From an optimization exercise on the open Yosys and OpenROAD flow, aimed at small area; shortcuts taken in it are not production practice.
Function was checked by simulation only, so behaviour that the tests miss may differ from the original.
Not every run is shown, and edits may drop behaviour that the tests do not exercise.
No activity file was given, so power comes from the tool's default toggle rates.

**flow/flow/run.sh**
```bash
#!/bin/bash
set -euo pipefail
HERE=$(pwd)
FLOWDIR=$HERE/flow

# ORFS synth.tcl with the ABC script replaced by ours
sed -e "s#-script \$abc_script#-script $FLOWDIR/abc_area.script#" \
    $FLOW_HOME/scripts/synth_preamble.tcl > $HERE/my_synth_preamble.tcl
sed -e "s#source \$::env(SCRIPTS_DIR)/synth_preamble.tcl#source $HERE/my_synth_preamble.tcl#" \
    -e "s#extract_fa {\*}\[dont_use_extract_fa_args\]#extract_fa -fa#" \
    $FLOW_HOME/scripts/synth.tcl > $HERE/my_synth.tcl
grep -q "my_synth_preamble.tcl" $HERE/my_synth.tcl
grep -q "extract_fa -fa" $HERE/my_synth.tcl
grep -q "$FLOWDIR/abc_area.script" $HERE/my_synth_preamble.tcl
# The standard flow's synthesis script, sourcing the modified synth.tcl
sed -e "s#source \$::env(SCRIPTS_DIR)/synth.tcl#source $HERE/my_synth.tcl#" \
    $HERE/synth_recipe.tcl > $HERE/my_synth_recipe.tcl
grep -q "my_synth.tcl" $HERE/my_synth_recipe.tcl
# standard.sh with our synthesis script
sed -e "s#SYNTH_SCRIPT=[^ ]*#SYNTH_SCRIPT=$HERE/my_synth_recipe.tcl#" $HERE/standard.sh > $HERE/my_standard.sh
grep -q "my_synth_recipe.tcl" $HERE/my_standard.sh

export SYNTH_ARGS="-noabc"
export BUFFER_PORTS_ARGS="-buffer_cell sky130_fd_sc_hd__buf_1"
if [[ -s $FLOWDIR/cts_args.txt ]]; then
  export CTS_ARGS="$(cat $FLOWDIR/cts_args.txt)"
fi
bash $HERE/my_standard.sh > $HERE/standard.log 2>&1
```
**flow/flow/abc_area.script**
```
strash
dch -f
amap
strash
dch -f
amap
```
**flow/flow/cts_args.txt**
```
-sink_clustering_enable -repair_clock_nets -dont_use_dummy_load -buf_list sky130_fd_sc_hd__clkbuf_8 -sink_clustering_size 18 -sink_clustering_max_diameter 70
```
**flow/standard.sh**
```bash
#!/bin/bash
# synth_recipe.tcl (not shown) runs the flow's synth.tcl, then flattens the netlist and writes it again
# the make line also repeats each setting of config.mk as NAME=value (left out here)
make -C /OpenROAD-flow-scripts/flow DESIGN_CONFIG=/design/flow/config.mk WORK_HOME=/design/flow/orfs CLKGATE_MAP_FILE= SYNTH_SCRIPT=/design/flow/synth_recipe.tcl "${@:-finish}"
```
**flow/config.mk**
```make
export PLATFORM = sky130hd
export DESIGN_NAME = db_filter
export DESIGN_NICKNAME = db_filter
export VERILOG_FILES = /design/flow/design.v
export SDC_FILE = /design/flow/constraint.sdc
export NUM_CORES = 8
export LEC_CHECK = 0
export CAP_MARGIN = 20
export CORE_MARGIN = 2
export CORE_UTILIZATION = 65
export SETUP_SLACK_MARGIN = 0.1
export SLEW_MARGIN = 20
```
**flow/constraint.sdc**
```tcl
create_clock -name core_clock -period 9.0 [get_ports {clk}]
set_input_delay 1.8000 -clock core_clock [delete_from_list [all_inputs] [get_ports {clk}]]
set_output_delay 1.8000 -clock core_clock [all_outputs]
set_load 0.01 [all_outputs]
```
**flow/design.v**
```verilog
`timescale 1ns/100ps                                  
module db_tables ( idx, nalpha1, nts1, nbeta1, tc1, tc2, tc3 );
input  [5:0] idx;
output [7:0] nalpha1, nts1;
output [4:0] nbeta1, tc1, tc2, tc3;
reg    [7:0] nalpha1, nts1;
reg    [4:0] nbeta1, tc1, tc2, tc3;
always @(idx) begin
	case (idx)
	6'd0: begin nalpha1 = 8'd252; nts1 = 8'd253; nbeta1 = 5'd30; tc1 = 5'd0; tc2 = 5'd0; tc3 = 5'd0; end
	6'd1: begin nalpha1 = 8'd252; nts1 = 8'd253; nbeta1 = 5'd30; tc1 = 5'd0; tc2 = 5'd0; tc3 = 5'd0; end
	6'd2: begin nalpha1 = 8'd252; nts1 = 8'd253; nbeta1 = 5'd30; tc1 = 5'd0; tc2 = 5'd0; tc3 = 5'd0; end
	6'd3: begin nalpha1 = 8'd252; nts1 = 8'd253; nbeta1 = 5'd30; tc1 = 5'd0; tc2 = 5'd0; tc3 = 5'd0; end
	6'd4: begin nalpha1 = 8'd252; nts1 = 8'd253; nbeta1 = 5'd30; tc1 = 5'd0; tc2 = 5'd0; tc3 = 5'd0; end
	6'd5: begin nalpha1 = 8'd252; nts1 = 8'd253; nbeta1 = 5'd30; tc1 = 5'd0; tc2 = 5'd0; tc3 = 5'd0; end
	6'd6: begin nalpha1 = 8'd252; nts1 = 8'd253; nbeta1 = 5'd30; tc1 = 5'd0; tc2 = 5'd0; tc3 = 5'd0; end
	6'd7: begin nalpha1 = 8'd252; nts1 = 8'd253; nbeta1 = 5'd30; tc1 = 5'd0; tc2 = 5'd0; tc3 = 5'd0; end
	6'd8: begin nalpha1 = 8'd252; nts1 = 8'd253; nbeta1 = 5'd30; tc1 = 5'd0; tc2 = 5'd0; tc3 = 5'd0; end
	6'd9: begin nalpha1 = 8'd252; nts1 = 8'd253; nbeta1 = 5'd30; tc1 = 5'd0; tc2 = 5'd0; tc3 = 5'd0; end
	6'd10: begin nalpha1 = 8'd252; nts1 = 8'd253; nbeta1 = 5'd30; tc1 = 5'd0; tc2 = 5'd0; tc3 = 5'd0; end
	6'd11: begin nalpha1 = 8'd252; nts1 = 8'd253; nbeta1 = 5'd30; tc1 = 5'd0; tc2 = 5'd0; tc3 = 5'd0; end
	6'd12: begin nalpha1 = 8'd252; nts1 = 8'd253; nbeta1 = 5'd30; tc1 = 5'd0; tc2 = 5'd0; tc3 = 5'd0; end
	6'd13: begin nalpha1 = 8'd252; nts1 = 8'd253; nbeta1 = 5'd30; tc1 = 5'd0; tc2 = 5'd0; tc3 = 5'd0; end
	6'd14: begin nalpha1 = 8'd252; nts1 = 8'd253; nbeta1 = 5'd30; tc1 = 5'd0; tc2 = 5'd0; tc3 = 5'd0; end
	6'd15: begin nalpha1 = 8'd252; nts1 = 8'd253; nbeta1 = 5'd30; tc1 = 5'd0; tc2 = 5'd0; tc3 = 5'd0; end
	6'd16: begin nalpha1 = 8'd252; nts1 = 8'd253; nbeta1 = 5'd30; tc1 = 5'd0; tc2 = 5'd0; tc3 = 5'd0; end
	6'd17: begin nalpha1 = 8'd252; nts1 = 8'd253; nbeta1 = 5'd30; tc1 = 5'd0; tc2 = 5'd0; tc3 = 5'd1; end
	6'd18: begin nalpha1 = 8'd251; nts1 = 8'd253; nbeta1 = 5'd30; tc1 = 5'd0; tc2 = 5'd0; tc3 = 5'd1; end
	6'd19: begin nalpha1 = 8'd250; nts1 = 8'd253; nbeta1 = 5'd29; tc1 = 5'd0; tc2 = 5'd0; tc3 = 5'd1; end
	6'd20: begin nalpha1 = 8'd249; nts1 = 8'd253; nbeta1 = 5'd29; tc1 = 5'd0; tc2 = 5'd0; tc3 = 5'd1; end
	6'd21: begin nalpha1 = 8'd248; nts1 = 8'd252; nbeta1 = 5'd29; tc1 = 5'd0; tc2 = 5'd1; tc3 = 5'd1; end
	6'd22: begin nalpha1 = 8'd247; nts1 = 8'd252; nbeta1 = 5'd29; tc1 = 5'd0; tc2 = 5'd1; tc3 = 5'd1; end
	6'd23: begin nalpha1 = 8'd246; nts1 = 8'd252; nbeta1 = 5'd28; tc1 = 5'd1; tc2 = 5'd1; tc3 = 5'd1; end
	6'd24: begin nalpha1 = 8'd244; nts1 = 8'd251; nbeta1 = 5'd28; tc1 = 5'd1; tc2 = 5'd1; tc3 = 5'd1; end
	6'd25: begin nalpha1 = 8'd243; nts1 = 8'd251; nbeta1 = 5'd28; tc1 = 5'd1; tc2 = 5'd1; tc3 = 5'd1; end
	6'd26: begin nalpha1 = 8'd241; nts1 = 8'd251; nbeta1 = 5'd26; tc1 = 5'd1; tc2 = 5'd1; tc3 = 5'd1; end
	6'd27: begin nalpha1 = 8'd239; nts1 = 8'd250; nbeta1 = 5'd26; tc1 = 5'd1; tc2 = 5'd1; tc3 = 5'd2; end
	6'd28: begin nalpha1 = 8'd236; nts1 = 8'd249; nbeta1 = 5'd25; tc1 = 5'd1; tc2 = 5'd1; tc3 = 5'd2; end
	6'd29: begin nalpha1 = 8'd234; nts1 = 8'd249; nbeta1 = 5'd25; tc1 = 5'd1; tc2 = 5'd1; tc3 = 5'd2; end
	6'd30: begin nalpha1 = 8'd231; nts1 = 8'd248; nbeta1 = 5'd24; tc1 = 5'd1; tc2 = 5'd1; tc3 = 5'd2; end
	6'd31: begin nalpha1 = 8'd228; nts1 = 8'd247; nbeta1 = 5'd24; tc1 = 5'd1; tc2 = 5'd2; tc3 = 5'd3; end
	6'd32: begin nalpha1 = 8'd224; nts1 = 8'd246; nbeta1 = 5'd23; tc1 = 5'd1; tc2 = 5'd2; tc3 = 5'd3; end
	6'd33: begin nalpha1 = 8'd220; nts1 = 8'd245; nbeta1 = 5'd23; tc1 = 5'd2; tc2 = 5'd2; tc3 = 5'd3; end
	6'd34: begin nalpha1 = 8'd216; nts1 = 8'd244; nbeta1 = 5'd22; tc1 = 5'd2; tc2 = 5'd2; tc3 = 5'd4; end
	6'd35: begin nalpha1 = 8'd211; nts1 = 8'd243; nbeta1 = 5'd22; tc1 = 5'd2; tc2 = 5'd3; tc3 = 5'd4; end
	6'd36: begin nalpha1 = 8'd206; nts1 = 8'd242; nbeta1 = 5'd21; tc1 = 5'd2; tc2 = 5'd3; tc3 = 5'd4; end
	6'd37: begin nalpha1 = 8'd200; nts1 = 8'd240; nbeta1 = 5'd21; tc1 = 5'd3; tc2 = 5'd3; tc3 = 5'd5; end
	6'd38: begin nalpha1 = 8'd193; nts1 = 8'd239; nbeta1 = 5'd20; tc1 = 5'd3; tc2 = 5'd4; tc3 = 5'd6; end
	6'd39: begin nalpha1 = 8'd185; nts1 = 8'd237; nbeta1 = 5'd20; tc1 = 5'd3; tc2 = 5'd4; tc3 = 5'd6; end
	6'd40: begin nalpha1 = 8'd176; nts1 = 8'd234; nbeta1 = 5'd19; tc1 = 5'd4; tc2 = 5'd5; tc3 = 5'd7; end
	6'd41: begin nalpha1 = 8'd166; nts1 = 8'd232; nbeta1 = 5'd19; tc1 = 5'd4; tc2 = 5'd5; tc3 = 5'd8; end
	6'd42: begin nalpha1 = 8'd155; nts1 = 8'd229; nbeta1 = 5'd18; tc1 = 5'd4; tc2 = 5'd6; tc3 = 5'd9; end
	6'd43: begin nalpha1 = 8'd143; nts1 = 8'd226; nbeta1 = 5'd18; tc1 = 5'd5; tc2 = 5'd7; tc3 = 5'd10; end
	6'd44: begin nalpha1 = 8'd129; nts1 = 8'd223; nbeta1 = 5'd17; tc1 = 5'd6; tc2 = 5'd8; tc3 = 5'd11; end
	6'd45: begin nalpha1 = 8'd112; nts1 = 8'd218; nbeta1 = 5'd17; tc1 = 5'd6; tc2 = 5'd8; tc3 = 5'd13; end
	6'd46: begin nalpha1 = 8'd94; nts1 = 8'd214; nbeta1 = 5'd16; tc1 = 5'd7; tc2 = 5'd10; tc3 = 5'd14; end
	6'd47: begin nalpha1 = 8'd74; nts1 = 8'd209; nbeta1 = 5'd16; tc1 = 5'd8; tc2 = 5'd11; tc3 = 5'd16; end
	6'd48: begin nalpha1 = 8'd53; nts1 = 8'd204; nbeta1 = 5'd15; tc1 = 5'd9; tc2 = 5'd12; tc3 = 5'd18; end
	6'd49: begin nalpha1 = 8'd30; nts1 = 8'd198; nbeta1 = 5'd15; tc1 = 5'd10; tc2 = 5'd13; tc3 = 5'd20; end
	6'd50: begin nalpha1 = 8'd1; nts1 = 8'd191; nbeta1 = 5'd14; tc1 = 5'd11; tc2 = 5'd15; tc3 = 5'd23; end
	6'd51: begin nalpha1 = 8'd1; nts1 = 8'd191; nbeta1 = 5'd14; tc1 = 5'd13; tc2 = 5'd17; tc3 = 5'd25; end
	6'd52: begin nalpha1 = 8'd1; nts1 = 8'd191; nbeta1 = 5'd14; tc1 = 5'd13; tc2 = 5'd17; tc3 = 5'd25; end
	6'd53: begin nalpha1 = 8'd1; nts1 = 8'd191; nbeta1 = 5'd14; tc1 = 5'd13; tc2 = 5'd17; tc3 = 5'd25; end
	6'd54: begin nalpha1 = 8'd1; nts1 = 8'd191; nbeta1 = 5'd14; tc1 = 5'd13; tc2 = 5'd17; tc3 = 5'd25; end
	6'd55: begin nalpha1 = 8'd1; nts1 = 8'd191; nbeta1 = 5'd14; tc1 = 5'd13; tc2 = 5'd17; tc3 = 5'd25; end
	6'd56: begin nalpha1 = 8'd1; nts1 = 8'd191; nbeta1 = 5'd14; tc1 = 5'd13; tc2 = 5'd17; tc3 = 5'd25; end
	6'd57: begin nalpha1 = 8'd1; nts1 = 8'd191; nbeta1 = 5'd14; tc1 = 5'd13; tc2 = 5'd17; tc3 = 5'd25; end
	6'd58: begin nalpha1 = 8'd1; nts1 = 8'd191; nbeta1 = 5'd14; tc1 = 5'd13; tc2 = 5'd17; tc3 = 5'd25; end
	6'd59: begin nalpha1 = 8'd1; nts1 = 8'd191; nbeta1 = 5'd14; tc1 = 5'd13; tc2 = 5'd17; tc3 = 5'd25; end
	6'd60: begin nalpha1 = 8'd1; nts1 = 8'd191; nbeta1 = 5'd14; tc1 = 5'd13; tc2 = 5'd17; tc3 = 5'd25; end
	6'd61: begin nalpha1 = 8'd1; nts1 = 8'd191; nbeta1 = 5'd14; tc1 = 5'd13; tc2 = 5'd17; tc3 = 5'd25; end
	6'd62: begin nalpha1 = 8'd1; nts1 = 8'd191; nbeta1 = 5'd14; tc1 = 5'd13; tc2 = 5'd17; tc3 = 5'd25; end
	6'd63: begin nalpha1 = 8'd1; nts1 = 8'd191; nbeta1 = 5'd14; tc1 = 5'd13; tc2 = 5'd17; tc3 = 5'd25; end
	endcase
end
endmodule
module rca #(parameter W = 8) (a, b, ci, s, co);
input  [W-1:0] a, b;
input          ci;
output [W-1:0] s;
output         co;
wire   [W:0]   c;
assign c[0] = ci;
genvar i;
generate for (i = 0; i < W; i = i + 1) begin : bit_
	assign {c[i+1], s[i]} = a[i] + b[i] + c[i];
end endgenerate
assign co = c[W];
endmodule
module rcc #(parameter W = 8) (a, b, ci, co);
input  [W-1:0] a, b;
input          ci;
output         co;
wire   [W:0]   c;
assign c[0] = ci;
genvar i;
generate for (i = 0; i < W; i = i + 1) begin : bit_
	assign c[i+1] = (a[i] & b[i]) | (c[i] & (a[i] | b[i]));
end endgenerate
assign co = c[W];
endmodule
module beta_test (a, b, nbeta1, ok);
input  [7:0] a, b;
input  [4:0] nbeta1;
output       ok;
wire [7:0] d;
wire       co;
rca #(8) sub (.a(a), .b(~b), .ci(1'b1), .s(d), .co(co));
wire s = ~co;                         
wire [4:0] x = d[4:0] ^ {5{s}};       
wire c5;
rcc #(5) cmp (.a(x), .b(nbeta1), .ci(s), .co(c5));
assign ok = ~c5 & (d[7:5] == {3{s}});
endmodule
module line_pre ( pix, en, nalpha1, nts1, nbeta1, tc0_l, ntc0_l, tc_c,
                  edge_on, ap, aq, con_s, dm, clip_l, clip_c, difp, difq );
input  [63:0] pix;       
input         en;        
input  [7:0]  nalpha1;   
input  [7:0]  nts1;      
input  [4:0]  nbeta1;    
input  [4:0]  tc0_l;     
input  [5:0]  ntc0_l;    
input  [4:0]  tc_c;      
output        edge_on, ap, aq, con_s;
output [5:0]  dm;
output        clip_l, clip_c;
output [5:0]  difp, difq;
wire [7:0] p2 = pix[55:48], p1 = pix[47:40], p0 = pix[39:32];
wire [7:0] q0 = pix[31:24], q1 = pix[23:16], q2 = pix[15:8];
wire [8:0] e;                                    
wire       e_co;
rca #(8) sub_e (.a(q0), .b(~p0), .ci(1'b1), .s(e[7:0]), .co(e_co));
assign e[8] = ~e_co;
wire       e_s = e[8];
wire [7:0] e_x = e[7:0] ^ {8{e_s}};
wire ca, cs;
rcc #(8) cmp_a (.a(e_x), .b(nalpha1), .ci(e_s), .co(ca));
rcc #(8) cmp_s (.a(e_x), .b(nts1),    .ci(e_s), .co(cs));
assign con_s = ~cs;
wire b_p1, b_q1;
beta_test bt_p1 (.a(p1), .b(p0), .nbeta1(nbeta1), .ok(b_p1));
beta_test bt_q1 (.a(q1), .b(q0), .nbeta1(nbeta1), .ok(b_q1));
beta_test bt_p2 (.a(p2), .b(p0), .nbeta1(nbeta1), .ok(ap));
beta_test bt_q2 (.a(q2), .b(q0), .nbeta1(nbeta1), .ok(aq));
assign edge_on = en & ~ca & b_p1 & b_q1;
wire [8:0] u;                                    
wire       u_co;
rca #(8) sub_u (.a(p1), .b(~q1), .ci(1'b1), .s(u[7:0]), .co(u_co));
assign u[8] = ~u_co;
wire [9:0] w;
wire       w_co;
rca #(10) add_w (.a({e_s, e}), .b({u[8], u[8], u[8], u[8:2]}), .ci(1'b1), .s(w), .co(w_co));
wire [8:0] delta = w[9:1];
wire       s     = delta[8];
wire [7:0] y     = delta[7:0] ^ {8{s}};    
wire       big   = |y[7:5];                
assign dm = {s, delta[4:0]};
wire [4:0] dd;
wire       dc;
rca #(5) sub_d (.a(y[4:0]), .b(~tc0_l), .ci(s), .s(dd), .co(dc));
assign clip_l = big | (dc & ((~ap & ~aq) | ((ap ^ aq) & (|dd)) | (ap & aq & (|dd[4:1]))));
wire cc5;
rcc #(5) cmp_c (.a(y[4:0]), .b(~tc_c), .ci(s), .co(cc5));
assign clip_c = big | cc5;
wire [8:0] a_c;
rca #(8) add_a (.a(p0), .b(q0), .ci(1'b1), .s(a_c[7:0]), .co(a_c[8]));
wire [7:0] avg = a_c[8:1];
p1_pre pp (.x2(p2), .x1(p1), .avg(avg), .tc0(tc0_l), .ntc0(ntc0_l), .dif(difp));
p1_pre pq (.x2(q2), .x1(q1), .avg(avg), .tc0(tc0_l), .ntc0(ntc0_l), .dif(difq));
endmodule
module p1_pre (x2, x1, avg, tc0, ntc0, dif);
input  [7:0] x2, x1, avg;
input  [4:0] tc0;
input  [5:0] ntc0;
output [5:0] dif;
wire [7:0] h_s;
wire       h_co;
rca #(8) add_h (.a(x2), .b(avg), .ci(1'b0), .s(h_s), .co(h_co));
wire [7:0] h = {h_co, h_s[7:1]};
wire [7:0] t;
wire       t_co;
rca #(8) sub_t (.a(h), .b(~x1), .ci(1'b1), .s(t), .co(t_co));
wire       t_s  = ~t_co;
wire [7:0] t_y  = t ^ {8{t_s}};
wire       c5;
rcc #(5) cmp (.a(t_y[4:0]), .b(~tc0), .ci(t_s), .co(c5));
wire       clip = (|t_y[7:5]) | c5;
assign dif = clip ? (t_s ? ntc0 : {1'b0, tc0}) : t[5:0];
endmodule
module add_clip (x, z, ci, y);
input  [7:0] x;
input  [5:0] z;
input        ci;
output [7:0] y;
wire [4:0] lo;
wire       c5;
rca #(5) add_lo (.a(x[4:0]), .b(z[4:0]), .ci(ci), .s(lo), .co(c5));
wire [2:0] xh  = x[7:5];
wire [2:0] inc = {xh[2] ^ (xh[1] & xh[0]), xh[1] ^ xh[0], ~xh[0]};
wire [2:0] dec = {xh[2] ^ (~xh[1] & ~xh[0]), ~(xh[1] ^ xh[0]), ~xh[0]};
wire       sg  = z[5];
wire [2:0] hi  = (sg == c5) ? xh : (c5 ? inc : dec);
wire       ovf = ~sg & c5 & (&xh);
wire       unf = sg & ~c5 & ~(|xh);
assign y = ({hi, lo} | {8{ovf}}) & ~{8{unf}};
endmodule
module add_wrap (x, z, y);
input  [7:0] x;
input  [5:0] z;
output [7:0] y;
wire [4:0] lo;
wire       c5;
rca #(5) add_lo (.a(x[4:0]), .b(z[4:0]), .ci(1'b0), .s(lo), .co(c5));
wire [2:0] xh  = x[7:5];
wire [2:0] inc = {xh[2] ^ (xh[1] & xh[0]), xh[1] ^ xh[0], ~xh[0]};
wire [2:0] dec = {xh[2] ^ (~xh[1] & ~xh[0]), ~(xh[1] ^ xh[0]), ~xh[0]};
wire       sg  = z[5];
wire [2:0] hi  = (sg == c5) ? xh : (c5 ? inc : dec);
assign y = {hi, lo};
endmodule
module line_post ( pix, edge_on, ap, aq, con_s, dm, clip_l, clip_c, difp, difq,
                   t0, t1, t2, tcc, norm, strongf, chroma, pix_o );
input  [63:0] pix;       
input         edge_on;   
input         ap, aq;    
input         con_s;     
input  [5:0]  dm;        
input         clip_l;    
input         clip_c;    
input  [5:0]  difp, difq;  
input  [4:0]  t0, t1, t2;  
input  [4:0]  tcc;       
input         norm;      
input         strongf;   
input         chroma;
output [63:0] pix_o;
wire [7:0] p3 = pix[63:56], p2 = pix[55:48], p1 = pix[47:40], p0 = pix[39:32];
wire [7:0] q0 = pix[31:24], q1 = pix[23:16], q2 = pix[15:8],  q3 = pix[7:0];
wire luma = ~chroma;
wire fn   = edge_on & norm;
wire fs   = edge_on & strongf;
wire sp   = fs & ap & con_s & luma;
wire sq   = fs & aq & con_s & luma;
wire [4:0] tc_l = (ap & aq) ? t2 : ((ap | aq) ? t1 : t0);
wire [4:0] tcs  = chroma ? tcc : tc_l;
wire       clip = chroma ? clip_c : clip_l;
wire       s    = dm[5];
wire [5:0] z    = fn ? {s, (clip ? (tcs ^ {5{s}}) : dm[4:0])} : 6'd0;
wire       zc   = fn & clip & s;
wire [7:0] p0n, q0n;
add_clip ac_p0 (.x(p0), .z(z),  .ci(zc),  .y(p0n));
add_clip ac_q0 (.x(q0), .z(~z), .ci(~zc), .y(q0n));
wire [7:0] p1n, q1n;
add_wrap aw_p1 (.x(p1), .z((fn & ap & luma) ? difp : 6'd0), .y(p1n));
add_wrap aw_q1 (.x(q1), .z((fn & aq & luma) ? difq : 6'd0), .y(q1n));
wire [8:0] pq1, ep, eq;
rca #(8) add_pq1 (.a(p1), .b(q1), .ci(1'b0), .s(pq1[7:0]), .co(pq1[8]));
rca #(8) add_ep  (.a(p1), .b(p0), .ci(1'b1), .s(ep[7:0]),  .co(ep[8]));
rca #(8) add_eq  (.a(q1), .b(q0), .ci(1'b1), .s(eq[7:0]),  .co(eq[8]));
wire [9:0] cc;
rca #(9) add_c (.a(ep), .b(eq), .ci(1'b0), .s(cc[8:0]), .co(cc[9]));
wire [7:0] p0s, p1s, p2s, q0s, q1s, q2s, p0c, q0c;
strong_side ssp (.x3(p3), .x2(p2), .y0(q0), .e(ep), .pq1(pq1), .cc(cc), .y0s(p0s), .y1s(p1s), .y2s(p2s), .y0c(p0c));
strong_side ssq (.x3(q3), .x2(q2), .y0(p0), .e(eq), .pq1(pq1), .cc(cc), .y0s(q0s), .y1s(q1s), .y2s(q2s), .y0c(q0c));
wire [7:0] p0o = fs ? (sp ? p0s : p0c) : p0n;
wire [7:0] q0o = fs ? (sq ? q0s : q0c) : q0n;
wire [7:0] p1o = sp ? p1s : p1n;
wire [7:0] q1o = sq ? q1s : q1n;
wire [7:0] p2o = sp ? p2s : p2;
wire [7:0] q2o = sq ? q2s : q2;
assign pix_o = {p3, p2o, p1o, p0o, q0o, q1o, q2o, q3};
endmodule
module strong_side (x3, x2, y0, e, pq1, cc, y0s, y1s, y2s, y0c);
input  [7:0] x3, x2, y0;
input  [8:0] e, pq1;
input  [9:0] cc;
output [7:0] y0s, y1s, y2s, y0c;
wire [8:0] f;
rca #(8) add_f (.a(x2), .b(y0), .ci(1'b0), .s(f[7:0]), .co(f[8]));
wire [9:0] s;
rca #(9) add_s (.a(e), .b(f), .ci(1'b1), .s(s[8:0]), .co(s[9]));
assign y1s = s[9:2];
wire [10:0] t0;
rca #(10) add_0 (.a(s), .b(cc), .ci(1'b0), .s(t0[9:0]), .co(t0[10]));
assign y0s = t0[10:3];
wire [8:0] m;
rca #(8) add_m (.a(x3), .b(x2), .ci(1'b1), .s(m[7:0]), .co(m[8]));
wire [10:0] t2;
rca #(10) add_2 (.a(s), .b({m, 1'b0}), .ci(1'b0), .s(t2[9:0]), .co(t2[10]));
assign y2s = t2[10:3];
wire [9:0] x;
rca #(9) add_x (.a(e), .b(pq1), .ci(1'b1), .s(x[8:0]), .co(x[9]));
assign y0c = x[9:2];
endmodule
module db_filter ( clk,
					 rst, 
					 bs_luma,
					 bs_chroma_1, 
					 bs_chroma_2, 
                     qp1_i, qp2_i,
					 select,
					 p3_1_i, p2_1_i, p1_1_i, p0_1_i, q0_1_i, q1_1_i, q2_1_i, q3_1_i,
                     p3_2_i, p2_2_i, p1_2_i, p0_2_i, q0_2_i, q1_2_i, q2_2_i, q3_2_i,
                     p3_3_i, p2_3_i, p1_3_i, p0_3_i, q0_3_i, q1_3_i, q2_3_i, q3_3_i,
                     p3_4_i, p2_4_i, p1_4_i, p0_4_i, q0_4_i, q1_4_i, q2_4_i, q3_4_i,
					 p3_1_o, p2_1_o, p1_1_o, p0_1_o, q0_1_o, q1_1_o, q2_1_o, q3_1_o,
                     p3_2_o, p2_2_o, p1_2_o, p0_2_o, q0_2_o, q1_2_o, q2_2_o, q3_2_o,
                     p3_3_o, p2_3_o, p1_3_o, p0_3_o, q0_3_o, q1_3_o, q2_3_o, q3_3_o,
                     p3_4_o, p2_4_o, p1_4_o, p0_4_o, q0_4_o, q1_4_o, q2_4_o, q3_4_o
                    );
input clk;
input rst;
input [2:0] bs_luma;
input [2:0] bs_chroma_1;
input [2:0] bs_chroma_2;
input [5:0] qp1_i, qp2_i;
input select;                  
input [7:0] p3_1_i, p2_1_i, p1_1_i, p0_1_i, q0_1_i, q1_1_i, q2_1_i, q3_1_i;
input [7:0] p3_2_i, p2_2_i, p1_2_i, p0_2_i, q0_2_i, q1_2_i, q2_2_i, q3_2_i;
input [7:0] p3_3_i, p2_3_i, p1_3_i, p0_3_i, q0_3_i, q1_3_i, q2_3_i, q3_3_i;
input [7:0] p3_4_i, p2_4_i, p1_4_i, p0_4_i, q0_4_i, q1_4_i, q2_4_i, q3_4_i;
output [7:0] p3_1_o, p2_1_o, p1_1_o, p0_1_o, q0_1_o, q1_1_o, q2_1_o, q3_1_o;
output [7:0] p3_2_o, p2_2_o, p1_2_o, p0_2_o, q0_2_o, q1_2_o, q2_2_o, q3_2_o;
output [7:0] p3_3_o, p2_3_o, p1_3_o, p0_3_o, q0_3_o, q1_3_o, q2_3_o, q3_3_o;
output [7:0] p3_4_o, p2_4_o, p1_4_o, p0_4_o, q0_4_o, q1_4_o, q2_4_o, q3_4_o;
wire [6:0] qpav1 = qp1_i + qp2_i + 7'd1;
wire [5:0] index = qpav1[6:1];
wire [255:0] pix_i = {p3_1_i, p2_1_i, p1_1_i, p0_1_i, q0_1_i, q1_1_i, q2_1_i, q3_1_i,
                      p3_2_i, p2_2_i, p1_2_i, p0_2_i, q0_2_i, q1_2_i, q2_2_i, q3_2_i,
                      p3_3_i, p2_3_i, p1_3_i, p0_3_i, q0_3_i, q1_3_i, q2_3_i, q3_3_i,
                      p3_4_i, p2_4_i, p1_4_i, p0_4_i, q0_4_i, q1_4_i, q2_4_i, q3_4_i};
reg [255:0] pix_1;
reg [5:0]   index_1;
reg [2:0]   bsl_1, bsc1_1, bsc2_1;
always @(posedge clk or negedge rst) begin
	if(!rst) begin
		pix_1   <= 0;
		index_1 <= 0;
		bsl_1   <= 0;
		bsc1_1  <= 0;
		bsc2_1  <= 0;
	end
	else begin
		pix_1   <= pix_i;
		index_1 <= index;
		bsl_1   <= bs_luma;
		bsc1_1  <= bs_chroma_1;
		bsc2_1  <= bs_chroma_2;
	end
end
wire       en = index_1[5] | index_1[4];      
wire [7:0] nalpha1, nts1;
wire [4:0] nbeta1, tc1, tc2, tc3;
db_tables tab (.idx(index_1), .nalpha1(nalpha1), .nts1(nts1), .nbeta1(nbeta1), .tc1(tc1), .tc2(tc2), .tc3(tc3));
wire [4:0] tc0_l  = bsl_1[1]  ? (bsl_1[0]  ? tc3 : tc2) : tc1;
wire [4:0] tc0_c1 = bsc1_1[1] ? (bsc1_1[0] ? tc3 : tc2) : tc1;
wire [4:0] tc0_c2 = bsc2_1[1] ? (bsc2_1[0] ? tc3 : tc2) : tc1;
wire [5:0] ntc0_l = 6'd0 - {1'b0, tc0_l};
wire [4:0] tc_c1  = tc0_c1 + 5'd1;
wire [4:0] tc_c2  = tc0_c2 + 5'd1;
wire [3:0] edge_on, ap, aq, con_s, clip_lm, clip_cm;
wire [23:0] dm, difp, difq;
line_pre pre1 (.pix(pix_1[255:192]), .en(en), .nalpha1(nalpha1), .nts1(nts1), .nbeta1(nbeta1), .tc0_l(tc0_l), .ntc0_l(ntc0_l), .tc_c(tc_c1),
               .edge_on(edge_on[3]), .ap(ap[3]), .aq(aq[3]), .con_s(con_s[3]), .dm(dm[23:18]), .clip_l(clip_lm[3]), .clip_c(clip_cm[3]), .difp(difp[23:18]), .difq(difq[23:18]));
line_pre pre2 (.pix(pix_1[191:128]), .en(en), .nalpha1(nalpha1), .nts1(nts1), .nbeta1(nbeta1), .tc0_l(tc0_l), .ntc0_l(ntc0_l), .tc_c(tc_c1),
               .edge_on(edge_on[2]), .ap(ap[2]), .aq(aq[2]), .con_s(con_s[2]), .dm(dm[17:12]), .clip_l(clip_lm[2]), .clip_c(clip_cm[2]), .difp(difp[17:12]), .difq(difq[17:12]));
line_pre pre3 (.pix(pix_1[127:64]),  .en(en), .nalpha1(nalpha1), .nts1(nts1), .nbeta1(nbeta1), .tc0_l(tc0_l), .ntc0_l(ntc0_l), .tc_c(tc_c2),
               .edge_on(edge_on[1]), .ap(ap[1]), .aq(aq[1]), .con_s(con_s[1]), .dm(dm[11:6]),  .clip_l(clip_lm[1]), .clip_c(clip_cm[1]), .difp(difp[11:6]),  .difq(difq[11:6]));
line_pre pre4 (.pix(pix_1[63:0]),    .en(en), .nalpha1(nalpha1), .nts1(nts1), .nbeta1(nbeta1), .tc0_l(tc0_l), .ntc0_l(ntc0_l), .tc_c(tc_c2),
               .edge_on(edge_on[0]), .ap(ap[0]), .aq(aq[0]), .con_s(con_s[0]), .dm(dm[5:0]),    .clip_l(clip_lm[0]), .clip_c(clip_cm[0]), .difp(difp[5:0]),    .difq(difq[5:0]));
wire norm_l    = (bsl_1  == 3'd1) | (bsl_1  == 3'd2) | (bsl_1  == 3'd3);
wire norm_c1   = (bsc1_1 == 3'd1) | (bsc1_1 == 3'd2) | (bsc1_1 == 3'd3);
wire norm_c2   = (bsc2_1 == 3'd1) | (bsc2_1 == 3'd2) | (bsc2_1 == 3'd3);
wire strong_l  = (bsl_1  == 3'd4);
wire strong_c1 = (bsc1_1 == 3'd4);
wire strong_c2 = (bsc2_1 == 3'd4);
reg [255:0] pix_2;
reg [3:0]   edge_on_2, ap_2, aq_2, con_s_2, clip_l_2, clip_c_2;
reg [23:0]  dm_2, difp_2, difq_2;
reg [4:0]   tc0_l_2, tc_c1_2, tc_c2_2;
reg         norm_l_2, norm_c1_2, norm_c2_2, strong_l_2, strong_c1_2, strong_c2_2;
always @(posedge clk or negedge rst) begin
	if(!rst) begin
		pix_2      <= 0;
		edge_on_2  <= 0;
		ap_2       <= 0;
		aq_2       <= 0;
		con_s_2    <= 0;
		clip_l_2   <= 0;
		clip_c_2   <= 0;
		dm_2       <= 0;
		difp_2     <= 0;
		difq_2     <= 0;
		tc0_l_2    <= 0;
		tc_c1_2    <= 0;
		tc_c2_2    <= 0;
		norm_l_2   <= 0;
		norm_c1_2  <= 0;
		norm_c2_2  <= 0;
		strong_l_2 <= 0;
		strong_c1_2<= 0;
		strong_c2_2<= 0;
	end
	else begin
		pix_2      <= pix_1;
		edge_on_2  <= edge_on;
		ap_2       <= ap;
		aq_2       <= aq;
		con_s_2    <= con_s;
		clip_l_2   <= clip_lm;
		clip_c_2   <= clip_cm;
		dm_2       <= dm;
		difp_2     <= difp;
		difq_2     <= difq;
		tc0_l_2    <= tc0_l;
		tc_c1_2    <= tc_c1;
		tc_c2_2    <= tc_c2;
		norm_l_2   <= norm_l;
		norm_c1_2  <= norm_c1;
		norm_c2_2  <= norm_c2;
		strong_l_2 <= strong_l;
		strong_c1_2<= strong_c1;
		strong_c2_2<= strong_c2;
	end
end
wire [4:0] t1 = tc0_l_2 + 5'd1;
wire [4:0] t2 = tc0_l_2 + 5'd2;
wire norm_a   = select ? norm_c1_2   : norm_l_2;
wire norm_b   = select ? norm_c2_2   : norm_l_2;
wire strong_a = select ? strong_c1_2 : strong_l_2;
wire strong_b = select ? strong_c2_2 : strong_l_2;
wire [255:0] pix_o;
line_post post1 (.pix(pix_2[255:192]), .edge_on(edge_on_2[3]), .ap(ap_2[3]), .aq(aq_2[3]), .con_s(con_s_2[3]), .dm(dm_2[23:18]), .clip_l(clip_l_2[3]), .clip_c(clip_c_2[3]),
                 .difp(difp_2[23:18]), .difq(difq_2[23:18]), .t0(tc0_l_2), .t1(t1), .t2(t2), .tcc(tc_c1_2), .norm(norm_a), .strongf(strong_a), .chroma(select), .pix_o(pix_o[255:192]));
line_post post2 (.pix(pix_2[191:128]), .edge_on(edge_on_2[2]), .ap(ap_2[2]), .aq(aq_2[2]), .con_s(con_s_2[2]), .dm(dm_2[17:12]), .clip_l(clip_l_2[2]), .clip_c(clip_c_2[2]),
                 .difp(difp_2[17:12]), .difq(difq_2[17:12]), .t0(tc0_l_2), .t1(t1), .t2(t2), .tcc(tc_c1_2), .norm(norm_a), .strongf(strong_a), .chroma(select), .pix_o(pix_o[191:128]));
line_post post3 (.pix(pix_2[127:64]),  .edge_on(edge_on_2[1]), .ap(ap_2[1]), .aq(aq_2[1]), .con_s(con_s_2[1]), .dm(dm_2[11:6]),  .clip_l(clip_l_2[1]), .clip_c(clip_c_2[1]),
                 .difp(difp_2[11:6]),  .difq(difq_2[11:6]),  .t0(tc0_l_2), .t1(t1), .t2(t2), .tcc(tc_c2_2), .norm(norm_b), .strongf(strong_b), .chroma(select), .pix_o(pix_o[127:64]));
line_post post4 (.pix(pix_2[63:0]),    .edge_on(edge_on_2[0]), .ap(ap_2[0]), .aq(aq_2[0]), .con_s(con_s_2[0]), .dm(dm_2[5:0]),    .clip_l(clip_l_2[0]), .clip_c(clip_c_2[0]),
                 .difp(difp_2[5:0]),   .difq(difq_2[5:0]),   .t0(tc0_l_2), .t1(t1), .t2(t2), .tcc(tc_c2_2), .norm(norm_b), .strongf(strong_b), .chroma(select), .pix_o(pix_o[63:0]));
assign {p3_1_o, p2_1_o, p1_1_o, p0_1_o, q0_1_o, q1_1_o, q2_1_o, q3_1_o,
        p3_2_o, p2_2_o, p1_2_o, p0_2_o, q0_2_o, q1_2_o, q2_2_o, q3_2_o,
        p3_3_o, p2_3_o, p1_3_o, p0_3_o, q0_3_o, q1_3_o, q2_3_o, q3_3_o,
        p3_4_o, p2_4_o, p1_4_o, p0_4_o, q0_4_o, q1_4_o, q2_4_o, q3_4_o} = pix_o;
endmodule
```
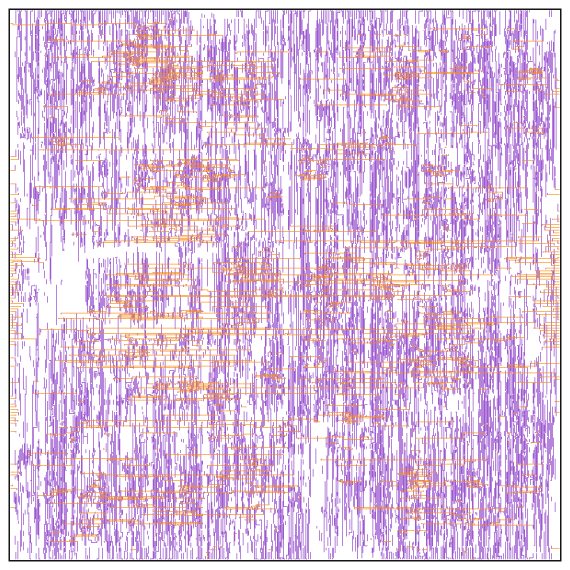
**Above:** run 1 (signal wires by layer).
Drawn at 2 px/micron. Two of the layers only.
colour	layer	wire length
orange	met3	13700 microns
purple	met2	68.4 mm

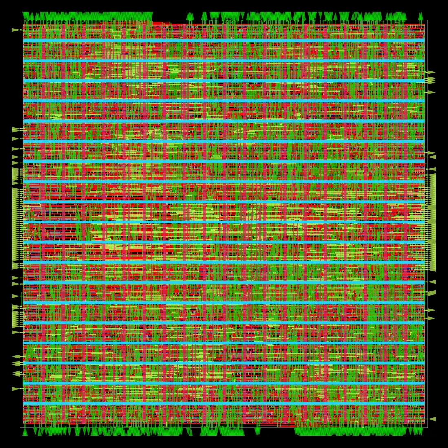
**Above:** run 1 (final layout).
die width: 275.0 microns
total die area: 75600 sq um
std cell rows: 99
Ports: 536

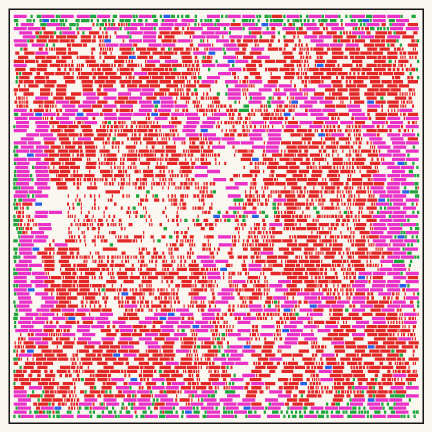
**Above:** run 1 (placement by cell class).
Drawn at 1.5 px/micron.
colour	class	cells	share of their area
magenta	flip-flops	644	32%
green	other buffers and delay cells	594	5.0%
red	all other logic	3486	62%
blue	cells driving clock nets	51	1.4%
design area: 52110 sq um
Seq/total area: 30.93%
post-layout util: 71.55%
Core Box Area: 72830 sq um

==> results.toml, run 1 <==
[place]
placedCellCount = 5675
port_buffers = 535
gp_congestion = 1.004
hpwlAfterDp_microns = 119800
dpl-instance-area_sq_um = 51030

[synthesis]
synth-simple-area-share_pct = 8.922
synth_fa_ha_area_share_pct = 37.29
synth_top_family_by_area = "adder cells"
ys.flop_type = "dfrtp_1"
yosysTopAreaCell = "fa_1"
async_flop_share_pct = 100.0
netlist_top_cells_count = "889 x fa_1, 644 x dfrtp_1, 530 x nor2_1, 481 x clkinv_1, 288 x o21ai_0"
netlist_area_sq_um = 47720
synth-compound-area-share_pct = 15.22
yosys.area.top_type_share_pct = 37.29
synth.most_common_cell = "fa_1"
synth.area.top_cells = "fa_1 37%, dfrtp_1 34%, nor2_1 4.2%"
synth-seq-cells = 644
mappedNetlistNets = 5363
muxShareOfSynthArea_pct = 0
yosysSeqAreaShare_pct = 33.77
yosys_warnings = 2
synth.distinct_cells = 49

[global_route]
grt_remaining_overflow = 0
first_global_vias = 37190
antenna_found_initial = 2
grt_use_total_pct = 39.58
grt_max_degree = 173
grt_pass1_wl_microns = 220600

[clock_network]
cts_tree = "built"
root_buffer = "clkbuf_8"
clock_path_buffers = 3
hold_buffers = 0
post_cts_buffers = 3

[setup_path]
path_common_cell = "fa_1"
rrSetupSlack_ns = 0.57
critPathCapture = "p0_3_o[6]"
path_buf_inv = 2
cp-startpoint = "pix_2[88]"
worstReg2RegEnd = "clip_l_2[0]"
required_ns = 7.20
worst_path_max_delay_cell = "fa_1"
critPathKind = "reg2out"
reg2reg_depth = 24
cp-end-kind = "output pin"
crit_path_start_kind = "flop"
path_cells = "clkinv_2 -> nand2_1 -> fa_2 -> fa_2 -> fa_2 -> fa_1 -> fa_1 -> fa_1 -> fa_1 -> fa_1 -> fa_1 -> fa_1 -> fa_1 -> a22oi_2 -> o22ai_2 -> buf_1"
crit_cells = 16
cp_max_fo = 5
slowest_delay_ns = 0.57
arrival_ns = 6.93

[route]
drtPass1Iterations = 7
drt-initial-drc-count = 3934
post_drt_wl_per_cell_microns = 25.31
vias_per_cell = 6.310
drc = 0
finalWirelength_microns = 145200
detail-route-antenna-nets = 0

[layout]
final_common_cell = "fa_1"
nets = 5946
area_growth_pct = 9.198
layout-drive-gt1-share_pct = 5.236
final_cell_mix = "821 x fa_1, 644 x dfrtp_1, 526 x buf_1, 517 x nor2_1, 461 x clkinv_1"
final_cells = 5737

[hold_path]
hp-class = "reg2reg"
whs_path_depth = 0
hp-start = "pix_1[1]"
whs_endpoint = "pix_2[1]"

[pwr]
p_leak_nw = 20.02
total_power_mw = 11.88
peakVddDrop_v = 0.0001707
power_density_nw_per_um2 = 228.0

[sta]
tns_ns = 0
worst_slack_ns = 0.2736
final_max_slew_viol_count = 0
period_needed_ns = 8.726
hold_viol = 0
setup_viol = 0
whs_ns = 0.3156
max_freq_mhz = 114.6
timing.final.crit_share_pct = 96.96
final.setup_skew_ns = 0.08424
relSlewSlack_pct = 18.20
rsz0062_at_grt = "true"

[run_status]
outcome = "no timing/DRC/antenna violations"
[run 1: where the power goes]
group	internal [mW]	leakage, nW	switching [mW]
Combinational	2.95	12.1	3.99
Sequential	3.20	7.56	0.301
Clock	0.504	0.367	0.933
[run 1: flip-flops by register name, summed over array words and instances, names as in the netlist, 3 cells and up]
signal     cells
tc_c2_2        5
dm_2          24
ap_2           4
pix_2        256
aq_2           4
bsc1_1         3
tc_c1_2        5
bsc2_1         3
clip_l_2       4
tc0_l_2        5
difp_2        24
bsl_1          3
pix_1        256
difq_2        24
clip_c_2       4
index_1        6
edge_on_2      4
con_s_2        4
[run 1: routing by layer]
metal	vias up	wire length, microns	GRT usage, %
met3	380	13670	8.170
met1	18270	56250	56.16
li1	15450	-	-
met4	0	6921	16.57
met5	-	0	0
met2	2101	68390	60.78
[run 1: final cells by class]
type | count | area (sq um)
Antenna cell | 3 | 7.507
Clock buffer | 51 | 701.9
Fill cell | 5292 | 20720
Inverter | 481 | 1815
Multi-Input combinational cell | 3005 | 29740
Sequential cell | 644 | 16120
Tap cell | 959 | 1200
Timing Repair Buffer | 594 | 2531
## Run 2: what changed since run 1
--- a/flow/config.mk
+++ b/flow/config.mk
@@ -9,4 +9,5 @@
 export CORE_MARGIN = 2
 export CORE_UTILIZATION = 65
+export GPL_TIMING_DRIVEN = 0
 export SETUP_SLACK_MARGIN = 0.1
 export SLEW_MARGIN = 20
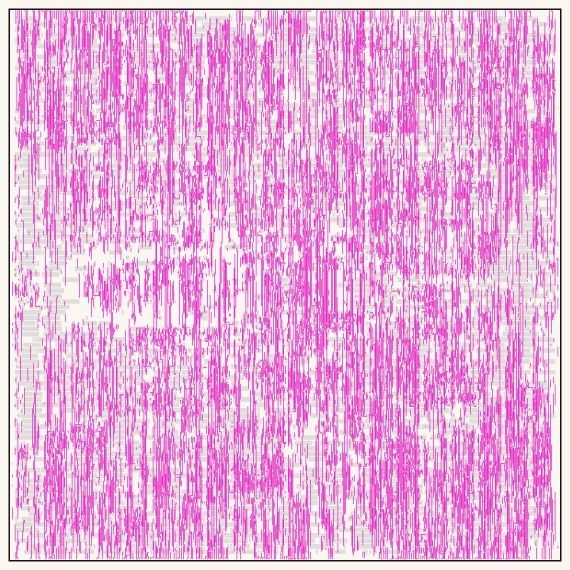
**Above:** run 2 (signal wires on met2).
Drawn at 2 px/micron. Cells faint in the background.
share of all routed wire	47%
longest straight run	88.2 microns
nets with wire on the layer	5195
wire length on this layer	68.7 mm
M2 GR Usage: 60.61%
wire length after detailed routing: 145300 microns
via count: 36240

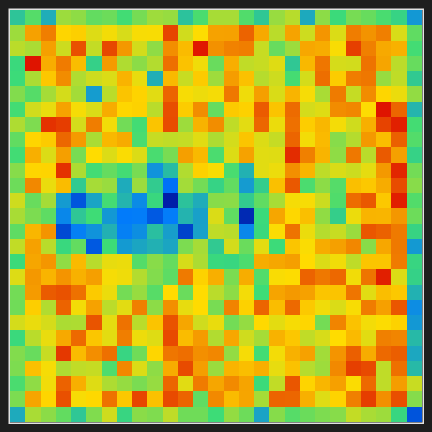
**Above:** run 2 (placement density heat map).
Drawn at 1.5 px/micron. The die is cut into 27 by 27 equal tiles; dark blue is low, red is high, 0 to 100% covered.
fullest tile	98%
mean over tiles	69%
tiles over 75% full	40%
post-layout util: 72.87%
Initial Util: 65.52%

==> results.toml, run 2 <==
[synthesis]
synth_cells = 4194
async_flop_share_pct = 100.0
yosys_warnings = 2
yosysSeqAreaShare_pct = 33.77
synth_edf_count = 0
synth.avg_cell_area_sq_um = 11.38
mappedNetlistNets = 5363
synth.most_common_cell = "fa_1"
ys.flop_type = "dfrtp_1"
synth-seq-cells = 644
synth.distinct_cells = 49
yosysTopAreaCell = "fa_1"
synth.area.top_cells = "fa_1 37%, dfrtp_1 34%, nor2_1 4.2%"
netlist_area_sq_um = 47720
netlist_top_cells_count = "889 x fa_1, 644 x dfrtp_1, 530 x nor2_1, 481 x clkinv_1, 288 x o21ai_0"
yosys.area.top_type_share_pct = 37.29

[floorplan]
row_count = 99
tap_cells = 959
dieArea_sq_um = 75600
coreArea_sq_um = 72830
die_h_microns = 275.0
die_x_microns = 275.0
io_pins = 536

[pwr]
powerClk_mw = 1.40
peakVddDrop_v = 0.0001848
p_int_mw = 6.650
p_leak_nw = 20.55
p_sw_mw = 5.189
top_power_group = "combinational logic"
seqPwrFrac_pct = 29.5
pwr.group.combinational_mw = 6.94
powerSeq_mw = 3.49
p_clk_share_pct = 11.9
total_power_mw = 11.84
combPwrFrac_pct = 58.7
switching_share_pct = 43.83
power_density_nw_per_um2 = 223.1

[route]
detail-route-antenna-nets = 0
vias_per_cell = 6.233
drt-initial-drc-count = 3931
drtPass1Iterations = 19
post_drt_wl_per_cell_microns = 24.99
drc = 0

[layout]
design.seq.count = 644
final_cells = 5815
n_all_inverters = 481
multi_input_cells = 3005
nets = 6024
layout-drive-gt1-share_pct = 7.336
seq_area_sq_um = 16120
postLayoutCellArea_sq_um = 53070
final_cell_mix = "825 x fa_1, 643 x dfrtp_1, 526 x buf_1, 511 x nor2_1, 447 x clkinv_1"
clkbuf_count = 48
area_growth_pct = 11.22
seq_area_share_pct = 30.37
buffer_area_share_pct = 6.396
reg_top3 = "pix_1 (256), pix_2 (256)"
multi_input_area_sq_um = 29860
largest_class = "multi-input gates"
antenna_cells = 3
final.fill_count = 5193
n_all_buffers = 675
final_common_cell = "fa_1"
clkCellAreaFrac_pct = 1.245
multi_input_area_share_pct = 56.26

[global_route]
antenna_found_initial = 4
grt_pass1_wl_microns = 218000
grt_max_degree = 38
first_global_vias = 36760
grt_remaining_overflow = 0
grt_use_total_pct = 39.28

[place]
post-place-ws_ns = -1.831
hpwlAfterDp_microns = 121200
gp_congestion = 0.9754
dpl-instance-area_sq_um = 51880
placedCellCount = 5746
port_buffers = 535

[clock_network]
cts_buffers = 48
cts_tree = "built"
path_clk_slew_ns = 0.11
clkSinkCount = 644
cts-htree-levels = 2
clock_path_buffers = 3
root_buffer = "clkbuf_8"
clock_latency_ns = 0.72

[sta]
whs_ns = 0.3128
final.setup_skew_ns = 0.06396
hold_viol = 0
worst_slack_ns = 0.1823
final_max_slew_viol_count = 0
rsz0062_at_grt = "true"
setup_viol = 0
worstMarginPinSlew_ns = 1.325
max_freq_mhz = 113.4
relSlewSlack_pct = 10.71
timing.final.crit_share_pct = 97.97
tns_ns = 0
period_needed_ns = 8.818

[setup_path]
critPathKind = "reg2out"
cp-end-kind = "output pin"
cp_top_family = "adder cells"
crit_path_start_kind = "flop"
slowest_delay_ns = 0.63
path_buf_inv = 2
crit_cells = 16
path_cells = "inv_2 -> nand2_2 -> fa_2 -> fa_1 -> fa_1 -> fa_2 -> fa_2 -> fa_1 -> fa_1 -> fa_1 -> fa_2 -> fa_1 -> fa_1 -> a22oi_1 -> o21ai_1 -> buf_2"
worst_path_max_delay_cell = "fa_1"
cp_max_fo = 5
arrival_ns = 7.02
path_common_cell = "fa_1"
required_ns = 7.20
reg2reg_depth = 23

[hold_path]
hp-class = "reg2reg"
whs_path_depth = 0

[flow_run]
maxCapViolations = 0

[run_status]
outcome = "no timing/DRC/antenna violations"
run 2: cell counts after synthesis:
No cell type changed its count.
run 2: repair_timing:
| item | CTS | global route |
|---|---|---|
| hold buffers | 0 | 0 |
| gates resized for setup | 83 | 87 |
| setup buffers | 9 | 9 |
| pin swaps | 15 | 22 |
| setup endpoints to repair | 98 | 65 |
| gates cloned | 0 | 0 |
run 2: path summary, 6_finish.rpt:
check | slack [ns] | from | to
setup / recovery | 0.18 | pix_2[144] | q0_2_o[6]
hold / removal | 0.31 | pix_1[132] | pix_2[132]
min in group asynchronous | 1.12 | rst | pix_2[65]
setup reg to reg | 0.53 | pix_1[145] | clip_l_2[2]
max in group asynchronous | 6.01 | rst | pix_1[134]
hold reg to reg | 0.31 | pix_1[132] | pix_2[132]
run 2: routing by layer:
layer	up-vias	wire length, microns	GRT usage (%)
met3	389	13050	7.794
li1	15640	-	-
met4	2	7014	16.15
met2	1889	68700	60.61
met1	18330	56560	55.79
met5	-	17	0
run 2: kinds of logic after synthesis:
kind of cell	after synthesis	share of synthesized area, %
buffers and inverters	545	4.790
adder cells (fa/ha/maj)	889	37.29
flip-flops	644	33.77
AO/OA/AOI/OAI	1124	15.22
AND/OR/NAND/NOR	992	8.922
**Run 2: placement by cell class**

Drawn at 1.5 px/micron.
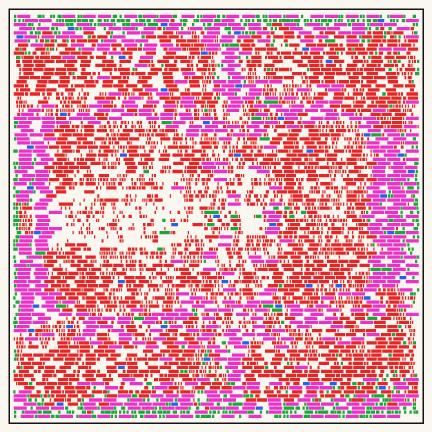

## Run 3: what changed since run 2
--- a/flow/config.mk
+++ b/flow/config.mk
@@ -8,6 +8,4 @@
 export CAP_MARGIN = 20
 export CORE_MARGIN = 2
-export CORE_UTILIZATION = 65
-export GPL_TIMING_DRIVEN = 0
-export SETUP_SLACK_MARGIN = 0.1
+export CORE_UTILIZATION = 50
 export SLEW_MARGIN = 20
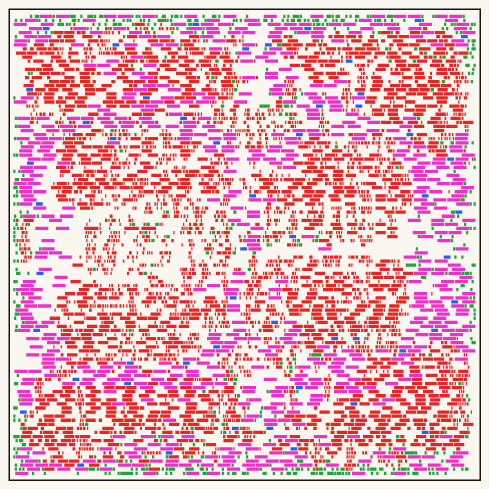
**Above:** run 3 (placement by cell class).
Drawn at 1.5 px/micron.
colour	class	cells	share of their area
red	all other logic	3486	62%
green	other buffers and delay cells	612	5.2%
blue	cells driving clock nets	52	1.4%
magenta	flip-flops	644	32%
Seq/total area: 30.65%
Core Box Area: 94730 sq um

==> results.toml, run 3 <==
[clock_network]
root_buffer = "clkbuf_8"
clock_latency_ns = 0.79
cts_resized = 41
clkSinkCount = 644
post_cts_buffers = 10
hold_buffers = 0
cts_buffers = 52
clock_path_buffers = 3
path_clk_slew_ns = 0.11
cts-htree-levels = 2
cts_tree = "built"

[layout]
post-route-util_pct = 55.51
multi_input_cells = 3005
reg_top3 = "pix_1 (256), pix_2 (256)"
largest_class = "multi-input gates"
final.fill_count = 8374
buffer_area_share_pct = 5.045
nets = 5965
layout-drive-gt1-share_pct = 5.111
n_all_inverters = 481
clkCellAreaFrac_pct = 1.361
area_growth_pct = 10.19
final_cells = 6062
antenna_cells = 3
final_common_cell = "fa_1"
multi_input_area_sq_um = 29690
multi_input_area_share_pct = 56.47
final_cell_mix = "828 x fa_1, 643 x dfrtp_1, 530 x buf_1, 519 x nor2_1, 470 x clkinv_1"
clkbuf_count = 52
seq_area_sq_um = 16120
postLayoutCellArea_sq_um = 52580
design.seq.count = 644
n_all_buffers = 612

[place]
dpl-instance-area_sq_um = 51460
gp_congestion = 0.9573
post-place-ws_ns = 0.3458
placedCellCount = 5988
port_buffers = 535
hpwlAfterDp_microns = 127000

[route]
drt-initial-drc-count = 3113
drtPass1Iterations = 9
top_layer = "met4"
wl_met1_microns = 65600
post_drt_wl_per_cell_microns = 25.12
wl_met2_microns = 72630
drc = 0
wl_met3_microns = 9214
detail-route-antenna-nets = 0
num_vias = 34700
finalWirelength_microns = 152300
vias_per_cell = 5.725

[sta]
hold_viol = 0
final_max_slew_viol_count = 0
timing.final.crit_share_pct = 97.84
whs_ns = 0.3071
worst_slack_ns = 0.1941
period_needed_ns = 8.806
relSlewSlack_pct = 25.70
setup_viol = 0
tns_ns = 0
worstMarginPinSlew_ns = 1.115
final.setup_skew_ns = 0.06691
max_freq_mhz = 113.6

[floorplan]
start_util_pct = 50.38
dieArea_sq_um = 97930
tap_cells = 1265
die_x_microns = 312.9
row_count = 113
io_pins = 536
die_h_microns = 312.9

[synthesis]
synth-simple-area-share_pct = 8.922
yosysSeqAreaShare_pct = 33.77
synth.distinct_cells = 49
yosys.area.top_type_share_pct = 37.29
muxShareOfSynthArea_pct = 0
yosys_warnings = 2
synth.area.top_cells = "fa_1 37%, dfrtp_1 34%, nor2_1 4.2%"
synth_fa_ha_area_share_pct = 37.29
synth.avg_cell_area_sq_um = 11.38
synth-compound-area-share_pct = 15.22
synth.most_common_cell = "fa_1"
synth_edf_count = 0
synth_cells = 4194
async_flop_share_pct = 100.0
synth_xor_area_share_pct = 0
netlist_area_sq_um = 47720
synth-seq-cells = 644
ys.flop_type = "dfrtp_1"
synth_top_family_by_area = "adder cells"
mappedNetlistNets = 5363
netlist_top_cells_count = "889 x fa_1, 644 x dfrtp_1, 530 x nor2_1, 481 x clkinv_1, 288 x o21ai_0"
yosysTopAreaCell = "fa_1"

[setup_path]
required_ns = 7.20
path_common_cell = "fa_1"
cp_top_family = "adder cells"
reg2reg_depth = 24
worst_path_max_delay_cell = "fa_1"
critPathKind = "reg2out"
reg2reg_from = "pix_1[17]"
arrival_ns = 7.01
cp-end-kind = "output pin"
path_buf_inv = 2
slowest_delay_ns = 0.60
cp_max_fo = 5
crit_path_start_kind = "flop"
path_cells = "clkinv_2 -> nor2_2 -> fa_1 -> fa_1 -> fa_2 -> fa_1 -> fa_1 -> fa_1 -> fa_1 -> fa_2 -> fa_1 -> fa_1 -> fa_1 -> a22oi_2 -> o22ai_2 -> buf_1"
worstReg2RegEnd = "clip_l_2[0]"
rrSetupSlack_ns = 0.66

[global_route]
busiest_layer = "met2"
grt_util_met2_pct = 50.49
first_global_vias = 36350
grt_use_total_pct = 32.03
grt_remaining_overflow = 0
grt_max_degree = 150
grt_pass1_wl_microns = 231900
gr-usage-met3_pct = 4.062
grtUsageMet1_pct = 47.16
antenna_found_initial = 2

[pwr]
peakVddDrop_v = 0.0001480
p_leak_nw = 20.07
power_density_nw_per_um2 = 226.2
total_power_mw = 11.89

[flow_run]
maxCapViolations = 0

[hold_path]
hp-start = "pix_1[197]"
whs_path_depth = 0
whs_endpoint = "pix_2[197]"
hp-class = "reg2reg"

[run_status]
outcome = "no timing/DRC/antenna violations"
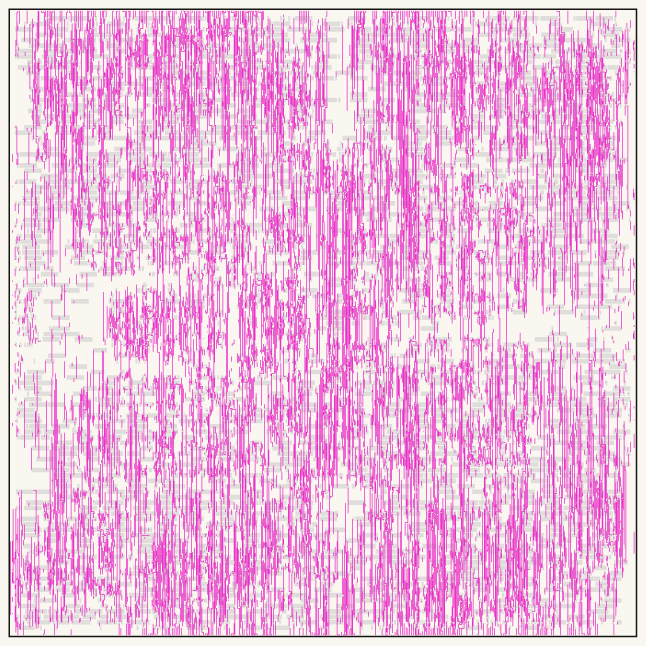
**Above:** run 3 (signal wires on met2).
Drawn at 2 px/micron. Cells faint in the background.
wire length on this layer	72.6 mm
share of all routed wire	48%

==> run 3: cell counts after synthesis <==
No cell type changed its count.
==> run 3: worst max path at each step <==
stage	from	cells past startpoint	end
after floorplan	select	8	q0_3_o[0]
after global placement	select	18	q0_3_o[6]
after detailed placement	select	18	q0_3_o[6]
after CTS	pix_2[32]	17	p0_4_o[6]
after global routing	pix_2[176]	16	p0_2_o[6]
final	pix_2[24]	16	p0_4_o[6]
==> run 3: worst register-to-register path, cell delays in order (launching register included) <==
cell,delay [ns]
dfrtp_1,0.48
clkinv_1,0.15
o22ai_1,0.16
o21ai_0,0.13
fa_1,0.42
fa_1,0.41
fa_1,0.51
fa_1,0.43
fa_1,0.40
fa_1,0.39
fa_1,0.45
fa_1,0.42
fa_1,0.40
fa_1,0.56
clkinv_1,0.19
o22ai_1,0.11
fa_1,0.42
fa_1,0.39
fa_1,0.39
fa_1,0.39
fa_1,0.44
nor4_1,0.27
o21ai_0,0.12
nor2_1,0.10
o21bai_1,0.06
==> run 3: power by group <==
part / internal (mW) / switching, mW / total (mW)
Sequential: 3.20 / 0.305 / 3.50
Clock: 0.513 / 0.956 / 1.47
Combinational: 2.96 / 3.96 / 6.92
## Run 4: what changed since run 3
--- a/flow/config.mk
+++ b/flow/config.mk
@@ -6,6 +6,7 @@
 export NUM_CORES = 8
 export LEC_CHECK = 0
-export CAP_MARGIN = 20
+export CAP_MARGIN = 5
 export CORE_MARGIN = 2
-export CORE_UTILIZATION = 50
-export SLEW_MARGIN = 20
+export CORE_UTILIZATION = 65
+export SETUP_SLACK_MARGIN = 0.1
+export SLEW_MARGIN = 5
==> results.toml, run 4 <==
[run_status]
outcome = "no timing/DRC/antenna violations"

[setup_path]
required_ns = 7.20
slowest_delay_ns = 0.55
path_common_cell = "fa_1"
crit_path_start_kind = "flop"
arrival_ns = 6.92
path_buf_inv = 2
cp-end-kind = "output pin"
path_cells = "clkinv_1 -> nand2_1 -> fa_2 -> fa_1 -> fa_1 -> fa_2 -> fa_1 -> fa_1 -> fa_2 -> fa_2 -> fa_1 -> fa_1 -> fa_1 -> a22oi_2 -> o21ai_2 -> buf_2"
rrSetupSlack_ns = 0.59
worst_path_max_delay_cell = "fa_1"
cp_top_family = "adder cells"
cp_max_fo = 4
critPathKind = "reg2out"

[layout]
nets = 5946
reg_top3 = "pix_1 (256), pix_2 (256)"
area_growth_pct = 9.174
final_cell_mix = "821 x fa_1, 644 x dfrtp_1, 526 x buf_1, 517 x nor2_1, 461 x clkinv_1"
final_cells = 5737
final_common_cell = "fa_1"
layout-drive-gt1-share_pct = 5.236
postLayoutCellArea_sq_um = 52100

[synthesis]
netlist_top_cells_count = "889 x fa_1, 644 x dfrtp_1, 530 x nor2_1, 481 x clkinv_1, 288 x o21ai_0"
yosysSeqAreaShare_pct = 33.77
muxShareOfSynthArea_pct = 0
synth.avg_cell_area_sq_um = 11.38
async_flop_share_pct = 100.0
yosysTopAreaCell = "fa_1"
mappedNetlistNets = 5363
synth_cells = 4194
synth_xor_area_share_pct = 0
synth_fa_ha_area_share_pct = 37.29
synth.most_common_cell = "fa_1"
synth_edf_count = 0
synth-seq-cells = 644
synth_top_family_by_area = "adder cells"
netlist_area_sq_um = 47720
synth.area.top_cells = "fa_1 37%, dfrtp_1 34%, nor2_1 4.2%"
yosys.area.top_type_share_pct = 37.29
synth.distinct_cells = 49
synth-simple-area-share_pct = 8.922
synth-compound-area-share_pct = 15.22
yosys_warnings = 2
ys.flop_type = "dfrtp_1"

[global_route]
grt_util_met2_pct = 60.78
grt_remaining_overflow = 0
grt_pass1_wl_microns = 220600
grtUsageMet1_pct = 56.16
antenna_found_initial = 2
first_global_vias = 37190
gr-usage-met3_pct = 8.170
grt_max_degree = 173
busiest_layer = "met2"

[route]
wl_met2_microns = 68180
wl_met3_microns = 14110
drt-initial-drc-count = 4008
wl_met1_microns = 56110
top_layer = "met4"
drc = 0
detail-route-antenna-nets = 0
drtPass1Iterations = 8
vias_per_cell = 6.320

[sta]
setup_viol = 0
period_needed_ns = 8.718
rsz0062_at_grt = "true"
relSlewSlack_pct = 18.18
max_freq_mhz = 114.7
hold_viol = 0
final_max_slew_viol_count = 0
timing.final.crit_share_pct = 96.87
worstMarginPinSlew_ns = 1.215
tns_ns = 0
final.setup_skew_ns = 0.08205
whs_ns = 0.3179

[clock_network]
clkSinkCount = 644
root_buffer = "clkbuf_8"
clock_path_buffers = 3
cts_resized = 41
cts_tree = "built"
cts-htree-levels = 2
hold_buffers = 0
clock_latency_ns = 0.74
cts_buffers = 51
path_clk_slew_ns = 0.11
post_cts_buffers = 3

[pwr]
p_leak_nw = 20.02
p_clk_share_pct = 12.1
total_power_mw = 11.88
p_sw_mw = 5.227
peakVddDrop_v = 0.0001692
powerSeq_mw = 3.50
combPwrFrac_pct = 58.5
p_int_mw = 6.653
switching_share_pct = 44.00
top_power_group = "combinational logic"
seqPwrFrac_pct = 29.4
powerClk_mw = 1.44
power_density_nw_per_um2 = 228.0
pwr.group.combinational_mw = 6.94

[floorplan]
start_util_pct = 65.52
row_count = 99
die_x_microns = 275.0
die_h_microns = 275.0
io_pins = 536
dieArea_sq_um = 75600

[place]
hpwlAfterDp_microns = 119800
port_buffers = 535
dpl-instance-area_sq_um = 51030
placedCellCount = 5675
gp_congestion = 1.004

[flow_run]
maxCapViolations = 0

[hold_path]
hp-class = "reg2reg"
-- run 4: cell count changes in the layout (fill, tap and decap cells not counted), moves of 4 or more --
cell,change
buf_4,-18
buf_1,-4
clkinv_1,-9
fa_1,-7
inv_2,+7
fa_2,+7
-- run 4: path summary, 6_finish.rpt --
kind / endpoint / startpoint / cells after the start
setup / recovery: p0_1_o[6] / pix_2[208] / 16
hold / removal: pix_2[1] / pix_1[1] / 0
setup reg to reg: clip_l_2[1] / pix_1[81] / 24
hold reg to reg: pix_2[1] / pix_1[1] / 0
max in group asynchronous: pix_1[166] / rst / 3
min in group asynchronous: pix_1[64] / rst / 1
-- run 4: layout make-up --
| cell class | instances | area [sq um] |
|---|---|---|
| inverters | 481 | 1815 |
| flip-flops and latches | 644 | 16120 |
| multi-input cells | 3005 | 29730 |
| diodes | 3 | 7.507 |
| clock buffers | 51 | 701.9 |
| well taps | 959 | 1200 |
| fillers | 5293 | 20740 |
| repair buffers | 594 | 2531 |
-- run 4: per-stage QoR --
stage | utilization, % | worst slack (ns)
after floorplan | - | 0.6536
after global placement | 70.07 | 0.4486
after detailed placement | 70.07 | 0.3490
after CTS | 71.20 | 0.08579
after global routing | 71.53 | 0.06664
final | 71.53 | 0.2816
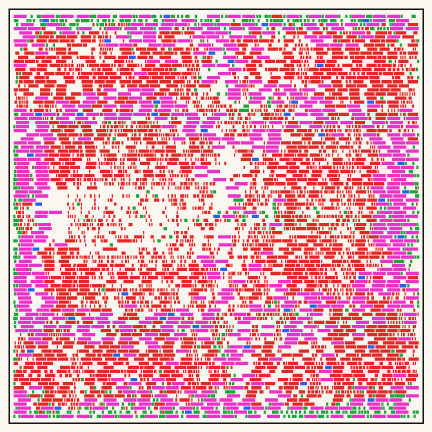
**Above:** run 4 (placement by cell class).
Drawn at 1.5 px/micron.
colour	class	cells	share of their area
green	other buffers and delay cells	594	5.0%
red	all other logic	3486	62%
magenta	flip-flops	644	32%
blue	cells driving clock nets	51	1.4%
post-layout util: 71.53%
Core Box Area: 72830 sq um

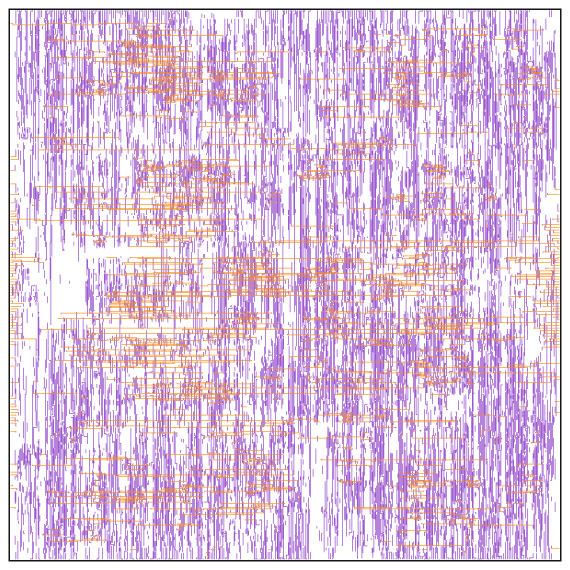
**Above:** run 4 (signal wires by layer).
Drawn at 2 px/micron. Two of the layers only.
colour	layer	wire length
orange	met3	14100 microns
purple	met2	68.2 mm
wire length after detailed routing: 145400 microns
Total GRT Usage: 39.58%
WL/cell: 25.34 microns
via count: 36260

## Run 5: what changed since run 4
==> flow/flow/cts_args.txt (replaced) <==
-sink_clustering_enable -repair_clock_nets -dont_use_dummy_load -buf_list sky130_fd_sc_hd__clkbuf_8 -sink_clustering_size 16 -sink_clustering_max_diameter 60
--- a/flow/config.mk
+++ b/flow/config.mk
@@ -6,7 +6,7 @@
 export NUM_CORES = 8
 export LEC_CHECK = 0
-export CAP_MARGIN = 5
+export CAP_MARGIN = 20
 export CORE_MARGIN = 2
-export CORE_UTILIZATION = 65
+export CORE_UTILIZATION = 50
 export SETUP_SLACK_MARGIN = 0.1
-export SLEW_MARGIN = 5
+export SLEW_MARGIN = 20
==> results.toml, run 5 <==
[setup_path]
rrSetupSlack_ns = 0.64
critPathKind = "reg2out"
required_ns = 7.20
path_cells = "clkinvlp_4 -> nor2_2 -> fa_1 -> fa_2 -> fa_2 -> a222oi_1 -> nor2_1 -> fa_1 -> fa_2 -> fa_2 -> fa_1 -> fa_1 -> fa_1 -> fa_1 -> a22oi_2 -> o22ai_1 -> buf_1"
reg2reg_from = "pix_1[17]"
crit_path_start_kind = "flop"
worstReg2RegEnd = "clip_l_2[0]"
path_common_cell = "fa_1"
cp-end-kind = "output pin"
cp-startpoint = "pix_2[96]"
arrival_ns = 6.88
cp_max_fo = 4

[global_route]
grt_remaining_overflow = 0
first_global_vias = 36440
grt_max_degree = 150
antenna_found_initial = 2
grt_pass1_wl_microns = 232100

[floorplan]
die_x_microns = 312.9
die_h_microns = 312.9
start_util_pct = 50.38
dieArea_sq_um = 97930
io_pins = 536
coreArea_sq_um = 94730
row_count = 113

[clock_network]
clock_path_buffers = 3
clkSinkCount = 644
path_clk_slew_ns = 0.09
cts-htree-levels = 3
root_buffer = "clkbuf_8"
cts_resized = 59

[sta]
final.setup_skew_ns = 0.07293
worst_slack_ns = 0.3192
timing.final.crit_share_pct = 96.45
whs_ns = 0.3194
period_needed_ns = 8.681
rsz0062_at_grt = "true"
tns_ns = 0
hold_viol = 0
setup_viol = 0
max_freq_mhz = 115.2

[synthesis]
synth_xor_area_share_pct = 0
yosys.area.top_type_share_pct = 37.29
netlist_area_sq_um = 47720
synth.distinct_cells = 49
synth.avg_cell_area_sq_um = 11.38
muxShareOfSynthArea_pct = 0
yosys_warnings = 2
synth.area.top_cells = "fa_1 37%, dfrtp_1 34%, nor2_1 4.2%"
synth.most_common_cell = "fa_1"
synth_edf_count = 0
mappedNetlistNets = 5363
synth-seq-cells = 644
synth_top_family_by_area = "adder cells"
synth_fa_ha_area_share_pct = 37.29
synth-compound-area-share_pct = 15.22
yosysSeqAreaShare_pct = 33.77
async_flop_share_pct = 100.0
synth-simple-area-share_pct = 8.922
ys.flop_type = "dfrtp_1"

[layout]
reg_top3 = "pix_1 (256), pix_2 (256)"
final.fill_count = 8366
area_growth_pct = 10.73
final_common_cell = "fa_1"
nets = 5976
final_cell_mix = "807 x fa_1, 642 x dfrtp_1, 526 x buf_1, 518 x nor2_1, 466 x clkinv_1"
layout-drive-gt1-share_pct = 5.973

[hold_path]
whs_endpoint = "pix_2[60]"
whs_path_depth = 0
hp-class = "reg2reg"

[run_status]
outcome = "no timing/DRC/antenna violations"

[pwr]
p_leak_nw = 20.17
seqPwrFrac_pct = 29.0
p_sw_mw = 5.255
p_int_mw = 6.843
peakVddDrop_v = 0.0001418
top_power_group = "combinational logic"
powerClk_mw = 1.64

[place]
post-place-ws_ns = 0.3458
gp_congestion = 0.9573
port_buffers = 535
hpwlAfterDp_microns = 127000

[route]
vias_per_cell = 5.735
drt-initial-drc-count = 3204
drtPass1Iterations = 9
[run 5: cell counts after synthesis]
No cell type changed its count.
[run 5: layout make-up]
type,instances,area [sq um],share of cell area [%]
multi-input cells,3005,29750,56.30
flip-flops and latches,644,16120,30.50
clock buffers,67,922.1,1.745
inverters,481,1818,3.440
diodes,2,5.005,0.009471
repair buffers,608,2646,5.008
well taps,1265,1583,2.995
[run 5: critical path, delay by kind of cell, from the launching register on]
family                     cells  cell delay, ns
adders and majority gates     10            4.54
AOI/OAI and AO/OA              3            0.67
buffers and inverters          2            0.28
and+or+nand+nor                2            0.24
DFF                            1            0.41
[run 5: metal layers]
layer	share of wire (%)	routed length, microns	global-route usage (%)	vias up
met5	0	0	0	-
met4	3.1	4669	9.015	0
met3	5.9	9017	4.612	225
met2	48	72620	50.53	1319
met1	43	65960	47.21	17730
li1	-	-	-	15550
[run 5: metrics by stage]
stage / instances / cell area, sq um / power (mW)
after floorplan: 4194 / 47720 / 8.249
after global placement: 5988 / 51450 / 10.06
after detailed placement: 5988 / 51460 / 10.21
after CTS: 6065 / 52610 / 11.99
after global routing: 6071 / 52840 / 13.22
final: 6072 / 52840 / 12.10
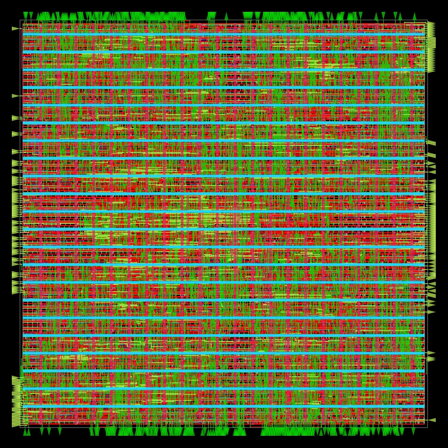
**Above:** run 5 (final layout).
post-layout util: 55.78%
wire length after detailed routing: 152300 microns

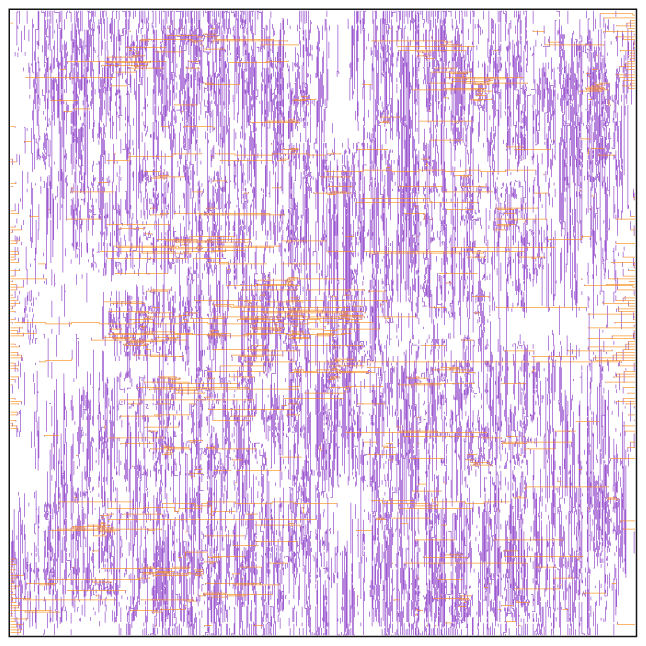
**Above:** run 5 (signal wires by layer).
Drawn at 2 px/micron. Two of the layers only.
colour	layer	wire length
orange	met3	9020 microns
purple	met2	72.6 mm
Total GRT Usage: 32.12%
via count: 34820
WL/cell: 25.08 microns

## Run 6: what changed since run 5
--- a/flow/design.v
+++ b/flow/design.v
@@ -100,8 +100,9 @@
 assign co = c[W];
 endmodule
-module beta_test (a, b, nbeta1, ok);
+module beta_test (a, b, nbeta1, ok, dv);
 input  [7:0] a, b;
 input  [4:0] nbeta1;
 output       ok;
+output [5:0] dv;                      
 wire [7:0] d;
 wire       co;
@@ -112,4 +113,5 @@
 rcc #(5) cmp (.a(x), .b(nbeta1), .ci(s), .co(c5));
 assign ok = ~c5 & (d[7:5] == {3{s}});
+assign dv = {s, d[4:0]};
 endmodule
 module line_pre ( pix, en, nalpha1, nts1, nbeta1, tc0_l, ntc0_l, tc_c,
@@ -140,8 +142,9 @@
 assign con_s = ~cs;
 wire b_p1, b_q1;
-beta_test bt_p1 (.a(p1), .b(p0), .nbeta1(nbeta1), .ok(b_p1));
-beta_test bt_q1 (.a(q1), .b(q0), .nbeta1(nbeta1), .ok(b_q1));
-beta_test bt_p2 (.a(p2), .b(p0), .nbeta1(nbeta1), .ok(ap));
-beta_test bt_q2 (.a(q2), .b(q0), .nbeta1(nbeta1), .ok(aq));
+wire [5:0] dp1, dq1, dp2, dq2;        
+beta_test bt_p1 (.a(p1), .b(p0), .nbeta1(nbeta1), .ok(b_p1), .dv(dp1));
+beta_test bt_q1 (.a(q1), .b(q0), .nbeta1(nbeta1), .ok(b_q1), .dv(dq1));
+beta_test bt_p2 (.a(p2), .b(p0), .nbeta1(nbeta1), .ok(ap),   .dv(dp2));
+beta_test bt_q2 (.a(q2), .b(q0), .nbeta1(nbeta1), .ok(aq),   .dv(dq2));
 assign edge_on = en & ~ca & b_p1 & b_q1;
 wire [8:0] u;                                    
@@ -164,27 +167,25 @@
 rcc #(5) cmp_c (.a(y[4:0]), .b(~tc_c), .ci(s), .co(cc5));
 assign clip_c = big | cc5;
-wire [8:0] a_c;
-rca #(8) add_a (.a(p0), .b(q0), .ci(1'b1), .s(a_c[7:0]), .co(a_c[8]));
-wire [7:0] avg = a_c[8:1];
-p1_pre pp (.x2(p2), .x1(p1), .avg(avg), .tc0(tc0_l), .ntc0(ntc0_l), .dif(difp));
-p1_pre pq (.x2(q2), .x1(q1), .avg(avg), .tc0(tc0_l), .ntc0(ntc0_l), .dif(difq));
+wire [6:0] xp, xq;                               
+wire       xp_co, xq_co;
+rca #(7) sub_xp (.a({dp2[5], dp2}), .b(~{dp1, 1'b0}), .ci(1'b1), .s(xp), .co(xp_co));
+rca #(7) sub_xq (.a({dq2[5], dq2}), .b(~{dq1, 1'b0}), .ci(1'b1), .s(xq), .co(xq_co));
+wire [8:0] zp, zq;
+wire       zp_co, zq_co;
+rca #(9) add_zp (.a({xp[6], xp[6], xp}), .b({e[8], e[8:1]}), .ci(e[0]), .s(zp), .co(zp_co));
+rca #(9) sub_zq (.a({xq[6], xq[6], xq}), .b(~{e[8], e[8:1]}), .ci(1'b1), .s(zq), .co(zq_co));
+p1_pre pp (.t(zp[8:1]), .tc0(tc0_l), .ntc0(ntc0_l), .dif(difp));
+p1_pre pq (.t(zq[8:1]), .tc0(tc0_l), .ntc0(ntc0_l), .dif(difq));
 endmodule
-module p1_pre (x2, x1, avg, tc0, ntc0, dif);
-input  [7:0] x2, x1, avg;
+module p1_pre (t, tc0, ntc0, dif);
+input  [7:0] t;
 input  [4:0] tc0;
 input  [5:0] ntc0;
 output [5:0] dif;
-wire [7:0] h_s;
-wire       h_co;
-rca #(8) add_h (.a(x2), .b(avg), .ci(1'b0), .s(h_s), .co(h_co));
-wire [7:0] h = {h_co, h_s[7:1]};
-wire [7:0] t;
-wire       t_co;
-rca #(8) sub_t (.a(h), .b(~x1), .ci(1'b1), .s(t), .co(t_co));
-wire       t_s  = ~t_co;
-wire [7:0] t_y  = t ^ {8{t_s}};
+wire       t_s  = t[7];
+wire [6:0] t_y  = t[6:0] ^ {7{t_s}};
 wire       c5;
 rcc #(5) cmp (.a(t_y[4:0]), .b(~tc0), .ci(t_s), .co(c5));
-wire       clip = (|t_y[7:5]) | c5;
+wire       clip = (|t_y[6:5]) | c5;
 assign dif = clip ? (t_s ? ntc0 : {1'b0, tc0}) : t[5:0];
 endmodule
==> results.toml, run 6 <==
[run_status]
outcome = "no timing/DRC/antenna violations"

[floorplan]
io_pins = 536
start_util_pct = 50.29
die_h_microns = 309.9
coreArea_sq_um = 93050
dieArea_sq_um = 96060
die_x_microns = 309.9
row_count = 112

[place]
placedCellCount = 5940
post-place-ws_ns = 0.2573
dpl-instance-area_sq_um = 50480
gp_congestion = 0.9935
hpwlAfterDp_microns = 125200
port_buffers = 535

[layout]
area_growth_pct = 10.89
final_common_cell = "fa_1"
nets = 5891
postLayoutCellArea_sq_um = 51890
final_cells = 6028
post-route-util_pct = 55.77
reg_top3 = "pix_1 (256), pix_2 (256)"
final_cell_mix = "758 x fa_1, 644 x dfrtp_1, 533 x clkinv_1, 526 x buf_1, 428 x nor2_1"
layout-drive-gt1-share_pct = 6.098

[synthesis]
ys.flop_type = "dfrtp_1"
netlist_top_cells_count = "837 x fa_1, 644 x dfrtp_1, 552 x clkinv_1, 442 x nor2_1, 268 x o21ai_0"
synth.area.top_cells = "fa_1 36%, dfrtp_1 34%, clkinv_1 4.4%"
synth-compound-area-share_pct = 16.02
synth.distinct_cells = 48
async_flop_share_pct = 100.0
muxShareOfSynthArea_pct = 0
synth-seq-cells = 644
netlist_area_sq_um = 46800
synth_xor_area_share_pct = 0.05615
synth_top_family_by_area = "adder cells"
synth_fa_ha_area_share_pct = 35.81
yosys_warnings = 2
synth.most_common_cell = "fa_1"
yosysTopAreaCell = "fa_1"
yosysSeqAreaShare_pct = 34.44
synth_edf_count = 0
synth.avg_cell_area_sq_um = 11.27
synth-simple-area-share_pct = 8.224
yosys.area.top_type_share_pct = 35.81
synth_cells = 4152
mappedNetlistNets = 5269

[clock_network]
root_buffer = "clkbuf_8"
cts-htree-levels = 3
cts_resized = 55
clock_latency_ns = 0.74
clkSinkCount = 644
hold_buffers = 0
cts_buffers = 72
path_clk_slew_ns = 0.10
post_cts_buffers = 7
cts_tree = "built"
clock_path_buffers = 3

[sta]
relSlewSlack_pct = 22.40
period_needed_ns = 8.703
hold_viol = 0
timing.final.crit_share_pct = 96.70
worstMarginPinSlew_ns = 1.156
tns_ns = 0
whs_ns = 0.3093
final.setup_skew_ns = 0.07382
rsz0062_at_grt = "true"
worst_slack_ns = 0.2971
setup_viol = 0
final_max_slew_viol_count = 0
max_freq_mhz = 114.9

[setup_path]
worstReg2RegEnd = "clip_l_2[2]"
cp_max_fo = 3
arrival_ns = 6.90
worst_path_max_delay_cell = "fa_1"
rrSetupSlack_ns = 0.53
reg2reg_from = "pix_1[145]"
required_ns = 7.20
path_common_cell = "fa_1"
crit_cells = 14
crit_path_start_kind = "flop"
slowest_delay_ns = 0.58
cp-end-kind = "output pin"
path_cells = "fa_1 -> fa_1 -> fa_1 -> fa_1 -> fa_1 -> fa_1 -> fa_1 -> fa_1 -> fa_1 -> fa_1 -> fa_1 -> a22oi_2 -> o21ai_1 -> clkbuf_2"
critPathKind = "reg2out"
path_buf_inv = 1
cp_top_family = "adder cells"
reg2reg_depth = 23

[route]
drt-initial-drc-count = 3069
vias_per_cell = 5.810
wl_met3_microns = 11050
top_layer = "met4"
post_drt_wl_per_cell_microns = 24.95
num_vias = 35020
detail-route-antenna-nets = 0
wl_met2_microns = 71100
drc = 0
wl_met1_microns = 63120
drtPass1Iterations = 7

[pwr]
peakVddDrop_v = 0.0001775
p_leak_nw = 19.86
total_power_mw = 12.70
power_density_nw_per_um2 = 244.8

[flow_run]
maxCapViolations = 0

[global_route]
grt_max_degree = 165
grt_use_total_pct = 32.02
grtUsageMet1_pct = 46.03
antenna_found_initial = 2
busiest_layer = "met2"
grt_remaining_overflow = 0
first_global_vias = 36020
grt_pass1_wl_microns = 224900
gr-usage-met3_pct = 5.428

[hold_path]
whs_endpoint = "pix_2[3]"
whs_path_depth = 0
hp-class = "reg2reg"
hp-start = "pix_1[3]"
## run 6: area by class of cell
class | instances | area, sq um
flip-flops and latches | 644 | 16120
diodes | 2 | 5.005
inverters | 552 | 2083
repair buffers | 612 | 2639
clock buffers | 72 | 991.0
fillers | 8233 | 41160
well taps | 1254 | 1569
multi-input cells | 2892 | 28490
## run 6: report_power, final
part           switching, mW  total [mW]  leakage (nW)  internal [mW]
clock                  0.997        1.71         0.518          0.709
combinational           4.36        7.49          11.8           3.14
sequential             0.281        3.50          7.55           3.22
## run 6: cell families (layout without fill, tap and decap cells)
group                    after synthesis  count (layout)
AO/OA/AOI/OAI                       1148            1148
AND/OR/NAND/NOR                      904             904
adder cells (fa/ha/maj)              837             837
flip-flops                           644             644
buffers and inverters                616            1236
XOR/XNOR                               3               3
other                                  0               2
## run 6: worst max-delay path by stage
stage	startpoint	to	slack (ns)
after floorplan	select	p0_2_o[7]	0.66
final	pix_2[137]	q0_2_o[6]	0.30
after global placement	select	q0_1_o[7]	0.41
after global routing	select	q0_1_o[4]	0.07
after detailed placement	select	q0_1_o[3]	0.26
after CTS	pix_2[232]	p0_1_o[6]	0.08
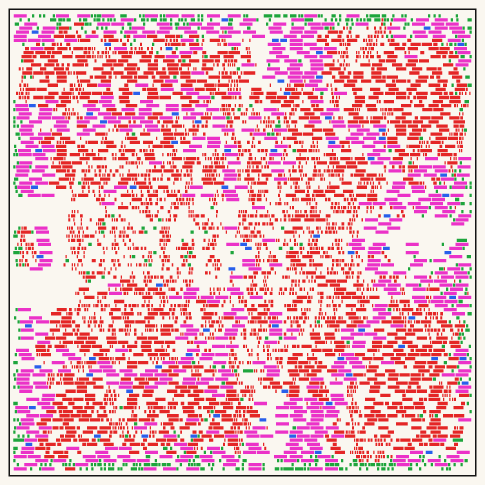
**Above:** run 6 (placement by cell class).
Drawn at 1.5 px/micron.
colour	class	cells	share of their area
magenta	flip-flops	644	32%
blue	cells driving clock nets	72	2.0%
green	other buffers and delay cells	612	5.2%
red	all other logic	3444	61%

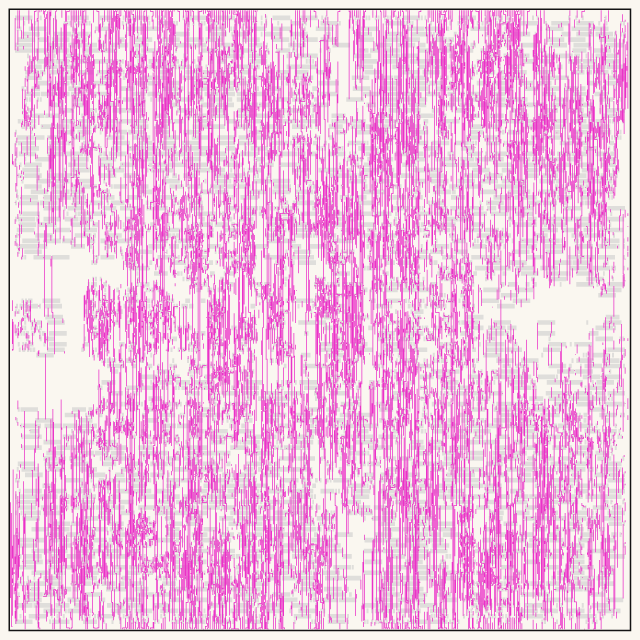
**Above:** run 6 (signal wires on met2).
Drawn at 2 px/micron. Cells faint in the background.
share of all routed wire	47%
longest straight run	91.1 microns
wire length on this layer	71.1 mm
main direction	vertical
M2 GR Usage: 50.07%
wire length after detailed routing: 150400 microns

**Run 6: placement density heat map**

Drawn at 1 px/micron. The die is cut into 31 by 31 equal tiles; dark blue is low, red is high, 0 to 100% covered.
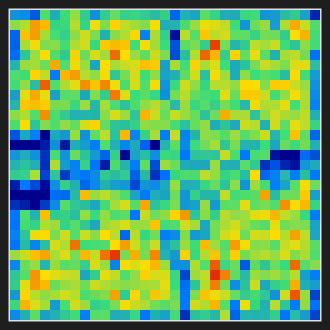

## Run 7: what changed since run 6
==> flow/flow/cts_args.txt (replaced) <==
-sink_clustering_enable -repair_clock_nets -dont_use_dummy_load -buf_list sky130_fd_sc_hd__clkbuf_8 -sink_clustering_size 18 -sink_clustering_max_diameter 70
--- a/flow/config.mk
+++ b/flow/config.mk
@@ -8,5 +8,5 @@
 export CAP_MARGIN = 20
 export CORE_MARGIN = 2
-export CORE_UTILIZATION = 50
+export CORE_UTILIZATION = 65
 export SETUP_SLACK_MARGIN = 0.1
 export SLEW_MARGIN = 20
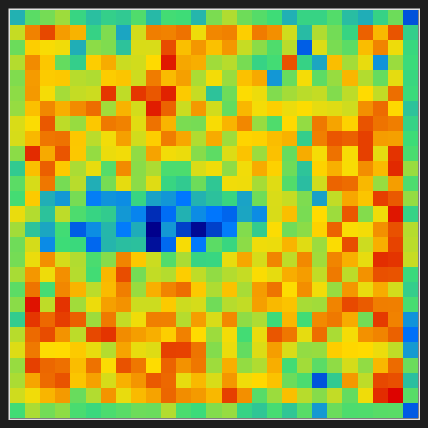
**Above:** run 7 (placement density heat map).
Drawn at 1.5 px/micron. The die is cut into 27 by 27 equal tiles; dark blue is low, red is high, 0 to 100% covered.
tiles over 75% full	38%
nearly empty tiles	0.30%
mean over tiles	67%
fullest tile	100%
Core Box Area: 71360 sq um
Initial Util: 65.58%
post-layout util: 71.73%

==> results.toml, run 7 <==
[setup_path]
cp-end-kind = "output pin"
path_cells = "clkinv_1 -> nand2_1 -> fa_2 -> fa_1 -> fa_1 -> fa_2 -> fa_1 -> fa_1 -> fa_2 -> fa_1 -> fa_1 -> fa_1 -> fa_1 -> o22ai_1 -> a21oi_1 -> buf_1"
reg2reg_depth = 23
rrSetupSlack_ns = 0.59
worstReg2RegEnd = "clip_l_2[2]"
critPathKind = "reg2out"
path_common_cell = "fa_1"
cp_top_family = "adder cells"
cp-startpoint = "pix_2[144]"
cp_max_fo = 4

[route]
wl_met2_microns = 68160
detail-route-antenna-nets = 0
wl_met1_microns = 55240
post_drt_wl_per_cell_microns = 25.42
finalWirelength_microns = 144900
drtPass1Iterations = 9
drc = 0
drt-initial-drc-count = 3992
vias_per_cell = 6.342
wl_met3_microns = 13750
top_layer = "met5"

[pwr]
p_leak_nw = 19.71
peakVddDrop_v = 0.0001833

[synthesis]
yosys.area.top_type_share_pct = 35.81
netlist_top_cells_count = "837 x fa_1, 644 x dfrtp_1, 552 x clkinv_1, 442 x nor2_1, 268 x o21ai_0"
yosysSeqAreaShare_pct = 34.44
mappedNetlistNets = 5269
synth.avg_cell_area_sq_um = 11.27
synth.distinct_cells = 48
synth_edf_count = 0

[global_route]
grt_max_degree = 173
grt_remaining_overflow = 0
grt_util_met2_pct = 61.64
busiest_layer = "met2"
antenna_found_initial = 5
grtUsageMet1_pct = 56.42
first_global_vias = 36800
grt_pass1_wl_microns = 220000

[sta]
rsz0062_at_grt = "false"
whs_ns = 0.3004
final.setup_skew_ns = 0.07277
worstMarginPinSlew_ns = 1.152
setup_viol = 0
period_needed_ns = 8.767
final_max_slew_viol_count = 0
timing.final.crit_share_pct = 97.41
relSlewSlack_pct = 22.61

[hold_path]
hp-start = "pix_1[1]"
whs_path_depth = 0
whs_endpoint = "pix_2[1]"

[layout]
multi_input_area_sq_um = 28450
nets = 5867
final_common_cell = "fa_1"
clkbuf_count = 51
antenna_cells = 1
area_growth_pct = 9.387
multi_input_cells = 2892
buffer_area_share_pct = 5.167
final_cell_mix = "779 x fa_1, 643 x dfrtp_1, 533 x clkinv_1, 528 x buf_1, 428 x nor2_1"
layout-drive-gt1-share_pct = 5.223
largest_class = "multi-input gates"
n_all_buffers = 609
seq_area_share_pct = 31.48
design.seq.count = 644
reg_top3 = "pix_1 (256), pix_2 (256)"

[clock_network]
clock_latency_ns = 0.73
clkSinkCount = 644
cts_buffers = 51
root_buffer = "clkbuf_8"

[floorplan]
die_x_microns = 272.3
row_count = 98
tap_cells = 950
io_pins = 536
dieArea_sq_um = 74160

[run_status]
outcome = "no timing/DRC/antenna violations"

[place]
port_buffers = 535
hpwlAfterDp_microns = 120500

[flow_run]
maxCapViolations = 0
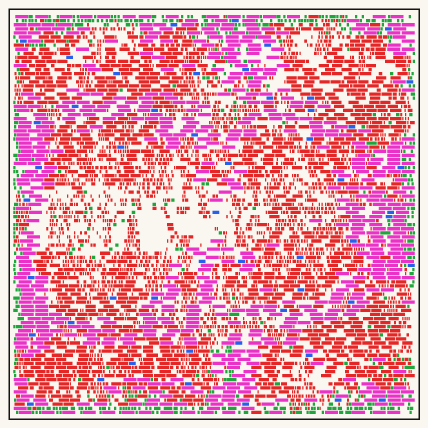
**Above:** run 7 (placement by cell class).
Drawn at 1.5 px/micron.
colour	class	cells	share of their area
blue	cells driving clock nets	51	1.4%
magenta	flip-flops	644	32%
green	other buffers and delay cells	609	5.3%
red	all other logic	3444	61%

==> run 7: cell counts after synthesis <==
No cell type changed its count.
==> run 7: cells by family after synthesis <==
logic type      after synthesis  synth area share (%)
simple gates                904                 8.224
fa+ha+maj                   837                 35.81
compound gates             1148                 16.02
flops                       644                 34.44
xor+xnor                      3               0.05616
buf+inv                     616                 5.454
==> run 7: stage by stage <==
| stage | worst slack [ns] | cell area [sq um] | instances |
|---|---|---|---|
| final | 0.2334 | 51190 | 5699 |
| after detailed placement | 0.04563 | 50050 | 5628 |
| after CTS | 0.05488 | 50900 | 5684 |
| after global routing | 0.09132 | 51190 | 5699 |
| after floorplan | 0.6635 | 46800 | 4152 |
| after global placement | 0.2109 | 50050 | 5628 |
==> run 7: repair_timing <==
| item | in CTS | in global routing |
|---|---|---|
| gates resized for setup | 45 | 75 |
| pin swaps | 5 | 15 |
| setup buffers | 5 | 12 |
| setup endpoints to repair | 26 | 62 |
==> run 7: where the power goes <==
part	internal (mW)	leakage, nW	switching [mW]	total [mW]
sequential	3.22	7.55	0.291	3.51
combinational	3.12	11.8	4.39	7.52
clock	0.504	0.367	0.922	1.43
total	6.85	19.7	5.60	12.5
## Run 8: what changed since run 7
==> flow/flow/abc_area.script (replaced) <==
strash
dch -f
amap -A 1000 -F 1000
==> results.toml, run 8 <==
[run_status]
outcome = "no timing/DRC/antenna violations"

[sta]
final.setup_skew_ns = 0.06492
whs_ns = 0.2973
final_max_slew_viol_count = 0
worstMarginPinSlew_ns = 1.142
timing.final.crit_share_pct = 97.75
hold_viol = 0
period_needed_ns = 8.797
tns_ns = 0
setup_viol = 0
relSlewSlack_pct = 23.89
rsz0062_at_grt = "true"
max_freq_mhz = 113.7

[clock_network]
post_cts_buffers = 3
root_buffer = "clkbuf_8"
path_clk_slew_ns = 0.11
cts_buffers = 50
clkSinkCount = 644
clock_latency_ns = 0.73
clock_path_buffers = 3
hold_buffers = 0
cts-htree-levels = 2
cts_resized = 25
cts_tree = "built"

[synthesis]
synth.most_common_cell = "fa_1"
synth_xor_area_share_pct = 0.07498
synth.area.top_cells = "fa_1 36%, dfrtp_1 34%, clkinv_1 4.2%"
synth_top_family_by_area = "adder cells"
synth-compound-area-share_pct = 17.26
synth-seq-cells = 644
synth_cells = 4067
ys.flop_type = "dfrtp_1"
synth_edf_count = 0
netlist_area_sq_um = 46720
yosys_warnings = 2
synth_fa_ha_area_share_pct = 35.86
netlist_top_cells_count = "837 x fa_1, 644 x dfrtp_1, 522 x clkinv_1, 428 x nor2_1, 269 x a21oi_1"
yosys.area.top_type_share_pct = 35.86
synth.distinct_cells = 46
synth.avg_cell_area_sq_um = 11.49
synth-simple-area-share_pct = 7.094
mappedNetlistNets = 5184
async_flop_share_pct = 100.0
yosysSeqAreaShare_pct = 34.49
yosysTopAreaCell = "fa_1"
muxShareOfSynthArea_pct = 0

[setup_path]
cp-end-kind = "output pin"
required_ns = 7.20
worst_path_max_delay_cell = "fa_1"
reg2reg_depth = 24
reg2reg_from = "pix_1[144]"
cp-startpoint = "pix_2[88]"
worstReg2RegEnd = "clip_l_2[2]"
path_cells = "clkinv_2 -> nor2_2 -> fa_1 -> fa_1 -> fa_1 -> fa_1 -> fa_2 -> fa_1 -> fa_1 -> fa_2 -> fa_1 -> fa_1 -> fa_1 -> a22oi_1 -> o21ai_0 -> buf_1"
arrival_ns = 7.00
crit_path_start_kind = "flop"
rrSetupSlack_ns = 0.69
path_common_cell = "fa_1"
cp_max_fo = 5
critPathKind = "reg2out"
slowest_delay_ns = 0.56
critPathCapture = "p0_3_o[7]"

[hold_path]
hp-start = "pix_1[125]"
whs_path_depth = 0
whs_endpoint = "pix_2[125]"
hp-class = "reg2reg"

[global_route]
first_global_vias = 36430
antenna_found_initial = 3
grt_util_met2_pct = 60.50
grt_remaining_overflow = 0
grtUsageMet1_pct = 55.98
grt_max_degree = 178
gr-usage-met3_pct = 9.257
busiest_layer = "met2"
grt_pass1_wl_microns = 216000

[pwr]
powerClk_mw = 1.42
p_sw_mw = 5.384
p_clk_share_pct = 11.7
powerSeq_mw = 3.48
peakVddDrop_v = 0.0001664
p_leak_nw = 19.18
seqPwrFrac_pct = 28.6
top_power_group = "combinational logic"
p_int_mw = 6.793
pwr.group.combinational_mw = 7.28
switching_share_pct = 44.22
power_density_nw_per_um2 = 239.1
combPwrFrac_pct = 59.8

[place]
placedCellCount = 5534
hpwlAfterDp_microns = 116800
gp_congestion = 1.093
dpl-instance-area_sq_um = 49910
port_buffers = 535

[layout]
final_common_cell = "fa_1"
reg_top3 = "pix_1 (256), pix_2 (256)"
final_cells = 5595
postLayoutCellArea_sq_um = 50930
nets = 5762
final_cell_mix = "782 x fa_1, 644 x dfrtp_1, 526 x buf_1, 500 x clkinv_1, 417 x nor2_1"
final.fill_count = 5225
area_growth_pct = 8.995
layout-drive-gt1-share_pct = 4.932

[route]
drt-initial-drc-count = 3989
drc = 0
wl_met3_microns = 15060
detail-route-antenna-nets = 0
top_layer = "met5"
drtPass1Iterations = 9
wl_met1_microns = 54790
vias_per_cell = 6.445
wl_met2_microns = 66710

[floorplan]
die_h_microns = 272.1
die_x_microns = 272.1
start_util_pct = 65.47
io_pins = 536
coreArea_sq_um = 71360
row_count = 98
dieArea_sq_um = 74040

[flow_run]
maxCapViolations = 0
-- run 8: cell types whose count changed after synthesis, sizes merged, moves of 19 or more --
cell	delta
a211oi	-42
a21oi	+94
a222oi	+19
a22o	-80
a22oi	+23
clkinv	-30
nand2	-82
o221ai	+37
o22a	+117
o22ai	-79
-- run 8: cell type report --
class                           instances  area (sq um)  share of cell area [%]
Timing Repair Buffer                  590          2470                   4.850
Tap cell                              950          1189                   2.334
Sequential cell                       644         16120                   31.64
Antenna cell                            2         5.005                0.009828
Inverter                              522          1976                   3.879
Multi-Input combinational cell       2837         28480                   55.93
Clock buffer                           50         688.2                   1.351
-- run 8: through the flow --
step,worst slack (ns),total power [mW],util (%)
final,0.2028,12.18,71.36
after floorplan,0.6962,8.586,-
after global routing,0.007982,13.13,71.36
after CTS,0.08475,11.97,71.01
after detailed placement,0.5189,10.52,69.93
after global placement,0.5899,10.28,69.93
-- run 8: critical path, delay by kind of cell (launching register included) --
kind                       cells  cell delay, ns
buffers and inverters          2            0.28
and+or+nand+nor                1            0.15
adders and majority gates     11            5.06
DFF                            1            0.35
AOI/OAI and AO/OA              2            0.45
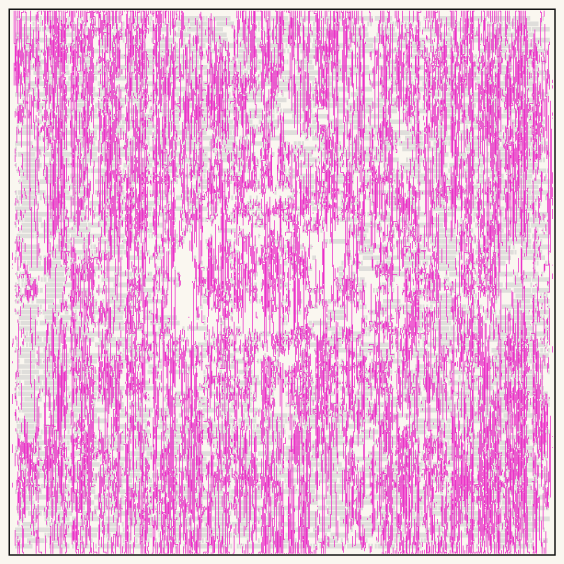
**Above:** run 8 (signal wires on met2).
Drawn at 2 px/micron. Cells faint in the background.
share of all routed wire	47%
longest straight run	91.8 microns
main direction	vertical
nets with wire on the layer	5057
wire length after detailed routing: 142700 microns
via count: 36060

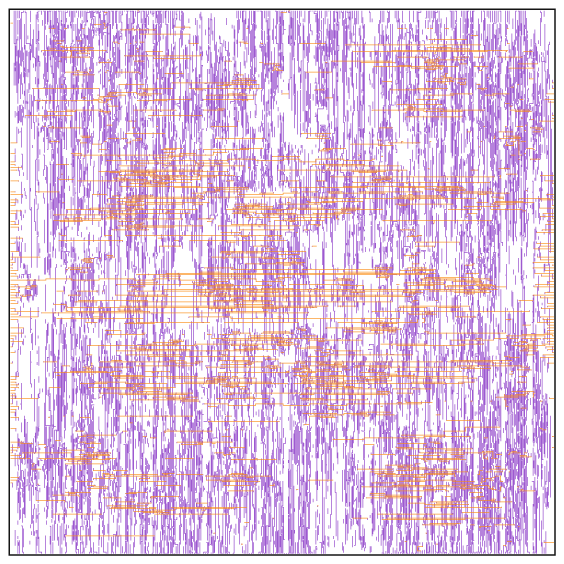
**Above:** run 8 (signal wires by layer).
Drawn at 2 px/micron. Two of the layers only.
colour	layer	wire length
orange	met3	15100 microns
purple	met2	66.7 mm
Total GRT Usage: 39.35%
WL/cell: 25.51 microns

**Run 8: placement by cell class**

Drawn at 1.5 px/micron.
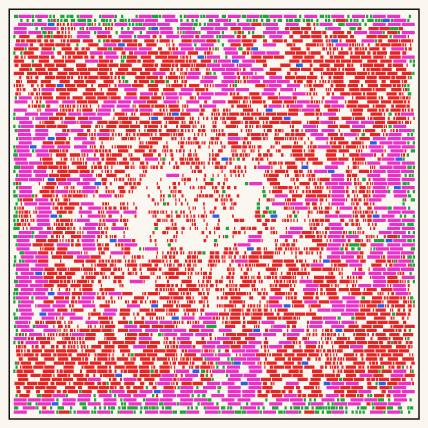

## Run 9: what changed since run 8
--- a/flow/config.mk
+++ b/flow/config.mk
@@ -8,5 +8,5 @@
 export CAP_MARGIN = 20
 export CORE_MARGIN = 2
-export CORE_UTILIZATION = 65
+export CORE_UTILIZATION = 70
 export SETUP_SLACK_MARGIN = 0.1
 export SLEW_MARGIN = 20
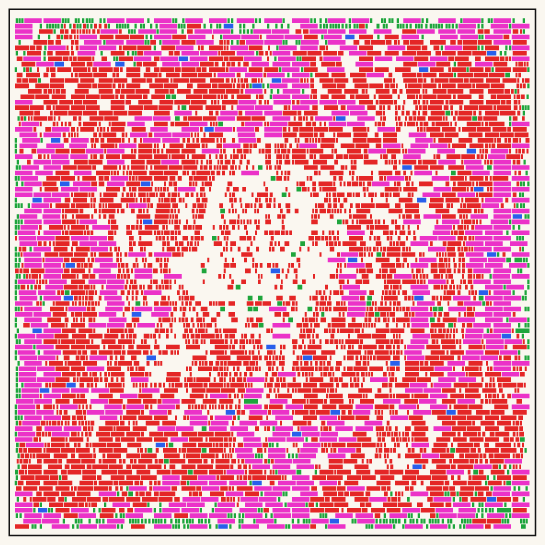
**Above:** run 9 (placement by cell class).
Drawn at 2 px/micron.
colour	class	cells	share of their area
red	all other logic	3359	61%
blue	cells driving clock nets	48	1.3%
magenta	flip-flops	644	32%
green	other buffers and delay cells	595	5.0%

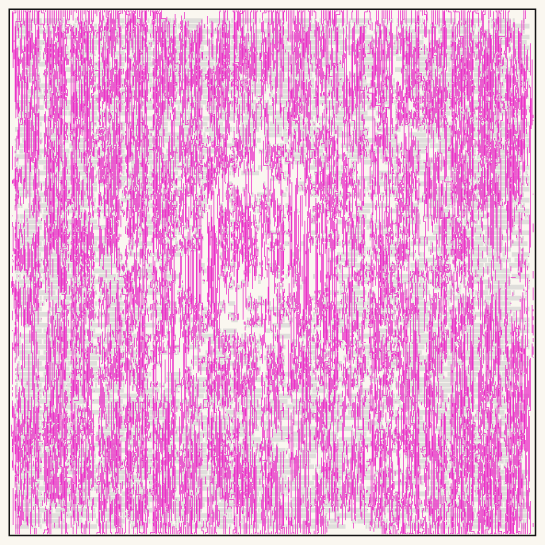
**Above:** run 9 (signal wires on met2).
Drawn at 2 px/micron. Cells faint in the background.
longest straight run	84.3 microns
nets with wire on the layer	5146
main direction	vertical
wire length on this layer	71.3 mm
share of all routed wire	48%

==> results.toml, run 9 <==
[floorplan]
start_util_pct = 70.94
io_pins = 536
coreArea_sq_um = 65860
die_h_microns = 262.4
row_count = 94
dieArea_sq_um = 68830
tap_cells = 864

[layout]
design.seq.count = 644
reg_top3 = "pix_1 (256), pix_2 (256)"
n_all_buffers = 595
nets = 5765
antenna_cells = 3
layout-drive-gt1-share_pct = 5.166
final_common_cell = "fa_1"
final.fill_count = 4193
final_cells = 5513
n_all_inverters = 522
area_growth_pct = 8.907
multi_input_area_share_pct = 56.08
post-route-util_pct = 77.26
seq_area_share_pct = 31.67
buffer_area_share_pct = 4.933
multi_input_area_sq_um = 28530
seq_area_sq_um = 16120
clkCellAreaFrac_pct = 1.298
multi_input_cells = 2837
final_cell_mix = "776 x fa_1, 644 x dfrtp_1, 527 x buf_1, 501 x clkinv_1, 418 x nor2_1"

[setup_path]
crit_path_start_kind = "flop"
cp_max_fo = 6
rrSetupSlack_ns = 0.46
crit_cells = 16
path_common_cell = "fa_1"
path_cells = "inv_2 -> nand2_1 -> fa_2 -> fa_1 -> fa_2 -> fa_2 -> fa_1 -> fa_1 -> fa_1 -> fa_1 -> fa_2 -> fa_1 -> fa_1 -> a22oi_2 -> o22ai_2 -> buf_1"
arrival_ns = 7.02
worst_path_max_delay_cell = "fa_2"
required_ns = 7.20
path_buf_inv = 2
reg2reg_from = "pix_1[169]"
critPathKind = "reg2out"
cp-end-kind = "output pin"
reg2reg_depth = 25
cp-startpoint = "pix_2[16]"
worstReg2RegEnd = "clip_l_2[2]"
cp_top_family = "adder cells"

[route]
drt-initial-drc-count = 4831
num_vias = 37010
vias_per_cell = 6.713
finalWirelength_microns = 148800
top_layer = "met5"
wl_met1_microns = 53450
post_drt_wl_per_cell_microns = 26.99
detail-route-antenna-nets = 0
wl_met3_microns = 16080
drtPass1Iterations = 9
wl_met2_microns = 71260

[sta]
rsz0062_at_grt = "true"
hold_viol = 0
worstMarginPinSlew_ns = 1.160
final.setup_skew_ns = 0.06236
final_max_slew_viol_count = 0
max_freq_mhz = 113.3
whs_ns = 0.3244
relSlewSlack_pct = 22.66
tns_ns = 0

[synthesis]
async_flop_share_pct = 100.0
synth.most_common_cell = "fa_1"
synth.distinct_cells = 46
synth.avg_cell_area_sq_um = 11.49
netlist_top_cells_count = "837 x fa_1, 644 x dfrtp_1, 522 x clkinv_1, 428 x nor2_1, 269 x a21oi_1"
yosysSeqAreaShare_pct = 34.49
synth-simple-area-share_pct = 7.094
synth_top_family_by_area = "adder cells"
synth_xor_area_share_pct = 0.07498
mappedNetlistNets = 5184
synth.area.top_cells = "fa_1 36%, dfrtp_1 34%, clkinv_1 4.2%"
ys.flop_type = "dfrtp_1"
yosysTopAreaCell = "fa_1"
synth-compound-area-share_pct = 17.26
yosys.area.top_type_share_pct = 35.86
muxShareOfSynthArea_pct = 0
synth-seq-cells = 644
synth_edf_count = 0
synth_cells = 4067
synth_fa_ha_area_share_pct = 35.86
netlist_area_sq_um = 46720
yosys_warnings = 2

[clock_network]
cts_tree = "built"
cts_buffers = 48
clock_latency_ns = 0.70
clock_path_buffers = 3
root_buffer = "clkbuf_8"
path_clk_slew_ns = 0.10
cts-htree-levels = 2

[global_route]
antenna_found_initial = 4
gr-usage-met3_pct = 9.651
grt_util_met2_pct = 68.95
busiest_layer = "met2"
grt_max_degree = 187
first_global_vias = 38410
grtUsageMet1_pct = 60.62
grt_remaining_overflow = 0
grt_pass1_wl_microns = 226700
grt_use_total_pct = 43.97

[pwr]
peakVddDrop_v = 0.0001840
power_density_nw_per_um2 = 244.0
p_leak_nw = 19.19

[hold_path]
hp-class = "reg2reg"
whs_path_depth = 0

[place]
placedCellCount = 5449
hpwlAfterDp_microns = 119300
port_buffers = 535

[flow_run]
maxCapViolations = 0

[run_status]
outcome = "no timing/DRC/antenna violations"
run 9: cell counts after synthesis:
No cell type changed its count.
run 9: report_power, final:
group | switching [mW] | leakage, nW | internal (mW)
sequential | 0.278 | 7.55 | 3.21
combinational | 4.34 | 11.3 | 3.18
clock | 0.934 | 0.345 | 0.477
run 9: worst min-delay path by stage:
| stage | startpoint | end | slack (ns) |
|---|---|---|---|
| 2_1_floorplan | pix_1[0] | pix_2[0] | 0.33 |
| 3_3_place_gp | pix_1[3] | pix_2[3] | 0.33 |
| 3_5_place_dp | pix_1[63] | pix_2[63] | 0.33 |
| 4_1_cts | pix_1[60] | pix_2[60] | 0.33 |
| 5_1_grt | pix_1[60] | pix_2[60] | 0.32 |
| 6_report | pix_1[60] | pix_2[60] | 0.32 |
run 9: per-stage QoR:
step	total power [mW]	cell area, sq um	setup WS [ns]
global route	13.31	50890	0.06252
global placement	10.29	49810	0.5416
finish	12.42	50890	0.1776
CTS	12.10	50630	0.09193
floorplan	8.586	46720	0.6962
detailed placement	10.62	49830	0.5005
run 9: repair_timing:
item                                    CTS  global route
endpoints found under the setup margin   18            28
gates cloned                              0             0
hold buffers                              0             0
pin swaps                                 5             8
setup buffers                             7             5
resized for setup                        43            78
## Run 10: what changed since run 9
--- a/flow/design.v
+++ b/flow/design.v
@@ -332,10 +332,22 @@
                       p3_3_i, p2_3_i, p1_3_i, p0_3_i, q0_3_i, q1_3_i, q2_3_i, q3_3_i,
                       p3_4_i, p2_4_i, p1_4_i, p0_4_i, q0_4_i, q1_4_i, q2_4_i, q3_4_i};
+reg valid_1, valid_2;
+always @(posedge clk or negedge rst) begin
+	if(!rst) begin
+		valid_1 <= 1'b0;
+		valid_2 <= 1'b0;
+	end
+	else begin
+		valid_1 <= 1'b1;
+		valid_2 <= valid_1;
+	end
+end
 reg [255:0] pix_1;
 reg [5:0]   index_1;
 reg [2:0]   bsl_1, bsc1_1, bsc2_1;
+always @(posedge clk)
+	pix_1   <= pix_i;
 always @(posedge clk or negedge rst) begin
 	if(!rst) begin
-		pix_1   <= 0;
 		index_1 <= 0;
 		bsl_1   <= 0;
@@ -344,5 +356,4 @@
 	end
 	else begin
-		pix_1   <= pix_i;
 		index_1 <= index;
 		bsl_1   <= bs_luma;
@@ -382,27 +393,5 @@
 reg [4:0]   tc0_l_2, tc_c1_2, tc_c2_2;
 reg         norm_l_2, norm_c1_2, norm_c2_2, strong_l_2, strong_c1_2, strong_c2_2;
-always @(posedge clk or negedge rst) begin
-	if(!rst) begin
-		pix_2      <= 0;
-		edge_on_2  <= 0;
-		ap_2       <= 0;
-		aq_2       <= 0;
-		con_s_2    <= 0;
-		clip_l_2   <= 0;
-		clip_c_2   <= 0;
-		dm_2       <= 0;
-		difp_2     <= 0;
-		difq_2     <= 0;
-		tc0_l_2    <= 0;
-		tc_c1_2    <= 0;
-		tc_c2_2    <= 0;
-		norm_l_2   <= 0;
-		norm_c1_2  <= 0;
-		norm_c2_2  <= 0;
-		strong_l_2 <= 0;
-		strong_c1_2<= 0;
-		strong_c2_2<= 0;
-	end
-	else begin
+always @(posedge clk) begin
 		pix_2      <= pix_1;
 		edge_on_2  <= edge_on;
@@ -424,5 +413,4 @@
 		strong_c1_2<= strong_c1;
 		strong_c2_2<= strong_c2;
-	end
 end
 wire [4:0] t1 = tc0_l_2 + 5'd1;
@@ -444,4 +432,4 @@
         p3_2_o, p2_2_o, p1_2_o, p0_2_o, q0_2_o, q1_2_o, q2_2_o, q3_2_o,
         p3_3_o, p2_3_o, p1_3_o, p0_3_o, q0_3_o, q1_3_o, q2_3_o, q3_3_o,
-        p3_4_o, p2_4_o, p1_4_o, p0_4_o, q0_4_o, q1_4_o, q2_4_o, q3_4_o} = pix_o;
+        p3_4_o, p2_4_o, p1_4_o, p0_4_o, q0_4_o, q1_4_o, q2_4_o, q3_4_o} = pix_o & {256{valid_2}};
 endmodule
--- a/flow/config.mk
+++ b/flow/config.mk
@@ -8,5 +8,5 @@
 export CAP_MARGIN = 20
 export CORE_MARGIN = 2
-export CORE_UTILIZATION = 70
+export CORE_UTILIZATION = 65
 export SETUP_SLACK_MARGIN = 0.1
 export SLEW_MARGIN = 20
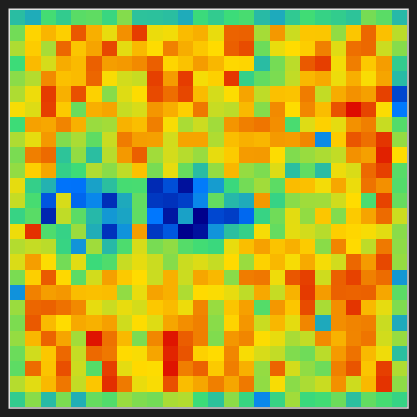
**Above:** run 10 (placement density heat map).
Drawn at 1.5 px/micron. The die is cut into 26 by 26 equal tiles; dark blue is low, red is high, 0 to 100% covered.
mean over tiles	68%
tiles over 75% full	44%
fullest tile	99%
nearly empty tiles	0.30%

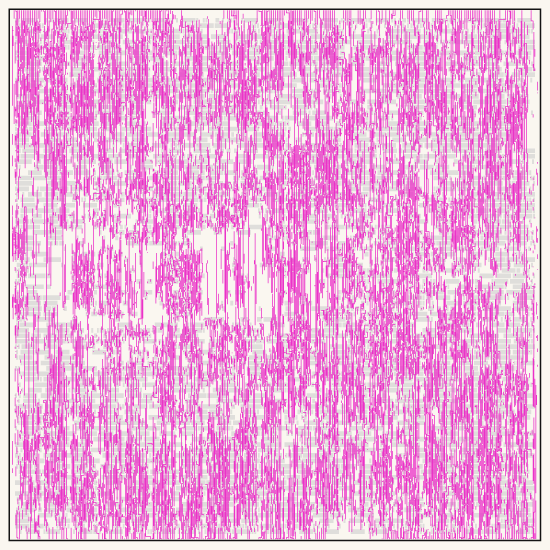
**Above:** run 10 (signal wires on met2).
Drawn at 2 px/micron. Cells faint in the background.
nets with wire on the layer	5266
wire length on this layer	66.7 mm
main direction	vertical
share of all routed wire	47%

==> results.toml, run 10 <==
[global_route]
grt_remaining_overflow = 0
grt_max_degree = 148
busiest_layer = "met2"
grt_use_total_pct = 41.02
grt_pass1_wl_microns = 216300
gr-usage-met3_pct = 9.094
grt_util_met2_pct = 64.26
first_global_vias = 37150
antenna_found_initial = 5

[sta]
rsz0062_at_grt = "true"
whs_ns = 0.3133
final_max_slew_viol_count = 0
relSlewSlack_pct = 16.93
final.setup_skew_ns = 0.08055
worstMarginPinSlew_ns = 1.246
hold_viol = 0
tns_ns = 0

[route]
wl_met1_microns = 53900
num_vias = 36830
drt-initial-drc-count = 4558
vias_per_cell = 6.364
wl_met2_microns = 66730
top_layer = "met5"
detail-route-antenna-nets = 0
finalWirelength_microns = 143100
post_drt_wl_per_cell_microns = 24.72
drtPass1Iterations = 9

[floorplan]
start_util_pct = 65.76
dieArea_sq_um = 70160
row_count = 95
coreArea_sq_um = 67280
die_h_microns = 264.9

[hold_path]
hp-class = "reg2reg"
hp-start = "pix_1[129]"
whs_path_depth = 0
whs_endpoint = "pix_2[129]"

[setup_path]
rrSetupSlack_ns = 0.54
worstReg2RegEnd = "difp_2[16]"
cp-end-kind = "output pin"
cp_max_fo = 6
required_ns = 7.20
reg2reg_depth = 25
critPathKind = "reg2out"
path_cells = "clkinv_1 -> nand2_1 -> fa_2 -> fa_1 -> fa_1 -> fa_1 -> fa_1 -> fa_2 -> fa_1 -> fa_1 -> fa_2 -> fa_1 -> fa_1 -> a22oi_2 -> o22a_1 -> nor2_1 -> buf_2"
cp_top_family = "adder cells"
arrival_ns = 6.98
crit_cells = 17
cp-startpoint = "pix_2[168]"
path_buf_inv = 2
path_common_cell = "fa_1"
crit_path_start_kind = "flop"

[synthesis]
synth.most_common_cell = "fa_1"
yosysSeqAreaShare_pct = 29.43
yosys_warnings = 2
netlist_area_sq_um = 44240
synth-simple-area-share_pct = 9.995
synth-seq-cells = 646
async_flop_share_pct = 2.632
muxShareOfSynthArea_pct = 0
synth.avg_cell_area_sq_um = 10.41
synth_fa_ha_area_share_pct = 37.88
synth.area.top_cells = "fa_1 38%, dfxtp_1 28%, nor2_1 5.0%"
synth.distinct_cells = 50
synth_edf_count = 0
yosys.area.top_type_share_pct = 37.88
mappedNetlistNets = 5365
synth-compound-area-share_pct = 18.23
synth_cells = 4248
yosysTopAreaCell = "fa_1"
netlist_top_cells_count = "837 x fa_1, 629 x dfxtp_1, 585 x nor2_1, 512 x clkinv_1, 273 x a21oi_1"

[layout]
final_common_cell = "fa_1"
nets = 6031
area_growth_pct = 10.87
layout-drive-gt1-share_pct = 5.761
final_cell_mix = "755 x fa_1, 624 x dfxtp_1, 571 x nor2_1, 523 x buf_1, 493 x clkinv_1"
reg_top3 = "pix_1 (256), pix_2 (256)"

[pwr]
powerSeq_mw = 3.46
power_density_nw_per_um2 = 250.8
seqPwrFrac_pct = 28.1
pwr.group.combinational_mw = 7.44
p_sw_mw = 5.465
peakVddDrop_v = 0.0001616
p_int_mw = 6.836
switching_share_pct = 44.43
p_clk_share_pct = 11.4
powerClk_mw = 1.41
p_leak_nw = 18.06
top_power_group = "combinational logic"

[clock_network]
clock_path_buffers = 3
cts_buffers = 48
path_clk_slew_ns = 0.11
root_buffer = "clkbuf_8"
hold_buffers = 0
cts-htree-levels = 2
clock_latency_ns = 0.71
cts_tree = "built"

[run_status]
outcome = "no timing/DRC/antenna violations"

[place]
hpwlAfterDp_microns = 117700
run 10: cell types whose count changed in the layout (fill, tap and decap cells not counted), sizes merged, moves of 27 or more:
cell / before / now
dfxtp: 0 / 629
dfrtp: 644 / 17
nor2: 428 / 585
a22oi: 101 / 191
nor2b: 39 / 96
o22a: 134 / 81
nand2: 162 / 192
o22ai: 186 / 159
run 10: stage by stage:
stage | util [%] | total power, mW | area [sq um] | setup slack (ns) | instances
floorplan | - | 8.488 | 44240 | 0.4704 | 4248
global placement | 71.22 | 10.22 | 47910 | 0.4171 | 5719
detailed placement | 71.22 | 10.50 | 47910 | 0.2452 | 5719
CTS | 72.50 | 11.97 | 48780 | 0.07980 | 5778
global route | 72.90 | 13.21 | 49040 | 0.003906 | 5786
finish | 72.90 | 12.30 | 49050 | 0.2217 | 5787
run 10: layout make-up:
type                            count  area, sq um
Multi-Input combinational cell   3090        29680
Fill cell                        4990        18230
Sequential cell                   646        13030
Timing Repair Buffer              616         2629
Clock buffer                       48        660.6
Tap cell                          873         1092
Inverter                          512         1947
Antenna cell                        2        5.005
run 10: repair_timing:
action,4_1_cts,5_1_grt
pin swaps,11,7
endpoints found under the setup margin,21,61
resized for setup,59,96
buffers inserted,11,6
## Run 11: what changed since run 10
--- a/flow/config.mk
+++ b/flow/config.mk
@@ -8,5 +8,5 @@
 export CAP_MARGIN = 20
 export CORE_MARGIN = 2
-export CORE_UTILIZATION = 65
+export CORE_UTILIZATION = 50
 export SETUP_SLACK_MARGIN = 0.1
 export SLEW_MARGIN = 20
==> results.toml, run 11 <==
[setup_path]
cp-startpoint = "pix_2[72]"
critPathKind = "reg2out"
cp-end-kind = "output pin"
arrival_ns = 6.91
cp_max_fo = 5
rrSetupSlack_ns = 0.71
reg2reg_depth = 24
crit_cells = 17
required_ns = 7.20
path_buf_inv = 3
crit_path_start_kind = "flop"
path_cells = "clkinv_2 -> nor2_2 -> fa_1 -> fa_1 -> fa_2 -> fa_2 -> fa_2 -> fa_2 -> buf_4 -> fa_1 -> fa_1 -> fa_1 -> fa_1 -> fa_1 -> a22oi_1 -> nor2_1 -> buf_2"
cp_top_family = "adder cells"

[hold_path]
hp-start = "pix_1[124]"
hp-class = "reg2reg"
whs_endpoint = "pix_2[124]"
whs_path_depth = 0

[synthesis]
yosysSeqAreaShare_pct = 29.43
synth.avg_cell_area_sq_um = 10.41
yosysTopAreaCell = "fa_1"
netlist_top_cells_count = "837 x fa_1, 629 x dfxtp_1, 585 x nor2_1, 512 x clkinv_1, 273 x a21oi_1"
synth.area.top_cells = "fa_1 38%, dfxtp_1 28%, nor2_1 5.0%"
synth-seq-cells = 646
synth.distinct_cells = 50
yosys_warnings = 2
synth_cells = 4248
async_flop_share_pct = 2.632
mappedNetlistNets = 5365

[route]
post_drt_wl_per_cell_microns = 24.34
top_layer = "met4"
detail-route-antenna-nets = 0
wl_met1_microns = 63230
finalWirelength_microns = 148000
drtPass1Iterations = 14
drt-initial-drc-count = 3323
wl_met2_microns = 69300
vias_per_cell = 5.782
num_vias = 35170

[layout]
final_cell_mix = "737 x fa_1, 621 x dfxtp_1, 574 x nor2_1, 523 x buf_1, 486 x clkinv_1"
post-route-util_pct = 56.30
final.fill_count = 8069
final_common_cell = "fa_1"
layout-drive-gt1-share_pct = 6.387
reg_top3 = "pix_1 (256), pix_2 (256)"
area_growth_pct = 11.94

[clock_network]
cts_tree = "built"
path_clk_slew_ns = 0.12
clock_path_buffers = 3
root_buffer = "clkbuf_8"
cts_buffers = 55
clock_latency_ns = 0.77

[sta]
timing.final.crit_share_pct = 96.78
hold_viol = 0
final_max_slew_viol_count = 0
relSlewSlack_pct = 30.20
tns_ns = 0
worstMarginPinSlew_ns = 1.047
final.setup_skew_ns = 0.06260
whs_ns = 0.2794
worst_slack_ns = 0.2899

[floorplan]
start_util_pct = 50.29
coreArea_sq_um = 87970
dieArea_sq_um = 90870

[pwr]
power_density_nw_per_um2 = 247.3
total_power_mw = 12.25
peakVddDrop_v = 0.0001662

[global_route]
antenna_found_initial = 3
gr-usage-met3_pct = 5.410
grt_util_met2_pct = 51.93
first_global_vias = 35340
grt_remaining_overflow = 0
grt_max_degree = 87
busiest_layer = "met2"
grt_use_total_pct = 32.81

[run_status]
outcome = "no timing/DRC/antenna violations"

[place]
placedCellCount = 6010
==> run 11: cell count changes in the layout (fill, tap and decap cells not counted), sizes merged <==
cell,change
buf,-3
clkinvlp,-1
clkinv,+2
inv,-1
clkbuf,+7
==> run 11: cell families after synthesis <==
kind of cell | Yosys count | synth area share (%)
AO/OA/AOI/OAI | 1221 | 18.23
XOR/XNOR | 6 | 0.1188
buffers and inverters | 512 | 4.344
other | 1 | 0.008477
adder cells (fa/ha/maj) | 837 | 37.88
AND/OR/NAND/NOR | 1025 | 9.995
flip-flops | 646 | 29.43
==> run 11: where the power goes <==
group	switching [mW]	internal (mW)	total, mW	leakage, nW
clock	0.975	0.542	1.52	0.395
sequential	0.274	3.19	3.47	5.50
combinational	4.15	3.11	7.26	12.2
==> run 11: final cells by class <==
cell class	count	area, sq um	area share, %
timing repair buffer	613	2606	5.263
multi-input combinational	3090	29720	60.01
clock buffer	55	757.0	1.529
inverter	512	1952	3.941
sequential	646	13030	26.31
antenna	2	5.005	0.01011
tap	1165	1458	2.943
==> run 11: what timing repair did <==
item	CTS	global route
pin swaps	9	11
endpoints found under the hold margin	0	0
buffers inserted	7	8
setup endpoints to repair	28	60
gates resized for setup	88	89
hold buffers	0	0
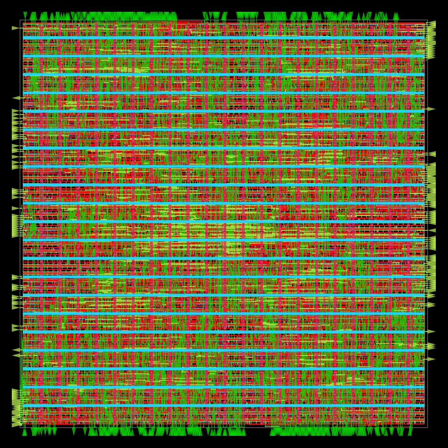
**Above:** run 11 (final layout).
design area: 49520 sq um
std cell rows: 109
Die H: 301.5 microns
Non-Filler Instances: 6083
die width: 301.5 microns

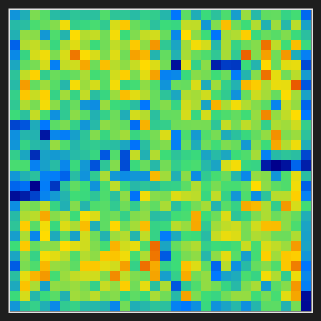
**Above:** run 11 (placement density heat map).
Drawn at 1 px/micron. The die is cut into 30 by 30 equal tiles; dark blue is low, red is high, 0 to 100% covered.
tiles over 75% full	8.8%
mean over tiles	53%
emptiest ninth of the die	middle left
fullest tile	90%

## Run 12: what changed since run 11
==> flow/flow/cts_args.txt (replaced) <==
-sink_clustering_enable -repair_clock_nets -dont_use_dummy_load -buf_list sky130_fd_sc_hd__clkbuf_8 -sink_clustering_size 14 -sink_clustering_max_diameter 60
--- a/flow/config.mk
+++ b/flow/config.mk
@@ -8,5 +8,5 @@
 export CAP_MARGIN = 20
 export CORE_MARGIN = 2
-export CORE_UTILIZATION = 50
+export CORE_UTILIZATION = 65
 export SETUP_SLACK_MARGIN = 0.1
 export SLEW_MARGIN = 20
==> results.toml, run 12 <==
[run_status]
outcome = "no timing/DRC/antenna violations"

[setup_path]
slowest_delay_ns = 0.53
rrSetupSlack_ns = 0.56
critPathCapture = "q2_2_o[6]"
arrival_ns = 6.94
path_common_cell = "fa_1"
crit_path_start_kind = "flop"
worst_path_max_delay_cell = "fa_1"
cp_top_family = "adder cells"
cp_max_fo = 4
cp-startpoint = "pix_2[160]"
reg2reg_depth = 25
path_buf_inv = 3
required_ns = 7.20
cp-end-kind = "output pin"
path_cells = "clkinv_2 -> nor2_2 -> fa_1 -> fa_1 -> fa_2 -> fa_1 -> buf_4 -> fa_1 -> fa_1 -> fa_1 -> fa_2 -> fa_1 -> fa_1 -> fa_1 -> a22oi_1 -> nor2_1 -> buf_1"
crit_cells = 17
critPathKind = "reg2out"
worstReg2RegEnd = "difp_2[16]"
reg2reg_from = "pix_1[161]"

[route]
top_layer = "met5"
wl_met2_microns = 66710
vias_per_cell = 6.382
drt-initial-drc-count = 4508
wl_met3_microns = 14410
drc = 0
num_vias = 37000
wl_met1_microns = 54730
detail-route-antenna-nets = 0
drtPass1Iterations = 10
finalWirelength_microns = 143300
post_drt_wl_per_cell_microns = 24.72

[synthesis]
yosysSeqAreaShare_pct = 29.43
mappedNetlistNets = 5365
yosys.area.top_type_share_pct = 37.88
synth_xor_area_share_pct = 0.1188
yosys_warnings = 2
yosysTopAreaCell = "fa_1"
synth-seq-cells = 646
synth-simple-area-share_pct = 9.995
synth_edf_count = 0
synth_cells = 4248
synth_fa_ha_area_share_pct = 37.88
netlist_top_cells_count = "837 x fa_1, 629 x dfxtp_1, 585 x nor2_1, 512 x clkinv_1, 273 x a21oi_1"
synth.avg_cell_area_sq_um = 10.41
synth.area.top_cells = "fa_1 38%, dfxtp_1 28%, nor2_1 5.0%"
synth.most_common_cell = "fa_1"
synth.distinct_cells = 50
async_flop_share_pct = 2.632
synth_top_family_by_area = "adder cells"
ys.flop_type = "dfxtp_1"
netlist_area_sq_um = 44240
synth-compound-area-share_pct = 18.23
muxShareOfSynthArea_pct = 0

[sta]
worstMarginPinSlew_ns = 1.274
setup_viol = 0
period_needed_ns = 8.736
timing.final.crit_share_pct = 97.06
whs_ns = 0.2658
final_max_slew_viol_count = 0
relSlewSlack_pct = 15.06
rsz0062_at_grt = "true"
hold_viol = 0
final.setup_skew_ns = 0.07117
tns_ns = 0
max_freq_mhz = 114.5
worst_slack_ns = 0.2645

[pwr]
p_int_mw = 6.933
total_power_mw = 12.42
p_leak_nw = 18.14
p_clk_share_pct = 12.3
peakVddDrop_v = 0.0001980
switching_share_pct = 44.19
seqPwrFrac_pct = 27.8
combPwrFrac_pct = 59.8
p_sw_mw = 5.490
top_power_group = "combinational logic"
powerSeq_mw = 3.46
power_density_nw_per_um2 = 252.5
pwr.group.combinational_mw = 7.43
powerClk_mw = 1.53

[flow_run]
maxCapViolations = 0

[hold_path]
whs_endpoint = "pix_2[129]"
hp-start = "pix_1[129]"
hp-class = "reg2reg"
whs_path_depth = 0

[floorplan]
coreArea_sq_um = 67280
io_pins = 536
row_count = 95
start_util_pct = 65.76
die_h_microns = 264.9
die_x_microns = 264.9

[global_route]
antenna_found_initial = 4
grt_max_degree = 148
gr-usage-met3_pct = 9.029
busiest_layer = "met2"
grt_remaining_overflow = 0
grt_pass1_wl_microns = 216500
grt_use_total_pct = 41.07
grt_util_met2_pct = 64.34
grtUsageMet1_pct = 55.38
first_global_vias = 37160

[place]
hpwlAfterDp_microns = 117700
port_buffers = 535
dpl-instance-area_sq_um = 47910
post-place-ws_ns = 0.2452
gp_congestion = 1.015
placedCellCount = 5719

[layout]
postLayoutCellArea_sq_um = 49200
reg_top3 = "pix_1 (256), pix_2 (256)"
layout-drive-gt1-share_pct = 6.114
nets = 6042
final_cell_mix = "750 x fa_1, 624 x dfxtp_1, 571 x nor2_1, 524 x buf_1, 490 x clkinv_1"
post-route-util_pct = 73.13
area_growth_pct = 11.22
final_common_cell = "fa_1"

[clock_network]
cts_tree = "built"
cts-htree-levels = 2
clock_path_buffers = 3
hold_buffers = 0
cts_buffers = 58
clkSinkCount = 646
clock_latency_ns = 0.75
root_buffer = "clkbuf_8"
path_clk_slew_ns = 0.09
==> run 12: cell counts after synthesis <==
Identical to the previous run, type by type.
==> run 12: cell type report <==
cell class,instances,area (sq um)
multi-input cells,3090,29700
fillers,4968,18070
flip-flops and latches,646,13030
repair buffers,617,2635
inverters,512,1946
well taps,873,1092
clock buffers,58,798.3
diodes,1,2.502
==> run 12: repair_timing <==
item	4_1_cts	5_1_grt
endpoints found under the setup margin	21	61
pin swaps	10	9
resized for setup	63	99
setup buffers	10	8
==> run 12: worst reg2reg max path: stages (launching register included) <==
cell,delay [ns]
dfxtp_1,0.48
clkinv_1,0.22
fa_1,0.43
fa_1,0.44
fa_1,0.44
fa_1,0.43
fa_1,0.45
fa_1,0.46
fa_1,0.55
fa_1,0.42
nand2_1,0.07
o21ai_0,0.10
o21ai_0,0.54
clkinv_1,0.21
fa_1,0.49
fa_1,0.57
clkinv_1,0.22
o21ai_0,0.15
a221o_1,0.33
o21ai_0,0.07
o21ai_0,0.12
a222oi_1,0.22
nor2_1,0.06
o21ai_0,0.28
clkinv_1,0.29
o22a_1,0.27
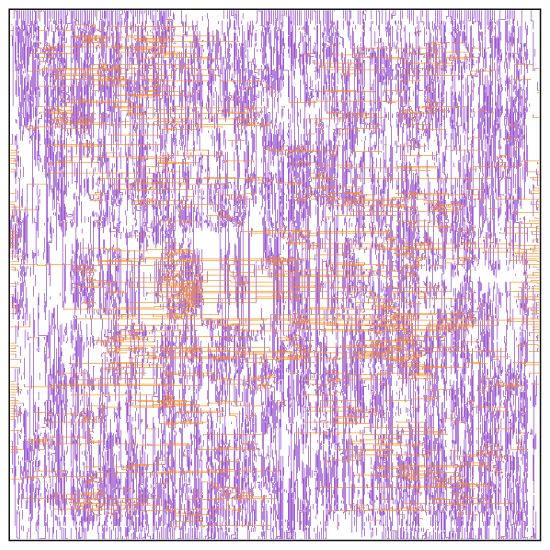
**Above:** run 12 (signal wires by layer).
Drawn at 2 px/micron. Two of the layers only.
colour	layer	wire length
purple	met2	66.7 mm
orange	met3	14400 microns

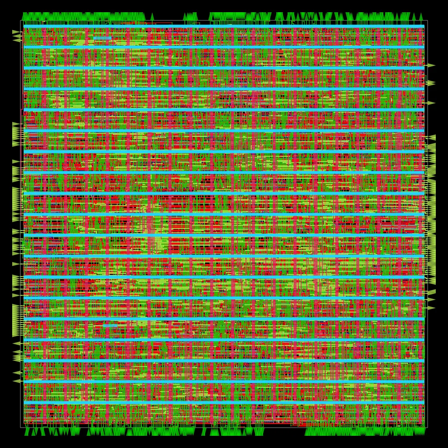
**Above:** run 12 (final layout).
total die area: 70160 sq um
Non-Filler Instances: 5797

## Run 13: what changed since run 12
==> flow/flow/cts_args.txt (replaced) <==
-sink_clustering_enable -repair_clock_nets -dont_use_dummy_load -buf_list sky130_fd_sc_hd__clkbuf_8 -sink_clustering_size 16 -sink_clustering_max_diameter 60
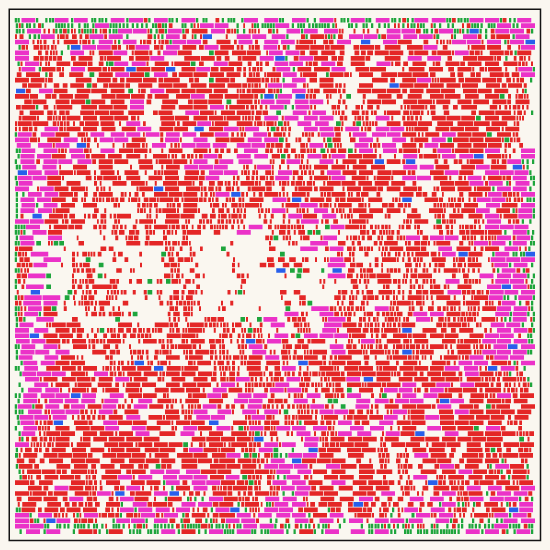
**Above:** run 13 (placement by cell class).
Drawn at 2 px/micron.
colour	class	cells	share of their area
magenta	flip-flops	646	27%
blue	cells driving clock nets	55	1.6%
red	all other logic	3602	66%
green	other buffers and delay cells	618	5.5%

==> results.toml, run 13 <==
[synthesis]
synth_fa_ha_area_share_pct = 37.88
synth.area.top_cells = "fa_1 38%, dfxtp_1 28%, nor2_1 5.0%"
synth.distinct_cells = 50
netlist_area_sq_um = 44240
synth-compound-area-share_pct = 18.23
synth.avg_cell_area_sq_um = 10.41
yosys_warnings = 2
ys.flop_type = "dfxtp_1"
synth_xor_area_share_pct = 0.1188
synth-simple-area-share_pct = 9.995
netlist_top_cells_count = "837 x fa_1, 629 x dfxtp_1, 585 x nor2_1, 512 x clkinv_1, 273 x a21oi_1"
synth-seq-cells = 646
yosysTopAreaCell = "fa_1"
yosysSeqAreaShare_pct = 29.43
synth_top_family_by_area = "adder cells"
synth_cells = 4248
synth.most_common_cell = "fa_1"

[floorplan]
start_util_pct = 65.76
die_x_microns = 264.9
dieArea_sq_um = 70160
row_count = 95
coreArea_sq_um = 67280
io_pins = 536
die_h_microns = 264.9

[setup_path]
reg2reg_depth = 24
worst_path_max_delay_cell = "fa_1"
critPathCapture = "p2_2_o[6]"
arrival_ns = 6.93
crit_path_start_kind = "flop"
cp-startpoint = "pix_2[168]"
path_buf_inv = 3
rrSetupSlack_ns = 0.60
cp-end-kind = "output pin"
crit_cells = 17
required_ns = 7.20
cp_top_family = "adder cells"
slowest_delay_ns = 0.54
path_common_cell = "fa_1"
worstReg2RegEnd = "clip_l_2[1]"
path_cells = "clkinv_1 -> nand2_1 -> fa_2 -> fa_1 -> fa_1 -> fa_1 -> fa_2 -> fa_1 -> fa_1 -> buf_4 -> fa_1 -> fa_1 -> fa_1 -> fa_1 -> a22oi_1 -> nor2_1 -> buf_1"

[clock_network]
path_clk_slew_ns = 0.11
clock_latency_ns = 0.72
clkSinkCount = 646
cts-htree-levels = 2
cts_buffers = 55
clock_path_buffers = 3
cts_tree = "built"
root_buffer = "clkbuf_8"

[layout]
layout-drive-gt1-share_pct = 6.096
postLayoutCellArea_sq_um = 49160
reg_top3 = "pix_1 (256), pix_2 (256)"
final_cells = 5795
post-route-util_pct = 73.07
nets = 6040
final_cell_mix = "751 x fa_1, 625 x dfxtp_1, 571 x nor2_1, 524 x buf_1, 488 x clkinv_1"
final_common_cell = "fa_1"

[sta]
max_freq_mhz = 114.5
final.setup_skew_ns = 0.06758
worst_slack_ns = 0.2674
rsz0062_at_grt = "false"
worstMarginPinSlew_ns = 1.288
setup_viol = 0
relSlewSlack_pct = 14.16
period_needed_ns = 8.733
tns_ns = 0
final_max_slew_viol_count = 0
whs_ns = 0.2710

[pwr]
power_density_nw_per_um2 = 252.2
peakVddDrop_v = 0.0001855
p_leak_nw = 18.13
total_power_mw = 12.40

[route]
num_vias = 36890
detail-route-antenna-nets = 0
drc = 0
drtPass1Iterations = 8
finalWirelength_microns = 143100
drt-initial-drc-count = 4550

[place]
gp_congestion = 1.015
port_buffers = 535
dpl-instance-area_sq_um = 47910
hpwlAfterDp_microns = 117700
placedCellCount = 5719
post-place-ws_ns = 0.2452

[run_status]
outcome = "no timing/DRC/antenna violations"

[global_route]
antenna_found_initial = 4
grt_remaining_overflow = 0
grt_use_total_pct = 41.00
grt_max_degree = 148
grt_pass1_wl_microns = 216200

[flow_run]
maxCapViolations = 0
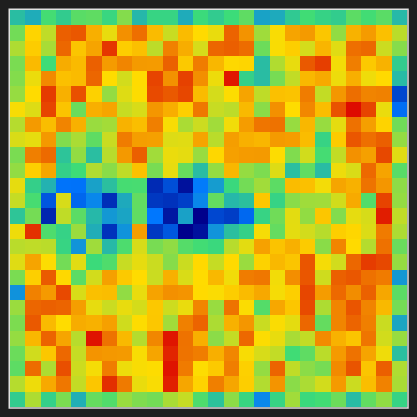
**Above:** run 13 (placement density heat map).
Drawn at 1.5 px/micron. The die is cut into 26 by 26 equal tiles; dark blue is low, red is high, 0 to 100% covered.
fullest tile	99%
tiles over 75% full	44%
nearly empty tiles	0.30%
mean over tiles	69%

## run 13: cell counts after synthesis
Identical to the previous run, type by type.
## run 13: routing by layer
| metal | share of wire (%) | GRT usage [%] | wire (microns) |
|---|---|---|---|
| met5 | 0.017 | 0 | 25 |
| met4 | 5.2 | 18.58 | 7457 |
| met3 | 10 | 9.020 | 14620 |
| met2 | 47 | 64.33 | 66710 |
| met1 | 38 | 55.25 | 54280 |
## run 13: repair_timing
action                                  4_1_cts  5_1_grt
buffers inserted                             10        9
endpoints found under the setup margin       22       63
hold buffers                                  0        0
pin swaps                                    10        8
resized for setup                            62       99
## run 13: area by class of cell
cell class	count	area [sq um]
multi-input combinational	3090	29700
fill	4989	18120
inverter	512	1944
sequential	646	13020
timing repair buffer	618	2643
tap	873	1092
clock buffer	55	757.0
antenna	1	2.502
## run 13: cells by family after synthesis
logic type / Yosys count
AO/OA/AOI/OAI: 1221
XOR/XNOR: 6
adder cells (fa/ha/maj): 837
buffers and inverters: 512
flip-flops: 646
other: 1
AND/OR/NAND/NOR: 1025
## run 13: report_power, final
group	switching [mW]	internal [mW]	total, mW
combinational	4.27	3.18	7.45
sequential	0.266	3.19	3.46
clock	0.952	0.542	1.49
## Run 14: what changed since run 13
--- a/flow/config.mk
+++ b/flow/config.mk
@@ -8,5 +8,4 @@
 export CAP_MARGIN = 20
 export CORE_MARGIN = 2
-export CORE_UTILIZATION = 65
-export SETUP_SLACK_MARGIN = 0.1
+export CORE_UTILIZATION = 55
 export SLEW_MARGIN = 20
==> results.toml, run 14 <==
[run_status]
outcome = "no timing/DRC/antenna violations"

[setup_path]
critPathKind = "reg2out"
path_buf_inv = 2
path_cells = "clkinv_1 -> nand2_1 -> fa_2 -> fa_1 -> fa_1 -> fa_2 -> fa_1 -> fa_1 -> fa_1 -> fa_1 -> fa_2 -> fa_1 -> fa_1 -> a22oi_1 -> o32a_1 -> nor2_1 -> buf_1"
path_common_cell = "fa_1"
cp_top_family = "adder cells"
cp-startpoint = "pix_2[104]"
required_ns = 7.20
slowest_delay_ns = 0.53
cp-end-kind = "output pin"
crit_path_start_kind = "flop"
arrival_ns = 6.98

[global_route]
antenna_found_initial = 2
grt_pass1_wl_microns = 216500
grt_use_total_pct = 35.14
grt_remaining_overflow = 0
grt_max_degree = 94

[layout]
final_cell_mix = "777 x fa_1, 623 x dfxtp_1, 574 x nor2_1, 527 x buf_1, 488 x clkinv_1"
final_cells = 5984
nets = 6042
layout-drive-gt1-share_pct = 5.342
seq_area_sq_um = 13030
multi_input_area_sq_um = 29580
final_common_cell = "fa_1"
final.fill_count = 6896
post-route-util_pct = 61.63
reg_top3 = "pix_1 (256), pix_2 (256)"

[clock_network]
root_buffer = "clkbuf_8"
hold_buffers = 0
clkSinkCount = 646
clock_path_buffers = 3
clock_latency_ns = 0.73
cts-htree-levels = 2
post_cts_buffers = 5
cts_tree = "built"

[synthesis]
ys.flop_type = "dfxtp_1"
synth-simple-area-share_pct = 9.995
synth.avg_cell_area_sq_um = 10.41
synth_top_family_by_area = "adder cells"
synth_fa_ha_area_share_pct = 37.88
yosys_warnings = 2
yosysSeqAreaShare_pct = 29.43
synth.most_common_cell = "fa_1"
netlist_top_cells_count = "837 x fa_1, 629 x dfxtp_1, 585 x nor2_1, 512 x clkinv_1, 273 x a21oi_1"
synth.distinct_cells = 50
synth-compound-area-share_pct = 18.23
netlist_area_sq_um = 44240
synth_cells = 4248
synth-seq-cells = 646
synth_xor_area_share_pct = 0.1188
yosysTopAreaCell = "fa_1"

[pwr]
pwr.group.combinational_mw = 7.25
total_power_mw = 12.26
combPwrFrac_pct = 59.2
switching_share_pct = 44.02
peakVddDrop_v = 0.0001416
power_density_nw_per_um2 = 248.5
p_clk_share_pct = 12.6
powerClk_mw = 1.54
p_sw_mw = 5.395
powerSeq_mw = 3.47
p_int_mw = 6.860

[sta]
whs_ns = 0.2843
worstMarginPinSlew_ns = 1.184
tns_ns = 0
max_freq_mhz = 113.8
final.setup_skew_ns = 0.07701
relSlewSlack_pct = 20.78
period_needed_ns = 8.784
final_max_slew_viol_count = 0
setup_viol = 0
worst_slack_ns = 0.2155

[place]
port_buffers = 535
post-place-ws_ns = 0.08220
placedCellCount = 5910
gp_congestion = 1.017
hpwlAfterDp_microns = 120600

[flow_run]
maxCapViolations = 0

[route]
detail-route-antenna-nets = 0
post_drt_wl_per_cell_microns = 24.23
finalWirelength_microns = 145000
drtPass1Iterations = 9
num_vias = 35680
drt-initial-drc-count = 3558

[hold_path]
hp-class = "reg2reg"

[floorplan]
io_pins = 536
coreArea_sq_um = 80030
start_util_pct = 55.28
-- run 14: cell counts after synthesis --
No cell type changed its count.
-- run 14: layer usage --
| layer | GRT usage, % | up-vias | part of all wire [%] |
|---|---|---|---|
| met4 | 9.766 | 2 | 2.9 |
| met5 | 0 | - | 0.0076 |
| met3 | 5.959 | 239 | 8.4 |
| met1 | 50.20 | 17740 | 41 |
| li1 | - | 16080 | - |
| met2 | 55.67 | 1623 | 48 |
-- run 14: final timing paths --
check,depth (start not counted),slack (ns),endpoint
hold reg to reg,0,0.28,pix_2[185]
min in group asynchronous,2,1.03,bsc1_1[1]
max in group asynchronous,2,7.66,bsc2_1[2]
setup reg to reg,24,0.65,clip_l_2[2]
setup / recovery,17,0.22,q0_3_o[6]
hold / removal,0,0.28,pix_2[185]
-- run 14: cell type report --
cell class,count,share of cell area [%]
Antenna cell,1,0.005074
Clock buffer,60,1.674
Inverter,512,3.942
Multi-Input combinational cell,3090,59.97
Sequential cell,646,26.41
Tap cell,1060,2.689
Timing Repair Buffer,615,5.309
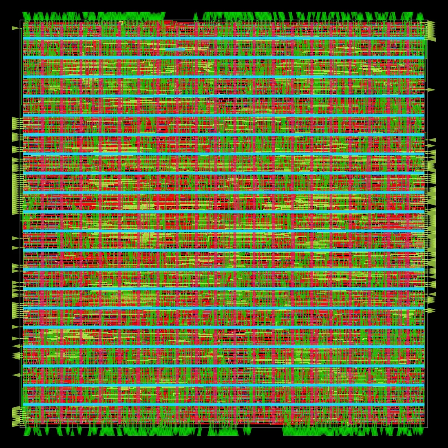
**Above:** run 14 (final layout).
Die H: 287.6 microns
std cell rows: 104
total die area: 82720 sq um

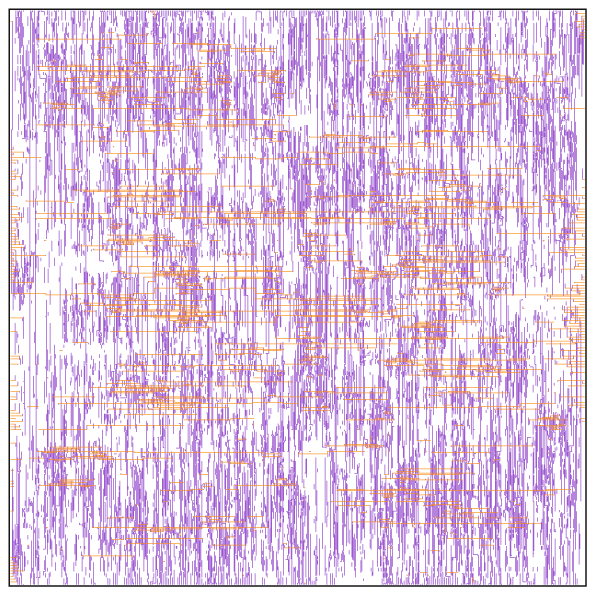
**Above:** run 14 (signal wires by layer).
Drawn at 2 px/micron. Two of the layers only.
colour	layer	wire length
orange	met3	12100 microns
purple	met2	68.9 mm

## Run 15: what changed since run 14
--- a/flow/config.mk
+++ b/flow/config.mk
@@ -8,4 +8,4 @@
 export CAP_MARGIN = 20
 export CORE_MARGIN = 2
-export CORE_UTILIZATION = 55
+export CORE_UTILIZATION = 70
 export SLEW_MARGIN = 20
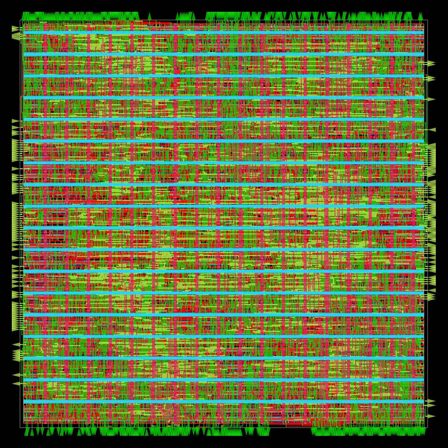
**Above:** run 15 (final layout).
wire length after detailed routing: 144300 microns
post-layout util: 77.92%
total die area: 65220 sq um
design area: 48880 sq um

==> results.toml, run 15 <==
[pwr]
peakVddDrop_v = 0.0002131
total_power_mw = 12.32
powerClk_mw = 1.49
p_sw_mw = 5.486
p_clk_share_pct = 12.1
switching_share_pct = 44.52
powerSeq_mw = 3.47
combPwrFrac_pct = 59.7
power_density_nw_per_um2 = 252.1
top_power_group = "combinational logic"
seqPwrFrac_pct = 28.2
p_leak_nw = 18.04
pwr.group.combinational_mw = 7.36
p_int_mw = 6.837

[clock_network]
cts_buffers = 55
clock_path_buffers = 3
cts-htree-levels = 2
path_clk_slew_ns = 0.10
clock_latency_ns = 0.75
root_buffer = "clkbuf_8"
cts_tree = "built"
clkSinkCount = 646
hold_buffers = 0

[synthesis]
synth.most_common_cell = "fa_1"
synth-seq-cells = 646
ys.flop_type = "dfxtp_1"
synth.distinct_cells = 50
async_flop_share_pct = 2.632
synth_top_family_by_area = "adder cells"
synth_edf_count = 0
yosysSeqAreaShare_pct = 29.43
synth-simple-area-share_pct = 9.995
muxShareOfSynthArea_pct = 0
synth_fa_ha_area_share_pct = 37.88
netlist_top_cells_count = "837 x fa_1, 629 x dfxtp_1, 585 x nor2_1, 512 x clkinv_1, 273 x a21oi_1"
synth.area.top_cells = "fa_1 38%, dfxtp_1 28%, nor2_1 5.0%"
synth_xor_area_share_pct = 0.1188
netlist_area_sq_um = 44240
synth.avg_cell_area_sq_um = 10.41
yosys.area.top_type_share_pct = 37.88
yosysTopAreaCell = "fa_1"
yosys_warnings = 2
synth_cells = 4248
synth-compound-area-share_pct = 18.23
mappedNetlistNets = 5365

[sta]
worstMarginPinSlew_ns = 1.232
period_needed_ns = 8.814
hold_viol = 0
final.setup_skew_ns = 0.1195
setup_viol = 0
max_freq_mhz = 113.5
final_max_slew_viol_count = 0
timing.final.crit_share_pct = 97.94
relSlewSlack_pct = 17.85
tns_ns = 0

[hold_path]
hp-class = "reg2reg"
hp-start = "pix_1[255]"
whs_path_depth = 0
whs_endpoint = "pix_2[255]"

[setup_path]
crit_path_start_kind = "flop"
critPathKind = "reg2out"
worstReg2RegEnd = "clip_l_2[2]"
required_ns = 7.20
reg2reg_from = "pix_1[144]"
cp_max_fo = 4
cp-startpoint = "pix_2[32]"
arrival_ns = 7.01
worst_path_max_delay_cell = "fa_1"
reg2reg_depth = 24
crit_cells = 17
path_buf_inv = 2
cp_top_family = "adder cells"
path_common_cell = "fa_1"
critPathCapture = "q0_4_o[6]"
path_cells = "clkinv_2 -> nand2_1 -> fa_2 -> fa_1 -> fa_1 -> fa_1 -> fa_2 -> fa_1 -> fa_1 -> fa_2 -> fa_1 -> fa_1 -> fa_1 -> a22oi_1 -> o22a_1 -> nor2_1 -> buf_1"
cp-end-kind = "output pin"
rrSetupSlack_ns = 0.60
slowest_delay_ns = 0.52

[route]
top_layer = "met4"
drt-initial-drc-count = 4866
detail-route-antenna-nets = 0
wl_met3_microns = 16550
wl_met2_microns = 67000
drtPass1Iterations = 9
wl_met1_microns = 52220
drc = 0
vias_per_cell = 6.560

[layout]
nets = 6021
area_growth_pct = 10.50
reg_top3 = "pix_1 (256), pix_2 (256)"
final_common_cell = "fa_1"
layout-drive-gt1-share_pct = 4.978
final_cell_mix = "780 x fa_1, 623 x dfxtp_1, 572 x nor2_1, 528 x buf_1, 488 x clkinv_1"
final_cells = 5751

[place]
gp_congestion = 1.015
port_buffers = 535
placedCellCount = 5685
hpwlAfterDp_microns = 117200
dpl-instance-area_sq_um = 47830

[floorplan]
row_count = 92
die_h_microns = 255.4
die_x_microns = 255.4
coreArea_sq_um = 62740
start_util_pct = 70.52
io_pins = 536

[global_route]
grt_pass1_wl_microns = 220200
grt_remaining_overflow = 0
antenna_found_initial = 3
grt_max_degree = 159
grt_use_total_pct = 44.59
first_global_vias = 38350

[run_status]
outcome = "no timing/DRC/antenna violations"

[flow_run]
maxCapViolations = 0
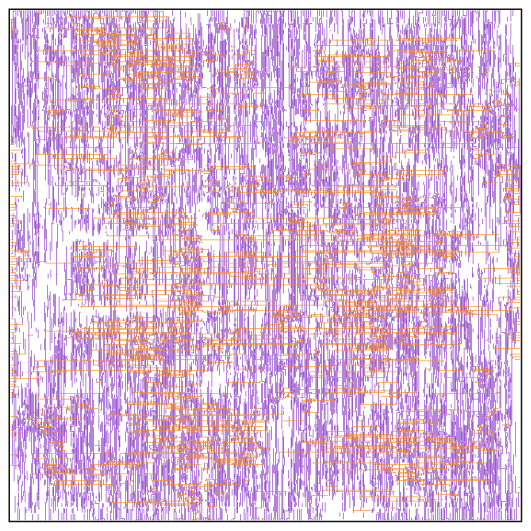
**Above:** run 15 (signal wires by layer).
Drawn at 2 px/micron. Two of the layers only.
colour	layer	wire length
orange	met3	16600 microns
purple	met2	67.0 mm
WL/cell: 25.10 microns
via count: 37730

[run 15: logic make-up (layout without fill, tap and decap cells)]
family	Yosys count	in the layout
fa+ha+maj	837	837
compound gates	1221	1221
buf+inv	512	1166
xor+xnor	6	6
flops	646	646
other cells	1	4
simple gates	1025	1025
[run 15: layout make-up]
class,count,area [sq um]
Multi-Input combinational cell,3090,29590
Fill cell,4210,13850
Tap cell,846,1059
Clock buffer,55,757.0
Sequential cell,646,13030
Inverter,512,1943
Antenna cell,3,7.507
Timing Repair Buffer,599,2501
[run 15: what timing repair did]
item                                    4_1_cts  5_1_grt
endpoints found under the setup margin       16       38
gates resized for setup                      40       81
buffers inserted                              3        5
pin swaps                                     4        8
endpoints found under the hold margin         0        0
[run 15: routing by layer]
layer | track usage, % | vias to the layer above
met1 | 59.47 | 18230
met2 | 69.66 | 2874
met4 | 22.76 | 0
li1 | - | 16020
met5 | 0 | -
met3 | 9.802 | 606
[run 15: per-stage QoR]
stage	worst slack [ns]	hold WS [ns]
after global placement	0.5025	0.3098
after CTS	0.004335	0.2673
after detailed placement	0.1143	0.3121
after global routing	-0.0002314	0.2786
after floorplan	0.4704	0.3096
final	0.1858	0.2679
## Run 16: what changed since run 15
--- a/flow/config.mk
+++ b/flow/config.mk
@@ -8,4 +8,4 @@
 export CAP_MARGIN = 20
 export CORE_MARGIN = 2
-export CORE_UTILIZATION = 70
+export CORE_UTILIZATION = 60
 export SLEW_MARGIN = 20
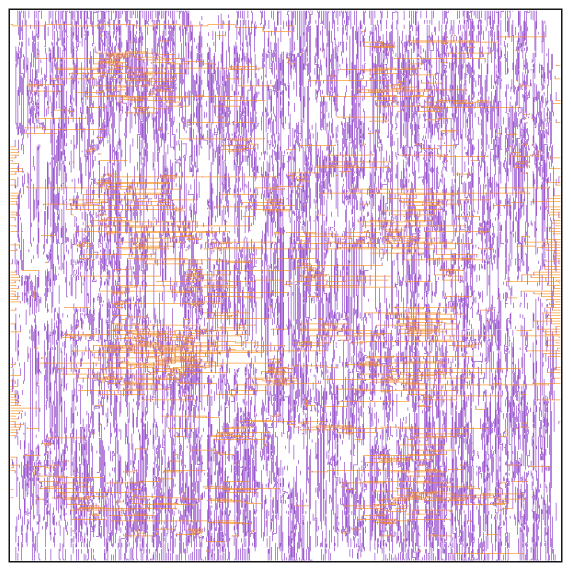
**Above:** run 16 (signal wires by layer).
Drawn at 2 px/micron. Two of the layers only.
colour	layer	wire length
purple	met2	67.1 mm
orange	met3	12700 microns

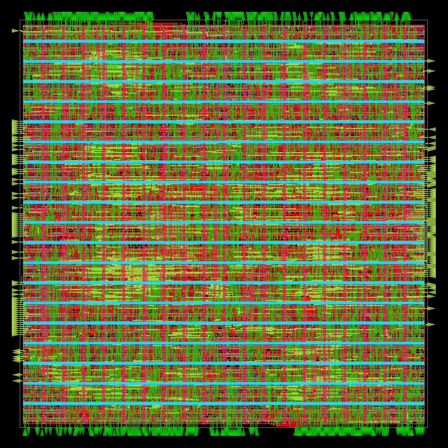
**Above:** run 16 (final layout).
Die H: 275.5 microns
design area: 49150 sq um
post-layout util: 67.37%
wire length after detailed routing: 143200 microns

==> results.toml, run 16 <==
[sta]
final_max_slew_viol_count = 0
worstMarginPinSlew_ns = 1.151
hold_viol = 0
setup_viol = 0
whs_ns = 0.2865
final.setup_skew_ns = 0.06069
relSlewSlack_pct = 22.46
worst_slack_ns = 0.1774
tns_ns = 0
period_needed_ns = 8.823

[place]
port_buffers = 535
placedCellCount = 5807
gp_congestion = 1.062
post-place-ws_ns = 0.07275
dpl-instance-area_sq_um = 48020

[global_route]
first_global_vias = 35880
grt_use_total_pct = 38.11
grt_max_degree = 147
grt_pass1_wl_microns = 214800
grt_remaining_overflow = 0

[pwr]
p_leak_nw = 18.12
top_power_group = "combinational logic"
powerClk_mw = 1.55
seqPwrFrac_pct = 28.5
peakVddDrop_v = 0.0001671
p_int_mw = 6.824
total_power_mw = 12.22
switching_share_pct = 44.16
powerSeq_mw = 3.48
power_density_nw_per_um2 = 248.6
p_sw_mw = 5.396

[setup_path]
critPathKind = "reg2out"
worst_path_max_delay_cell = "fa_1"
path_cells = "clkinvlp_4 -> nor2_2 -> fa_1 -> fa_1 -> fa_2 -> fa_2 -> fa_1 -> fa_1 -> fa_1 -> fa_1 -> fa_1 -> fa_1 -> fa_1 -> a22oi_1 -> o22a_1 -> nor2_1 -> buf_1"
cp-startpoint = "pix_2[88]"
required_ns = 7.20
crit_path_start_kind = "flop"
rrSetupSlack_ns = 0.66
worstReg2RegEnd = "clip_l_2[2]"
reg2reg_depth = 24
path_common_cell = "fa_1"
reg2reg_from = "pix_1[144]"
critPathCapture = "p0_3_o[6]"
arrival_ns = 7.02

[layout]
final_common_cell = "fa_1"
final_cells = 5878
final_cell_mix = "780 x fa_1, 626 x dfxtp_1, 572 x nor2_1, 527 x buf_1, 488 x clkinv_1"
antenna_cells = 3
buffer_area_share_pct = 5.221
final.fill_count = 5916
n_all_inverters = 512
clkCellAreaFrac_pct = 1.680
multi_input_area_share_pct = 60.17
reg_top3 = "pix_1 (256), pix_2 (256)"
multi_input_cells = 3090
largest_class = "multi-input gates"
layout-drive-gt1-share_pct = 5.167
nets = 6035
area_growth_pct = 11.11
multi_input_area_sq_um = 29580
design.seq.count = 646
seq_area_share_pct = 26.50

[clock_network]
hold_buffers = 0
clkSinkCount = 646
cts_tree = "built"
cts-htree-levels = 2
path_clk_slew_ns = 0.09
clock_path_buffers = 3
root_buffer = "clkbuf_8"
clock_latency_ns = 0.74

[hold_path]
whs_endpoint = "pix_2[128]"
whs_path_depth = 0
hp-start = "pix_1[128]"

[route]
drtPass1Iterations = 8
drc = 0
drt-initial-drc-count = 4110
num_vias = 36130

[synthesis]
yosys_warnings = 2
synth.most_common_cell = "fa_1"
synth_cells = 4248
yosysTopAreaCell = "fa_1"
netlist_area_sq_um = 44240
async_flop_share_pct = 2.632
yosysSeqAreaShare_pct = 29.43
mappedNetlistNets = 5365
synth-seq-cells = 646
ys.flop_type = "dfxtp_1"
synth_edf_count = 0
netlist_top_cells_count = "837 x fa_1, 629 x dfxtp_1, 585 x nor2_1, 512 x clkinv_1, 273 x a21oi_1"

[floorplan]
coreArea_sq_um = 72960
dieArea_sq_um = 75920
io_pins = 536
start_util_pct = 60.64
row_count = 99
tap_cells = 959

[run_status]
outcome = "no timing/DRC/antenna violations"

[flow_run]
maxCapViolations = 0
-- run 16: kinds of logic (layout without fill, tap and decap cells) --
logic type | after synthesis | in the layout | synth area share [%]
AOI/OAI and AO/OA | 1221 | 1221 | 18.23
and+or+nand+nor | 1025 | 1025 | 9.995
adders and majority gates | 837 | 837 | 37.88
DFF | 646 | 646 | 29.43
buffers and inverters | 512 | 1180 | 4.344
xor gates and xnor gates | 6 | 6 | 0.1188
other | 1 | 4 | 0.008477
-- run 16: what timing repair did --
item | 4_1_cts | 5_1_grt
setup buffers | 4 | 4
resized for setup | 32 | 86
endpoints found under the hold margin | 0 | 0
pin swaps | 4 | 5
setup endpoints to repair | 14 | 61
-- run 16: worst max-delay path, delay by kind of cell (launching register included) --
kind | cells | cell delay, ns
adder cells (fa/ha/maj) | 11 | 5.11
flip-flops | 1 | 0.35
buffers and inverters | 2 | 0.31
AO/OA/AOI/OAI | 2 | 0.31
AND/OR/NAND/NOR | 2 | 0.22
-- run 16: layer usage --
layer / track usage, % / vias up / part of all wire (%)
met5: 0 / - / 0
met4: 14.67 / 0 / 4.2
met3: 6.020 / 339 / 8.9
met2: 60.00 / 1916 / 47
met1: 53.65 / 17770 / 40
li1: - / 16110 / -
**Run 16: placement density heat map**

Drawn at 1.5 px/micron. The die is cut into 28 by 28 equal tiles; dark blue is low, red is high, 0 to 100% covered.
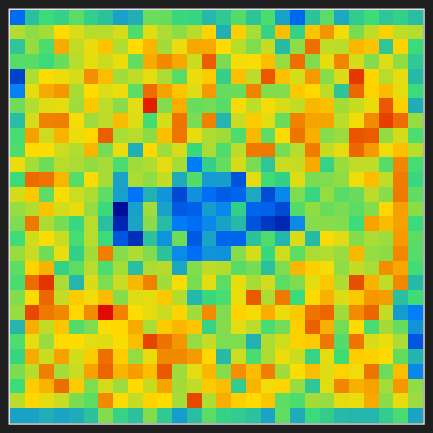

## Run 17: what changed since run 16
--- a/flow/config.mk
+++ b/flow/config.mk
@@ -8,4 +8,4 @@
 export CAP_MARGIN = 20
 export CORE_MARGIN = 2
-export CORE_UTILIZATION = 60
+export CORE_UTILIZATION = 65
 export SLEW_MARGIN = 20
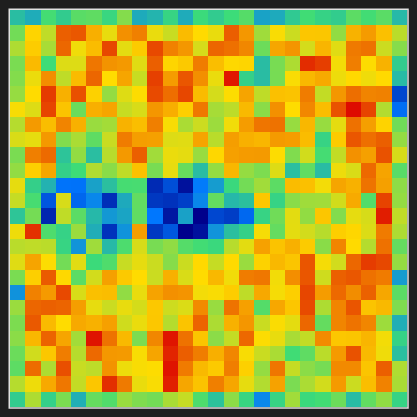
**Above:** run 17 (placement density heat map).
Drawn at 1.5 px/micron. The die is cut into 26 by 26 equal tiles; dark blue is low, red is high, 0 to 100% covered.
tiles over 75% full	43%
mean over tiles	68%
fullest tile	99%
nearly empty tiles	0.30%

==> results.toml, run 17 <==
[setup_path]
crit_path_start_kind = "flop"
arrival_ns = 7.00
path_cells = "clkinv_1 -> nor2_2 -> fa_1 -> fa_1 -> fa_1 -> fa_1 -> fa_1 -> fa_2 -> fa_1 -> fa_1 -> fa_2 -> fa_1 -> fa_1 -> a22oi_2 -> o22a_1 -> nor2_1 -> buf_2"
cp_top_family = "adder cells"
path_common_cell = "fa_1"
cp-startpoint = "pix_2[160]"
worst_path_max_delay_cell = "fa_1"
required_ns = 7.20
critPathKind = "reg2out"

[route]
drt-initial-drc-count = 4444
finalWirelength_microns = 142900
drc = 0
num_vias = 36720

[layout]
area_growth_pct = 10.70
nets = 6028
final_cell_mix = "779 x fa_1, 624 x dfxtp_1, 572 x nor2_1, 526 x buf_1, 492 x clkinv_1"
postLayoutCellArea_sq_um = 48970
reg_top3 = "pix_1 (256), pix_2 (256)"
layout-drive-gt1-share_pct = 5.093

[sta]
hold_viol = 0
tns_ns = 0
final.setup_skew_ns = 0.07838
setup_viol = 0
worstMarginPinSlew_ns = 1.245
relSlewSlack_pct = 16.97
final_max_slew_viol_count = 0
whs_ns = 0.2743

[pwr]
p_leak_nw = 18.08
peakVddDrop_v = 0.0001854

[clock_network]
cts-htree-levels = 2
clock_path_buffers = 3
clock_latency_ns = 0.72
clkSinkCount = 646
root_buffer = "clkbuf_8"
hold_buffers = 0

[synthesis]
synth_edf_count = 0
synth-seq-cells = 646
synth.most_common_cell = "fa_1"
ys.flop_type = "dfxtp_1"
netlist_top_cells_count = "837 x fa_1, 629 x dfxtp_1, 585 x nor2_1, 512 x clkinv_1, 273 x a21oi_1"
yosysTopAreaCell = "fa_1"
mappedNetlistNets = 5365
async_flop_share_pct = 2.632
muxShareOfSynthArea_pct = 0
synth_xor_area_share_pct = 0.1188
yosys_warnings = 2
yosysSeqAreaShare_pct = 29.43
synth-simple-area-share_pct = 9.995
synth-compound-area-share_pct = 18.23
synth_top_family_by_area = "adder cells"
synth_cells = 4248

[flow_run]
maxCapViolations = 0

[floorplan]
coreArea_sq_um = 67280
io_pins = 536
start_util_pct = 65.76

[place]
dpl-instance-area_sq_um = 47910
port_buffers = 535
placedCellCount = 5719

[global_route]
grt_remaining_overflow = 0
grt_max_degree = 148
first_global_vias = 37050
grt_use_total_pct = 40.94
grt_pass1_wl_microns = 215900

[run_status]
outcome = "no timing/DRC/antenna violations"

[hold_path]
hp-start = "pix_1[129]"
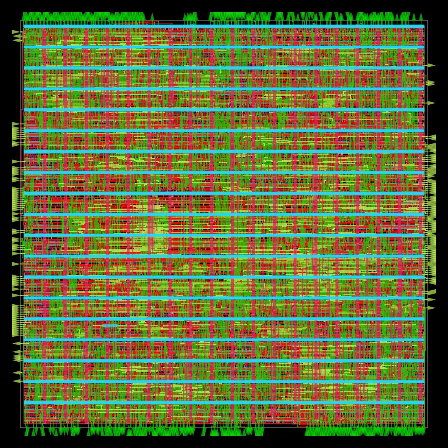
**Above:** run 17 (final layout).
Non-Filler Instances: 5784
total die area: 70160 sq um
std cell rows: 95
post-layout util: 72.79%
die width: 264.9 microns

## run 17: cell counts after synthesis
Identical to the previous run, type by type.
## run 17: what timing repair did
item,4_1_cts,5_1_grt
setup buffers,2,5
resized for setup,34,88
pin swaps,3,6
setup endpoints to repair,13,42
hold endpoints to repair,0,0
## run 17: layout make-up
cell class,instances,area [sq um]
diodes,2,5.005
clock buffers,55,757.0
fillers,5021,18310
inverters,512,1941
multi-input cells,3090,29600
flip-flops and latches,646,13020
well taps,873,1092
repair buffers,606,2550
## run 17: worst paths after layout
check | to | slack (ns) | cells after the start
worst max-delay path | q0_2_o[6] | 0.20 | 17
worst min-delay path | pix_2[129] | 0.27 | 0
worst max register to register | difp_2[16] | 0.57 | 25
worst min register to register | pix_2[129] | 0.27 | 0
max in group asynchronous | index_1[4] | 7.69 | 2
min in group asynchronous | bsc1_1[0] | 1.06 | 2
## run 17: layer usage
layer  wire (microns)  GRT usage, %
met5                7             0
met4             6709         17.61
met3            14400         8.964
met2            67050         64.59
met1            54710         55.29
## run 17: report_power, final
part | total (mW) | switching [mW] | internal (mW)
registers | 3.46 | 0.265 | 3.19
clock network | 1.49 | 0.953 | 0.542
logic | 7.31 | 4.23 | 3.08
total | 12.3 | 5.44 | 6.82

==> notes/layouts.md <==
Pictures saved along the way, in no particular order.

Placement density heat map.
shot_01.png
Drawn at 1 px/micron. The die is cut into 31 by 31 equal tiles; dark blue is low, red is high, 0 to 100% covered.
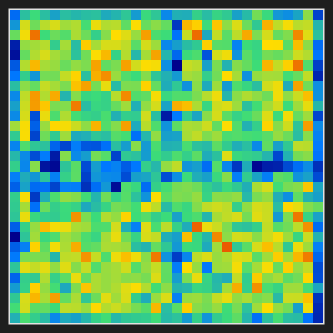
shot_02.png
Drawn at 1 px/micron. The die is cut into 29 by 29 equal tiles; dark blue is low, red is high, 0 to 100% covered.
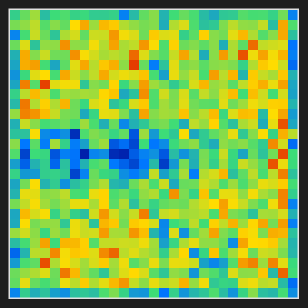
shot_03.png
Drawn at 1.5 px/micron. The die is cut into 27 by 27 equal tiles; dark blue is low, red is high, 0 to 100% covered.
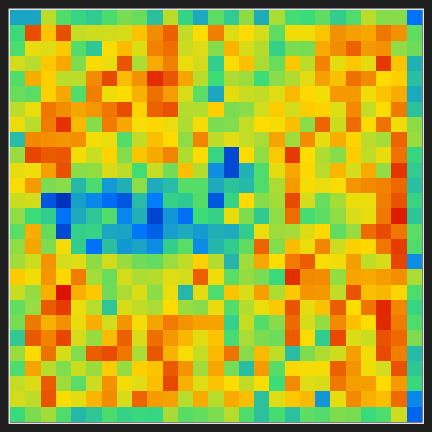
shot_04.png
Drawn at 1.5 px/micron. The die is cut into 26 by 26 equal tiles; dark blue is low, red is high, 0 to 100% covered.
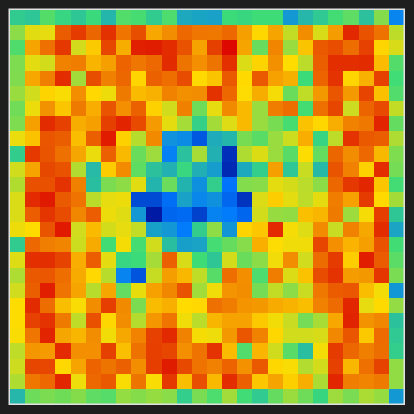
shot_05.png
Drawn at 1.5 px/micron. The die is cut into 27 by 27 equal tiles; dark blue is low, red is high, 0 to 100% covered.
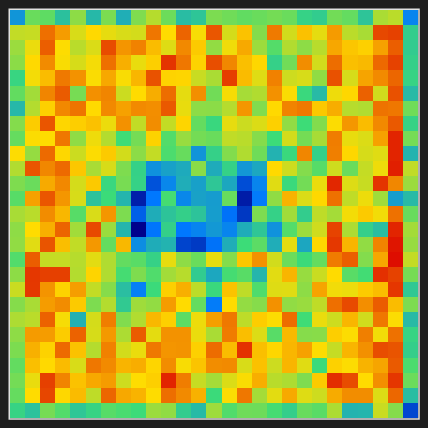
shot_06.png
Drawn at 1.5 px/micron. The die is cut into 26 by 26 equal tiles; dark blue is low, red is high, 0 to 100% covered.
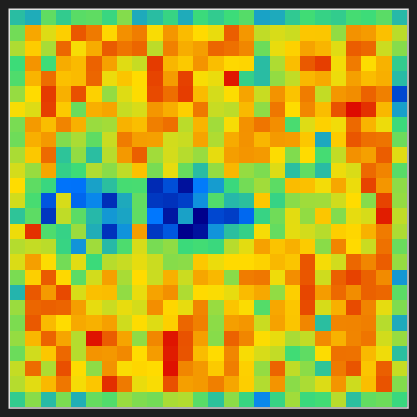
The one with the largest die is shot_01.png.
| from | picture |
|---|---|
| run 9 | shot_04.png |
| run 14 | shot_02.png |
| run 8 | shot_05.png |
| run 5 | shot_01.png |
| run 12 | shot_06.png |
| run 4 | shot_03.png |

Key to shot_06.png:
tiles over 75% full	45%
nearly empty tiles	0.30%
mean over tiles	69%
fullest tile	99%


==> gallery <==
Final layout.
image #1
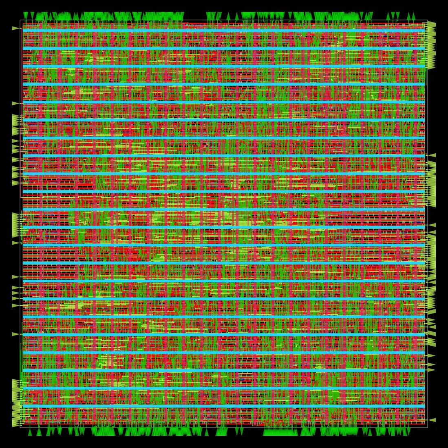
image #2
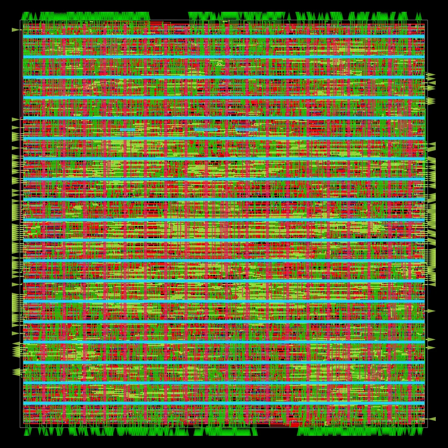
image #3
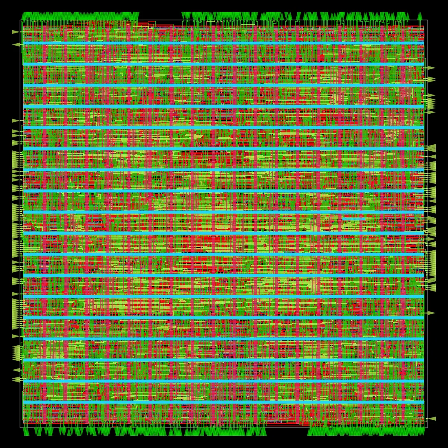
Image #1 comes from run 6.
Image #3 comes from run 9.
Image #2 comes from run 8.

==> static timing again, ports no longer ideal <==
The flow's constraints put no driver on any port. The routed layouts listed below were extracted and timed again, unchanged, in two steps.
Step 1 sets driving cells, clkbuf_16 on the clock port and buf_2 on the other inputs (assumed; they add their load-dependent delay and slew).
Step 2 also shifts input and output timing later by t, the mid clock arrival at the registers, as if the neighbouring blocks saw the same clock.
a / b / c = no drivers / after step 1 / after step 2; a / b = the first two.
run	t (ns)	setup WS [ns]	worst data-port slew with drivers (ns)
run 1	0.753	0.274 / 0.205 / 0.337	0.07
run 2	0.757	0.182 / 0.111 / 0.113	0.11
run 3	0.816	0.194 / 0.124 / 0.275	0.07
run 4	0.753	0.282 / 0.214 / 0.336	0.07
run 5	0.768	0.319 / 0.250 / 0.355	0.07
run 6	0.775	0.297 / 0.233 / 0.327	0.08
run 7	0.762	0.233 / 0.168 / 0.283	0.08
run 8	0.754	0.203 / 0.136 / 0.408	0.12
run 9	0.748	0.178 / 0.109 / 0.323	0.09
run 10	0.739	0.222 / 0.156 / 0.245	0.07
run 11	0.808	0.290 / 0.224 / 0.369	0.09
run 12	0.777	0.264 / 0.199 / 0.305	0.07
run 13	0.760	0.267 / 0.203 / 0.255	0.06
run 14	0.762	0.216 / 0.157 / 0.317	0.07
run 15	0.757	0.186 / 0.120 / 0.216	0.06
run 16	0.768	0.177 / 0.108 / 0.180	0.07
run 17	0.754	0.203 / 0.141 / 0.235	0.07
After both steps every run listed still meets setup and hold. For run 2, which loses most, drivers alone change the setup slack by -0.071 ns; drivers and shift together by -0.069 ns.
